Background: an optimization exercise with open tools, aiming at small area and a short achievable clock period. Do not read the settings as production practice.
Function was checked by simulation only, so behaviour that the tests miss may differ from the original.
Some runs may be left out. An edit can pass the tests and still lose a function that they never use.

==> flow/design.v <==
module Compare_and_Swap #(
    parameter BIT_WIDTH = 8
    )
(
    input  [BIT_WIDTH-1:0] a,
    input  [BIT_WIDTH-1:0] b,
    output a_lt_b
 );
wire [7:0] G = b & ~a;
wire [7:0] P = b | ~a;
wire [3:0] g2, p2;
wire [4:0] c;
assign c[0] = 1'b0;
genvar k;
generate for (k = 0; k < 4; k = k + 1) begin : t
  assign g2[k] = G[2*k+1] | (P[2*k+1] & G[2*k]);
  assign p2[k] = P[2*k+1] & P[2*k];
  assign c[k+1] = g2[k] | (p2[k] & c[k]);
end endgenerate
assign a_lt_b = c[4];
endmodule
module OE_Sort #(
    parameter BIT_WIDTH = 8,
    parameter N = 16
    )
(
    input clk,
    input rst,
    input in_valid,
    input [BIT_WIDTH*N-1:0] list,
    output out_valid,
    output [BIT_WIDTH*N-1:0] sorted_list
    );
reg [8:0] valid_pipe;
always @(posedge clk)
    if (rst) valid_pipe <= 9'b0;
    else valid_pipe <= {valid_pipe[7:0], in_valid};
assign out_valid = valid_pipe[8];
wire lt_0_0_13;
Compare_and_Swap #(.BIT_WIDTH(8)) cmp_0 (.a(list[7:0]), .b(list[111:104]), .a_lt_b(lt_0_0_13));
wire [7:0] x0_0 = lt_0_0_13 ? list[111:104] : list[7:0];
wire [7:0] x0_13 = lt_0_0_13 ? list[7:0] : list[111:104];
wire lt_1_1_12;
Compare_and_Swap #(.BIT_WIDTH(8)) cmp_1 (.a(list[15:8]), .b(list[103:96]), .a_lt_b(lt_1_1_12));
wire [7:0] x1_1 = lt_1_1_12 ? list[103:96] : list[15:8];
wire [7:0] x1_12 = lt_1_1_12 ? list[15:8] : list[103:96];
wire lt_2_2_15;
Compare_and_Swap #(.BIT_WIDTH(8)) cmp_2 (.a(list[23:16]), .b(list[127:120]), .a_lt_b(lt_2_2_15));
wire [7:0] x2_2 = lt_2_2_15 ? list[127:120] : list[23:16];
wire [7:0] x2_15 = lt_2_2_15 ? list[23:16] : list[127:120];
wire lt_3_3_14;
Compare_and_Swap #(.BIT_WIDTH(8)) cmp_3 (.a(list[31:24]), .b(list[119:112]), .a_lt_b(lt_3_3_14));
wire [7:0] x3_3 = lt_3_3_14 ? list[119:112] : list[31:24];
wire [7:0] x3_14 = lt_3_3_14 ? list[31:24] : list[119:112];
wire lt_4_4_8;
Compare_and_Swap #(.BIT_WIDTH(8)) cmp_4 (.a(list[39:32]), .b(list[71:64]), .a_lt_b(lt_4_4_8));
wire [7:0] x4_4 = lt_4_4_8 ? list[71:64] : list[39:32];
wire [7:0] x4_8 = lt_4_4_8 ? list[39:32] : list[71:64];
wire lt_5_5_6;
Compare_and_Swap #(.BIT_WIDTH(8)) cmp_5 (.a(list[47:40]), .b(list[55:48]), .a_lt_b(lt_5_5_6));
wire [7:0] x5_5 = lt_5_5_6 ? list[55:48] : list[47:40];
wire [7:0] x5_6 = lt_5_5_6 ? list[47:40] : list[55:48];
wire lt_6_7_11;
Compare_and_Swap #(.BIT_WIDTH(8)) cmp_6 (.a(list[63:56]), .b(list[95:88]), .a_lt_b(lt_6_7_11));
wire [7:0] x6_7 = lt_6_7_11 ? list[95:88] : list[63:56];
wire [7:0] x6_11 = lt_6_7_11 ? list[63:56] : list[95:88];
wire lt_7_9_10;
Compare_and_Swap #(.BIT_WIDTH(8)) cmp_7 (.a(list[79:72]), .b(list[87:80]), .a_lt_b(lt_7_9_10));
wire [7:0] x7_9 = lt_7_9_10 ? list[87:80] : list[79:72];
wire [7:0] x7_10 = lt_7_9_10 ? list[79:72] : list[87:80];
reg [7:0] q0_s1;
always @(posedge clk) q0_s1 <= x0_0;
reg [7:0] q5_s1;
always @(posedge clk) q5_s1 <= x5_5;
wire lt_8_0_5;
Compare_and_Swap #(.BIT_WIDTH(8)) cmp_8 (.a(q0_s1), .b(q5_s1), .a_lt_b(lt_8_0_5));
wire [7:0] x8_0 = lt_8_0_5 ? q5_s1 : q0_s1;
wire [7:0] x8_5 = lt_8_0_5 ? q0_s1 : q5_s1;
reg [7:0] q1_s1;
always @(posedge clk) q1_s1 <= x1_1;
reg [7:0] q7_s1;
always @(posedge clk) q7_s1 <= x6_7;
wire lt_9_1_7;
Compare_and_Swap #(.BIT_WIDTH(8)) cmp_9 (.a(q1_s1), .b(q7_s1), .a_lt_b(lt_9_1_7));
wire [7:0] x9_1 = lt_9_1_7 ? q7_s1 : q1_s1;
wire [7:0] x9_7 = lt_9_1_7 ? q1_s1 : q7_s1;
reg [7:0] q2_s1;
always @(posedge clk) q2_s1 <= x2_2;
reg [7:0] q9_s1;
always @(posedge clk) q9_s1 <= x7_9;
wire lt_10_2_9;
Compare_and_Swap #(.BIT_WIDTH(8)) cmp_10 (.a(q2_s1), .b(q9_s1), .a_lt_b(lt_10_2_9));
wire [7:0] x10_2 = lt_10_2_9 ? q9_s1 : q2_s1;
wire [7:0] x10_9 = lt_10_2_9 ? q2_s1 : q9_s1;
reg [7:0] q3_s1;
always @(posedge clk) q3_s1 <= x3_3;
reg [7:0] q4_s1;
always @(posedge clk) q4_s1 <= x4_4;
wire lt_11_3_4;
Compare_and_Swap #(.BIT_WIDTH(8)) cmp_11 (.a(q3_s1), .b(q4_s1), .a_lt_b(lt_11_3_4));
wire [7:0] x11_3 = lt_11_3_4 ? q4_s1 : q3_s1;
wire [7:0] x11_4 = lt_11_3_4 ? q3_s1 : q4_s1;
reg [7:0] q6_s1;
always @(posedge clk) q6_s1 <= x5_6;
reg [7:0] q13_s1;
always @(posedge clk) q13_s1 <= x0_13;
wire lt_12_6_13;
Compare_and_Swap #(.BIT_WIDTH(8)) cmp_12 (.a(q6_s1), .b(q13_s1), .a_lt_b(lt_12_6_13));
wire [7:0] x12_6 = lt_12_6_13 ? q13_s1 : q6_s1;
wire [7:0] x12_13 = lt_12_6_13 ? q6_s1 : q13_s1;
reg [7:0] q8_s1;
always @(posedge clk) q8_s1 <= x4_8;
reg [7:0] q14_s1;
always @(posedge clk) q14_s1 <= x3_14;
wire lt_13_8_14;
Compare_and_Swap #(.BIT_WIDTH(8)) cmp_13 (.a(q8_s1), .b(q14_s1), .a_lt_b(lt_13_8_14));
wire [7:0] x13_8 = lt_13_8_14 ? q14_s1 : q8_s1;
wire [7:0] x13_14 = lt_13_8_14 ? q8_s1 : q14_s1;
reg [7:0] q10_s1;
always @(posedge clk) q10_s1 <= x7_10;
reg [7:0] q15_s1;
always @(posedge clk) q15_s1 <= x2_15;
wire lt_14_10_15;
Compare_and_Swap #(.BIT_WIDTH(8)) cmp_14 (.a(q10_s1), .b(q15_s1), .a_lt_b(lt_14_10_15));
wire [7:0] x14_10 = lt_14_10_15 ? q15_s1 : q10_s1;
wire [7:0] x14_15 = lt_14_10_15 ? q10_s1 : q15_s1;
reg [7:0] q11_s1;
always @(posedge clk) q11_s1 <= x6_11;
reg [7:0] q12_s1;
always @(posedge clk) q12_s1 <= x1_12;
wire lt_15_11_12;
Compare_and_Swap #(.BIT_WIDTH(8)) cmp_15 (.a(q11_s1), .b(q12_s1), .a_lt_b(lt_15_11_12));
wire [7:0] x15_11 = lt_15_11_12 ? q12_s1 : q11_s1;
wire [7:0] x15_12 = lt_15_11_12 ? q11_s1 : q12_s1;
reg [7:0] q0_s2;
always @(posedge clk) q0_s2 <= x8_0;
reg [7:0] q1_s2;
always @(posedge clk) q1_s2 <= x9_1;
wire lt_16_0_1;
Compare_and_Swap #(.BIT_WIDTH(8)) cmp_16 (.a(q0_s2), .b(q1_s2), .a_lt_b(lt_16_0_1));
wire [7:0] x16_0 = lt_16_0_1 ? q1_s2 : q0_s2;
wire [7:0] x16_1 = lt_16_0_1 ? q0_s2 : q1_s2;
reg [7:0] q2_s2;
always @(posedge clk) q2_s2 <= x10_2;
reg [7:0] q3_s2;
always @(posedge clk) q3_s2 <= x11_3;
wire lt_17_2_3;
Compare_and_Swap #(.BIT_WIDTH(8)) cmp_17 (.a(q2_s2), .b(q3_s2), .a_lt_b(lt_17_2_3));
wire [7:0] x17_2 = lt_17_2_3 ? q3_s2 : q2_s2;
wire [7:0] x17_3 = lt_17_2_3 ? q2_s2 : q3_s2;
reg [7:0] q4_s2;
always @(posedge clk) q4_s2 <= x11_4;
reg [7:0] q5_s2;
always @(posedge clk) q5_s2 <= x8_5;
wire lt_18_4_5;
Compare_and_Swap #(.BIT_WIDTH(8)) cmp_18 (.a(q4_s2), .b(q5_s2), .a_lt_b(lt_18_4_5));
wire [7:0] x18_4 = lt_18_4_5 ? q5_s2 : q4_s2;
wire [7:0] x18_5 = lt_18_4_5 ? q4_s2 : q5_s2;
reg [7:0] q6_s2;
always @(posedge clk) q6_s2 <= x12_6;
reg [7:0] q8_s2;
always @(posedge clk) q8_s2 <= x13_8;
wire lt_19_6_8;
Compare_and_Swap #(.BIT_WIDTH(8)) cmp_19 (.a(q6_s2), .b(q8_s2), .a_lt_b(lt_19_6_8));
wire [7:0] x19_6 = lt_19_6_8 ? q8_s2 : q6_s2;
wire [7:0] x19_8 = lt_19_6_8 ? q6_s2 : q8_s2;
reg [7:0] q7_s2;
always @(posedge clk) q7_s2 <= x9_7;
reg [7:0] q9_s2;
always @(posedge clk) q9_s2 <= x10_9;
wire lt_20_7_9;
Compare_and_Swap #(.BIT_WIDTH(8)) cmp_20 (.a(q7_s2), .b(q9_s2), .a_lt_b(lt_20_7_9));
wire [7:0] x20_7 = lt_20_7_9 ? q9_s2 : q7_s2;
wire [7:0] x20_9 = lt_20_7_9 ? q7_s2 : q9_s2;
reg [7:0] q10_s2;
always @(posedge clk) q10_s2 <= x14_10;
reg [7:0] q11_s2;
always @(posedge clk) q11_s2 <= x15_11;
wire lt_21_10_11;
Compare_and_Swap #(.BIT_WIDTH(8)) cmp_21 (.a(q10_s2), .b(q11_s2), .a_lt_b(lt_21_10_11));
wire [7:0] x21_10 = lt_21_10_11 ? q11_s2 : q10_s2;
wire [7:0] x21_11 = lt_21_10_11 ? q10_s2 : q11_s2;
reg [7:0] q12_s2;
always @(posedge clk) q12_s2 <= x15_12;
reg [7:0] q13_s2;
always @(posedge clk) q13_s2 <= x12_13;
wire lt_22_12_13;
Compare_and_Swap #(.BIT_WIDTH(8)) cmp_22 (.a(q12_s2), .b(q13_s2), .a_lt_b(lt_22_12_13));
wire [7:0] x22_12 = lt_22_12_13 ? q13_s2 : q12_s2;
wire [7:0] x22_13 = lt_22_12_13 ? q12_s2 : q13_s2;
reg [7:0] q14_s2;
always @(posedge clk) q14_s2 <= x13_14;
reg [7:0] q15_s2;
always @(posedge clk) q15_s2 <= x14_15;
wire lt_23_14_15;
Compare_and_Swap #(.BIT_WIDTH(8)) cmp_23 (.a(q14_s2), .b(q15_s2), .a_lt_b(lt_23_14_15));
wire [7:0] x23_14 = lt_23_14_15 ? q15_s2 : q14_s2;
wire [7:0] x23_15 = lt_23_14_15 ? q14_s2 : q15_s2;
reg [7:0] q0_s3;
always @(posedge clk) q0_s3 <= x16_0;
reg [7:0] q2_s3;
always @(posedge clk) q2_s3 <= x17_2;
wire lt_24_0_2;
Compare_and_Swap #(.BIT_WIDTH(8)) cmp_24 (.a(q0_s3), .b(q2_s3), .a_lt_b(lt_24_0_2));
wire [7:0] x24_0 = lt_24_0_2 ? q2_s3 : q0_s3;
wire [7:0] x24_2 = lt_24_0_2 ? q0_s3 : q2_s3;
reg [7:0] q1_s3;
always @(posedge clk) q1_s3 <= x16_1;
reg [7:0] q3_s3;
always @(posedge clk) q3_s3 <= x17_3;
wire lt_25_1_3;
Compare_and_Swap #(.BIT_WIDTH(8)) cmp_25 (.a(q1_s3), .b(q3_s3), .a_lt_b(lt_25_1_3));
wire [7:0] x25_1 = lt_25_1_3 ? q3_s3 : q1_s3;
wire [7:0] x25_3 = lt_25_1_3 ? q1_s3 : q3_s3;
reg [7:0] q4_s3;
always @(posedge clk) q4_s3 <= x18_4;
reg [7:0] q10_s3;
always @(posedge clk) q10_s3 <= x21_10;
wire lt_26_4_10;
Compare_and_Swap #(.BIT_WIDTH(8)) cmp_26 (.a(q4_s3), .b(q10_s3), .a_lt_b(lt_26_4_10));
wire [7:0] x26_4 = lt_26_4_10 ? q10_s3 : q4_s3;
wire [7:0] x26_10 = lt_26_4_10 ? q4_s3 : q10_s3;
reg [7:0] q5_s3;
always @(posedge clk) q5_s3 <= x18_5;
reg [7:0] q11_s3;
always @(posedge clk) q11_s3 <= x21_11;
wire lt_27_5_11;
Compare_and_Swap #(.BIT_WIDTH(8)) cmp_27 (.a(q5_s3), .b(q11_s3), .a_lt_b(lt_27_5_11));
wire [7:0] x27_5 = lt_27_5_11 ? q11_s3 : q5_s3;
wire [7:0] x27_11 = lt_27_5_11 ? q5_s3 : q11_s3;
reg [7:0] q6_s3;
always @(posedge clk) q6_s3 <= x19_6;
reg [7:0] q7_s3;
always @(posedge clk) q7_s3 <= x20_7;
wire lt_28_6_7;
Compare_and_Swap #(.BIT_WIDTH(8)) cmp_28 (.a(q6_s3), .b(q7_s3), .a_lt_b(lt_28_6_7));
wire [7:0] x28_6 = lt_28_6_7 ? q7_s3 : q6_s3;
wire [7:0] x28_7 = lt_28_6_7 ? q6_s3 : q7_s3;
reg [7:0] q8_s3;
always @(posedge clk) q8_s3 <= x19_8;
reg [7:0] q9_s3;
always @(posedge clk) q9_s3 <= x20_9;
wire lt_29_8_9;
Compare_and_Swap #(.BIT_WIDTH(8)) cmp_29 (.a(q8_s3), .b(q9_s3), .a_lt_b(lt_29_8_9));
wire [7:0] x29_8 = lt_29_8_9 ? q9_s3 : q8_s3;
wire [7:0] x29_9 = lt_29_8_9 ? q8_s3 : q9_s3;
reg [7:0] q12_s3;
always @(posedge clk) q12_s3 <= x22_12;
reg [7:0] q14_s3;
always @(posedge clk) q14_s3 <= x23_14;
wire lt_30_12_14;
Compare_and_Swap #(.BIT_WIDTH(8)) cmp_30 (.a(q12_s3), .b(q14_s3), .a_lt_b(lt_30_12_14));
wire [7:0] x30_12 = lt_30_12_14 ? q14_s3 : q12_s3;
wire [7:0] x30_14 = lt_30_12_14 ? q12_s3 : q14_s3;
reg [7:0] q13_s3;
always @(posedge clk) q13_s3 <= x22_13;
reg [7:0] q15_s3;
always @(posedge clk) q15_s3 <= x23_15;
wire lt_31_13_15;
Compare_and_Swap #(.BIT_WIDTH(8)) cmp_31 (.a(q13_s3), .b(q15_s3), .a_lt_b(lt_31_13_15));
wire [7:0] x31_13 = lt_31_13_15 ? q15_s3 : q13_s3;
wire [7:0] x31_15 = lt_31_13_15 ? q13_s3 : q15_s3;
reg [7:0] q1_s4;
always @(posedge clk) q1_s4 <= x25_1;
reg [7:0] q6_s4;
always @(posedge clk) q6_s4 <= x28_6;
wire lt_32_1_6;
Compare_and_Swap #(.BIT_WIDTH(8)) cmp_32 (.a(q1_s4), .b(q6_s4), .a_lt_b(lt_32_1_6));
wire [7:0] x32_1 = lt_32_1_6 ? q6_s4 : q1_s4;
wire [7:0] x32_6 = lt_32_1_6 ? q1_s4 : q6_s4;
reg [7:0] q2_s4;
always @(posedge clk) q2_s4 <= x24_2;
reg [7:0] q4_s4;
always @(posedge clk) q4_s4 <= x26_4;
wire lt_33_2_4;
Compare_and_Swap #(.BIT_WIDTH(8)) cmp_33 (.a(q2_s4), .b(q4_s4), .a_lt_b(lt_33_2_4));
wire [7:0] x33_2 = lt_33_2_4 ? q4_s4 : q2_s4;
wire [7:0] x33_4 = lt_33_2_4 ? q2_s4 : q4_s4;
reg [7:0] q3_s4;
always @(posedge clk) q3_s4 <= x25_3;
reg [7:0] q5_s4;
always @(posedge clk) q5_s4 <= x27_5;
wire lt_34_3_5;
Compare_and_Swap #(.BIT_WIDTH(8)) cmp_34 (.a(q3_s4), .b(q5_s4), .a_lt_b(lt_34_3_5));
wire [7:0] x34_3 = lt_34_3_5 ? q5_s4 : q3_s4;
wire [7:0] x34_5 = lt_34_3_5 ? q3_s4 : q5_s4;
reg [7:0] q7_s4;
always @(posedge clk) q7_s4 <= x28_7;
reg [7:0] q8_s4;
always @(posedge clk) q8_s4 <= x29_8;
wire lt_35_7_8;
Compare_and_Swap #(.BIT_WIDTH(8)) cmp_35 (.a(q7_s4), .b(q8_s4), .a_lt_b(lt_35_7_8));
wire [7:0] x35_7 = lt_35_7_8 ? q8_s4 : q7_s4;
wire [7:0] x35_8 = lt_35_7_8 ? q7_s4 : q8_s4;
reg [7:0] q9_s4;
always @(posedge clk) q9_s4 <= x29_9;
reg [7:0] q13_s4;
always @(posedge clk) q13_s4 <= x31_13;
wire lt_36_9_13;
Compare_and_Swap #(.BIT_WIDTH(8)) cmp_36 (.a(q9_s4), .b(q13_s4), .a_lt_b(lt_36_9_13));
wire [7:0] x36_9 = lt_36_9_13 ? q13_s4 : q9_s4;
wire [7:0] x36_13 = lt_36_9_13 ? q9_s4 : q13_s4;
reg [7:0] q10_s4;
always @(posedge clk) q10_s4 <= x26_10;
reg [7:0] q12_s4;
always @(posedge clk) q12_s4 <= x30_12;
wire lt_37_10_12;
Compare_and_Swap #(.BIT_WIDTH(8)) cmp_37 (.a(q10_s4), .b(q12_s4), .a_lt_b(lt_37_10_12));
wire [7:0] x37_10 = lt_37_10_12 ? q12_s4 : q10_s4;
wire [7:0] x37_12 = lt_37_10_12 ? q10_s4 : q12_s4;
reg [7:0] q11_s4;
always @(posedge clk) q11_s4 <= x27_11;
reg [7:0] q14_s4;
always @(posedge clk) q14_s4 <= x30_14;
wire lt_38_11_14;
Compare_and_Swap #(.BIT_WIDTH(8)) cmp_38 (.a(q11_s4), .b(q14_s4), .a_lt_b(lt_38_11_14));
wire [7:0] x38_11 = lt_38_11_14 ? q14_s4 : q11_s4;
wire [7:0] x38_14 = lt_38_11_14 ? q11_s4 : q14_s4;
reg [7:0] q1_s5;
always @(posedge clk) q1_s5 <= x32_1;
reg [7:0] q2_s5;
always @(posedge clk) q2_s5 <= x33_2;
wire lt_39_1_2;
Compare_and_Swap #(.BIT_WIDTH(8)) cmp_39 (.a(q1_s5), .b(q2_s5), .a_lt_b(lt_39_1_2));
wire [7:0] x39_1 = lt_39_1_2 ? q2_s5 : q1_s5;
wire [7:0] x39_2 = lt_39_1_2 ? q1_s5 : q2_s5;
reg [7:0] q3_s5;
always @(posedge clk) q3_s5 <= x34_3;
reg [7:0] q12_s5;
always @(posedge clk) q12_s5 <= x37_12;
wire lt_40_3_12;
Compare_and_Swap #(.BIT_WIDTH(8)) cmp_40 (.a(q3_s5), .b(q12_s5), .a_lt_b(lt_40_3_12));
wire [7:0] x40_3 = lt_40_3_12 ? q12_s5 : q3_s5;
wire [7:0] x40_12 = lt_40_3_12 ? q3_s5 : q12_s5;
reg [7:0] q4_s5;
always @(posedge clk) q4_s5 <= x33_4;
reg [7:0] q6_s5;
always @(posedge clk) q6_s5 <= x32_6;
wire lt_41_4_6;
Compare_and_Swap #(.BIT_WIDTH(8)) cmp_41 (.a(q4_s5), .b(q6_s5), .a_lt_b(lt_41_4_6));
wire [7:0] x41_4 = lt_41_4_6 ? q6_s5 : q4_s5;
wire [7:0] x41_6 = lt_41_4_6 ? q4_s5 : q6_s5;
reg [7:0] q5_s5;
always @(posedge clk) q5_s5 <= x34_5;
reg [7:0] q7_s5;
always @(posedge clk) q7_s5 <= x35_7;
wire lt_42_5_7;
Compare_and_Swap #(.BIT_WIDTH(8)) cmp_42 (.a(q5_s5), .b(q7_s5), .a_lt_b(lt_42_5_7));
wire [7:0] x42_5 = lt_42_5_7 ? q7_s5 : q5_s5;
wire [7:0] x42_7 = lt_42_5_7 ? q5_s5 : q7_s5;
reg [7:0] q8_s5;
always @(posedge clk) q8_s5 <= x35_8;
reg [7:0] q10_s5;
always @(posedge clk) q10_s5 <= x37_10;
wire lt_43_8_10;
Compare_and_Swap #(.BIT_WIDTH(8)) cmp_43 (.a(q8_s5), .b(q10_s5), .a_lt_b(lt_43_8_10));
wire [7:0] x43_8 = lt_43_8_10 ? q10_s5 : q8_s5;
wire [7:0] x43_10 = lt_43_8_10 ? q8_s5 : q10_s5;
reg [7:0] q9_s5;
always @(posedge clk) q9_s5 <= x36_9;
reg [7:0] q11_s5;
always @(posedge clk) q11_s5 <= x38_11;
wire lt_44_9_11;
Compare_and_Swap #(.BIT_WIDTH(8)) cmp_44 (.a(q9_s5), .b(q11_s5), .a_lt_b(lt_44_9_11));
wire [7:0] x44_9 = lt_44_9_11 ? q11_s5 : q9_s5;
wire [7:0] x44_11 = lt_44_9_11 ? q9_s5 : q11_s5;
reg [7:0] q13_s5;
always @(posedge clk) q13_s5 <= x36_13;
reg [7:0] q14_s5;
always @(posedge clk) q14_s5 <= x38_14;
wire lt_45_13_14;
Compare_and_Swap #(.BIT_WIDTH(8)) cmp_45 (.a(q13_s5), .b(q14_s5), .a_lt_b(lt_45_13_14));
wire [7:0] x45_13 = lt_45_13_14 ? q14_s5 : q13_s5;
wire [7:0] x45_14 = lt_45_13_14 ? q13_s5 : q14_s5;
reg [7:0] q3_s6;
always @(posedge clk) q3_s6 <= x40_3;
reg [7:0] q8_s6;
always @(posedge clk) q8_s6 <= x43_8;
wire lt_46_3_8;
Compare_and_Swap #(.BIT_WIDTH(8)) cmp_46 (.a(q3_s6), .b(q8_s6), .a_lt_b(lt_46_3_8));
wire [7:0] x46_3 = lt_46_3_8 ? q8_s6 : q3_s6;
wire [7:0] x46_8 = lt_46_3_8 ? q3_s6 : q8_s6;
reg [7:0] q5_s6;
always @(posedge clk) q5_s6 <= x42_5;
reg [7:0] q6_s6;
always @(posedge clk) q6_s6 <= x41_6;
wire lt_47_5_6;
Compare_and_Swap #(.BIT_WIDTH(8)) cmp_47 (.a(q5_s6), .b(q6_s6), .a_lt_b(lt_47_5_6));
wire [7:0] x47_5 = lt_47_5_6 ? q6_s6 : q5_s6;
wire [7:0] x47_6 = lt_47_5_6 ? q5_s6 : q6_s6;
reg [7:0] q7_s6;
always @(posedge clk) q7_s6 <= x42_7;
reg [7:0] q10_s6;
always @(posedge clk) q10_s6 <= x43_10;
wire lt_48_7_10;
Compare_and_Swap #(.BIT_WIDTH(8)) cmp_48 (.a(q7_s6), .b(q10_s6), .a_lt_b(lt_48_7_10));
wire [7:0] x48_7 = lt_48_7_10 ? q10_s6 : q7_s6;
wire [7:0] x48_10 = lt_48_7_10 ? q7_s6 : q10_s6;
reg [7:0] q9_s6;
always @(posedge clk) q9_s6 <= x44_9;
reg [7:0] q12_s6;
always @(posedge clk) q12_s6 <= x40_12;
wire lt_49_9_12;
Compare_and_Swap #(.BIT_WIDTH(8)) cmp_49 (.a(q9_s6), .b(q12_s6), .a_lt_b(lt_49_9_12));
wire [7:0] x49_9 = lt_49_9_12 ? q12_s6 : q9_s6;
wire [7:0] x49_12 = lt_49_9_12 ? q9_s6 : q12_s6;
reg [7:0] q2_s6;
always @(posedge clk) q2_s6 <= x39_2;
reg [7:0] q2_s7;
always @(posedge clk) q2_s7 <= q2_s6;
reg [7:0] q4_s6;
always @(posedge clk) q4_s6 <= x41_4;
reg [7:0] q4_s7;
always @(posedge clk) q4_s7 <= q4_s6;
wire lt_50_2_4;
Compare_and_Swap #(.BIT_WIDTH(8)) cmp_50 (.a(q2_s7), .b(q4_s7), .a_lt_b(lt_50_2_4));
wire [7:0] x50_2 = lt_50_2_4 ? q4_s7 : q2_s7;
wire [7:0] x50_4 = lt_50_2_4 ? q2_s7 : q4_s7;
reg [7:0] q3_s7;
always @(posedge clk) q3_s7 <= x46_3;
reg [7:0] q5_s7;
always @(posedge clk) q5_s7 <= x47_5;
wire lt_51_3_5;
Compare_and_Swap #(.BIT_WIDTH(8)) cmp_51 (.a(q3_s7), .b(q5_s7), .a_lt_b(lt_51_3_5));
wire [7:0] x51_3 = lt_51_3_5 ? q5_s7 : q3_s7;
wire [7:0] x51_5 = lt_51_3_5 ? q3_s7 : q5_s7;
reg [7:0] q6_s7;
always @(posedge clk) q6_s7 <= x47_6;
reg [7:0] q8_s7;
always @(posedge clk) q8_s7 <= x46_8;
wire lt_52_6_8;
Compare_and_Swap #(.BIT_WIDTH(8)) cmp_52 (.a(q6_s7), .b(q8_s7), .a_lt_b(lt_52_6_8));
wire [7:0] x52_6 = lt_52_6_8 ? q8_s7 : q6_s7;
wire [7:0] x52_8 = lt_52_6_8 ? q6_s7 : q8_s7;
reg [7:0] q7_s7;
always @(posedge clk) q7_s7 <= x48_7;
reg [7:0] q9_s7;
always @(posedge clk) q9_s7 <= x49_9;
wire lt_53_7_9;
Compare_and_Swap #(.BIT_WIDTH(8)) cmp_53 (.a(q7_s7), .b(q9_s7), .a_lt_b(lt_53_7_9));
wire [7:0] x53_7 = lt_53_7_9 ? q9_s7 : q7_s7;
wire [7:0] x53_9 = lt_53_7_9 ? q7_s7 : q9_s7;
reg [7:0] q10_s7;
always @(posedge clk) q10_s7 <= x48_10;
reg [7:0] q12_s7;
always @(posedge clk) q12_s7 <= x49_12;
wire lt_54_10_12;
Compare_and_Swap #(.BIT_WIDTH(8)) cmp_54 (.a(q10_s7), .b(q12_s7), .a_lt_b(lt_54_10_12));
wire [7:0] x54_10 = lt_54_10_12 ? q12_s7 : q10_s7;
wire [7:0] x54_12 = lt_54_10_12 ? q10_s7 : q12_s7;
reg [7:0] q11_s6;
always @(posedge clk) q11_s6 <= x44_11;
reg [7:0] q11_s7;
always @(posedge clk) q11_s7 <= q11_s6;
reg [7:0] q13_s6;
always @(posedge clk) q13_s6 <= x45_13;
reg [7:0] q13_s7;
always @(posedge clk) q13_s7 <= q13_s6;
wire lt_55_11_13;
Compare_and_Swap #(.BIT_WIDTH(8)) cmp_55 (.a(q11_s7), .b(q13_s7), .a_lt_b(lt_55_11_13));
wire [7:0] x55_11 = lt_55_11_13 ? q13_s7 : q11_s7;
wire [7:0] x55_13 = lt_55_11_13 ? q11_s7 : q13_s7;
reg [7:0] q3_s8;
always @(posedge clk) q3_s8 <= x51_3;
reg [7:0] q4_s8;
always @(posedge clk) q4_s8 <= x50_4;
wire lt_56_3_4;
Compare_and_Swap #(.BIT_WIDTH(8)) cmp_56 (.a(q3_s8), .b(q4_s8), .a_lt_b(lt_56_3_4));
wire [7:0] x56_3 = lt_56_3_4 ? q4_s8 : q3_s8;
wire [7:0] x56_4 = lt_56_3_4 ? q3_s8 : q4_s8;
reg [7:0] q5_s8;
always @(posedge clk) q5_s8 <= x51_5;
reg [7:0] q6_s8;
always @(posedge clk) q6_s8 <= x52_6;
wire lt_57_5_6;
Compare_and_Swap #(.BIT_WIDTH(8)) cmp_57 (.a(q5_s8), .b(q6_s8), .a_lt_b(lt_57_5_6));
wire [7:0] x57_5 = lt_57_5_6 ? q6_s8 : q5_s8;
wire [7:0] x57_6 = lt_57_5_6 ? q5_s8 : q6_s8;
reg [7:0] q7_s8;
always @(posedge clk) q7_s8 <= x53_7;
reg [7:0] q8_s8;
always @(posedge clk) q8_s8 <= x52_8;
wire lt_58_7_8;
Compare_and_Swap #(.BIT_WIDTH(8)) cmp_58 (.a(q7_s8), .b(q8_s8), .a_lt_b(lt_58_7_8));
wire [7:0] x58_7 = lt_58_7_8 ? q8_s8 : q7_s8;
wire [7:0] x58_8 = lt_58_7_8 ? q7_s8 : q8_s8;
reg [7:0] q9_s8;
always @(posedge clk) q9_s8 <= x53_9;
reg [7:0] q10_s8;
always @(posedge clk) q10_s8 <= x54_10;
wire lt_59_9_10;
Compare_and_Swap #(.BIT_WIDTH(8)) cmp_59 (.a(q9_s8), .b(q10_s8), .a_lt_b(lt_59_9_10));
wire [7:0] x59_9 = lt_59_9_10 ? q10_s8 : q9_s8;
wire [7:0] x59_10 = lt_59_9_10 ? q9_s8 : q10_s8;
reg [7:0] q11_s8;
always @(posedge clk) q11_s8 <= x55_11;
reg [7:0] q12_s8;
always @(posedge clk) q12_s8 <= x54_12;
wire lt_60_11_12;
Compare_and_Swap #(.BIT_WIDTH(8)) cmp_60 (.a(q11_s8), .b(q12_s8), .a_lt_b(lt_60_11_12));
wire [7:0] x60_11 = lt_60_11_12 ? q12_s8 : q11_s8;
wire [7:0] x60_12 = lt_60_11_12 ? q11_s8 : q12_s8;
reg [7:0] q0_s4;
always @(posedge clk) q0_s4 <= x24_0;
reg [7:0] q0_s5;
always @(posedge clk) q0_s5 <= q0_s4;
reg [7:0] q0_s6;
always @(posedge clk) q0_s6 <= q0_s5;
reg [7:0] q0_s7;
always @(posedge clk) q0_s7 <= q0_s6;
reg [7:0] q0_s8;
always @(posedge clk) q0_s8 <= q0_s7;
reg [7:0] q0_s9;
always @(posedge clk) q0_s9 <= q0_s8;
assign sorted_list[7:0] = q0_s9;
reg [7:0] q1_s6;
always @(posedge clk) q1_s6 <= x39_1;
reg [7:0] q1_s7;
always @(posedge clk) q1_s7 <= q1_s6;
reg [7:0] q1_s8;
always @(posedge clk) q1_s8 <= q1_s7;
reg [7:0] q1_s9;
always @(posedge clk) q1_s9 <= q1_s8;
assign sorted_list[15:8] = q1_s9;
reg [7:0] q2_s8;
always @(posedge clk) q2_s8 <= x50_2;
reg [7:0] q2_s9;
always @(posedge clk) q2_s9 <= q2_s8;
assign sorted_list[23:16] = q2_s9;
reg [7:0] q3_s9;
always @(posedge clk) q3_s9 <= x56_3;
assign sorted_list[31:24] = q3_s9;
reg [7:0] q4_s9;
always @(posedge clk) q4_s9 <= x56_4;
assign sorted_list[39:32] = q4_s9;
reg [7:0] q5_s9;
always @(posedge clk) q5_s9 <= x57_5;
assign sorted_list[47:40] = q5_s9;
reg [7:0] q6_s9;
always @(posedge clk) q6_s9 <= x57_6;
assign sorted_list[55:48] = q6_s9;
reg [7:0] q7_s9;
always @(posedge clk) q7_s9 <= x58_7;
assign sorted_list[63:56] = q7_s9;
reg [7:0] q8_s9;
always @(posedge clk) q8_s9 <= x58_8;
assign sorted_list[71:64] = q8_s9;
reg [7:0] q9_s9;
always @(posedge clk) q9_s9 <= x59_9;
assign sorted_list[79:72] = q9_s9;
reg [7:0] q10_s9;
always @(posedge clk) q10_s9 <= x59_10;
assign sorted_list[87:80] = q10_s9;
reg [7:0] q11_s9;
always @(posedge clk) q11_s9 <= x60_11;
assign sorted_list[95:88] = q11_s9;
reg [7:0] q12_s9;
always @(posedge clk) q12_s9 <= x60_12;
assign sorted_list[103:96] = q12_s9;
reg [7:0] q13_s8;
always @(posedge clk) q13_s8 <= x55_13;
reg [7:0] q13_s9;
always @(posedge clk) q13_s9 <= q13_s8;
assign sorted_list[111:104] = q13_s9;
reg [7:0] q14_s6;
always @(posedge clk) q14_s6 <= x45_14;
reg [7:0] q14_s7;
always @(posedge clk) q14_s7 <= q14_s6;
reg [7:0] q14_s8;
always @(posedge clk) q14_s8 <= q14_s7;
reg [7:0] q14_s9;
always @(posedge clk) q14_s9 <= q14_s8;
assign sorted_list[119:112] = q14_s9;
reg [7:0] q15_s4;
always @(posedge clk) q15_s4 <= x31_15;
reg [7:0] q15_s5;
always @(posedge clk) q15_s5 <= q15_s4;
reg [7:0] q15_s6;
always @(posedge clk) q15_s6 <= q15_s5;
reg [7:0] q15_s7;
always @(posedge clk) q15_s7 <= q15_s6;
reg [7:0] q15_s8;
always @(posedge clk) q15_s8 <= q15_s7;
reg [7:0] q15_s9;
always @(posedge clk) q15_s9 <= q15_s8;
assign sorted_list[127:120] = q15_s9;
endmodule
==> flow/flow/run.sh <==
#!/bin/bash
# The standard layout (standard.sh, ORFS from synthesis to finish), except that
# buffer_ports gives every input and output port a sky130_fd_sc_hd__buf_1 instead of the
# delay buffer (clkdlybuf4s50_1) it picks by default. Each ORFS step keeps its own log under
# orfs/logs/; make's full output goes to standard.log here.
set -euo pipefail
export BUFFER_PORTS_ARGS="-buffer_cell sky130_fd_sc_hd__buf_1"
bash standard.sh finish > standard.log 2>&1
==> flow/standard.sh <==
#!/bin/bash
# synth_recipe.tcl (not shown) runs the flow's synth.tcl, then flattens the netlist and writes it again
# the make line also repeats each setting of config.mk as NAME=value (left out here)
make -C /OpenROAD-flow-scripts/flow DESIGN_CONFIG=/design/flow/config.mk WORK_HOME=/design/flow/orfs CLKGATE_MAP_FILE= SYNTH_SCRIPT=/design/flow/synth_recipe.tcl "${@:-finish}"
==> flow/config.mk <==
export PLATFORM = sky130hd
export DESIGN_NAME = OE_Sort
export DESIGN_NICKNAME = OE_Sort
export VERILOG_FILES = /design/flow/design.v
export SDC_FILE = /design/flow/constraint.sdc
export NUM_CORES = 4
export LEC_CHECK = 0
export ABC_AREA = 1
export CAP_MARGIN = 20
export CORE_MARGIN = 2
export CORE_UTILIZATION = 65
export CTS_CLUSTER_DIAMETER = 80
export CTS_CLUSTER_SIZE = 30
export SETUP_SLACK_MARGIN = 0.8
export SLEW_MARGIN = 20
==> flow/constraint.sdc <==
create_clock -name core_clock -period 2.5 [get_ports {clk}]
set_input_delay 0.5000 -clock core_clock [delete_from_list [all_inputs] [get_ports {clk}]]
set_output_delay 0.5000 -clock core_clock [all_outputs]
set_load 0.01 [all_outputs]
==> impl_results.md, run 1 <==
- Synth Flop Type: dfxtp_1
- Grt ovf: 0
- Post-synthesis compound-gate area fraction: 6.735%
- Clock transition at the registers of the reported paths: 0.10 ns
- RSZ-0062 raised after global routing: no
- CTS buffer count: 48
- # placed instances: about 7.1k
- Seq cells post-synth: between 1k and 1.5k
- Gr usage total: 27.54%
- Status: no timing/DRC/antenna violations
- Largest area contributor in the netlist: dfxtp_1
- Synth top area share: 50.31%
- F_max: a little over 600 MHz
- Mux cell area share after synthesis: 0%
- Postcts setup bufs: 0
- Post-synthesis net count: 6252
- R2r setup slk: about 0.90 ns
- CP Launch Point: q9_s9[6]
- Max-slew violations: 0
- Hold Crit Endpoint: valid_pipe[0]
- Critical path's slowest cell: dfxtp_1
- CP Launch Type: flip-flop
- FF-to-FF path depth: 7
- Cell count of the worst hold path: 3
- Worst path bufs/invs: 1
- Sequential element share of the synthesized area: 50.31%
- TNS Setup: 0 ns
- Drt pass-1 iters: 5
- DR vias: 36.50k
- CP Depth: 1
- Main area contributors after synthesis: dfxtp_1, nand2_1, nand3_1
-- run 1: cells in the final DEF, fill, tap and decap left out, types with 2 or more instances in the layout --
cell type and n:
dfxtp_2 11, a211oi_2 48, nand2_4 61, o22ai_1 61, o21ai_1 61, o21ai_0 61
nand2_8 2, clkinv_1 41, inv_2 86, buf_1 258, clkbuf_1 4, a22o_1 61
a211oi_1 13, a21oi_2 14, or2_2 61, buf_4 19, nor3_1 39, inv_8 3
inv_1 736, nand3_1 854, inv_6 6, nand2_1 2318, clkbuf_16 49, inv_12 2
nor3_2 22, dfxtp_1 1150, nor2_2 61, nand2_2 64, clkinv_2 2, a21oi_4 47
nor2_1 70
-- run 1: final cells by class --
type                    instances  area, µm²
clock buffers                  54       1255
inverters                     863       3239
multi-input cells            3918      18660
repair buffers                278       1116
clock inverters                17      191.4
well taps                     940       1176
fillers                      6062      21260
flip-flops and latches       1161      23260
-- run 1: stage by stage --
stage / instance area, µm² / hold slack (ns) / setup slack, ns
after global placement: 47140 / 0.3095 / 0.5905
after CTS: 48600 / 0.005914 / 0.8126
final: 48890 / 0.04444 / 0.8652
after detailed placement: 47140 / 0.3121 / 0.5194
after floorplan: 46200 / 0.3096 / 1.146
after global routing: 48890 / 0.03449 / 0.7855
-- run 1: metal layers --
metal  global-route usage [%]  wire length, µm  vias to the layer above  part of all wire, %
li1                         -                -                    19190                    -
met4                    14.09             5837                        0                  5.7
met1                    33.52            42850                    16280                   42
met2                    48.37            50290                      835                   49
met5                        0                0                        -                    0
met3                    2.787             3940                      202                  3.8
-- run 1: logic make-up (layout without fill, tap and decap cells) --
kind of cell | count (synthesis) | after routing
AO/OA/AOI/OAI | 366 | 366
buffers and inverters | 1047 | 1212
flip-flops | 1161 | 1161
AND/OR/NAND/NOR | 3547 | 3552
-- run 1: worst register-to-register path: cells and delay by family (launching register included) --
kind,cells,cell delay (ns)
DFF,1,0.48
and+or+nand+nor,5,0.57
buffers and inverters,1,0.10
AOI/OAI and AO/OA,1,0.36
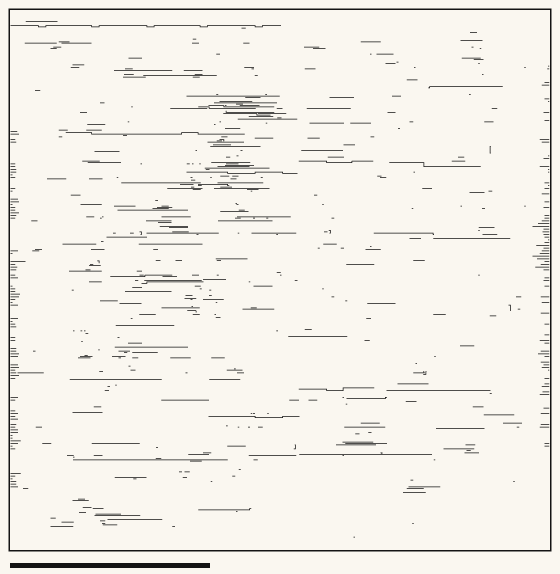
(run_1/layer_met3.png)
Scale bar: 100 µm.
nets with wire on the layer: 426
share of all routed wire: 3.8%
routed wire length: 102.9 mm
met3 Usage GRT: 2.787%

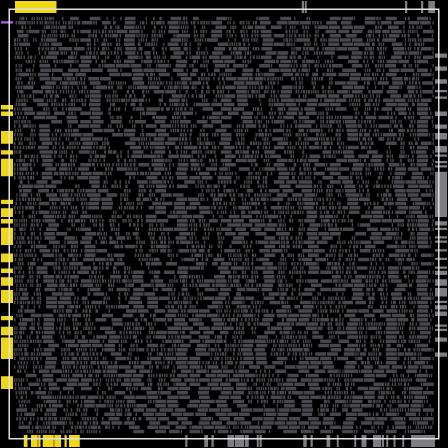
(run_1/io_placement.png)
Pins as bars across the die edge, other pins in gray.
| port | color | pins | direction | edge |
|---|---|---|---|---|
| list | yellow | 128 | input | 74 west, 28 north, 26 south |
| clk | purple | 1 | input | west |
chip width: 270.6 µm
Port Buf Inserts: 259
Vert. Die Dim: 270.6 µm

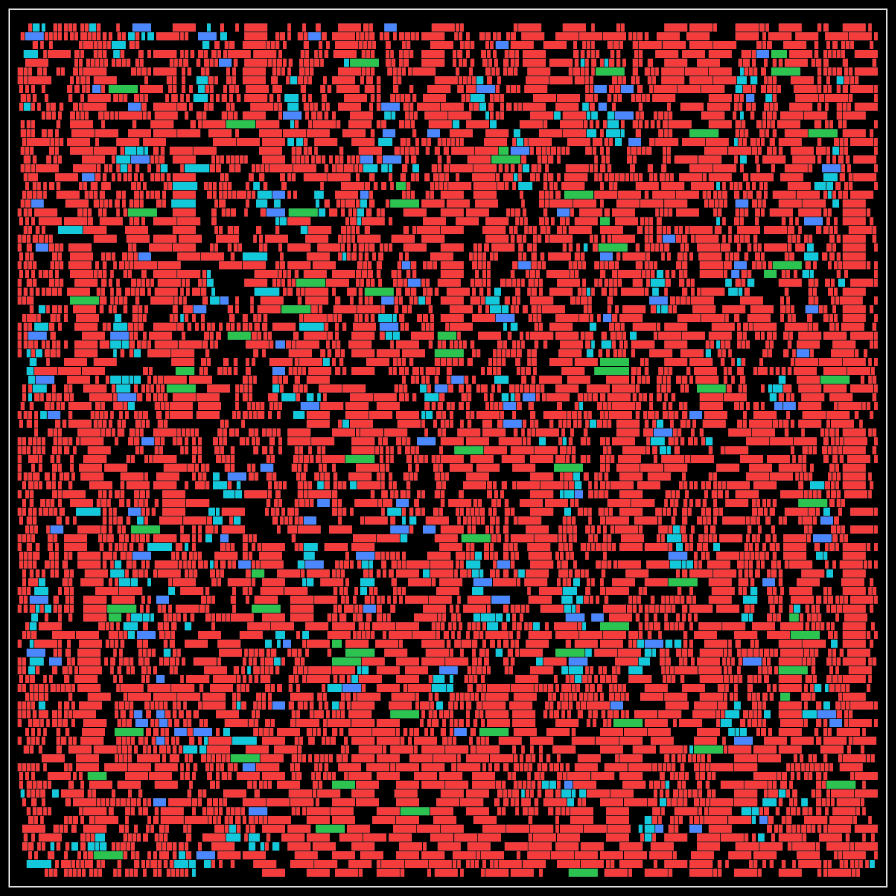
(run_1/sizes.png)
| size | color | cells | share |
|---|---|---|---|
| _6 and larger | green | 65 | 1.0% |
| _2 cells | cyan | 370 | 5.9% |
| _0 and _1 cells | red | 5727 | 91% |
| _3 and _4 cells | blue | 129 | 2.1% |
Non-CTS buffers: 278
fin area: 0.04889 mm²
setup ws final: 0.8652 ns
area delta synth->final: 5.823%

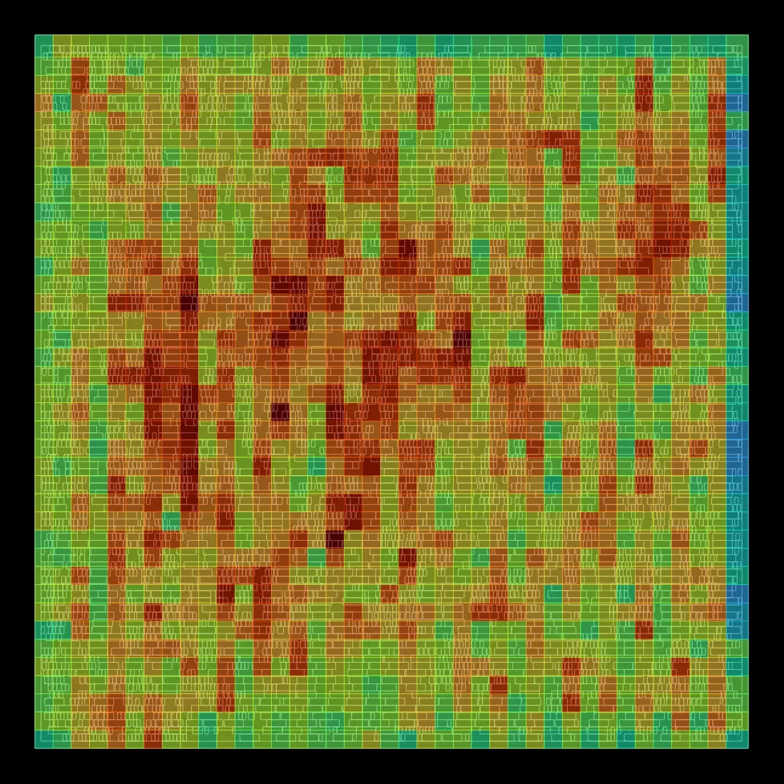
(run_1/congestion.png)
Post-Route Utilization: 69.69%
routing usage on met2: 48.37%
Most Crowded Layer GR: met2
Avg WL per Cell: 14.23 µm

==> inputs of run 2 (changes only) <==
--- a/flow/config.mk
+++ b/flow/config.mk
@@ -13,3 +13,3 @@
 export CTS_CLUSTER_SIZE = 30
-export SETUP_SLACK_MARGIN = 0.8
+export SETUP_SLACK_MARGIN = 1.0
 export SLEW_MARGIN = 20
==> impl_results.md, run 2 <==
- Synth Flop Type: dfxtp_1
- Synth top area share: between 50% and 60%
- Grt ovf: 0
- Fill count: 5581
- CP Launch Type: flip-flop
- Area of the multi-input gates: between 0.015 and 0.02 mm²
- Mapped Area: 0.04620 mm²
- Critical path's slowest cell: dfxtp_1
- FF+latch area: 0.02351 mm²
- R2r setup slk: 1.00 ns
- # placed instances: 7149
- Cell count of the worst hold path: 3
- Status: no timing/DRC/antenna violations
- Worst path bufs/invs: 1
- TNS Setup: 0 ns
- CTS buffer count: 48
- Routability cong.: 0.9626
- Clk_skew: 0.03892 ns
- DR vias: 38.02k
- Commonest non-fill, non-tap cells in the layout: nand2_1, dfxtp_1, nand3_1, inv_1, buf_4
- F_max: 619.4 MHz
- Hold Crit Endpoint: valid_pipe[0]
- Main area contributors after synthesis: dfxtp_1, nand2_1, nand3_1
- Chip width: 270.6 µm
- Port Buf Inserts: 259
- Vert. Die Dim: around 270 µm
- Clock transition at the registers of the reported paths: about 0.1 ns
- Die area: 0.07322 mm²
- FF-to-FF path depth: 6
- Cell Area, Placed: 0.04714 mm²
- Max incr delay on CP: 0.33 ns
- Sequential element share of the synthesized area: 50.31%
- Drt pass-1 iters: 10
- Pre-CTS WS: roughly 0.52 ns
- Post-synthesis net count: 6252
- Routed wire length: between 100 and 150 mm
==> run 2: cell count changes in the layout (fill, tap and decap cells not counted), sizes merged <==
cell   previous run  this run
buf             278       474
nand2          2445      2461
==> run 2: how the worst max path moves through the flow <==
stage,slack [ns],end,start,cells after the start
floorplan,1.15,q10_s1[0],list[79],7
global placement,0.59,q13_s1[6],list[7],8
detailed placement,0.52,q13_s1[6],list[7],8
CTS,0.86,sorted_list[98],q12_s9[2],1
global route,0.85,sorted_list[102],q12_s9[6],1
finish,0.89,sorted_list[102],q12_s9[6],1
==> run 2: repair_timing <==
action                                  CTS  global route
cloned                                    2            19
buffers inserted                         47           155
pin swaps                                 3             8
endpoints found under the setup margin  458           844
resized for setup                       252           295
==> run 2: cell type report <==
cell class,instances,area share [%]
flip-flops and latches,1161,45.26
multi-input cells,3934,37.35
inverters,863,6.238
repair buffers,474,6.094
clock buffers,54,2.417
well taps,940,2.265
clock inverters,17,0.3686
==> run 2: per-layer routing <==
| metal | global-route usage [%] | vias up | wire length (µm) |
|---|---|---|---|
| met5 | 0 | - | 0 |
| met4 | 14.63 | 0 | 6456 |
| met3 | 2.672 | 237 | 4520 |
| met2 | 49.28 | 1044 | 53300 |
| met1 | 33.77 | 17080 | 44470 |
| li1 | - | 19670 | - |
==> run 2: stage by stage <==
step / utilization [%] / hold slack (ns)
6_report: 74.03 / 0.04154
5_1_grt: 74.03 / 0.05106
4_1_cts: 70.70 / 0.005914
3_5_place_dp: 67.20 / 0.3121
3_3_place_gp: 67.20 / 0.3095
2_1_floorplan: - / 0.3096
==> run 2: cells by family (layout without fill, tap and decap cells) <==
logic type	after synthesis	after routing	synth area share (%)
AO/OA/AOI/OAI	366	366	6.735
AND/OR/NAND/NOR	3547	3568	33.13
flip-flops	1161	1161	50.31
buffers and inverters	1047	1408	9.828
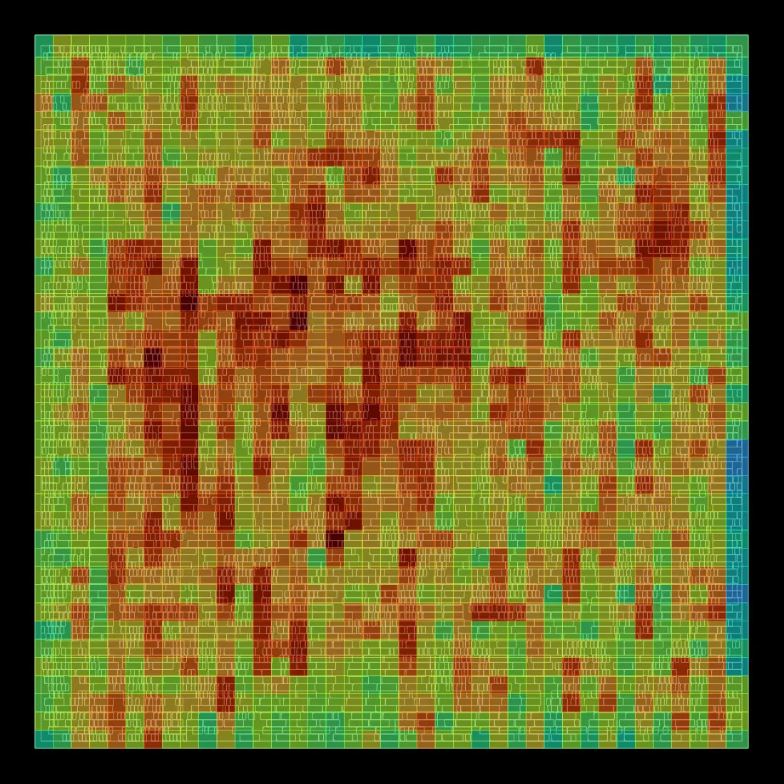
(run_2/congestion.png)
Post-Route Utilization: 74.03%
met1 Use GR: 33.77%
met3 Usage GRT: 2.672%
Avg WL per Cell: 14.61 µm
gr usage total: 27.93%

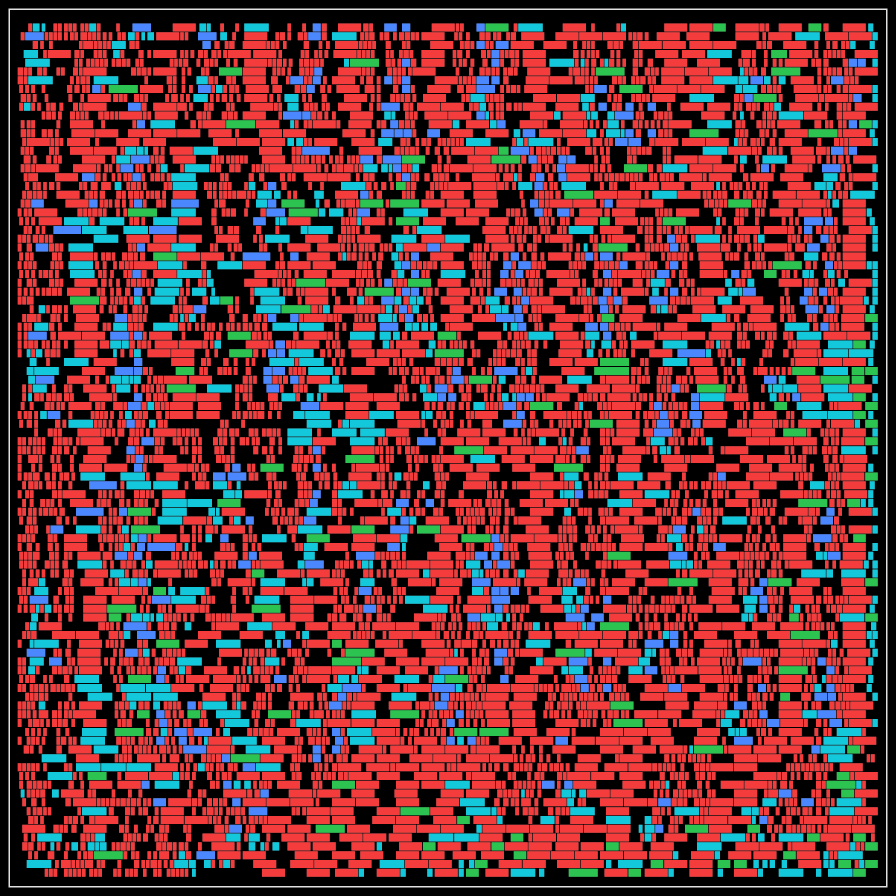
(run_2/sizes.png)
| size | color | cells | share |
|---|---|---|---|
| _2 cells | cyan | 638 | 9.8% |
| _6 and larger | green | 146 | 2.2% |
| _0 and _1 cells | red | 5370 | 83% |
| _3 and _4 cells | blue | 349 | 5.4% |
Non-CTS buffers: 474
setup ws final: 0.8854 ns
area delta synth->final: 12.40%
fin area: 0.05193 mm²

==> inputs of run 3 (changes only) <==
--- a/flow/config.mk
+++ b/flow/config.mk
@@ -13,3 +13,3 @@
 export CTS_CLUSTER_SIZE = 30
-export SETUP_SLACK_MARGIN = 1.0
+export SETUP_SLACK_MARGIN = 0.7
 export SLEW_MARGIN = 20
==> impl_results.md, run 3 <==
- Status: no timing/DRC/antenna violations
- Sequential element share of the synthesized area: 50.31%
- Grt ovf: 0
- Die area: 0.07322 mm²
- TNS Setup: 0 ns
- CP Launch Type: flip-flop
- Most Crowded Layer GR: met2
- Clock transition at the registers of the reported paths: about 0.10 ns
- Clk_skew: around 0.036 ns
- M1 WL: 43.14 mm
- R2r setup slk: 0.80 ns
- Worst path bufs/invs: 2
- FF-to-FF path depth: 9
- Port Buf Inserts: roughly 260
- Max incr delay on CP: 0.48 ns
- Synth Flop Type: dfxtp_1
- Synth top area share: a little over 50%
- Minimum hold slack: 0.04402 ns
- CTS buffer count: 48
- Critical path's slowest cell: dfxtp_1
- Drt pass-1 iters: 6
- Met3 routed WL: 3.760 mm
- Routability cong.: 0.9626
- Fill count: about 6k
- Max-slew violations: 0
- Post-synthesis net count: between 6k and 7k
- Routing usage on met2: 48.38%
- # placed instances: slightly above 7k
- Main area contributors after synthesis: dfxtp_1, nand2_1, nand3_1
- Commonest non-fill, non-tap cells in the layout: nand2_1, dfxtp_1, nand3_1, inv_1, buf_1
- Worst setup path endpoint: q11_s3[6]
- Avg WL per Cell: 14.23 µm
==> run 3: cell counts after synthesis <==
No cell type changed its count.
==> run 3: final cells by class <==
type / instances / area (µm²) / area share, %
tap: 940 / 1176 / 2.417
multi-input combinational: 3914 / 18470 / 37.97
timing repair buffer: 273 / 1077 / 2.214
inverter: 863 / 3239 / 6.658
clock buffer: 54 / 1255 / 2.579
clock inverter: 17 / 191.4 / 0.3934
sequential: 1161 / 23240 / 47.77
antenna: 1 / 2.502 / 0.005143
==> run 3: worst reg2reg max path, stage by stage, from the launching register on <==
cell     delay (ns)
dfxtp_1        0.48
inv_1          0.10
o22ai_1        0.18
inv_2          0.04
nand2_1        0.06
nand2_1        0.06
nand2_2        0.26
nand2_4        0.19
nand2_1        0.10
nand2_1        0.11
==> run 3: worst min-delay path by stage <==
stage | depth (start not counted) | startpoint | endpoint | slack (ns)
floorplan | 0 | q0_s4[0] | q0_s5[0] | 0.31
global placement | 0 | q1_s6[5] | q1_s7[5] | 0.31
detailed placement | 0 | q0_s7[3] | q0_s8[3] | 0.31
CTS | 3 | in_valid | valid_pipe[0] | 0.006
global route | 3 | in_valid | valid_pipe[0] | 0.03
finish | 3 | in_valid | valid_pipe[0] | 0.04
==> run 3: timing repair <==
action                     CTS  global route
resized for setup            0            10
setup buffers                0             1
hold endpoints to repair     0             0
setup endpoints to repair    0            47
==> run 3: stage by stage <==
| stage | area, µm² | util, % | worst slack (ns) |
|---|---|---|---|
| after floorplan | 46200 | - | 1.146 |
| after global placement | 47140 | 67.20 | 0.5905 |
| after detailed placement | 47140 | 67.20 | 0.5194 |
| after CTS | 48590 | 69.27 | 0.7893 |
| after global routing | 48650 | 69.36 | 0.7053 |
| final | 48660 | 69.36 | 0.8025 |
==> run 3: cells by family after synthesis <==
kind of cell	share of synthesized area (%)
compound gates	6.735
simple gates	33.13
flops	50.31
buf+inv	9.828
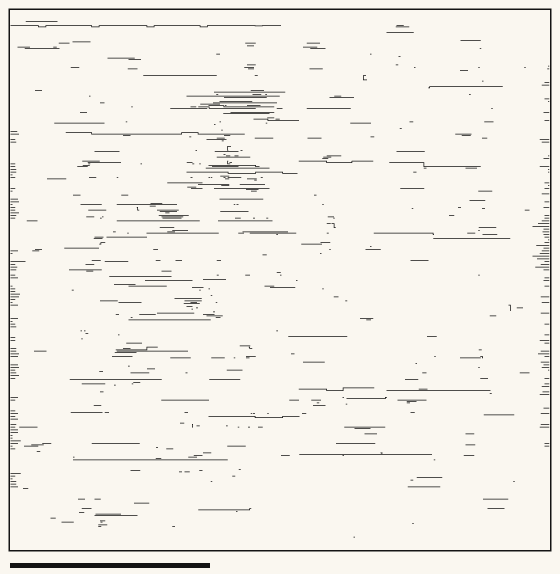
(run_3/layer_met3.png)
Scale bar: 100 µm.
share of all routed wire: 3.7%
nets with wire on the layer: 425
wire length on this layer: 3760 µm
main direction: horizontal
met3 Usage GRT: 2.787%
routed wire length: 102.8 mm
DR vias: 36.48k

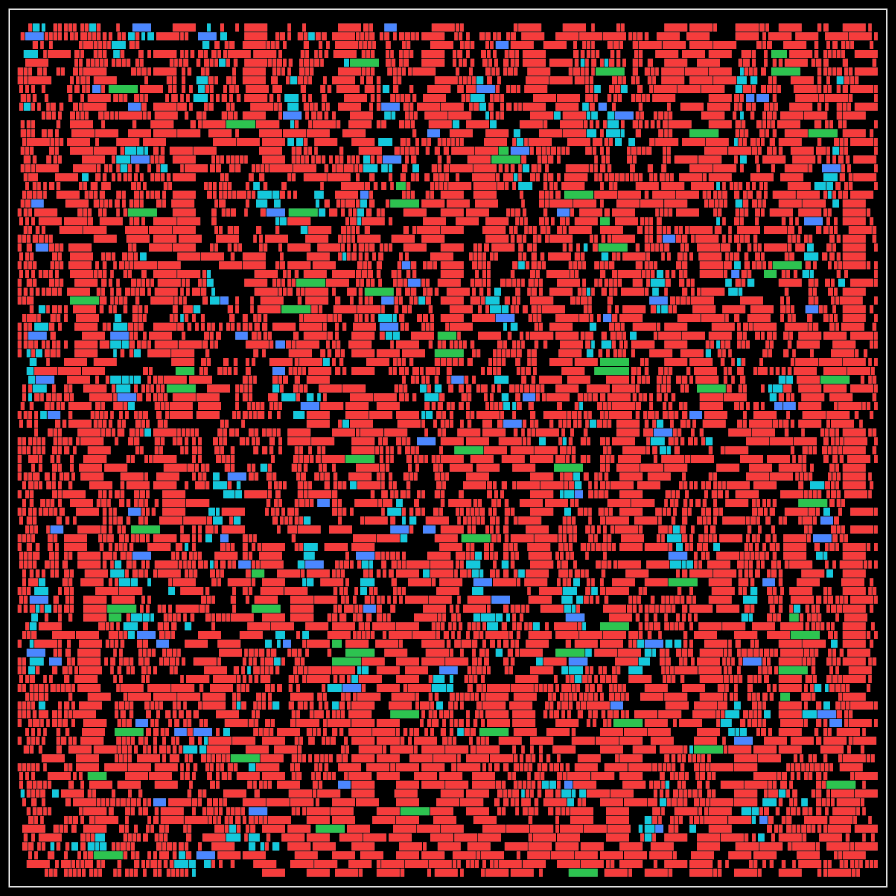
(run_3/sizes.png)
| size | color | cells | share |
|---|---|---|---|
| _0 and _1 cells | red | 5739 | 91% |
| _3 and _4 cells | blue | 98 | 1.6% |
| _6 and larger | green | 63 | 1.0% |
| _2 cells | cyan | 382 | 6.1% |
setup ws final: 0.8025 ns
fin area: 0.04866 mm²
area delta synth->final: 5.319%
Non-CTS buffers: 273

==> inputs of run 4 (changes only) <==
--- a/flow/config.mk
+++ b/flow/config.mk
@@ -13,3 +13,3 @@
 export CTS_CLUSTER_SIZE = 30
-export SETUP_SLACK_MARGIN = 0.7
+export SETUP_SLACK_MARGIN = 0.85
 export SLEW_MARGIN = 20
==> impl_results.md, run 4 <==
- Seq cells post-synth: 1161
- Worst setup path endpoint: q9_s4[2]
- Max incr delay on CP: 0.43 ns
- CTS buffer count: 48
- Main area contributors after synthesis: dfxtp_1, nand2_1, nand3_1
- Worst path bufs/invs: 2
- Commonest non-fill, non-tap cell in the layout: nand2_1
- R2r setup slk: 0.87 ns
- CP Launch Point: q9_s3[0]
- Port Buf Inserts: 259
- Vert. Die Dim: ~270 µm
- Sequential element share of the synthesized area: 50.31%
- Area delta synth->final: 7.009%
- Grt ovf: 0
- Clock transition at the registers of the reported paths: 0.11 ns
- Synth top area share: 50.31%
- Synth Flop Type: dfxtp_1
- CP Launch Type: flip-flop
- TNS Setup: 0 ns
- Commonest non-fill, non-tap cells in the layout: nand2_1, dfxtp_1, nand3_1, inv_1, buf_1
- Drt pass-1 iters: 8
- Routed wire length: around 100 mm
- CP Depth: 10
- Max-slew violations: 0
- Post-synthesis net count: 6252
- Critical path's slowest cell: dfxtp_1
- Met1 Use GR: 33.53%
- Number of diodes: 0
- Routing usage on met2: about 48%
- Top-count cell post-synth: nand2_1
- Hold Path Origin: in_valid
- F_max: 614.8 MHz
- RSZ-0062 raised after global routing: no
- Met3 Usage GRT: 2.787%
- Mapped Area: 0.04620 mm²
- Fill count: 5981
- Routability cong.: 0.9626
- Chip width: 270.6 µm
- Cell count of the worst hold path: 3
- Status: no timing/DRC/antenna violations
- Most Crowded Layer GR: met2
-- run 4: layer usage --
metal  wire (µm)  part of all wire, %  up-vias
met1       43440                   42    16410
met5           0                    0        -
li1            -                    -    19290
met4        5738                  5.5        0
met3        3819                  3.7      202
met2       50890                   49      814
-- run 4: logic make-up (layout without fill, tap and decap cells) --
family | Yosys count | after routing | synth area share, %
AND/OR/NAND/NOR | 3547 | 3555 | 33.13
buffers and inverters | 1047 | 1249 | 9.828
flip-flops | 1161 | 1161 | 50.31
AO/OA/AOI/OAI | 366 | 366 | 6.735
-- run 4: repair_timing --
action | CTS | global route
pin swaps | 0 | 7
gates cloned | 0 | 8
hold endpoints to repair | 0 | 0
resized for setup | 29 | 117
buffers inserted | 0 | 43
setup endpoints to repair | 38 | 520
-- run 4: per-stage QoR --
stage / instances / worst slack, ns / instance area (µm²) / util [%] / hold slack, ns
after floorplan: 6121 / 1.146 / 46200 / - / 0.3096
after global placement: 7149 / 0.5905 / 47140 / 67.20 / 0.3095
after detailed placement: 7149 / 0.5194 / 47140 / 67.20 / 0.3121
after CTS: 7220 / 0.8502 / 48640 / 69.33 / 0.005914
after global routing: 7271 / 0.7855 / 49440 / 70.47 / 0.03466
final: 7271 / 0.8734 / 49440 / 70.47 / 0.03874
-- run 4: layout make-up --
| cell class | instances | area [µm²] | share of cell area (%) |
|---|---|---|---|
| timing repair buffer | 315 | 1489 | 3.012 |
| clock buffer | 54 | 1255 | 2.538 |
| sequential | 1161 | 23270 | 47.06 |
| clock inverter | 17 | 191.4 | 0.3872 |
| inverter | 863 | 3239 | 6.552 |
| multi-input combinational | 3921 | 18820 | 38.07 |
| tap | 940 | 1176 | 2.379 |
-- run 4: worst register-to-register path, delay by kind of cell, from the launching register on --
family,cells,cell delay (ns)
buf+inv,2,0.22
compound gates,1,0.12
flops,1,0.43
simple gates,7,0.67
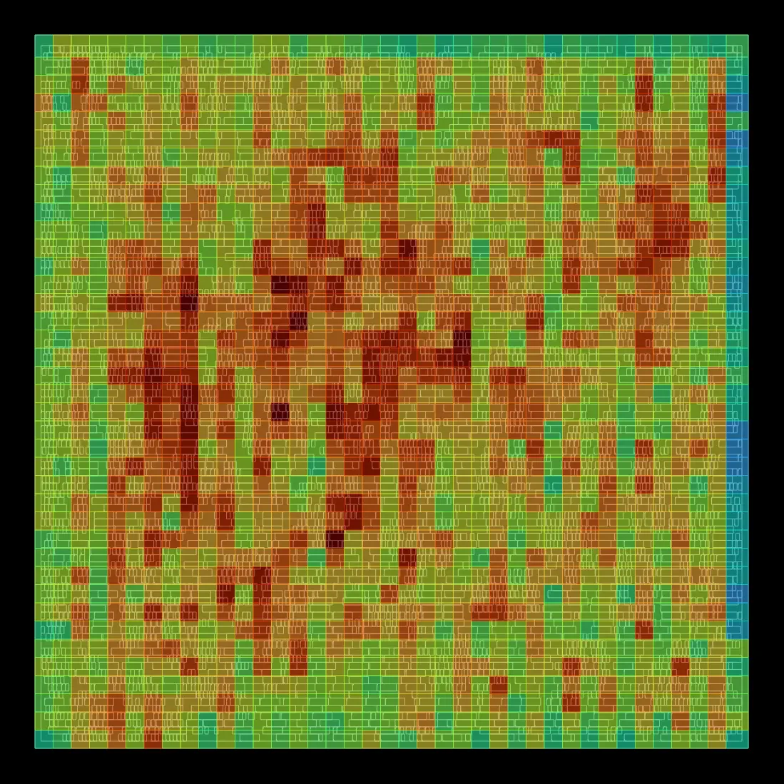
(run_4/congestion.png)
Avg WL per Cell: 14.29 µm
Post-Route Utilization: 70.47%
gr usage total: 27.54%

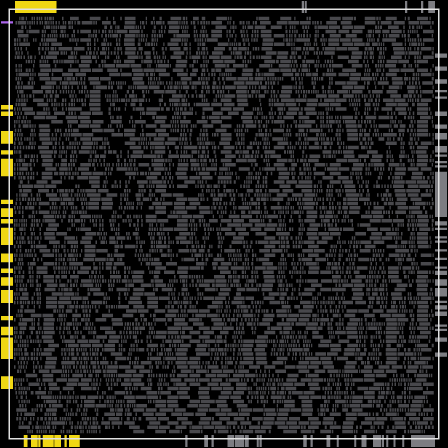
(run_4/io_placement.png)
Pins as bars across the die edge, other pins in gray.

==> inputs of run 5 (changes only) <==
--- a/flow/config.mk
+++ b/flow/config.mk
@@ -13,3 +13,3 @@
 export CTS_CLUSTER_SIZE = 30
-export SETUP_SLACK_MARGIN = 0.85
+export SETUP_SLACK_MARGIN = 0.9
 export SLEW_MARGIN = 20
==> impl_results.md, run 5 <==
- Status: no timing/DRC/antenna violations
- Die area: approximately 0.073 mm²
- Number of diodes: 0
- Worst path bufs/invs: 1
- Clock transition at the registers of the reported paths: approximately 0.10 ns
- Avg WL per Cell: 14.39 µm
- Adder-cell share of the synthesized area: 0%
- R2r setup slk: 0.90 ns
- Total core area: 0.07015 mm²
- CP Launch Type: flip-flop
- Post-synthesis net count: 6252
- Post-synthesis compound-gate area fraction: around 6.7%
- Max incr delay on CP: 0.34 ns
- Seq cells post-synth: approximately 1.2k
- Antenna violations before repair: 0
- CTS root buffer: clkbuf_16
- Vert. Die Dim: 270.6 µm
- Synth Flop Type: dfxtp_1
- RSZ-0062 raised after global routing: yes
- Critical path endpoint category: primary output
- Max-slew headroom: between 50% and 60%
- Drt pass-1 iters: 9
- Port Buf Inserts: 259
- Max-slew violations: 0
- Commonest non-fill, non-tap cells in the layout: nand2_1, dfxtp_1, nand3_1, inv_1, buf_1
- F_max: a little over 600 MHz
- Synth top area share: 50.31%
- Critical path's slowest cell: dfxtp_1
- Clk_skew: 0.03546 ns
- Mux cell area share after synthesis: 0%
- Synth Area in XOR/XNOR: 0%
- Yosys cell types: 24
- Post-Syn Instances: 6121
- CTS buffer count: 48
- IO Pins: 260
- Routed wire length: 105.4 mm
- Top-count cell post-synth: nand2_1
- Post-route ant nets: 0
- DR iter-0 viols: roughly 2.4k
- Mapped Area: 0.04620 mm²
- TNS Setup: 0 ns
- Grt ovf: 0
- Chip width: 270.6 µm
- Simple-gate share of the synthesized area: about a third
- Cell Area, Placed: approximately 0.047 mm²
- Routability cong.: between 0.9 and 1
- Gr usage total: 27.68%
- DR vias: 37.06k
- Yosys synthesis warning count: 1
- Main area contributors after synthesis: dfxtp_1, nand2_1, nand3_1
- Largest area contributor in the netlist: dfxtp_1
- Pre-CTS WS: 0.5194 ns
- Largest family of logic cells by synthesized area: simple AND/OR/NAND/NOR gates
- Sequential element share of the synthesized area: 50.31%
## run 5: cell counts after synthesis
No cell type changed its count.
## run 5: final timing paths
check,from,endpoint,cells past startpoint
worst max-delay path,q12_s9[6],sorted_list[102],1
worst min-delay path,in_valid,valid_pipe[0],3
worst max register to register,q9_s3[0],q9_s4[2],10
worst min register to register,q0_s8[2],q0_s9[2],0
## run 5: kinds of logic after synthesis
logic type / after synthesis
buffers and inverters: 1047
AOI/OAI and AO/OA: 366
DFF: 1161
and+or+nand+nor: 3547
## run 5: routing by layer
layer  share of wire (%)  track usage (%)  vias to the layer above
met5                   0                0                        -
met4                 5.7            14.06                        0
met3                 3.7            2.760                      220
met2                  49            48.83                      927
met1                  42            33.57                    16540
li1                    -                -                    19380
## run 5: area by class of cell
cell class                 count  area, µm²
tap                          940       1176
fill                        5823      19840
multi-input combinational   3922      18940
timing repair buffer         362       2163
clock inverter                17      191.4
sequential                  1161      23340
inverter                     863       3239
clock buffer                  54       1255
## run 5: what timing repair did
| action | CTS | global route |
|---|---|---|
| hold buffers | 0 | 0 |
| cloned | 0 | 9 |
| resized for setup | 180 | 163 |
| endpoints found under the setup margin | 184 | 775 |
| pin swaps | 0 | 9 |
| setup buffers | 3 | 87 |
## run 5: stage by stage
stage,utilization (%),cells,hold slack (ns)
final,71.72,7319,0.04326
after global routing,71.72,7319,0.05116
after CTS,69.80,7223,0.005914
after detailed placement,67.20,7149,0.3121
after global placement,67.20,7149,0.3095
after floorplan,-,6121,0.3096
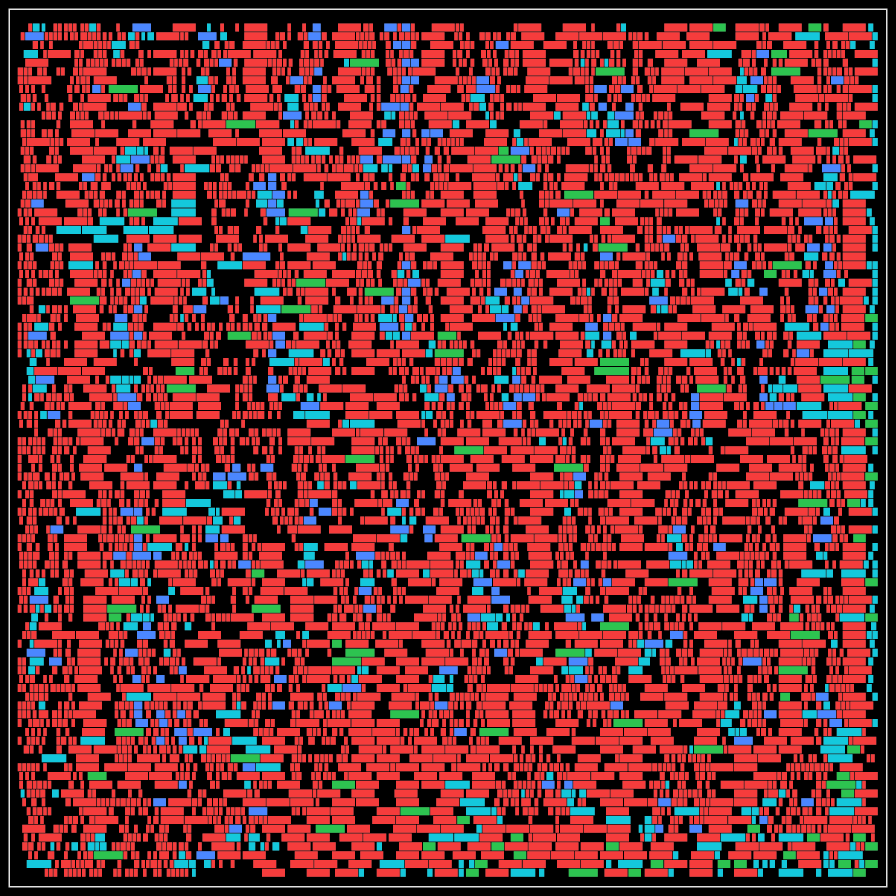
(run_5/sizes.png)
| size | color | cells | share |
|---|---|---|---|
| _0 and _1 cells | red | 5522 | 87% |
| _6 and larger | green | 106 | 1.7% |
| _2 cells | cyan | 493 | 7.7% |
| _3 and _4 cells | blue | 258 | 4.0% |
fin area: 0.05031 mm²
area delta synth->final: 8.897%
setup ws final: 0.8867 ns

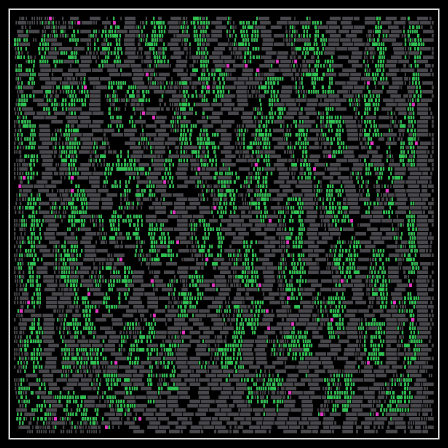
(run_5/logic_types.png)
| family | color | cells | most used | where |
|---|---|---|---|---|
| NAND gates | green | 3303 | nand2_1 | all over the die |
| AND and OR gates | magenta | 61 | or2_2 | all over the die |
Final Instance Count excl. Fillers: 7319
fraction of area in multi-input gates: 37.65%
commonest non-fill, non-tap cell in the layout: nand2_1

==> inputs of run 6 (changes only) <==
--- a/flow/config.mk
+++ b/flow/config.mk
@@ -10,6 +10,6 @@
 export CORE_MARGIN = 2
-export CORE_UTILIZATION = 65
+export CORE_UTILIZATION = 80
 export CTS_CLUSTER_DIAMETER = 80
 export CTS_CLUSTER_SIZE = 30
-export SETUP_SLACK_MARGIN = 0.9
+export SETUP_SLACK_MARGIN = 0.8
 export SLEW_MARGIN = 20
==> impl_results.md, run 6 <==
- Hold Path Origin: in_valid
- Max incr delay on CP: 0.47 ns
- Critical path endpoint category: flip-flop
- R2r setup slk: 0.78 ns
- Routed wire length: 115.7 mm
- Post-synthesis net count: 6252
- CTS buffer count: 46
- Drt pass-1 iters: 7
- Avg WL per Cell: about 16 µm
- Grt ovf: 0
- Cell Area, Placed: between 0.04 and 0.05 mm²
- Post-Syn Instances: 6121
- IO Pins: 260
- Post-route ant nets: 0
- TNS Setup: 0 ns
- CP Launch Type: flip-flop
- Status: no timing/DRC/antenna violations
- Port Buf Inserts: between 200 and 300
- Mux cell area share after synthesis: 0%
- Commonest non-fill, non-tap cell in the layout: nand2_1
- Gr usage total: 37.47%
- Critical path's slowest cell: dfxtp_1
- Total core area: 0.05737 mm²
- Adder-cell share of the synthesized area: 0%
- Cell count of the worst hold path: 3
## run 6: cell counts after synthesis
No cell type changed its count.
## run 6: layout make-up
| type | count | area [µm²] |
|---|---|---|
| antenna | 2 | 5.005 |
| tap | 765 | 957.2 |
| inverter | 863 | 3239 |
| multi-input combinational | 3918 | 18750 |
| sequential | 1161 | 23250 |
| fill | 3364 | 8513 |
| clock inverter | 11 | 141.4 |
| timing repair buffer | 300 | 1300 |
| clock buffer | 50 | 1207 |
## run 6: per-layer routing
| metal | GRT usage, % | part of all wire (%) | wire length, µm | up-vias |
|---|---|---|---|---|
| met1 | 42.05 | 36 | 42010 | 17880 |
| met5 | 0 | 0.018 | 21 | - |
| met4 | 26.45 | 8.2 | 9517 | 4 |
| met3 | 5.147 | 6.6 | 7665 | 521 |
| li1 | - | - | - | 19260 |
| met2 | 65.75 | 49 | 56500 | 1923 |
## run 6: through the flow
stage                     hold WS [ns]  std cells  utilization [%]
after global placement          0.3099       6973            81.79
after detailed placement        0.3121       6973            81.79
after floorplan                 0.3096       6121                -
after global routing           0.02300       7068            85.15
after CTS                      0.02113       7036            84.18
final                          0.03622       7070            85.16
## run 6: worst max-delay path, delay by kind of cell, from the launching register on
kind / cells / cell delay [ns]
and+or+nand+nor: 10 / 0.97
DFF: 1 / 0.47
buffers and inverters: 2 / 0.23
## run 6: worst max-delay path by stage
stage	start	to	slack (ns)
global route	q15_s3[1]	q13_s4[3]	0.65
detailed placement	list[7]	q0_s1[0]	0.53
floorplan	list[79]	q10_s1[0]	1.15
CTS	q2_s9[6]	sorted_list[22]	0.80
global placement	list[7]	q0_s1[6]	0.59
finish	q15_s3[2]	q13_s4[2]	0.78
## run 6: timing repair
action                                  4_1_cts  5_1_grt
buffers inserted                              0       29
endpoints found under the setup margin       30      399
gates cloned                                  2        3
gates resized for setup                       5       72
pin swaps                                     2        3
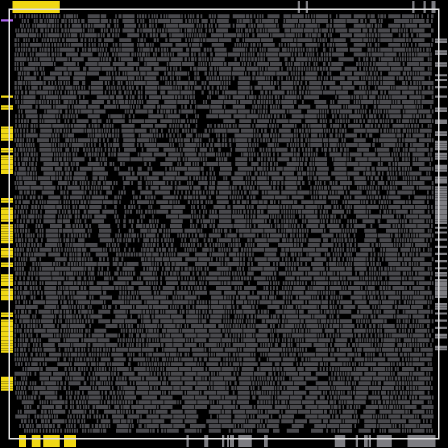
(run_6/io_placement.png)
Pins as bars across the die edge, other pins in gray.
Vert. Die Dim: 244.3 µm
chip width: 244.3 µm

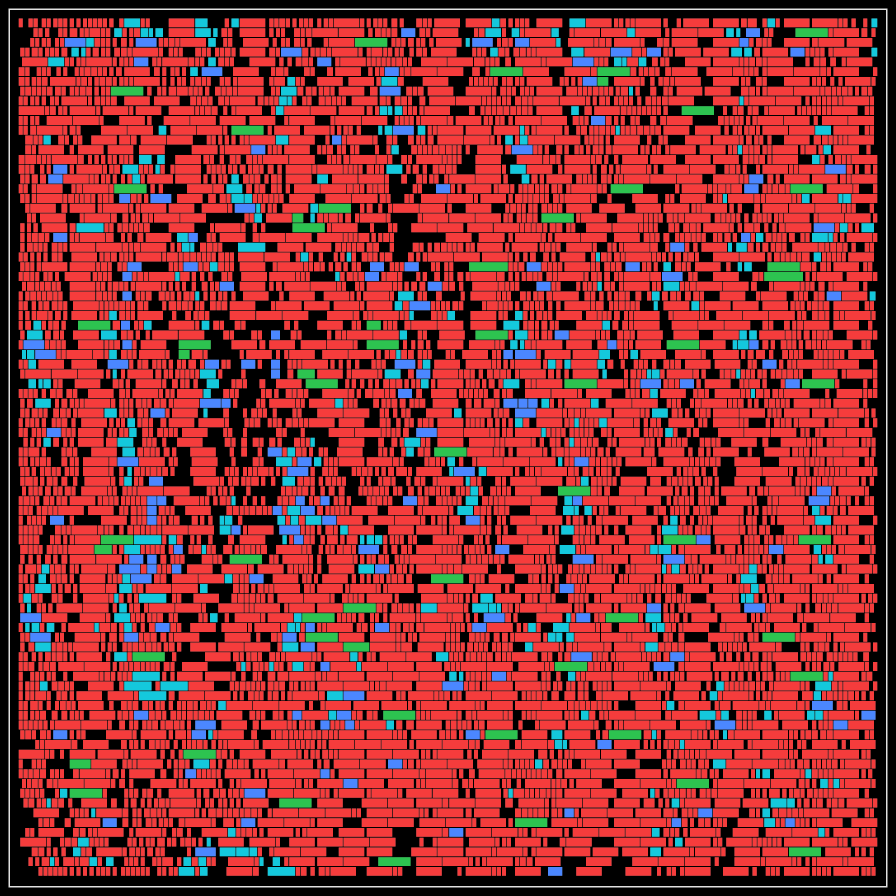
(run_6/sizes.png)
| size | color | cells | share |
|---|---|---|---|
| _6 and larger | green | 57 | 0.90% |
| _2 cells | cyan | 355 | 5.6% |
| _3 and _4 cells | blue | 172 | 2.7% |
| _0 and _1 cells | red | 5719 | 91% |
fin area: 0.04885 mm²
area delta synth->final: 5.742%
setup ws final: 0.7774 ns
Non-CTS buffers: 300

==> inputs of run 7 (changes only) <==
--- a/flow/config.mk
+++ b/flow/config.mk
@@ -10,5 +10,5 @@
 export CORE_MARGIN = 2
-export CORE_UTILIZATION = 80
-export CTS_CLUSTER_DIAMETER = 80
-export CTS_CLUSTER_SIZE = 30
+export CORE_UTILIZATION = 65
+export CTS_CLUSTER_DIAMETER = 60
+export CTS_CLUSTER_SIZE = 20
 export SETUP_SLACK_MARGIN = 0.8
==> impl_results.md, run 7 <==
- Status: no timing/DRC/antenna violations
- Grt ovf: 0
- Drt pass-1 iters: 6
- IO Pins: 260
- CTS buffer count: 75
- Critical path's slowest cell: dfxtp_1
- Top-count cell post-synth: nand2_1
- Max-slew headroom: 56.88%
- Commonest non-fill, non-tap cells in the layout: nand2_1, dfxtp_1, nand3_1, inv_1, buf_1
- Routed wire length: around 100 mm
- Main area contributors after synthesis: dfxtp_1, nand2_1, nand3_1
- Worst setup path endpoint: q8_s4[4]
- F_max: 595.0 MHz
- Critical path endpoint category: flip-flop
- Vert. Die Dim: 270.6 µm
- Mapped Area: between 0.04 and 0.05 mm²
- Yosys cell types: 24
- R2r startpoint: q8_s3[3]
- Pre-CTS WS: 0.5194 ns
- Cell Area, Placed: between 0.04 and 0.05 mm²
- Clk_skew: 0.02273 ns
- Die area: 0.07322 mm²
- RSZ-0062 raised after global routing: yes
- Synth top area share: 50.31%
- Largest area contributor in the netlist: dfxtp_1
- CTS root buffer: clkbuf_16
- Total core area: 0.07015 mm²
- Routability cong.: 0.9626
- R2r setup slk: between 0.8 and 0.9 ns
- FF-to-FF End: q8_s4[4]
- Sequential element share of the synthesized area: 50.31%
- Clock transition at the registers of the reported paths: 0.07 ns
- Port Buf Inserts: 259
- Post-Syn Instances: 6121
- Post-route ant nets: 0
-- run 7: cell families after synthesis --
logic type | count (synthesis) | share of synthesized area (%)
simple gates | 3547 | 33.13
buf+inv | 1047 | 9.828
compound gates | 366 | 6.735
flops | 1161 | 50.31
-- run 7: what timing repair did --
action                                  4_1_cts  5_1_grt
endpoints found under the setup margin        7      271
setup buffers                                 0       17
pin swaps                                     0        4
resized for setup                             2       39
gates cloned                                  0        5
-- run 7: worst min path at each step --
stage	startpoint	end	slack [ns]	depth (start not counted)
finish	in_valid	valid_pipe[0]	0.06	3
global route	in_valid	valid_pipe[0]	0.05	3
CTS	in_valid	valid_pipe[0]	0.02	3
detailed placement	q0_s7[3]	q0_s8[3]	0.31	0
global placement	q1_s6[5]	q1_s7[5]	0.31	0
floorplan	q0_s4[0]	q0_s5[0]	0.31	0
-- run 7: area by class of cell --
type,instances,area [µm²],share of cell area [%]
inverters,863,3239,6.507
diodes,1,2.502,0.005027
clock inverters,26,332.8,0.6685
flip-flops and latches,1161,23250,46.70
well taps,940,1176,2.363
multi-input cells,3918,18630,37.42
repair buffers,289,1197,2.405
clock buffers,83,1958,3.933
-- run 7: per-stage QoR --
step                hold WS, ns  std cells  utilization, %
CTS                     0.02354       7258           70.48
finish                  0.05536       7281           70.97
floorplan                0.3096       6121               -
detailed placement       0.3121       7149           67.20
global route            0.04739       7280           70.96
global placement         0.3095       7149           67.20
-- run 7: worst max-delay path, delay by kind of cell (launching register included) --
kind	cells	cell delay (ns)
AOI/OAI and AO/OA	1	0.07
buffers and inverters	3	0.32
DFF	1	0.43
and+or+nand+nor	8	0.76
-- run 7: metal layers --
metal,GRT usage (%),vias up,routed length [µm]
met5,0,-,0
met4,15.54,0,6070
met3,3.390,251,4353
met2,48.60,940,50890
met1,33.62,16510,43190
li1,-,19300,-
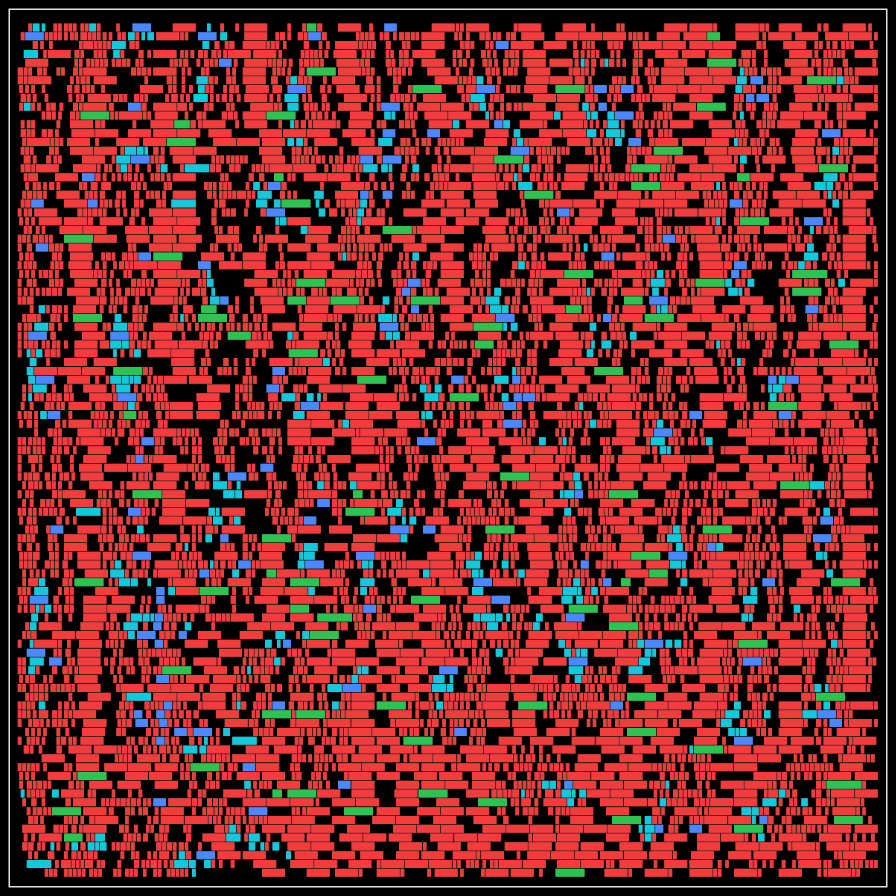
(run_7/sizes.png)
| size | color | cells | share |
|---|---|---|---|
| _6 and larger | green | 98 | 1.5% |
| _2 cells | cyan | 368 | 5.8% |
| _0 and _1 cells | red | 5733 | 90% |
| _3 and _4 cells | blue | 141 | 2.2% |
Non-CTS buffers: 289
area delta synth->final: 7.756%
setup ws final: 0.8193 ns
fin area: 0.04978 mm²

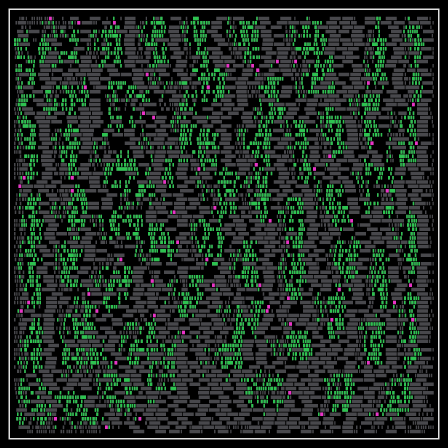
(run_7/logic_types.png)
| family | color | cells | most used | where |
|---|---|---|---|---|
| NAND gates | green | 3299 | nand2_1 | all over the die |
| AND and OR gates | magenta | 61 | or2_2 | all over the die |
Final Instance Count excl. Fillers: 7281
fraction of area in multi-input gates: 37.42%

==> inputs of run 8 (changes only) <==
==> flow/flow/run.sh (replaced) <==
#!/bin/bash
# The standard layout (standard.sh, ORFS from synthesis to finish), except that
# buffer_ports gives every input and output port a sky130_fd_sc_hd__buf_2 instead of the
# delay buffer (clkdlybuf4s50_1) it picks by default. Each ORFS step keeps its own log under
# orfs/logs/; make's full output goes to standard.log here.
set -euo pipefail
export BUFFER_PORTS_ARGS="-buffer_cell sky130_fd_sc_hd__buf_2"
bash standard.sh finish > standard.log 2>&1
--- a/flow/config.mk
+++ b/flow/config.mk
@@ -11,4 +11,4 @@
 export CORE_UTILIZATION = 65
-export CTS_CLUSTER_DIAMETER = 60
-export CTS_CLUSTER_SIZE = 20
+export CTS_CLUSTER_DIAMETER = 80
+export CTS_CLUSTER_SIZE = 30
 export SETUP_SLACK_MARGIN = 0.8
==> impl_results.md, run 8 <==
- Yosys cell types: 24
- Post-route ant nets: 0
- Die area: 0.07322 mm²
- Adder-cell share of the synthesized area: 0%
- Port Buf Inserts: 259
- Synth Flop Type: dfxtp_1
- Worst path bufs/invs: 0
- Fill count: 5912
- FF-to-FF End: q14_s3[3]
- Status: no timing/DRC/antenna violations
- Pre-CTS WS: 0.5688 ns
- R2r setup slk: 0.82 ns
- Avg WL per Cell: 14.28 µm
- FF-to-FF path depth: 6
- Yosys synthesis warning count: 1
- R2r startpoint: q15_s2[7]
- Area delta synth->final: 6.616%
- Routability cong.: 0.9821
- Sequential element share of the synthesized area: 50.31%
- TNS Setup: 0 ns
- Commonest non-fill, non-tap cell in the layout: nand2_1
- F_max: 596.2 MHz
- Hold Crit Endpoint: valid_pipe[0]
-- run 8: cell count changes in the layout (fill, tap and decap cells not counted), moves of 4 or more --
| cell | before | now |
|---|---|---|
| buf_1 | 259 | 0 |
| buf_2 | 0 | 259 |
| buf_4 | 30 | 20 |
| clkbuf_16 | 76 | 49 |
| clkinv_8 | 5 | 1 |
| nand2_2 | 68 | 63 |
| nand2_4 | 58 | 63 |
-- run 8: worst max-delay path by stage --
| stage | startpoint | to | slack [ns] |
|---|---|---|---|
| 3_3_place_gp | list[111] | q0_s1[6] | 0.64 |
| 3_5_place_dp | list[111] | q13_s1[6] | 0.57 |
| 4_1_cts | q1_s3[4] | q3_s4[2] | 0.82 |
| 2_1_floorplan | list[79] | q10_s1[0] | 1.15 |
| 5_1_grt | q9_s4[1] | q9_s5[2] | 0.80 |
| 6_report | q15_s2[7] | q14_s3[3] | 0.82 |
-- run 8: cells by family after synthesis --
group           Yosys count
simple gates           3547
flops                  1161
buf+inv                1047
compound gates          366
-- run 8: area by class of cell --
class	count	area, µm²	area share, %
multi-input cells	3918	18650	37.87
diodes	2	5.005	0.01016
clock inverters	18	232.7	0.4725
clock buffers	53	1251	2.540
well taps	940	1176	2.388
flip-flops and latches	1161	23250	47.21
repair buffers	279	1446	2.936
inverters	863	3239	6.577
-- run 8: per-layer routing --
layer  wire length [µm]  track usage (%)  up-vias  share of wire, %
li1                   -                -    19210                 -
met1              42730            33.28    16390                41
met2              50680            49.13      821                49
met3               3915            2.716      208               3.8
met4               5939            13.99        0               5.8
met5                  0                0        -                 0
-- run 8: tightest hold or removal path, delay by kind of cell --
family | cells | cell delay [ns]
buffers and inverters | 2 | 0.10
and+or+nand+nor | 1 | 0.07
-- run 8: stage by stage --
stage / cell area, µm² / hold WS [ns] / instances
2_1_floorplan: 46200 / 0.3096 / 6121
3_3_place_gp: 47470 / 0.3096 / 7149
3_5_place_dp: 47470 / 0.3121 / 7149
4_1_cts: 48960 / 0.04473 / 7220
5_1_grt: 49250 / 0.06498 / 7232
6_report: 49260 / 0.07178 / 7234
-- run 8: timing repair --
item | in CTS | in global routing
pin swaps | 0 | 5
cloned | 0 | 5
setup buffers | 0 | 7
setup endpoints to repair | 6 | 272
gates resized for setup | 3 | 46
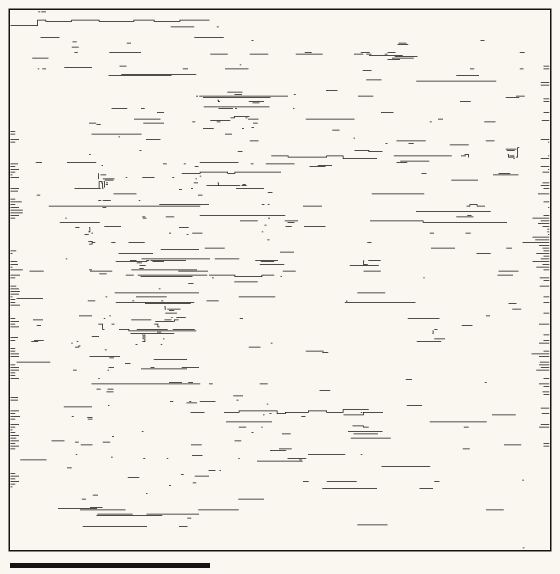
(run_8/layer_met3.png)
Scale bar: 100 µm.
DR vias: 36.63k
routed wire length: 103.3 mm

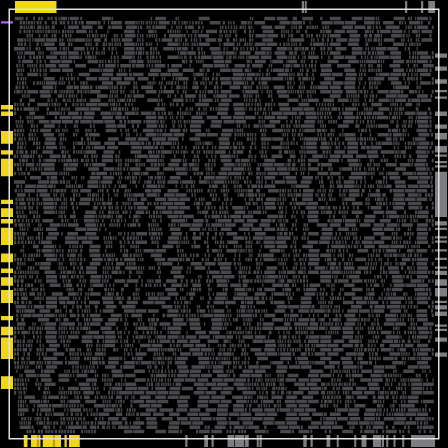
(run_8/io_placement.png)
Pins as bars across the die edge, other pins in gray.
chip width: 270.6 µm
Vert. Die Dim: 270.6 µm

==> inputs of run 9 (changes only) <==
==> flow/run.sh (new file) <==
#!/bin/bash
# synth_recipe.tcl (not shown) runs the flow's synth.tcl, then flattens the netlist and writes it again
# the make line also repeats each setting of config.mk as NAME=value (left out here)
make -C /OpenROAD-flow-scripts/flow DESIGN_CONFIG=/design/flow/config.mk WORK_HOME=/design/flow/orfs CLKGATE_MAP_FILE= SYNTH_SCRIPT=/design/flow/synth_recipe.tcl finish
removed: flow/flow/run.sh
removed: flow/standard.sh
==> impl_results.md, run 9 <==
- IO Pins: 260
- Mapped Area: approximately 0.046 mm²
- Die area: 0.07322 mm²
- CTS hold repair buffers: 0
- Critical path endpoint category: flip-flop
- Gr usage total: 27.89%
- R2r startpoint: q0_s3[7]
- Commonest non-fill, non-tap cells in the layout: nand2_1, dfxtp_1, nand3_1, inv_1, clkdlybuf4s50_1
- Seq cells post-synth: 1161
- CP Launch Type: flip-flop
- Cell count of the worst hold path: 0
- CTS buffer count: 47
- Port Buf Inserts: 259
- Cell Area, Placed: ~0.05 mm²
- Max-slew violations: 0
- Routability cong.: 0.9650
- Status: no timing/DRC/antenna violations
- Post-route ant nets: 0
- Main area contributors after synthesis: dfxtp_1, nand2_1, nand3_1
- Antenna violations before repair: 0
- Top-count cell post-synth: nand2_1
- Post-Syn Instances: 6121
- Largest area contributor in the netlist: dfxtp_1
- Fill count: 5868
- Chip width: 270.6 µm
- Vert. Die Dim: 270.6 µm
- Clk_skew: 0.02236 ns
- Avg WL per Cell: 14.47 µm
- F_max: around 600 MHz
- Sequential element share of the synthesized area: 50.31%
- Critical path's slowest cell: dfxtp_1
- Clock transition at the registers of the reported paths: 0.11 ns
- Max incr delay on CP: just over 0.5 ns
- FF-to-FF path depth: 7
- DR iter-0 viols: between 2k and 2.5k
- RSZ-0062 raised after global routing: yes
==> run 9: cell counts after synthesis <==
Identical to the previous run, type by type.
==> run 9: kinds of logic after synthesis <==
group | synth area share (%)
AND/OR/NAND/NOR | 33.13
flip-flops | 50.31
buffers and inverters | 9.828
AO/OA/AOI/OAI | 6.735
==> run 9: timing repair <==
action / 4_1_cts / 5_1_grt
cloned: 0 / 2
setup buffers: 0 / 17
endpoints found under the setup margin: 157 / 352
pin swaps: 0 / 2
gates resized for setup: 450 / 122
==> run 9: per-layer routing <==
metal | global-route usage [%] | wire length [µm] | share of wire, %
met1 | 33.36 | 42950 | 41
met2 | 49.37 | 51330 | 49
met3 | 2.911 | 4282 | 4.1
met4 | 14.86 | 6140 | 5.9
met5 | 0 | 0 | 0
==> run 9: through the flow <==
step	setup WS, ns	cells	utilization (%)
floorplan	1.146	6121	-
global placement	0.3721	7150	69.53
detailed placement	0.3233	7150	69.53
CTS	0.8003	7213	71.18
global route	0.7772	7232	71.37
finish	0.8201	7237	71.38
==> run 9: layout make-up <==
class	instances	area, µm²	area share (%)
Clock buffer	50	1230	2.456
Clock inverter	13	170.2	0.3398
Multi-Input combinational cell	3915	18670	37.28
Timing Repair Buffer	290	2280	4.553
Inverter	863	3239	6.469
Sequential cell	1161	23300	46.53
Antenna cell	5	12.51	0.02499
Tap cell	940	1176	2.349
==> run 9: worst paths after layout <==
kind	end	slack, ns
worst min register to register	q15_s5[4]	0.33
worst min-delay path	q15_s5[4]	0.33
worst max-delay path	q0_s4[6]	0.82
worst max register to register	q0_s4[6]	0.82
==> run 9: worst max-delay path: cells and delay by family (launching register included) <==
family	cells	cell delay [ns]
AO/OA/AOI/OAI	1	0.19
flip-flops	1	0.51
AND/OR/NAND/NOR	4	0.55
buffers and inverters	2	0.31
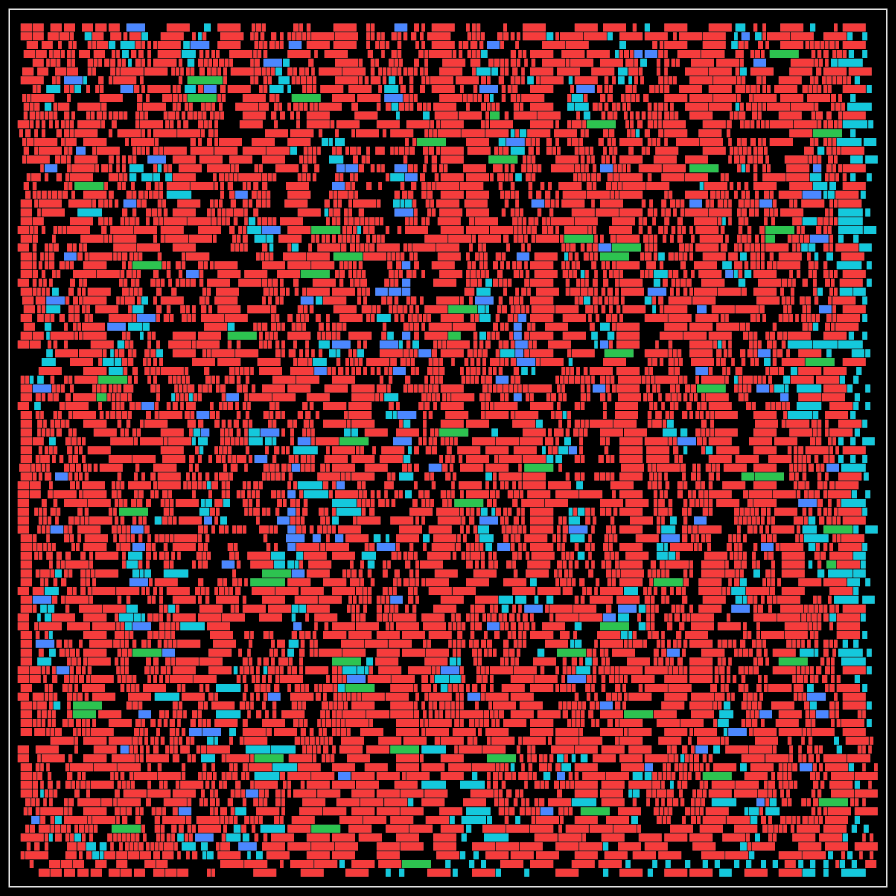
(run_9/sizes.png)
setup ws final: 0.8201 ns
area delta synth->final: 8.390%

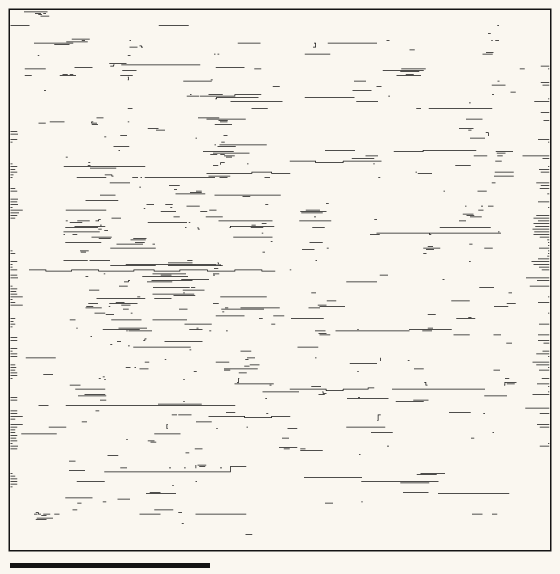
(run_9/layer_met3.png)
Scale bar: 100 µm.
share of all routed wire: 4.1%
longest straight run: 84.6 µm
main direction: horizontal
wire length on this layer: 4280 µm
nets with wire on the layer: 474
routed wire length: 104.7 mm
DR vias: 36.93k
met3 Usage GRT: 2.911%

## Run 10: files that changed since run 9, shown whole
removed: flow/run.sh
==> flow/design.v <==
module Compare_and_Swap #(
    parameter BIT_WIDTH = 8
    )
(
    input  [BIT_WIDTH-1:0] a,
    input  [BIT_WIDTH-1:0] b,
    output a_lt_b
 );
wire [7:0] G = b & ~a;
wire [7:0] P = b | ~a;
wire [3:0] g2, p2;
wire [4:0] c;
assign c[0] = 1'b0;
genvar k;
generate for (k = 0; k < 4; k = k + 1) begin : t
  assign g2[k] = G[2*k+1] | (P[2*k+1] & G[2*k]);
  assign p2[k] = P[2*k+1] & P[2*k];
  assign c[k+1] = g2[k] | (p2[k] & c[k]);
end endgenerate
assign a_lt_b = c[4];
endmodule
module OE_Sort #(
    parameter BIT_WIDTH = 8,
    parameter N = 16
    )
(
    input clk,
    input rst,
    input in_valid,
    input [BIT_WIDTH*N-1:0] list,
    output out_valid,
    output [BIT_WIDTH*N-1:0] sorted_list
    );
reg [8:0] valid_pipe;
always @(posedge clk)
    if (rst) valid_pipe <= 9'b0;
    else valid_pipe <= {valid_pipe[7:0], in_valid};
assign out_valid = valid_pipe[8];
wire lt_0_0_13;
Compare_and_Swap #(.BIT_WIDTH(8)) cmp_0 (.a(list[7:0]), .b(list[111:104]), .a_lt_b(lt_0_0_13));
wire [7:0] x0_0 = lt_0_0_13 ? list[111:104] : list[7:0];
wire [7:0] x0_13 = lt_0_0_13 ? list[7:0] : list[111:104];
wire lt_1_1_12;
Compare_and_Swap #(.BIT_WIDTH(8)) cmp_1 (.a(list[15:8]), .b(list[103:96]), .a_lt_b(lt_1_1_12));
wire [7:0] x1_1 = lt_1_1_12 ? list[103:96] : list[15:8];
wire [7:0] x1_12 = lt_1_1_12 ? list[15:8] : list[103:96];
wire lt_2_2_15;
Compare_and_Swap #(.BIT_WIDTH(8)) cmp_2 (.a(list[23:16]), .b(list[127:120]), .a_lt_b(lt_2_2_15));
wire [7:0] x2_2 = lt_2_2_15 ? list[127:120] : list[23:16];
wire [7:0] x2_15 = lt_2_2_15 ? list[23:16] : list[127:120];
wire lt_3_3_14;
Compare_and_Swap #(.BIT_WIDTH(8)) cmp_3 (.a(list[31:24]), .b(list[119:112]), .a_lt_b(lt_3_3_14));
wire [7:0] x3_3 = lt_3_3_14 ? list[119:112] : list[31:24];
wire [7:0] x3_14 = lt_3_3_14 ? list[31:24] : list[119:112];
wire lt_4_4_8;
Compare_and_Swap #(.BIT_WIDTH(8)) cmp_4 (.a(list[39:32]), .b(list[71:64]), .a_lt_b(lt_4_4_8));
wire [7:0] x4_4 = lt_4_4_8 ? list[71:64] : list[39:32];
wire [7:0] x4_8 = lt_4_4_8 ? list[39:32] : list[71:64];
wire lt_5_5_6;
Compare_and_Swap #(.BIT_WIDTH(8)) cmp_5 (.a(list[47:40]), .b(list[55:48]), .a_lt_b(lt_5_5_6));
wire [7:0] x5_5 = lt_5_5_6 ? list[55:48] : list[47:40];
wire [7:0] x5_6 = lt_5_5_6 ? list[47:40] : list[55:48];
wire lt_6_7_11;
Compare_and_Swap #(.BIT_WIDTH(8)) cmp_6 (.a(list[63:56]), .b(list[95:88]), .a_lt_b(lt_6_7_11));
wire [7:0] x6_7 = lt_6_7_11 ? list[95:88] : list[63:56];
wire [7:0] x6_11 = lt_6_7_11 ? list[63:56] : list[95:88];
wire lt_7_9_10;
Compare_and_Swap #(.BIT_WIDTH(8)) cmp_7 (.a(list[79:72]), .b(list[87:80]), .a_lt_b(lt_7_9_10));
wire [7:0] x7_9 = lt_7_9_10 ? list[87:80] : list[79:72];
wire [7:0] x7_10 = lt_7_9_10 ? list[79:72] : list[87:80];
reg [7:0] q0_s1;
always @(posedge clk) q0_s1 <= ~x0_0;
reg [7:0] q5_s1;
always @(posedge clk) q5_s1 <= ~x5_5;
wire lt_8_0_5;
Compare_and_Swap #(.BIT_WIDTH(8)) cmp_8 (.a(~q0_s1), .b(~q5_s1), .a_lt_b(lt_8_0_5));
wire [7:0] x8_0 = lt_8_0_5 ? ~q5_s1 : ~q0_s1;
wire [7:0] x8_5 = lt_8_0_5 ? ~q0_s1 : ~q5_s1;
reg [7:0] q1_s1;
always @(posedge clk) q1_s1 <= ~x1_1;
reg [7:0] q7_s1;
always @(posedge clk) q7_s1 <= ~x6_7;
wire lt_9_1_7;
Compare_and_Swap #(.BIT_WIDTH(8)) cmp_9 (.a(~q1_s1), .b(~q7_s1), .a_lt_b(lt_9_1_7));
wire [7:0] x9_1 = lt_9_1_7 ? ~q7_s1 : ~q1_s1;
wire [7:0] x9_7 = lt_9_1_7 ? ~q1_s1 : ~q7_s1;
reg [7:0] q2_s1;
always @(posedge clk) q2_s1 <= ~x2_2;
reg [7:0] q9_s1;
always @(posedge clk) q9_s1 <= ~x7_9;
wire lt_10_2_9;
Compare_and_Swap #(.BIT_WIDTH(8)) cmp_10 (.a(~q2_s1), .b(~q9_s1), .a_lt_b(lt_10_2_9));
wire [7:0] x10_2 = lt_10_2_9 ? ~q9_s1 : ~q2_s1;
wire [7:0] x10_9 = lt_10_2_9 ? ~q2_s1 : ~q9_s1;
reg [7:0] q3_s1;
always @(posedge clk) q3_s1 <= ~x3_3;
reg [7:0] q4_s1;
always @(posedge clk) q4_s1 <= ~x4_4;
wire lt_11_3_4;
Compare_and_Swap #(.BIT_WIDTH(8)) cmp_11 (.a(~q3_s1), .b(~q4_s1), .a_lt_b(lt_11_3_4));
wire [7:0] x11_3 = lt_11_3_4 ? ~q4_s1 : ~q3_s1;
wire [7:0] x11_4 = lt_11_3_4 ? ~q3_s1 : ~q4_s1;
reg [7:0] q6_s1;
always @(posedge clk) q6_s1 <= x5_6;
reg [7:0] q13_s1;
always @(posedge clk) q13_s1 <= x0_13;
wire lt_12_6_13;
Compare_and_Swap #(.BIT_WIDTH(8)) cmp_12 (.a(q6_s1), .b(q13_s1), .a_lt_b(lt_12_6_13));
wire [7:0] x12_6 = lt_12_6_13 ? q13_s1 : q6_s1;
wire [7:0] x12_13 = lt_12_6_13 ? q6_s1 : q13_s1;
reg [7:0] q8_s1;
always @(posedge clk) q8_s1 <= x4_8;
reg [7:0] q14_s1;
always @(posedge clk) q14_s1 <= x3_14;
wire lt_13_8_14;
Compare_and_Swap #(.BIT_WIDTH(8)) cmp_13 (.a(q8_s1), .b(q14_s1), .a_lt_b(lt_13_8_14));
wire [7:0] x13_8 = lt_13_8_14 ? q14_s1 : q8_s1;
wire [7:0] x13_14 = lt_13_8_14 ? q8_s1 : q14_s1;
reg [7:0] q10_s1;
always @(posedge clk) q10_s1 <= x7_10;
reg [7:0] q15_s1;
always @(posedge clk) q15_s1 <= x2_15;
wire lt_14_10_15;
Compare_and_Swap #(.BIT_WIDTH(8)) cmp_14 (.a(q10_s1), .b(q15_s1), .a_lt_b(lt_14_10_15));
wire [7:0] x14_10 = lt_14_10_15 ? q15_s1 : q10_s1;
wire [7:0] x14_15 = lt_14_10_15 ? q10_s1 : q15_s1;
reg [7:0] q11_s1;
always @(posedge clk) q11_s1 <= x6_11;
reg [7:0] q12_s1;
always @(posedge clk) q12_s1 <= x1_12;
wire lt_15_11_12;
Compare_and_Swap #(.BIT_WIDTH(8)) cmp_15 (.a(q11_s1), .b(q12_s1), .a_lt_b(lt_15_11_12));
wire [7:0] x15_11 = lt_15_11_12 ? q12_s1 : q11_s1;
wire [7:0] x15_12 = lt_15_11_12 ? q11_s1 : q12_s1;
reg [7:0] q0_s2;
always @(posedge clk) q0_s2 <= ~x8_0;
reg [7:0] q1_s2;
always @(posedge clk) q1_s2 <= ~x9_1;
wire lt_16_0_1;
Compare_and_Swap #(.BIT_WIDTH(8)) cmp_16 (.a(~q0_s2), .b(~q1_s2), .a_lt_b(lt_16_0_1));
wire [7:0] x16_0 = lt_16_0_1 ? ~q1_s2 : ~q0_s2;
wire [7:0] x16_1 = lt_16_0_1 ? ~q0_s2 : ~q1_s2;
reg [7:0] q2_s2;
always @(posedge clk) q2_s2 <= ~x10_2;
reg [7:0] q3_s2;
always @(posedge clk) q3_s2 <= ~x11_3;
wire lt_17_2_3;
Compare_and_Swap #(.BIT_WIDTH(8)) cmp_17 (.a(~q2_s2), .b(~q3_s2), .a_lt_b(lt_17_2_3));
wire [7:0] x17_2 = lt_17_2_3 ? ~q3_s2 : ~q2_s2;
wire [7:0] x17_3 = lt_17_2_3 ? ~q2_s2 : ~q3_s2;
reg [7:0] q4_s2;
always @(posedge clk) q4_s2 <= x11_4;
reg [7:0] q5_s2;
always @(posedge clk) q5_s2 <= x8_5;
wire lt_18_4_5;
Compare_and_Swap #(.BIT_WIDTH(8)) cmp_18 (.a(q4_s2), .b(q5_s2), .a_lt_b(lt_18_4_5));
wire [7:0] x18_4 = lt_18_4_5 ? q5_s2 : q4_s2;
wire [7:0] x18_5 = lt_18_4_5 ? q4_s2 : q5_s2;
reg [7:0] q6_s2;
always @(posedge clk) q6_s2 <= ~x12_6;
reg [7:0] q8_s2;
always @(posedge clk) q8_s2 <= ~x13_8;
wire lt_19_6_8;
Compare_and_Swap #(.BIT_WIDTH(8)) cmp_19 (.a(~q6_s2), .b(~q8_s2), .a_lt_b(lt_19_6_8));
wire [7:0] x19_6 = lt_19_6_8 ? ~q8_s2 : ~q6_s2;
wire [7:0] x19_8 = lt_19_6_8 ? ~q6_s2 : ~q8_s2;
reg [7:0] q7_s2;
always @(posedge clk) q7_s2 <= x9_7;
reg [7:0] q9_s2;
always @(posedge clk) q9_s2 <= x10_9;
wire lt_20_7_9;
Compare_and_Swap #(.BIT_WIDTH(8)) cmp_20 (.a(q7_s2), .b(q9_s2), .a_lt_b(lt_20_7_9));
wire [7:0] x20_7 = lt_20_7_9 ? q9_s2 : q7_s2;
wire [7:0] x20_9 = lt_20_7_9 ? q7_s2 : q9_s2;
reg [7:0] q10_s2;
always @(posedge clk) q10_s2 <= ~x14_10;
reg [7:0] q11_s2;
always @(posedge clk) q11_s2 <= ~x15_11;
wire lt_21_10_11;
Compare_and_Swap #(.BIT_WIDTH(8)) cmp_21 (.a(~q10_s2), .b(~q11_s2), .a_lt_b(lt_21_10_11));
wire [7:0] x21_10 = lt_21_10_11 ? ~q11_s2 : ~q10_s2;
wire [7:0] x21_11 = lt_21_10_11 ? ~q10_s2 : ~q11_s2;
reg [7:0] q12_s2;
always @(posedge clk) q12_s2 <= x15_12;
reg [7:0] q13_s2;
always @(posedge clk) q13_s2 <= x12_13;
wire lt_22_12_13;
Compare_and_Swap #(.BIT_WIDTH(8)) cmp_22 (.a(q12_s2), .b(q13_s2), .a_lt_b(lt_22_12_13));
wire [7:0] x22_12 = lt_22_12_13 ? q13_s2 : q12_s2;
wire [7:0] x22_13 = lt_22_12_13 ? q12_s2 : q13_s2;
reg [7:0] q14_s2;
always @(posedge clk) q14_s2 <= x13_14;
reg [7:0] q15_s2;
always @(posedge clk) q15_s2 <= x14_15;
wire lt_23_14_15;
Compare_and_Swap #(.BIT_WIDTH(8)) cmp_23 (.a(q14_s2), .b(q15_s2), .a_lt_b(lt_23_14_15));
wire [7:0] x23_14 = lt_23_14_15 ? q15_s2 : q14_s2;
wire [7:0] x23_15 = lt_23_14_15 ? q14_s2 : q15_s2;
reg [7:0] q0_s3;
always @(posedge clk) q0_s3 <= ~x16_0;
reg [7:0] q2_s3;
always @(posedge clk) q2_s3 <= ~x17_2;
wire lt_24_0_2;
Compare_and_Swap #(.BIT_WIDTH(8)) cmp_24 (.a(~q0_s3), .b(~q2_s3), .a_lt_b(lt_24_0_2));
wire [7:0] x24_0 = lt_24_0_2 ? ~q2_s3 : ~q0_s3;
wire [7:0] x24_2 = lt_24_0_2 ? ~q0_s3 : ~q2_s3;
reg [7:0] q1_s3;
always @(posedge clk) q1_s3 <= x16_1;
reg [7:0] q3_s3;
always @(posedge clk) q3_s3 <= x17_3;
wire lt_25_1_3;
Compare_and_Swap #(.BIT_WIDTH(8)) cmp_25 (.a(q1_s3), .b(q3_s3), .a_lt_b(lt_25_1_3));
wire [7:0] x25_1 = lt_25_1_3 ? q3_s3 : q1_s3;
wire [7:0] x25_3 = lt_25_1_3 ? q1_s3 : q3_s3;
reg [7:0] q4_s3;
always @(posedge clk) q4_s3 <= ~x18_4;
reg [7:0] q10_s3;
always @(posedge clk) q10_s3 <= ~x21_10;
wire lt_26_4_10;
Compare_and_Swap #(.BIT_WIDTH(8)) cmp_26 (.a(~q4_s3), .b(~q10_s3), .a_lt_b(lt_26_4_10));
wire [7:0] x26_4 = lt_26_4_10 ? ~q10_s3 : ~q4_s3;
wire [7:0] x26_10 = lt_26_4_10 ? ~q4_s3 : ~q10_s3;
reg [7:0] q5_s3;
always @(posedge clk) q5_s3 <= x18_5;
reg [7:0] q11_s3;
always @(posedge clk) q11_s3 <= x21_11;
wire lt_27_5_11;
Compare_and_Swap #(.BIT_WIDTH(8)) cmp_27 (.a(q5_s3), .b(q11_s3), .a_lt_b(lt_27_5_11));
wire [7:0] x27_5 = lt_27_5_11 ? q11_s3 : q5_s3;
wire [7:0] x27_11 = lt_27_5_11 ? q5_s3 : q11_s3;
reg [7:0] q6_s3;
always @(posedge clk) q6_s3 <= ~x19_6;
reg [7:0] q7_s3;
always @(posedge clk) q7_s3 <= ~x20_7;
wire lt_28_6_7;
Compare_and_Swap #(.BIT_WIDTH(8)) cmp_28 (.a(~q6_s3), .b(~q7_s3), .a_lt_b(lt_28_6_7));
wire [7:0] x28_6 = lt_28_6_7 ? ~q7_s3 : ~q6_s3;
wire [7:0] x28_7 = lt_28_6_7 ? ~q6_s3 : ~q7_s3;
reg [7:0] q8_s3;
always @(posedge clk) q8_s3 <= x19_8;
reg [7:0] q9_s3;
always @(posedge clk) q9_s3 <= x20_9;
wire lt_29_8_9;
Compare_and_Swap #(.BIT_WIDTH(8)) cmp_29 (.a(q8_s3), .b(q9_s3), .a_lt_b(lt_29_8_9));
wire [7:0] x29_8 = lt_29_8_9 ? q9_s3 : q8_s3;
wire [7:0] x29_9 = lt_29_8_9 ? q8_s3 : q9_s3;
reg [7:0] q12_s3;
always @(posedge clk) q12_s3 <= ~x22_12;
reg [7:0] q14_s3;
always @(posedge clk) q14_s3 <= ~x23_14;
wire lt_30_12_14;
Compare_and_Swap #(.BIT_WIDTH(8)) cmp_30 (.a(~q12_s3), .b(~q14_s3), .a_lt_b(lt_30_12_14));
wire [7:0] x30_12 = lt_30_12_14 ? ~q14_s3 : ~q12_s3;
wire [7:0] x30_14 = lt_30_12_14 ? ~q12_s3 : ~q14_s3;
reg [7:0] q13_s3;
always @(posedge clk) q13_s3 <= x22_13;
reg [7:0] q15_s3;
always @(posedge clk) q15_s3 <= x23_15;
wire lt_31_13_15;
Compare_and_Swap #(.BIT_WIDTH(8)) cmp_31 (.a(q13_s3), .b(q15_s3), .a_lt_b(lt_31_13_15));
wire [7:0] x31_13 = lt_31_13_15 ? q15_s3 : q13_s3;
wire [7:0] x31_15 = lt_31_13_15 ? q13_s3 : q15_s3;
reg [7:0] q1_s4;
always @(posedge clk) q1_s4 <= ~x25_1;
reg [7:0] q6_s4;
always @(posedge clk) q6_s4 <= ~x28_6;
wire lt_32_1_6;
Compare_and_Swap #(.BIT_WIDTH(8)) cmp_32 (.a(~q1_s4), .b(~q6_s4), .a_lt_b(lt_32_1_6));
wire [7:0] x32_1 = lt_32_1_6 ? ~q6_s4 : ~q1_s4;
wire [7:0] x32_6 = lt_32_1_6 ? ~q1_s4 : ~q6_s4;
reg [7:0] q2_s4;
always @(posedge clk) q2_s4 <= x24_2;
reg [7:0] q4_s4;
always @(posedge clk) q4_s4 <= ~x26_4;
wire lt_33_2_4;
Compare_and_Swap #(.BIT_WIDTH(8)) cmp_33 (.a(q2_s4), .b(~q4_s4), .a_lt_b(lt_33_2_4));
wire [7:0] x33_2 = lt_33_2_4 ? ~q4_s4 : q2_s4;
wire [7:0] x33_4 = lt_33_2_4 ? q2_s4 : ~q4_s4;
reg [7:0] q3_s4;
always @(posedge clk) q3_s4 <= x25_3;
reg [7:0] q5_s4;
always @(posedge clk) q5_s4 <= ~x27_5;
wire lt_34_3_5;
Compare_and_Swap #(.BIT_WIDTH(8)) cmp_34 (.a(q3_s4), .b(~q5_s4), .a_lt_b(lt_34_3_5));
wire [7:0] x34_3 = lt_34_3_5 ? ~q5_s4 : q3_s4;
wire [7:0] x34_5 = lt_34_3_5 ? q3_s4 : ~q5_s4;
reg [7:0] q7_s4;
always @(posedge clk) q7_s4 <= x28_7;
reg [7:0] q8_s4;
always @(posedge clk) q8_s4 <= ~x29_8;
wire lt_35_7_8;
Compare_and_Swap #(.BIT_WIDTH(8)) cmp_35 (.a(q7_s4), .b(~q8_s4), .a_lt_b(lt_35_7_8));
wire [7:0] x35_7 = lt_35_7_8 ? ~q8_s4 : q7_s4;
wire [7:0] x35_8 = lt_35_7_8 ? q7_s4 : ~q8_s4;
reg [7:0] q9_s4;
always @(posedge clk) q9_s4 <= x29_9;
reg [7:0] q13_s4;
always @(posedge clk) q13_s4 <= ~x31_13;
wire lt_36_9_13;
Compare_and_Swap #(.BIT_WIDTH(8)) cmp_36 (.a(q9_s4), .b(~q13_s4), .a_lt_b(lt_36_9_13));
wire [7:0] x36_9 = lt_36_9_13 ? ~q13_s4 : q9_s4;
wire [7:0] x36_13 = lt_36_9_13 ? q9_s4 : ~q13_s4;
reg [7:0] q10_s4;
always @(posedge clk) q10_s4 <= x26_10;
reg [7:0] q12_s4;
always @(posedge clk) q12_s4 <= ~x30_12;
wire lt_37_10_12;
Compare_and_Swap #(.BIT_WIDTH(8)) cmp_37 (.a(q10_s4), .b(~q12_s4), .a_lt_b(lt_37_10_12));
wire [7:0] x37_10 = lt_37_10_12 ? ~q12_s4 : q10_s4;
wire [7:0] x37_12 = lt_37_10_12 ? q10_s4 : ~q12_s4;
reg [7:0] q11_s4;
always @(posedge clk) q11_s4 <= x27_11;
reg [7:0] q14_s4;
always @(posedge clk) q14_s4 <= x30_14;
wire lt_38_11_14;
Compare_and_Swap #(.BIT_WIDTH(8)) cmp_38 (.a(q11_s4), .b(q14_s4), .a_lt_b(lt_38_11_14));
wire [7:0] x38_11 = lt_38_11_14 ? q14_s4 : q11_s4;
wire [7:0] x38_14 = lt_38_11_14 ? q11_s4 : q14_s4;
reg [7:0] q1_s5;
always @(posedge clk) q1_s5 <= ~x32_1;
reg [7:0] q2_s5;
always @(posedge clk) q2_s5 <= ~x33_2;
wire lt_39_1_2;
Compare_and_Swap #(.BIT_WIDTH(8)) cmp_39 (.a(~q1_s5), .b(~q2_s5), .a_lt_b(lt_39_1_2));
wire [7:0] x39_1 = lt_39_1_2 ? ~q2_s5 : ~q1_s5;
wire [7:0] x39_2 = lt_39_1_2 ? ~q1_s5 : ~q2_s5;
reg [7:0] q3_s5;
always @(posedge clk) q3_s5 <= ~x34_3;
reg [7:0] q12_s5;
always @(posedge clk) q12_s5 <= x37_12;
wire lt_40_3_12;
Compare_and_Swap #(.BIT_WIDTH(8)) cmp_40 (.a(~q3_s5), .b(q12_s5), .a_lt_b(lt_40_3_12));
wire [7:0] x40_3 = lt_40_3_12 ? q12_s5 : ~q3_s5;
wire [7:0] x40_12 = lt_40_3_12 ? ~q3_s5 : q12_s5;
reg [7:0] q4_s5;
always @(posedge clk) q4_s5 <= x33_4;
reg [7:0] q6_s5;
always @(posedge clk) q6_s5 <= x32_6;
wire lt_41_4_6;
Compare_and_Swap #(.BIT_WIDTH(8)) cmp_41 (.a(q4_s5), .b(q6_s5), .a_lt_b(lt_41_4_6));
wire [7:0] x41_4 = lt_41_4_6 ? q6_s5 : q4_s5;
wire [7:0] x41_6 = lt_41_4_6 ? q4_s5 : q6_s5;
reg [7:0] q5_s5;
always @(posedge clk) q5_s5 <= x34_5;
reg [7:0] q7_s5;
always @(posedge clk) q7_s5 <= ~x35_7;
wire lt_42_5_7;
Compare_and_Swap #(.BIT_WIDTH(8)) cmp_42 (.a(q5_s5), .b(~q7_s5), .a_lt_b(lt_42_5_7));
wire [7:0] x42_5 = lt_42_5_7 ? ~q7_s5 : q5_s5;
wire [7:0] x42_7 = lt_42_5_7 ? q5_s5 : ~q7_s5;
reg [7:0] q8_s5;
always @(posedge clk) q8_s5 <= x35_8;
reg [7:0] q10_s5;
always @(posedge clk) q10_s5 <= ~x37_10;
wire lt_43_8_10;
Compare_and_Swap #(.BIT_WIDTH(8)) cmp_43 (.a(q8_s5), .b(~q10_s5), .a_lt_b(lt_43_8_10));
wire [7:0] x43_8 = lt_43_8_10 ? ~q10_s5 : q8_s5;
wire [7:0] x43_10 = lt_43_8_10 ? q8_s5 : ~q10_s5;
reg [7:0] q9_s5;
always @(posedge clk) q9_s5 <= ~x36_9;
reg [7:0] q11_s5;
always @(posedge clk) q11_s5 <= ~x38_11;
wire lt_44_9_11;
Compare_and_Swap #(.BIT_WIDTH(8)) cmp_44 (.a(~q9_s5), .b(~q11_s5), .a_lt_b(lt_44_9_11));
wire [7:0] x44_9 = lt_44_9_11 ? ~q11_s5 : ~q9_s5;
wire [7:0] x44_11 = lt_44_9_11 ? ~q9_s5 : ~q11_s5;
reg [7:0] q13_s5;
always @(posedge clk) q13_s5 <= x36_13;
reg [7:0] q14_s5;
always @(posedge clk) q14_s5 <= x38_14;
wire lt_45_13_14;
Compare_and_Swap #(.BIT_WIDTH(8)) cmp_45 (.a(q13_s5), .b(q14_s5), .a_lt_b(lt_45_13_14));
wire [7:0] x45_13 = lt_45_13_14 ? q14_s5 : q13_s5;
wire [7:0] x45_14 = lt_45_13_14 ? q13_s5 : q14_s5;
reg [7:0] q3_s6;
always @(posedge clk) q3_s6 <= ~x40_3;
reg [7:0] q8_s6;
always @(posedge clk) q8_s6 <= ~x43_8;
wire lt_46_3_8;
Compare_and_Swap #(.BIT_WIDTH(8)) cmp_46 (.a(~q3_s6), .b(~q8_s6), .a_lt_b(lt_46_3_8));
wire [7:0] x46_3 = lt_46_3_8 ? ~q8_s6 : ~q3_s6;
wire [7:0] x46_8 = lt_46_3_8 ? ~q3_s6 : ~q8_s6;
reg [7:0] q5_s6;
always @(posedge clk) q5_s6 <= ~x42_5;
reg [7:0] q6_s6;
always @(posedge clk) q6_s6 <= x41_6;
wire lt_47_5_6;
Compare_and_Swap #(.BIT_WIDTH(8)) cmp_47 (.a(~q5_s6), .b(q6_s6), .a_lt_b(lt_47_5_6));
wire [7:0] x47_5 = lt_47_5_6 ? q6_s6 : ~q5_s6;
wire [7:0] x47_6 = lt_47_5_6 ? ~q5_s6 : q6_s6;
reg [7:0] q7_s6;
always @(posedge clk) q7_s6 <= x42_7;
reg [7:0] q10_s6;
always @(posedge clk) q10_s6 <= x43_10;
wire lt_48_7_10;
Compare_and_Swap #(.BIT_WIDTH(8)) cmp_48 (.a(q7_s6), .b(q10_s6), .a_lt_b(lt_48_7_10));
wire [7:0] x48_7 = lt_48_7_10 ? q10_s6 : q7_s6;
wire [7:0] x48_10 = lt_48_7_10 ? q7_s6 : q10_s6;
reg [7:0] q9_s6;
always @(posedge clk) q9_s6 <= ~x44_9;
reg [7:0] q12_s6;
always @(posedge clk) q12_s6 <= x40_12;
wire lt_49_9_12;
Compare_and_Swap #(.BIT_WIDTH(8)) cmp_49 (.a(~q9_s6), .b(q12_s6), .a_lt_b(lt_49_9_12));
wire [7:0] x49_9 = lt_49_9_12 ? q12_s6 : ~q9_s6;
wire [7:0] x49_12 = lt_49_9_12 ? ~q9_s6 : q12_s6;
reg [7:0] q2_s6;
always @(posedge clk) q2_s6 <= x39_2;
reg [7:0] q2_s7;
always @(posedge clk) q2_s7 <= q2_s6;
reg [7:0] q4_s6;
always @(posedge clk) q4_s6 <= ~x41_4;
reg [7:0] q4_s7;
always @(posedge clk) q4_s7 <= q4_s6;
wire lt_50_2_4;
Compare_and_Swap #(.BIT_WIDTH(8)) cmp_50 (.a(q2_s7), .b(~q4_s7), .a_lt_b(lt_50_2_4));
wire [7:0] x50_2 = lt_50_2_4 ? ~q4_s7 : q2_s7;
wire [7:0] x50_4 = lt_50_2_4 ? q2_s7 : ~q4_s7;
reg [7:0] q3_s7;
always @(posedge clk) q3_s7 <= ~x46_3;
reg [7:0] q5_s7;
always @(posedge clk) q5_s7 <= ~x47_5;
wire lt_51_3_5;
Compare_and_Swap #(.BIT_WIDTH(8)) cmp_51 (.a(~q3_s7), .b(~q5_s7), .a_lt_b(lt_51_3_5));
wire [7:0] x51_3 = lt_51_3_5 ? ~q5_s7 : ~q3_s7;
wire [7:0] x51_5 = lt_51_3_5 ? ~q3_s7 : ~q5_s7;
reg [7:0] q6_s7;
always @(posedge clk) q6_s7 <= x47_6;
reg [7:0] q8_s7;
always @(posedge clk) q8_s7 <= x46_8;
wire lt_52_6_8;
Compare_and_Swap #(.BIT_WIDTH(8)) cmp_52 (.a(q6_s7), .b(q8_s7), .a_lt_b(lt_52_6_8));
wire [7:0] x52_6 = lt_52_6_8 ? q8_s7 : q6_s7;
wire [7:0] x52_8 = lt_52_6_8 ? q6_s7 : q8_s7;
reg [7:0] q7_s7;
always @(posedge clk) q7_s7 <= ~x48_7;
reg [7:0] q9_s7;
always @(posedge clk) q9_s7 <= ~x49_9;
wire lt_53_7_9;
Compare_and_Swap #(.BIT_WIDTH(8)) cmp_53 (.a(~q7_s7), .b(~q9_s7), .a_lt_b(lt_53_7_9));
wire [7:0] x53_7 = lt_53_7_9 ? ~q9_s7 : ~q7_s7;
wire [7:0] x53_9 = lt_53_7_9 ? ~q7_s7 : ~q9_s7;
reg [7:0] q10_s7;
always @(posedge clk) q10_s7 <= x48_10;
reg [7:0] q12_s7;
always @(posedge clk) q12_s7 <= x49_12;
wire lt_54_10_12;
Compare_and_Swap #(.BIT_WIDTH(8)) cmp_54 (.a(q10_s7), .b(q12_s7), .a_lt_b(lt_54_10_12));
wire [7:0] x54_10 = lt_54_10_12 ? q12_s7 : q10_s7;
wire [7:0] x54_12 = lt_54_10_12 ? q10_s7 : q12_s7;
reg [7:0] q11_s6;
always @(posedge clk) q11_s6 <= x44_11;
reg [7:0] q11_s7;
always @(posedge clk) q11_s7 <= q11_s6;
reg [7:0] q13_s6;
always @(posedge clk) q13_s6 <= ~x45_13;
reg [7:0] q13_s7;
always @(posedge clk) q13_s7 <= q13_s6;
wire lt_55_11_13;
Compare_and_Swap #(.BIT_WIDTH(8)) cmp_55 (.a(q11_s7), .b(~q13_s7), .a_lt_b(lt_55_11_13));
wire [7:0] x55_11 = lt_55_11_13 ? ~q13_s7 : q11_s7;
wire [7:0] x55_13 = lt_55_11_13 ? q11_s7 : ~q13_s7;
reg [7:0] q3_s8;
always @(posedge clk) q3_s8 <= ~x51_3;
reg [7:0] q4_s8;
always @(posedge clk) q4_s8 <= x50_4;
wire lt_56_3_4;
Compare_and_Swap #(.BIT_WIDTH(8)) cmp_56 (.a(~q3_s8), .b(q4_s8), .a_lt_b(lt_56_3_4));
wire [7:0] x56_3 = lt_56_3_4 ? q4_s8 : ~q3_s8;
wire [7:0] x56_4 = lt_56_3_4 ? ~q3_s8 : q4_s8;
reg [7:0] q5_s8;
always @(posedge clk) q5_s8 <= x51_5;
reg [7:0] q6_s8;
always @(posedge clk) q6_s8 <= ~x52_6;
wire lt_57_5_6;
Compare_and_Swap #(.BIT_WIDTH(8)) cmp_57 (.a(q5_s8), .b(~q6_s8), .a_lt_b(lt_57_5_6));
wire [7:0] x57_5 = lt_57_5_6 ? ~q6_s8 : q5_s8;
wire [7:0] x57_6 = lt_57_5_6 ? q5_s8 : ~q6_s8;
reg [7:0] q7_s8;
always @(posedge clk) q7_s8 <= ~x53_7;
reg [7:0] q8_s8;
always @(posedge clk) q8_s8 <= x52_8;
wire lt_58_7_8;
Compare_and_Swap #(.BIT_WIDTH(8)) cmp_58 (.a(~q7_s8), .b(q8_s8), .a_lt_b(lt_58_7_8));
wire [7:0] x58_7 = lt_58_7_8 ? q8_s8 : ~q7_s8;
wire [7:0] x58_8 = lt_58_7_8 ? ~q7_s8 : q8_s8;
reg [7:0] q9_s8;
always @(posedge clk) q9_s8 <= x53_9;
reg [7:0] q10_s8;
always @(posedge clk) q10_s8 <= ~x54_10;
wire lt_59_9_10;
Compare_and_Swap #(.BIT_WIDTH(8)) cmp_59 (.a(q9_s8), .b(~q10_s8), .a_lt_b(lt_59_9_10));
wire [7:0] x59_9 = lt_59_9_10 ? ~q10_s8 : q9_s8;
wire [7:0] x59_10 = lt_59_9_10 ? q9_s8 : ~q10_s8;
reg [7:0] q11_s8;
always @(posedge clk) q11_s8 <= ~x55_11;
reg [7:0] q12_s8;
always @(posedge clk) q12_s8 <= x54_12;
wire lt_60_11_12;
Compare_and_Swap #(.BIT_WIDTH(8)) cmp_60 (.a(~q11_s8), .b(q12_s8), .a_lt_b(lt_60_11_12));
wire [7:0] x60_11 = lt_60_11_12 ? q12_s8 : ~q11_s8;
wire [7:0] x60_12 = lt_60_11_12 ? ~q11_s8 : q12_s8;
reg [7:0] q0_s4;
always @(posedge clk) q0_s4 <= x24_0;
reg [7:0] q0_s5;
always @(posedge clk) q0_s5 <= q0_s4;
reg [7:0] q0_s6;
always @(posedge clk) q0_s6 <= q0_s5;
reg [7:0] q0_s7;
always @(posedge clk) q0_s7 <= q0_s6;
reg [7:0] q0_s8;
always @(posedge clk) q0_s8 <= q0_s7;
reg [7:0] q0_s9;
always @(posedge clk) q0_s9 <= q0_s8;
assign sorted_list[7:0] = q0_s9;
reg [7:0] q1_s6;
always @(posedge clk) q1_s6 <= x39_1;
reg [7:0] q1_s7;
always @(posedge clk) q1_s7 <= q1_s6;
reg [7:0] q1_s8;
always @(posedge clk) q1_s8 <= q1_s7;
reg [7:0] q1_s9;
always @(posedge clk) q1_s9 <= q1_s8;
assign sorted_list[15:8] = q1_s9;
reg [7:0] q2_s8;
always @(posedge clk) q2_s8 <= x50_2;
reg [7:0] q2_s9;
always @(posedge clk) q2_s9 <= q2_s8;
assign sorted_list[23:16] = q2_s9;
reg [7:0] q3_s9;
always @(posedge clk) q3_s9 <= x56_3;
assign sorted_list[31:24] = q3_s9;
reg [7:0] q4_s9;
always @(posedge clk) q4_s9 <= x56_4;
assign sorted_list[39:32] = q4_s9;
reg [7:0] q5_s9;
always @(posedge clk) q5_s9 <= x57_5;
assign sorted_list[47:40] = q5_s9;
reg [7:0] q6_s9;
always @(posedge clk) q6_s9 <= x57_6;
assign sorted_list[55:48] = q6_s9;
reg [7:0] q7_s9;
always @(posedge clk) q7_s9 <= x58_7;
assign sorted_list[63:56] = q7_s9;
reg [7:0] q8_s9;
always @(posedge clk) q8_s9 <= x58_8;
assign sorted_list[71:64] = q8_s9;
reg [7:0] q9_s9;
always @(posedge clk) q9_s9 <= x59_9;
assign sorted_list[79:72] = q9_s9;
reg [7:0] q10_s9;
always @(posedge clk) q10_s9 <= x59_10;
assign sorted_list[87:80] = q10_s9;
reg [7:0] q11_s9;
always @(posedge clk) q11_s9 <= x60_11;
assign sorted_list[95:88] = q11_s9;
reg [7:0] q12_s9;
always @(posedge clk) q12_s9 <= x60_12;
assign sorted_list[103:96] = q12_s9;
reg [7:0] q13_s8;
always @(posedge clk) q13_s8 <= x55_13;
reg [7:0] q13_s9;
always @(posedge clk) q13_s9 <= q13_s8;
assign sorted_list[111:104] = q13_s9;
reg [7:0] q14_s6;
always @(posedge clk) q14_s6 <= x45_14;
reg [7:0] q14_s7;
always @(posedge clk) q14_s7 <= q14_s6;
reg [7:0] q14_s8;
always @(posedge clk) q14_s8 <= q14_s7;
reg [7:0] q14_s9;
always @(posedge clk) q14_s9 <= q14_s8;
assign sorted_list[119:112] = q14_s9;
reg [7:0] q15_s4;
always @(posedge clk) q15_s4 <= x31_15;
reg [7:0] q15_s5;
always @(posedge clk) q15_s5 <= q15_s4;
reg [7:0] q15_s6;
always @(posedge clk) q15_s6 <= q15_s5;
reg [7:0] q15_s7;
always @(posedge clk) q15_s7 <= q15_s6;
reg [7:0] q15_s8;
always @(posedge clk) q15_s8 <= q15_s7;
reg [7:0] q15_s9;
always @(posedge clk) q15_s9 <= q15_s8;
assign sorted_list[127:120] = q15_s9;
endmodule
==> flow/flow/run.sh <==
#!/bin/bash
# The standard layout (standard.sh, ORFS from synthesis to finish), except that
# buffer_ports gives every input and output port a sky130_fd_sc_hd__buf_1 instead of the
# delay buffer (clkdlybuf4s50_1) it picks by default. Each ORFS step keeps its own log under
# orfs/logs/; make's full output goes to standard.log here.
set -euo pipefail
export BUFFER_PORTS_ARGS="-buffer_cell sky130_fd_sc_hd__buf_1"
bash standard.sh finish > standard.log 2>&1
==> flow/standard.sh <==
#!/bin/bash
# synth_recipe.tcl (not shown) runs the flow's synth.tcl, then flattens the netlist and writes it again
# the make line also repeats each setting of config.mk as NAME=value (left out here)
make -C /OpenROAD-flow-scripts/flow DESIGN_CONFIG=/design/flow/config.mk WORK_HOME=/design/flow/orfs CLKGATE_MAP_FILE= SYNTH_SCRIPT=/design/flow/synth_recipe.tcl "${@:-finish}"
==> impl_results.md, run 10 <==
- Commonest non-fill, non-tap cell in the layout: nand2_1
- Main area contributors after synthesis: dfxtp_1, nand2_1, nand3_1
- Critical path's slowest cell: dfxtp_1
- FF-to-FF End: q7_s6[3]
- DR vias: 37.57k
- CTS buffer count: 47
- Final Instance Count excl. Fillers: approximately 7.5k
- Area of the multi-input gates: 0.01761 mm²
- Area delta synth->final: 5.923%
- Total core area: roughly 0.07 mm²
- Setup ws final: 0.8722 ns
- TNS Setup: 0 ns
- Clock transition at the registers of the reported paths: 0.10 ns
- Hold Crit Endpoint: valid_pipe[0]
- Post-Syn Instances: 6356
- Post-route ant nets: 0
- Max-slew violations: 0
- Fin area: approximately 0.05 mm²
- CTS root buffer: clkbuf_16
- Adder-cell share of the synthesized area: 0%
- RSZ-0062 raised after global routing: no
- Pre-CTS WS: approximately 0.67 ns
- Mux cell area share after synthesis: 0%
- Post-synthesis compound-gate area fraction: 5.656%
- IO Pins: 260
- Grt ovf: 0
- Synth top area share: 50.68%
- Cell Area, Placed: ~0.047 mm²
- Antenna violations before repair: 1
- R2r setup slk: 0.90 ns
- DR iter-0 viols: about 3.1k
- Die area: about 0.073 mm²
- CP Launch Point: q9_s9[0]
- Commonest non-fill, non-tap cells in the layout: nand2_1, dfxtp_1, inv_1, nand3_1, buf_1
- Clk_skew: 0.02888 ns
- Cell count of the worst hold path: 3
- Status: no timing/DRC/antenna violations
- CTS hold repair buffers: 0
- Hold Path Origin: in_valid
- Synth Area in XOR/XNOR: 0%
- Avg WL per Cell: 13.44 µm
- Critical path endpoint category: primary output
run 10: cell types whose count changed in the layout (fill, tap and decap cells not counted), sizes merged, moves of 61 or more:
cell | before | now
a22o | 61 | 0
inv | 829 | 1100
a211oi | 61 | 0
clkdlybuf4s50 | 130 | 0
o22ai | 61 | 187
nor2 | 131 | 192
buf | 121 | 269
or2 | 61 | 0
run 10: metrics by stage:
| step | util [%] |
|---|---|
| floorplan | - |
| global placement | 66.96 |
| detailed placement | 66.96 |
| CTS | 68.95 |
| global route | 69.48 |
| finish | 69.48 |
run 10: layout make-up:
type / count / area share (%)
clock buffers: 51 / 2.540
clock inverters: 14 / 0.3040
inverters: 1094 / 8.454
multi-input cells: 3922 / 36.26
flip-flops and latches: 1161 / 47.87
well taps: 940 / 2.421
repair buffers: 269 / 2.156
run 10: routing by layer:
metal / vias up / wire [µm] / track usage [%]
met3: 191 / 4359 / 3.233
met2: 908 / 47620 / 46.06
met5: - / 13 / 0
met1: 16750 / 43800 / 34.00
met4: 2 / 4345 / 11.59
li1: 19720 / - / -
run 10: cells by family after synthesis:
| family | after synthesis |
|---|---|
| AO/OA/AOI/OAI | 445 |
| AND/OR/NAND/NOR | 3472 |
| buffers and inverters | 1278 |
| flip-flops | 1161 |
run 10: timing repair:
action,4_1_cts,5_1_grt
endpoints found under the setup margin,16,460
cloned,0,5
resized for setup,5,73
pin swaps,0,5
hold endpoints to repair,0,0
run 10: worst max-delay path by stage:
stage,to,slack [ns],cells past startpoint
finish,sorted_list[72],0.87,1
detailed placement,q1_s1[3],0.67,12
floorplan,q0_s1[1],1.12,13
global route,q12_s4[0],0.80,11
global placement,q11_s1[5],0.70,12
CTS,q3_s2[0],0.81,11
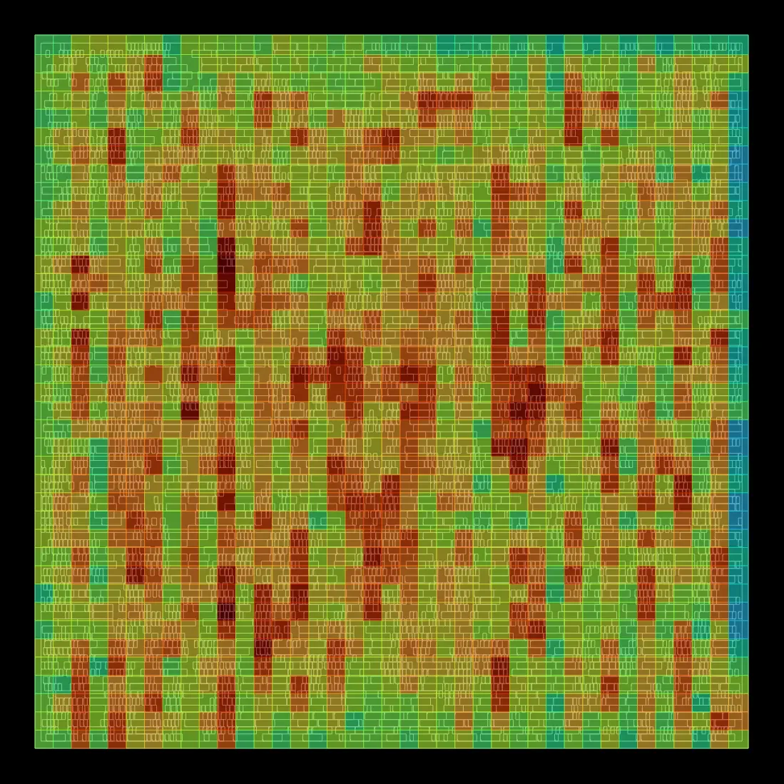
(run_10/congestion.png)
gr usage total: 26.79%
routing usage on met2: 46.06%

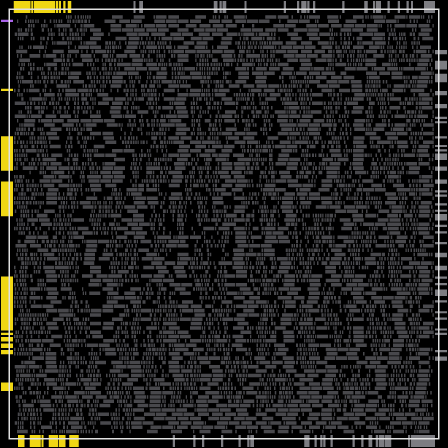
(run_10/io_placement.png)
Pins as bars across the die edge, other pins in gray.
| port | color | pins | direction | edge |
|---|---|---|---|---|
| clk | purple | 1 | input | west |
| list | yellow | 128 | input | 69 west, 31 north, 28 south |
all pins by edge: 72 south, 70 west, 65 north, 53 east
Vert. Die Dim: 269.6 µm
chip width: 269.6 µm

==> run 11: a larger rewrite; changed files in full <==
removed: flow/flow/run.sh
removed: flow/standard.sh
==> flow/design.v <==
module Compare_and_Swap #(
    parameter BIT_WIDTH = 8
    )
(
    input  [BIT_WIDTH-1:0] a,
    input  [BIT_WIDTH-1:0] b,
    output a_lt_b
 );
wire [7:0] g0 = b & ~a;
wire [7:0] l0 = a & ~b;
wire [3:0] g1, l1;
wire [1:0] g2, l2;
genvar k;
generate
  for (k = 0; k < 4; k = k + 1) begin : t1
    assign g1[k] = g0[2*k+1] | (~l0[2*k+1] & g0[2*k]);
    assign l1[k] = l0[2*k+1] | (~g0[2*k+1] & l0[2*k]);
  end
  for (k = 0; k < 2; k = k + 1) begin : t2
    assign g2[k] = g1[2*k+1] | (~l1[2*k+1] & g1[2*k]);
    assign l2[k] = l1[2*k+1] | (~g1[2*k+1] & l1[2*k]);
  end
endgenerate
assign a_lt_b = g2[1] | (~l2[1] & g2[0]);
endmodule
module OE_Sort #(
    parameter BIT_WIDTH = 8,
    parameter N = 16
    )
(
    input clk,
    input rst,
    input in_valid,
    input [BIT_WIDTH*N-1:0] list,
    output out_valid,
    output [BIT_WIDTH*N-1:0] sorted_list
    );
reg [5:0] valid_pipe;
always @(posedge clk)
    if (rst) valid_pipe <= 6'b0;
    else valid_pipe <= {valid_pipe[4:0], in_valid};
assign out_valid = valid_pipe[5];
wire lt_0_0_13;
Compare_and_Swap #(.BIT_WIDTH(8)) cmp_0 (.a(list[7:0]), .b(list[111:104]), .a_lt_b(lt_0_0_13));
wire [7:0] x0_0 = lt_0_0_13 ? list[111:104] : list[7:0];
wire [7:0] x0_13 = lt_0_0_13 ? list[7:0] : list[111:104];
wire lt_1_1_12;
Compare_and_Swap #(.BIT_WIDTH(8)) cmp_1 (.a(list[15:8]), .b(list[103:96]), .a_lt_b(lt_1_1_12));
wire [7:0] x1_1 = lt_1_1_12 ? list[103:96] : list[15:8];
wire [7:0] x1_12 = lt_1_1_12 ? list[15:8] : list[103:96];
wire lt_2_2_15;
Compare_and_Swap #(.BIT_WIDTH(8)) cmp_2 (.a(list[23:16]), .b(list[127:120]), .a_lt_b(lt_2_2_15));
wire [7:0] x2_2 = lt_2_2_15 ? list[127:120] : list[23:16];
wire [7:0] x2_15 = lt_2_2_15 ? list[23:16] : list[127:120];
wire lt_3_3_14;
Compare_and_Swap #(.BIT_WIDTH(8)) cmp_3 (.a(list[31:24]), .b(list[119:112]), .a_lt_b(lt_3_3_14));
wire [7:0] x3_3 = lt_3_3_14 ? list[119:112] : list[31:24];
wire [7:0] x3_14 = lt_3_3_14 ? list[31:24] : list[119:112];
wire lt_4_4_8;
Compare_and_Swap #(.BIT_WIDTH(8)) cmp_4 (.a(list[39:32]), .b(list[71:64]), .a_lt_b(lt_4_4_8));
wire [7:0] x4_4 = lt_4_4_8 ? list[71:64] : list[39:32];
wire [7:0] x4_8 = lt_4_4_8 ? list[39:32] : list[71:64];
wire lt_5_5_6;
Compare_and_Swap #(.BIT_WIDTH(8)) cmp_5 (.a(list[47:40]), .b(list[55:48]), .a_lt_b(lt_5_5_6));
wire [7:0] x5_5 = lt_5_5_6 ? list[55:48] : list[47:40];
wire [7:0] x5_6 = lt_5_5_6 ? list[47:40] : list[55:48];
wire lt_6_7_11;
Compare_and_Swap #(.BIT_WIDTH(8)) cmp_6 (.a(list[63:56]), .b(list[95:88]), .a_lt_b(lt_6_7_11));
wire [7:0] x6_7 = lt_6_7_11 ? list[95:88] : list[63:56];
wire [7:0] x6_11 = lt_6_7_11 ? list[63:56] : list[95:88];
wire lt_7_9_10;
Compare_and_Swap #(.BIT_WIDTH(8)) cmp_7 (.a(list[79:72]), .b(list[87:80]), .a_lt_b(lt_7_9_10));
wire [7:0] x7_9 = lt_7_9_10 ? list[87:80] : list[79:72];
wire [7:0] x7_10 = lt_7_9_10 ? list[79:72] : list[87:80];
wire lt_8_0_5;
Compare_and_Swap #(.BIT_WIDTH(8)) cmp_8 (.a(x0_0), .b(x5_5), .a_lt_b(lt_8_0_5));
wire [7:0] x8_0 = lt_8_0_5 ? x5_5 : x0_0;
wire [7:0] x8_5 = lt_8_0_5 ? x0_0 : x5_5;
wire lt_9_1_7;
Compare_and_Swap #(.BIT_WIDTH(8)) cmp_9 (.a(x1_1), .b(x6_7), .a_lt_b(lt_9_1_7));
wire [7:0] x9_1 = lt_9_1_7 ? x6_7 : x1_1;
wire [7:0] x9_7 = lt_9_1_7 ? x1_1 : x6_7;
wire lt_10_2_9;
Compare_and_Swap #(.BIT_WIDTH(8)) cmp_10 (.a(x2_2), .b(x7_9), .a_lt_b(lt_10_2_9));
wire [7:0] x10_2 = lt_10_2_9 ? x7_9 : x2_2;
wire [7:0] x10_9 = lt_10_2_9 ? x2_2 : x7_9;
wire lt_11_3_4;
Compare_and_Swap #(.BIT_WIDTH(8)) cmp_11 (.a(x3_3), .b(x4_4), .a_lt_b(lt_11_3_4));
wire [7:0] x11_3 = lt_11_3_4 ? x4_4 : x3_3;
wire [7:0] x11_4 = lt_11_3_4 ? x3_3 : x4_4;
wire lt_12_6_13;
Compare_and_Swap #(.BIT_WIDTH(8)) cmp_12 (.a(x5_6), .b(x0_13), .a_lt_b(lt_12_6_13));
wire [7:0] x12_6 = lt_12_6_13 ? x0_13 : x5_6;
wire [7:0] x12_13 = lt_12_6_13 ? x5_6 : x0_13;
wire lt_13_8_14;
Compare_and_Swap #(.BIT_WIDTH(8)) cmp_13 (.a(x4_8), .b(x3_14), .a_lt_b(lt_13_8_14));
wire [7:0] x13_8 = lt_13_8_14 ? x3_14 : x4_8;
wire [7:0] x13_14 = lt_13_8_14 ? x4_8 : x3_14;
wire lt_14_10_15;
Compare_and_Swap #(.BIT_WIDTH(8)) cmp_14 (.a(x7_10), .b(x2_15), .a_lt_b(lt_14_10_15));
wire [7:0] x14_10 = lt_14_10_15 ? x2_15 : x7_10;
wire [7:0] x14_15 = lt_14_10_15 ? x7_10 : x2_15;
wire lt_15_11_12;
Compare_and_Swap #(.BIT_WIDTH(8)) cmp_15 (.a(x6_11), .b(x1_12), .a_lt_b(lt_15_11_12));
wire [7:0] x15_11 = lt_15_11_12 ? x1_12 : x6_11;
wire [7:0] x15_12 = lt_15_11_12 ? x6_11 : x1_12;
reg [7:0] q0_s1;
always @(posedge clk) q0_s1 <= x8_0;
reg [7:0] q1_s1;
always @(posedge clk) q1_s1 <= x9_1;
wire lt_16_0_1;
Compare_and_Swap #(.BIT_WIDTH(8)) cmp_16 (.a(q0_s1), .b(q1_s1), .a_lt_b(lt_16_0_1));
wire [7:0] x16_0 = lt_16_0_1 ? q1_s1 : q0_s1;
wire [7:0] x16_1 = lt_16_0_1 ? q0_s1 : q1_s1;
reg [7:0] q2_s1;
always @(posedge clk) q2_s1 <= x10_2;
reg [7:0] q3_s1;
always @(posedge clk) q3_s1 <= x11_3;
wire lt_17_2_3;
Compare_and_Swap #(.BIT_WIDTH(8)) cmp_17 (.a(q2_s1), .b(q3_s1), .a_lt_b(lt_17_2_3));
wire [7:0] x17_2 = lt_17_2_3 ? q3_s1 : q2_s1;
wire [7:0] x17_3 = lt_17_2_3 ? q2_s1 : q3_s1;
reg [7:0] q4_s1;
always @(posedge clk) q4_s1 <= x11_4;
reg [7:0] q5_s1;
always @(posedge clk) q5_s1 <= x8_5;
wire lt_18_4_5;
Compare_and_Swap #(.BIT_WIDTH(8)) cmp_18 (.a(q4_s1), .b(q5_s1), .a_lt_b(lt_18_4_5));
wire [7:0] x18_4 = lt_18_4_5 ? q5_s1 : q4_s1;
wire [7:0] x18_5 = lt_18_4_5 ? q4_s1 : q5_s1;
reg [7:0] q6_s1;
always @(posedge clk) q6_s1 <= x12_6;
reg [7:0] q8_s1;
always @(posedge clk) q8_s1 <= x13_8;
wire lt_19_6_8;
Compare_and_Swap #(.BIT_WIDTH(8)) cmp_19 (.a(q6_s1), .b(q8_s1), .a_lt_b(lt_19_6_8));
wire [7:0] x19_6 = lt_19_6_8 ? q8_s1 : q6_s1;
wire [7:0] x19_8 = lt_19_6_8 ? q6_s1 : q8_s1;
reg [7:0] q7_s1;
always @(posedge clk) q7_s1 <= x9_7;
reg [7:0] q9_s1;
always @(posedge clk) q9_s1 <= x10_9;
wire lt_20_7_9;
Compare_and_Swap #(.BIT_WIDTH(8)) cmp_20 (.a(q7_s1), .b(q9_s1), .a_lt_b(lt_20_7_9));
wire [7:0] x20_7 = lt_20_7_9 ? q9_s1 : q7_s1;
wire [7:0] x20_9 = lt_20_7_9 ? q7_s1 : q9_s1;
reg [7:0] q10_s1;
always @(posedge clk) q10_s1 <= x14_10;
reg [7:0] q11_s1;
always @(posedge clk) q11_s1 <= x15_11;
wire lt_21_10_11;
Compare_and_Swap #(.BIT_WIDTH(8)) cmp_21 (.a(q10_s1), .b(q11_s1), .a_lt_b(lt_21_10_11));
wire [7:0] x21_10 = lt_21_10_11 ? q11_s1 : q10_s1;
wire [7:0] x21_11 = lt_21_10_11 ? q10_s1 : q11_s1;
reg [7:0] q12_s1;
always @(posedge clk) q12_s1 <= x15_12;
reg [7:0] q13_s1;
always @(posedge clk) q13_s1 <= x12_13;
wire lt_22_12_13;
Compare_and_Swap #(.BIT_WIDTH(8)) cmp_22 (.a(q12_s1), .b(q13_s1), .a_lt_b(lt_22_12_13));
wire [7:0] x22_12 = lt_22_12_13 ? q13_s1 : q12_s1;
wire [7:0] x22_13 = lt_22_12_13 ? q12_s1 : q13_s1;
reg [7:0] q14_s1;
always @(posedge clk) q14_s1 <= x13_14;
reg [7:0] q15_s1;
always @(posedge clk) q15_s1 <= x14_15;
wire lt_23_14_15;
Compare_and_Swap #(.BIT_WIDTH(8)) cmp_23 (.a(q14_s1), .b(q15_s1), .a_lt_b(lt_23_14_15));
wire [7:0] x23_14 = lt_23_14_15 ? q15_s1 : q14_s1;
wire [7:0] x23_15 = lt_23_14_15 ? q14_s1 : q15_s1;
wire lt_24_0_2;
Compare_and_Swap #(.BIT_WIDTH(8)) cmp_24 (.a(x16_0), .b(x17_2), .a_lt_b(lt_24_0_2));
reg [7:0] q0_s2;
always @(posedge clk) q0_s2 <= x16_0;
reg [7:0] q2_s2;
always @(posedge clk) q2_s2 <= x17_2;
reg lt_24_0_2_s2;
always @(posedge clk) lt_24_0_2_s2 <= lt_24_0_2;
wire [7:0] x24_0 = lt_24_0_2_s2 ? q2_s2 : q0_s2;
wire [7:0] x24_2 = lt_24_0_2_s2 ? q0_s2 : q2_s2;
wire lt_25_1_3;
Compare_and_Swap #(.BIT_WIDTH(8)) cmp_25 (.a(x16_1), .b(x17_3), .a_lt_b(lt_25_1_3));
reg [7:0] q1_s2;
always @(posedge clk) q1_s2 <= x16_1;
reg [7:0] q3_s2;
always @(posedge clk) q3_s2 <= x17_3;
reg lt_25_1_3_s2;
always @(posedge clk) lt_25_1_3_s2 <= lt_25_1_3;
wire [7:0] x25_1 = lt_25_1_3_s2 ? q3_s2 : q1_s2;
wire [7:0] x25_3 = lt_25_1_3_s2 ? q1_s2 : q3_s2;
wire lt_26_4_10;
Compare_and_Swap #(.BIT_WIDTH(8)) cmp_26 (.a(x18_4), .b(x21_10), .a_lt_b(lt_26_4_10));
reg [7:0] q4_s2;
always @(posedge clk) q4_s2 <= x18_4;
reg [7:0] q10_s2;
always @(posedge clk) q10_s2 <= x21_10;
reg lt_26_4_10_s2;
always @(posedge clk) lt_26_4_10_s2 <= lt_26_4_10;
wire [7:0] x26_4 = lt_26_4_10_s2 ? q10_s2 : q4_s2;
wire [7:0] x26_10 = lt_26_4_10_s2 ? q4_s2 : q10_s2;
wire lt_27_5_11;
Compare_and_Swap #(.BIT_WIDTH(8)) cmp_27 (.a(x18_5), .b(x21_11), .a_lt_b(lt_27_5_11));
reg [7:0] q5_s2;
always @(posedge clk) q5_s2 <= x18_5;
reg [7:0] q11_s2;
always @(posedge clk) q11_s2 <= x21_11;
reg lt_27_5_11_s2;
always @(posedge clk) lt_27_5_11_s2 <= lt_27_5_11;
wire [7:0] x27_5 = lt_27_5_11_s2 ? q11_s2 : q5_s2;
wire [7:0] x27_11 = lt_27_5_11_s2 ? q5_s2 : q11_s2;
wire lt_28_6_7;
Compare_and_Swap #(.BIT_WIDTH(8)) cmp_28 (.a(x19_6), .b(x20_7), .a_lt_b(lt_28_6_7));
reg [7:0] q6_s2;
always @(posedge clk) q6_s2 <= x19_6;
reg [7:0] q7_s2;
always @(posedge clk) q7_s2 <= x20_7;
reg lt_28_6_7_s2;
always @(posedge clk) lt_28_6_7_s2 <= lt_28_6_7;
wire [7:0] x28_6 = lt_28_6_7_s2 ? q7_s2 : q6_s2;
wire [7:0] x28_7 = lt_28_6_7_s2 ? q6_s2 : q7_s2;
wire lt_29_8_9;
Compare_and_Swap #(.BIT_WIDTH(8)) cmp_29 (.a(x19_8), .b(x20_9), .a_lt_b(lt_29_8_9));
reg [7:0] q8_s2;
always @(posedge clk) q8_s2 <= x19_8;
reg [7:0] q9_s2;
always @(posedge clk) q9_s2 <= x20_9;
reg lt_29_8_9_s2;
always @(posedge clk) lt_29_8_9_s2 <= lt_29_8_9;
wire [7:0] x29_8 = lt_29_8_9_s2 ? q9_s2 : q8_s2;
wire [7:0] x29_9 = lt_29_8_9_s2 ? q8_s2 : q9_s2;
wire lt_30_12_14;
Compare_and_Swap #(.BIT_WIDTH(8)) cmp_30 (.a(x22_12), .b(x23_14), .a_lt_b(lt_30_12_14));
reg [7:0] q12_s2;
always @(posedge clk) q12_s2 <= x22_12;
reg [7:0] q14_s2;
always @(posedge clk) q14_s2 <= x23_14;
reg lt_30_12_14_s2;
always @(posedge clk) lt_30_12_14_s2 <= lt_30_12_14;
wire [7:0] x30_12 = lt_30_12_14_s2 ? q14_s2 : q12_s2;
wire [7:0] x30_14 = lt_30_12_14_s2 ? q12_s2 : q14_s2;
wire lt_31_13_15;
Compare_and_Swap #(.BIT_WIDTH(8)) cmp_31 (.a(x22_13), .b(x23_15), .a_lt_b(lt_31_13_15));
reg [7:0] q13_s2;
always @(posedge clk) q13_s2 <= x22_13;
reg [7:0] q15_s2;
always @(posedge clk) q15_s2 <= x23_15;
reg lt_31_13_15_s2;
always @(posedge clk) lt_31_13_15_s2 <= lt_31_13_15;
wire [7:0] x31_13 = lt_31_13_15_s2 ? q15_s2 : q13_s2;
wire [7:0] x31_15 = lt_31_13_15_s2 ? q13_s2 : q15_s2;
wire lt_32_1_2;
Compare_and_Swap #(.BIT_WIDTH(8)) cmp_32 (.a(x25_1), .b(x24_2), .a_lt_b(lt_32_1_2));
wire [7:0] x32_1 = lt_32_1_2 ? x24_2 : x25_1;
wire [7:0] x32_2 = lt_32_1_2 ? x25_1 : x24_2;
wire lt_33_3_12;
Compare_and_Swap #(.BIT_WIDTH(8)) cmp_33 (.a(x25_3), .b(x30_12), .a_lt_b(lt_33_3_12));
wire [7:0] x33_3 = lt_33_3_12 ? x30_12 : x25_3;
wire [7:0] x33_12 = lt_33_3_12 ? x25_3 : x30_12;
wire lt_34_4_6;
Compare_and_Swap #(.BIT_WIDTH(8)) cmp_34 (.a(x26_4), .b(x28_6), .a_lt_b(lt_34_4_6));
wire [7:0] x34_4 = lt_34_4_6 ? x28_6 : x26_4;
wire [7:0] x34_6 = lt_34_4_6 ? x26_4 : x28_6;
wire lt_35_5_7;
Compare_and_Swap #(.BIT_WIDTH(8)) cmp_35 (.a(x27_5), .b(x28_7), .a_lt_b(lt_35_5_7));
wire [7:0] x35_5 = lt_35_5_7 ? x28_7 : x27_5;
wire [7:0] x35_7 = lt_35_5_7 ? x27_5 : x28_7;
wire lt_36_8_10;
Compare_and_Swap #(.BIT_WIDTH(8)) cmp_36 (.a(x29_8), .b(x26_10), .a_lt_b(lt_36_8_10));
wire [7:0] x36_8 = lt_36_8_10 ? x26_10 : x29_8;
wire [7:0] x36_10 = lt_36_8_10 ? x29_8 : x26_10;
wire lt_37_9_11;
Compare_and_Swap #(.BIT_WIDTH(8)) cmp_37 (.a(x29_9), .b(x27_11), .a_lt_b(lt_37_9_11));
wire [7:0] x37_9 = lt_37_9_11 ? x27_11 : x29_9;
wire [7:0] x37_11 = lt_37_9_11 ? x29_9 : x27_11;
wire lt_38_13_14;
Compare_and_Swap #(.BIT_WIDTH(8)) cmp_38 (.a(x31_13), .b(x30_14), .a_lt_b(lt_38_13_14));
wire [7:0] x38_13 = lt_38_13_14 ? x30_14 : x31_13;
wire [7:0] x38_14 = lt_38_13_14 ? x31_13 : x30_14;
reg [7:0] q1_s3;
always @(posedge clk) q1_s3 <= x32_1;
reg [7:0] q4_s3;
always @(posedge clk) q4_s3 <= x34_4;
wire lt_39_1_4;
Compare_and_Swap #(.BIT_WIDTH(8)) cmp_39 (.a(q1_s3), .b(q4_s3), .a_lt_b(lt_39_1_4));
wire [7:0] x39_1 = lt_39_1_4 ? q4_s3 : q1_s3;
wire [7:0] x39_4 = lt_39_1_4 ? q1_s3 : q4_s3;
reg [7:0] q2_s3;
always @(posedge clk) q2_s3 <= x32_2;
reg [7:0] q6_s3;
always @(posedge clk) q6_s3 <= x34_6;
wire lt_40_2_6;
Compare_and_Swap #(.BIT_WIDTH(8)) cmp_40 (.a(q2_s3), .b(q6_s3), .a_lt_b(lt_40_2_6));
wire [7:0] x40_2 = lt_40_2_6 ? q6_s3 : q2_s3;
wire [7:0] x40_6 = lt_40_2_6 ? q2_s3 : q6_s3;
reg [7:0] q5_s3;
always @(posedge clk) q5_s3 <= x35_5;
reg [7:0] q8_s3;
always @(posedge clk) q8_s3 <= x36_8;
wire lt_41_5_8;
Compare_and_Swap #(.BIT_WIDTH(8)) cmp_41 (.a(q5_s3), .b(q8_s3), .a_lt_b(lt_41_5_8));
wire [7:0] x41_5 = lt_41_5_8 ? q8_s3 : q5_s3;
wire [7:0] x41_8 = lt_41_5_8 ? q5_s3 : q8_s3;
reg [7:0] q7_s3;
always @(posedge clk) q7_s3 <= x35_7;
reg [7:0] q10_s3;
always @(posedge clk) q10_s3 <= x36_10;
wire lt_42_7_10;
Compare_and_Swap #(.BIT_WIDTH(8)) cmp_42 (.a(q7_s3), .b(q10_s3), .a_lt_b(lt_42_7_10));
wire [7:0] x42_7 = lt_42_7_10 ? q10_s3 : q7_s3;
wire [7:0] x42_10 = lt_42_7_10 ? q7_s3 : q10_s3;
reg [7:0] q9_s3;
always @(posedge clk) q9_s3 <= x37_9;
reg [7:0] q13_s3;
always @(posedge clk) q13_s3 <= x38_13;
wire lt_43_9_13;
Compare_and_Swap #(.BIT_WIDTH(8)) cmp_43 (.a(q9_s3), .b(q13_s3), .a_lt_b(lt_43_9_13));
wire [7:0] x43_9 = lt_43_9_13 ? q13_s3 : q9_s3;
wire [7:0] x43_13 = lt_43_9_13 ? q9_s3 : q13_s3;
reg [7:0] q11_s3;
always @(posedge clk) q11_s3 <= x37_11;
reg [7:0] q14_s3;
always @(posedge clk) q14_s3 <= x38_14;
wire lt_44_11_14;
Compare_and_Swap #(.BIT_WIDTH(8)) cmp_44 (.a(q11_s3), .b(q14_s3), .a_lt_b(lt_44_11_14));
wire [7:0] x44_11 = lt_44_11_14 ? q14_s3 : q11_s3;
wire [7:0] x44_14 = lt_44_11_14 ? q11_s3 : q14_s3;
wire lt_45_2_4;
Compare_and_Swap #(.BIT_WIDTH(8)) cmp_45 (.a(x40_2), .b(x39_4), .a_lt_b(lt_45_2_4));
reg [7:0] q2_s4;
always @(posedge clk) q2_s4 <= x40_2;
reg [7:0] q4_s4;
always @(posedge clk) q4_s4 <= x39_4;
reg lt_45_2_4_s4;
always @(posedge clk) lt_45_2_4_s4 <= lt_45_2_4;
wire [7:0] x45_2 = lt_45_2_4_s4 ? q4_s4 : q2_s4;
wire [7:0] x45_4 = lt_45_2_4_s4 ? q2_s4 : q4_s4;
reg [7:0] q3_s3;
always @(posedge clk) q3_s3 <= x33_3;
wire lt_46_3_6;
Compare_and_Swap #(.BIT_WIDTH(8)) cmp_46 (.a(q3_s3), .b(x40_6), .a_lt_b(lt_46_3_6));
reg [7:0] q3_s4;
always @(posedge clk) q3_s4 <= q3_s3;
reg [7:0] q6_s4;
always @(posedge clk) q6_s4 <= x40_6;
reg lt_46_3_6_s4;
always @(posedge clk) lt_46_3_6_s4 <= lt_46_3_6;
wire [7:0] x46_3 = lt_46_3_6_s4 ? q6_s4 : q3_s4;
wire [7:0] x46_6 = lt_46_3_6_s4 ? q3_s4 : q6_s4;
reg [7:0] q12_s3;
always @(posedge clk) q12_s3 <= x33_12;
wire lt_47_9_12;
Compare_and_Swap #(.BIT_WIDTH(8)) cmp_47 (.a(x43_9), .b(q12_s3), .a_lt_b(lt_47_9_12));
reg [7:0] q9_s4;
always @(posedge clk) q9_s4 <= x43_9;
reg [7:0] q12_s4;
always @(posedge clk) q12_s4 <= q12_s3;
reg lt_47_9_12_s4;
always @(posedge clk) lt_47_9_12_s4 <= lt_47_9_12;
wire [7:0] x47_9 = lt_47_9_12_s4 ? q12_s4 : q9_s4;
wire [7:0] x47_12 = lt_47_9_12_s4 ? q9_s4 : q12_s4;
wire lt_48_11_13;
Compare_and_Swap #(.BIT_WIDTH(8)) cmp_48 (.a(x44_11), .b(x43_13), .a_lt_b(lt_48_11_13));
reg [7:0] q11_s4;
always @(posedge clk) q11_s4 <= x44_11;
reg [7:0] q13_s4;
always @(posedge clk) q13_s4 <= x43_13;
reg lt_48_11_13_s4;
always @(posedge clk) lt_48_11_13_s4 <= lt_48_11_13;
wire [7:0] x48_11 = lt_48_11_13_s4 ? q13_s4 : q11_s4;
wire [7:0] x48_13 = lt_48_11_13_s4 ? q11_s4 : q13_s4;
reg [7:0] q5_s4;
always @(posedge clk) q5_s4 <= x41_5;
wire lt_49_3_5;
Compare_and_Swap #(.BIT_WIDTH(8)) cmp_49 (.a(x46_3), .b(q5_s4), .a_lt_b(lt_49_3_5));
wire [7:0] x49_3 = lt_49_3_5 ? q5_s4 : x46_3;
wire [7:0] x49_5 = lt_49_3_5 ? x46_3 : q5_s4;
reg [7:0] q8_s4;
always @(posedge clk) q8_s4 <= x41_8;
wire lt_50_6_8;
Compare_and_Swap #(.BIT_WIDTH(8)) cmp_50 (.a(x46_6), .b(q8_s4), .a_lt_b(lt_50_6_8));
wire [7:0] x50_6 = lt_50_6_8 ? q8_s4 : x46_6;
wire [7:0] x50_8 = lt_50_6_8 ? x46_6 : q8_s4;
reg [7:0] q7_s4;
always @(posedge clk) q7_s4 <= x42_7;
wire lt_51_7_9;
Compare_and_Swap #(.BIT_WIDTH(8)) cmp_51 (.a(q7_s4), .b(x47_9), .a_lt_b(lt_51_7_9));
wire [7:0] x51_7 = lt_51_7_9 ? x47_9 : q7_s4;
wire [7:0] x51_9 = lt_51_7_9 ? q7_s4 : x47_9;
reg [7:0] q10_s4;
always @(posedge clk) q10_s4 <= x42_10;
wire lt_52_10_12;
Compare_and_Swap #(.BIT_WIDTH(8)) cmp_52 (.a(q10_s4), .b(x47_12), .a_lt_b(lt_52_10_12));
wire [7:0] x52_10 = lt_52_10_12 ? x47_12 : q10_s4;
wire [7:0] x52_12 = lt_52_10_12 ? q10_s4 : x47_12;
reg [7:0] q3_s5;
always @(posedge clk) q3_s5 <= x49_3;
reg [7:0] q4_s5;
always @(posedge clk) q4_s5 <= x45_4;
wire lt_53_3_4;
Compare_and_Swap #(.BIT_WIDTH(8)) cmp_53 (.a(q3_s5), .b(q4_s5), .a_lt_b(lt_53_3_4));
wire [7:0] x53_3 = lt_53_3_4 ? q4_s5 : q3_s5;
wire [7:0] x53_4 = lt_53_3_4 ? q3_s5 : q4_s5;
reg [7:0] q5_s5;
always @(posedge clk) q5_s5 <= x49_5;
reg [7:0] q6_s5;
always @(posedge clk) q6_s5 <= x50_6;
wire lt_54_5_6;
Compare_and_Swap #(.BIT_WIDTH(8)) cmp_54 (.a(q5_s5), .b(q6_s5), .a_lt_b(lt_54_5_6));
wire [7:0] x54_5 = lt_54_5_6 ? q6_s5 : q5_s5;
wire [7:0] x54_6 = lt_54_5_6 ? q5_s5 : q6_s5;
reg [7:0] q7_s5;
always @(posedge clk) q7_s5 <= x51_7;
reg [7:0] q8_s5;
always @(posedge clk) q8_s5 <= x50_8;
wire lt_55_7_8;
Compare_and_Swap #(.BIT_WIDTH(8)) cmp_55 (.a(q7_s5), .b(q8_s5), .a_lt_b(lt_55_7_8));
wire [7:0] x55_7 = lt_55_7_8 ? q8_s5 : q7_s5;
wire [7:0] x55_8 = lt_55_7_8 ? q7_s5 : q8_s5;
reg [7:0] q9_s5;
always @(posedge clk) q9_s5 <= x51_9;
reg [7:0] q10_s5;
always @(posedge clk) q10_s5 <= x52_10;
wire lt_56_9_10;
Compare_and_Swap #(.BIT_WIDTH(8)) cmp_56 (.a(q9_s5), .b(q10_s5), .a_lt_b(lt_56_9_10));
wire [7:0] x56_9 = lt_56_9_10 ? q10_s5 : q9_s5;
wire [7:0] x56_10 = lt_56_9_10 ? q9_s5 : q10_s5;
reg [7:0] q11_s5;
always @(posedge clk) q11_s5 <= x48_11;
reg [7:0] q12_s5;
always @(posedge clk) q12_s5 <= x52_12;
wire lt_57_11_12;
Compare_and_Swap #(.BIT_WIDTH(8)) cmp_57 (.a(q11_s5), .b(q12_s5), .a_lt_b(lt_57_11_12));
wire [7:0] x57_11 = lt_57_11_12 ? q12_s5 : q11_s5;
wire [7:0] x57_12 = lt_57_11_12 ? q11_s5 : q12_s5;
wire lt_58_6_7;
Compare_and_Swap #(.BIT_WIDTH(8)) cmp_58 (.a(x54_6), .b(x55_7), .a_lt_b(lt_58_6_7));
reg [7:0] q6_s6;
always @(posedge clk) q6_s6 <= x54_6;
reg [7:0] q7_s6;
always @(posedge clk) q7_s6 <= x55_7;
reg lt_58_6_7_s6;
always @(posedge clk) lt_58_6_7_s6 <= lt_58_6_7;
wire [7:0] x58_6 = lt_58_6_7_s6 ? q7_s6 : q6_s6;
wire [7:0] x58_7 = lt_58_6_7_s6 ? q6_s6 : q7_s6;
wire lt_59_8_9;
Compare_and_Swap #(.BIT_WIDTH(8)) cmp_59 (.a(x55_8), .b(x56_9), .a_lt_b(lt_59_8_9));
reg [7:0] q8_s6;
always @(posedge clk) q8_s6 <= x55_8;
reg [7:0] q9_s6;
always @(posedge clk) q9_s6 <= x56_9;
reg lt_59_8_9_s6;
always @(posedge clk) lt_59_8_9_s6 <= lt_59_8_9;
wire [7:0] x59_8 = lt_59_8_9_s6 ? q9_s6 : q8_s6;
wire [7:0] x59_9 = lt_59_8_9_s6 ? q8_s6 : q9_s6;
reg [7:0] q0_s3;
always @(posedge clk) q0_s3 <= x24_0;
reg [7:0] q0_s4;
always @(posedge clk) q0_s4 <= q0_s3;
reg [7:0] q0_s5;
always @(posedge clk) q0_s5 <= q0_s4;
reg [7:0] q0_s6;
always @(posedge clk) q0_s6 <= q0_s5;
assign sorted_list[7:0] = q0_s6;
reg [7:0] q1_s4;
always @(posedge clk) q1_s4 <= x39_1;
reg [7:0] q1_s5;
always @(posedge clk) q1_s5 <= q1_s4;
reg [7:0] q1_s6;
always @(posedge clk) q1_s6 <= q1_s5;
assign sorted_list[15:8] = q1_s6;
reg [7:0] q2_s5;
always @(posedge clk) q2_s5 <= x45_2;
reg [7:0] q2_s6;
always @(posedge clk) q2_s6 <= q2_s5;
assign sorted_list[23:16] = q2_s6;
reg [7:0] q3_s6;
always @(posedge clk) q3_s6 <= x53_3;
assign sorted_list[31:24] = q3_s6;
reg [7:0] q4_s6;
always @(posedge clk) q4_s6 <= x53_4;
assign sorted_list[39:32] = q4_s6;
reg [7:0] q5_s6;
always @(posedge clk) q5_s6 <= x54_5;
assign sorted_list[47:40] = q5_s6;
assign sorted_list[55:48] = x58_6;
assign sorted_list[63:56] = x58_7;
assign sorted_list[71:64] = x59_8;
assign sorted_list[79:72] = x59_9;
reg [7:0] q10_s6;
always @(posedge clk) q10_s6 <= x56_10;
assign sorted_list[87:80] = q10_s6;
reg [7:0] q11_s6;
always @(posedge clk) q11_s6 <= x57_11;
assign sorted_list[95:88] = q11_s6;
reg [7:0] q12_s6;
always @(posedge clk) q12_s6 <= x57_12;
assign sorted_list[103:96] = q12_s6;
reg [7:0] q13_s5;
always @(posedge clk) q13_s5 <= x48_13;
reg [7:0] q13_s6;
always @(posedge clk) q13_s6 <= q13_s5;
assign sorted_list[111:104] = q13_s6;
reg [7:0] q14_s4;
always @(posedge clk) q14_s4 <= x44_14;
reg [7:0] q14_s5;
always @(posedge clk) q14_s5 <= q14_s4;
reg [7:0] q14_s6;
always @(posedge clk) q14_s6 <= q14_s5;
assign sorted_list[119:112] = q14_s6;
reg [7:0] q15_s3;
always @(posedge clk) q15_s3 <= x31_15;
reg [7:0] q15_s4;
always @(posedge clk) q15_s4 <= q15_s3;
reg [7:0] q15_s5;
always @(posedge clk) q15_s5 <= q15_s4;
reg [7:0] q15_s6;
always @(posedge clk) q15_s6 <= q15_s5;
assign sorted_list[127:120] = q15_s6;
endmodule
==> flow/run.sh <==
#!/bin/bash
# synth_recipe.tcl (not shown) runs the flow's synth.tcl, then flattens the netlist and writes it again
# the make line also repeats each setting of config.mk as NAME=value (left out here)
make -C /OpenROAD-flow-scripts/flow DESIGN_CONFIG=/design/flow/config.mk WORK_HOME=/design/flow/orfs CLKGATE_MAP_FILE= SYNTH_SCRIPT=/design/flow/synth_recipe.tcl finish
==> flow/config.mk <==
export PLATFORM = sky130hd
export DESIGN_NAME = OE_Sort
export DESIGN_NICKNAME = OE_Sort
export VERILOG_FILES = /design/flow/design.v
export SDC_FILE = /design/flow/constraint.sdc
export NUM_CORES = 4
export LEC_CHECK = 0
export ABC_AREA = 1
export CAP_MARGIN = 20
export CORE_MARGIN = 2
export CORE_UTILIZATION = 55
export SLEW_MARGIN = 20
==> impl_results.md, run 11 <==
- Critical path's slowest cell: clkdlybuf4s50_1
- Vert. Die Dim: about 260 µm
- FF-to-FF path depth: 15
- Cell count of the worst hold path: 0
- CTS hold repair buffers: 0
- Gr usage total: between 20% and 30%
- Main area contributors after synthesis: dfxtp_1, nand2_1, inv_1
- Port Buf Inserts: around 260
- Hold Path Origin: q1_s4[7]
- Post-CTS sizing: 0
- Max incr delay on CP: 0.55 ns
- Chip width: 264.0 µm
- Fill count: roughly 6k
- FF+latch area: ~0.016 mm²
- CP Depth: 4
- Worst path bufs/invs: 2
- Commonest non-fill, non-tap cell in the layout: nand2_1
- # placed instances: 7162
- Die area: 0.06968 mm²
- Routability cong.: 0.9868
- Status: no timing/DRC/antenna violations
- Seq cells post-synth: between 700 and 800
- Commonest non-fill, non-tap cells in the layout: nand2_1, inv_1, dfxtp_1, o21ai_0, buf_4
- Largest area contributor in the netlist: dfxtp_1
- Max-slew headroom: approximately two fifths
- CP Launch Point: lt_59_8_9_s6
- RSZ-0062 raised after global routing: yes
[run 11: cell types whose count changed after synthesis, sizes merged, moves of 121 or more]
cell / before / now
nor2: 192 / 396
o22ai: 187 / 42
nand2: 2420 / 1977
a21oi: 76 / 197
nand3: 806 / 427
dfxtp: 1161 / 788
o21ai: 160 / 604
inv: 1094 / 890
[run 11: path summary, 6_finish.rpt]
path / to
hold reg to reg: q1_s5[7]
hold / removal: q1_s5[7]
setup / recovery: sorted_list[78]
setup reg to reg: lt_28_6_7_s2
[run 11: layout make-up]
type / count / area share (%)
Clock buffer: 92 / 4.325
Clock inverter: 42 / 1.193
Inverter: 892 / 7.207
Multi-Input combinational cell: 3854 / 36.88
Sequential cell: 788 / 33.97
Tap cell: 873 / 2.351
Timing Repair Buffer: 762 / 14.07
[run 11: per-layer routing]
metal,routed length (µm),up-vias,GRT usage (%)
li1,-,19190,-
met1,42870,15310,33.80
met2,44460,843,45.58
met3,3729,201,2.591
met4,4476,0,12.87
met5,0,-,0
[run 11: logic make-up (layout without fill, tap and decap cells)]
| logic type | after synthesis | in the layout | share of synthesized area (%) |
|---|---|---|---|
| flip-flops | 788 | 788 | 42.44 |
| buffers and inverters | 1080 | 1788 | 11.84 |
| adder cells (fa/ha/maj) | 2 | 2 | 0.05386 |
| multiplexers | 3 | 3 | 0.08078 |
| AO/OA/AOI/OAI | 968 | 968 | 14.10 |
| AND/OR/NAND/NOR | 2879 | 2881 | 31.48 |
[run 11: worst reg2reg max path, stage by stage, from the launching register on]
cell and delay, ns:
dfxtp_1 0.41, inv_1 0.10, nor2_1 0.12, nand3b_1 0.15, a21oi_1 0.05, nor2_1 0.16
nand2_1 0.11, buf_4 0.17, o21ai_0 0.29, buf_4 0.19, nand3_1 0.14, inv_1 0.09
nor2_1 0.04, nor2_1 0.09, nand3_1 0.08, nand2_1 0.06
[run 11: stage by stage]
stage,util [%],setup TNS (ns),instance area [µm²]
after floorplan,-,0,37170
after global placement,65.18,-44.57,43690
after detailed placement,65.18,-49.45,43690
after CTS,69.00,0,46260
after global routing,69.30,-0.08249,46460
final,69.30,0,46460
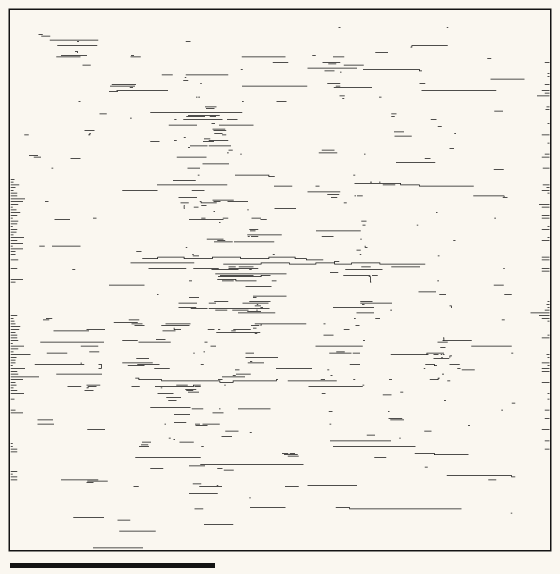
(run_11/layer_met3.png)
Scale bar: 100 µm.
routed wire length: 95.53 mm
DR vias: 35.54k
met3 Usage GRT: 2.591%

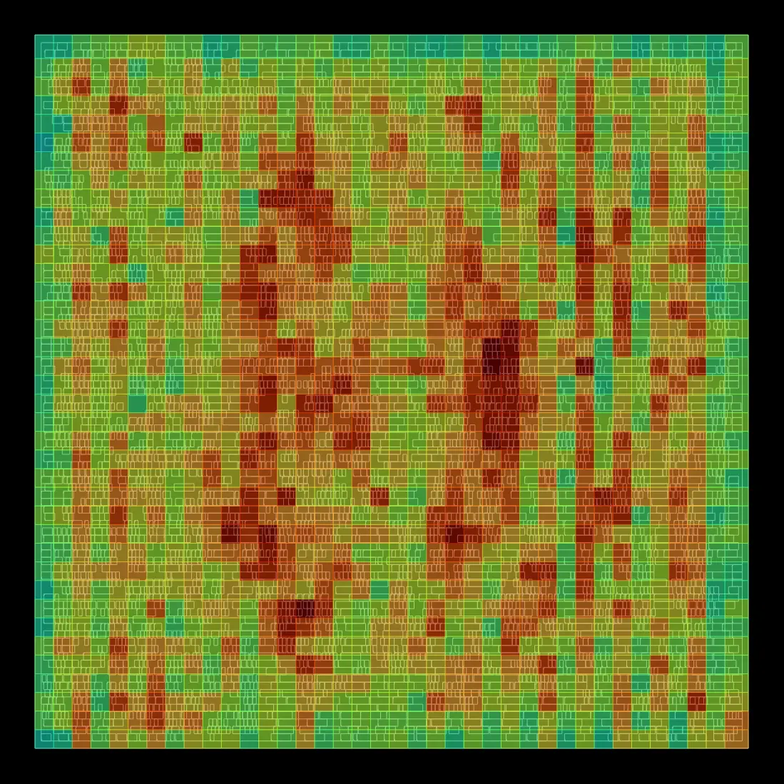
(run_11/congestion.png)
Post-Route Utilization: 69.30%
met1 Use GR: 33.80%
routing usage on met2: 45.58%
Avg WL per Cell: 13.08 µm

==> inputs of run 12 (changes only) <==
==> flow/flow/run.sh (new file) <==
#!/bin/bash
# The standard layout (standard.sh, ORFS from synthesis to finish), except that
# buffer_ports gives every input and output port a sky130_fd_sc_hd__buf_2 instead of the
# delay buffer (clkdlybuf4s50_1) it picks by default. Each ORFS step keeps its own log under
# orfs/logs/; make's full output goes to standard.log here.
set -euo pipefail
export BUFFER_PORTS_ARGS="-buffer_cell sky130_fd_sc_hd__buf_2"
bash standard.sh finish > standard.log 2>&1
==> flow/standard.sh (new file) <==
#!/bin/bash
# synth_recipe.tcl (not shown) runs the flow's synth.tcl, then flattens the netlist and writes it again
# the make line also repeats each setting of config.mk as NAME=value (left out here)
make -C /OpenROAD-flow-scripts/flow DESIGN_CONFIG=/design/flow/config.mk WORK_HOME=/design/flow/orfs CLKGATE_MAP_FILE= SYNTH_SCRIPT=/design/flow/synth_recipe.tcl "${@:-finish}"
removed: flow/run.sh
==> impl_results.md, run 12 <==
- FF+latch area: 0.01579 mm²
- Max-slew headroom: 36.25%
- Avg WL per Cell: 13.26 µm
- Status: no timing/DRC/antenna violations
- Clock transition at the registers of the reported paths: around 0.060 ns
- Largest area contributor in the netlist: dfxtp_1
- Clk_skew: 0.01856 ns
- Area of the multi-input gates: approximately 0.017 mm²
- Synth Flop Type: dfxtp_1
- Commonest non-fill, non-tap cells in the layout: nand2_1, inv_1, dfxtp_1, o21ai_0, nand3_1
- Fin area: between 0.04 and 0.05 mm²
- CTS root buffer: clkbuf_16
- Yosys synthesis warning count: 1
- CTS hold repair buffers: 0
- Max incr delay on CP: 0.33 ns
- Gr usage total: between 20% and 30%
- Grt ovf: 0
- Synth top area share: 42.44%
- Die area: 0.06968 mm²
- CTS buffer count: 78
- Antenna violations before repair: 0
- Number of diodes: 0
- Commonest non-fill, non-tap cell in the layout: nand2_1
- Post-route ant nets: 0
- Pre-CTS WS: -0.05748 ns
- Total core area: 0.06704 mm²
- Fill count: 6092
- Drt pass-1 iters: 6
- IO Pins: 260
- Setup ws final: 0.1603 ns
- F_max: 427.4 MHz
- CP Launch Type: flip-flop
- Critical path's slowest cell: dfxtp_1
- Mapped Area: 0.03717 mm²
- Critical path endpoint category: flip-flop
- # placed instances: 7026
- Sequential element share of the synthesized area: 42.44%
- Port Buf Inserts: 259
## run 12: cell counts after synthesis
No cell type changed its count.
## run 12: repair_timing
action	in CTS	in global routing
endpoints found under the setup margin	0	89
buffers inserted	0	0
resized for setup	0	28
## run 12: cells by family after synthesis
kind of cell | count (synthesis) | share of synthesized area (%)
compound gates | 968 | 14.10
fa+ha+maj | 2 | 0.05386
buf+inv | 1080 | 11.84
flops | 788 | 42.44
mux | 3 | 0.08078
simple gates | 2879 | 31.48
## run 12: path summary, 6_finish.rpt
path,endpoint,depth (start not counted),start
max,q10_s3[3],10,lt_29_8_9_s2
min,valid_pipe[0],3,in_valid
max reg2reg,q10_s3[3],10,lt_29_8_9_s2
min reg2reg,q0_s6[6],0,q0_s5[6]
## run 12: metrics by stage
stage          setup TNS [ns]  hold WS, ns
3_5_place_dp          -0.9984       0.3121
4_1_cts                     0      0.05770
3_3_place_gp          -0.9191       0.3096
5_1_grt             -0.003714      0.09623
6_report                    0      0.09482
2_1_floorplan               0       0.3096
## run 12: worst min-delay path, stage by stage
cell and delay (ns):
buf_2 0.10, inv_1 0.04, nor2_1 0.03
## run 12: cell type report
cell class,count,share of cell area (%)
clock inverters,39,1.194
flip-flops and latches,788,35.69
inverters,892,7.570
clock buffers,102,4.866
well taps,873,2.470
repair buffers,621,9.726
multi-input cells,3852,38.48
## run 12: per-layer routing
metal | track usage, % | vias up | share of wire (%)
li1 | - | 18890 | -
met1 | 33.83 | 15280 | 45
met2 | 46.91 | 781 | 48
met3 | 3.365 | 143 | 4.1
met4 | 9.198 | 0 | 3.1
met5 | 0 | - | 0
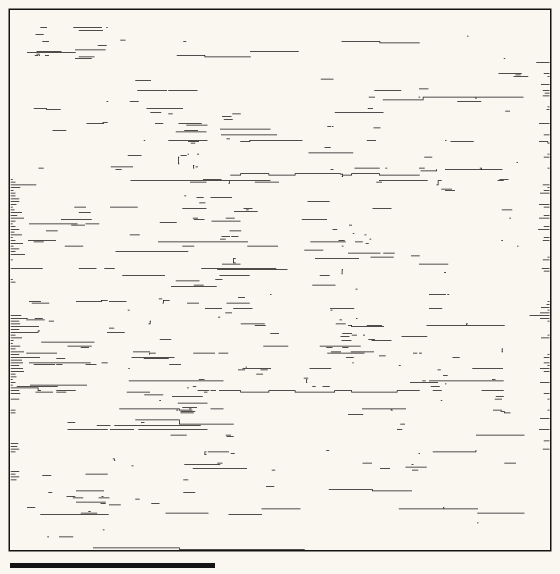
(run_12/layer_met3.png)
Scale bar: 100 µm.
main direction: horizontal
longest straight run: 68.1 µm
wire length on this layer: 3880 µm
nets with wire on the layer: 391
share of all routed wire: 4.1%
routed wire length: 95.06 mm
met3 Usage GRT: 3.365%
DR vias: 35.10k

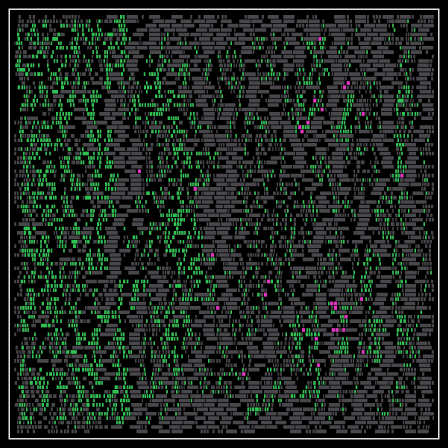
(run_12/logic_types.png)
| family | color | cells | most used |
|---|---|---|---|
| NAND gates | green | 2425 | nand2_1 |
| AND and OR gates | magenta | 29 | or2_2 |
Final Instance Count excl. Fillers: 7167
fraction of area in multi-input gates: 38.48%

[afterwards: timing with drivers on the ports]
Ports are ideal in the flow. The routed layouts listed here were re-timed in OpenROAD. Step 1 sets driving cells, clkbuf_16 on the clock port and buf_2 on the other inputs (assumed; they add their load-dependent delay and slew). Step 2, shift: input delay + t, output delay - t, t = (earliest + latest rising clock arrival at the registers) / 2. This alone moves slack from input paths to output paths. a / b / c = ideal ports / drivers / drivers and shift; a / b = the first two.
run | t, ns | slack for setup (ns) | hold slack, ns | clock arrival spread, ns
run 1 | 0.706 | 0.865 / 0.796 / 0.495 | 0.044 / 0.007 / 0.321 | 0.044 / 0.043
run 2 | 0.710 | 0.885 / 0.814 / 0.490 | 0.042 / 0.003 / 0.315 | 0.044 / 0.045
run 3 | 0.706 | 0.803 / 0.795 / 0.498 | 0.044 / 0.006 / 0.321 | 0.041 / 0.041
run 4 | 0.708 | 0.873 / 0.817 / 0.490 | 0.039 / 0.002 / 0.322 | 0.044 / 0.043
run 5 | 0.706 | 0.887 / 0.818 / 0.496 | 0.043 / 0.008 / 0.316 | 0.041 / 0.041
run 6 | 0.696 | 0.777 / 0.768 / 0.490 | 0.036 / -0.009 / 0.333 | 0.034 / 0.034
run 7 | 0.700 | 0.819 / 0.792 / 0.513 | 0.055 / 0.019 / 0.324 | 0.028 / 0.028
run 8 | 0.697 | 0.823 / 0.823 / 0.550 | 0.072 / 0.029 / 0.330 | 0.018 / 0.019
run 9 | 0.699 | 0.820 / 0.770 / 0.280 | 0.330 / 0.330 / 0.330 | 0.033 / 0.033
run 10 | 0.692 | 0.872 / 0.805 / 0.649 | 0.044 / 0.001 / 0.322 | 0.030 / 0.030
run 11 | 0.679 | 0.123 / 0.054 / -0.482 | 0.317 / 0.317 / 0.317 | 0.022 / 0.022
run 12 | 0.675 | 0.160 / 0.160 / -0.083 | 0.095 / 0.062 / 0.321 | 0.021 / 0.020
With both steps, setup timing fails in run 11 and run 12, where it was met with ideal ports. For run 11, which loses most, drivers alone change the setup slack by -0.069 ns; drivers and shift together by -0.605 ns.
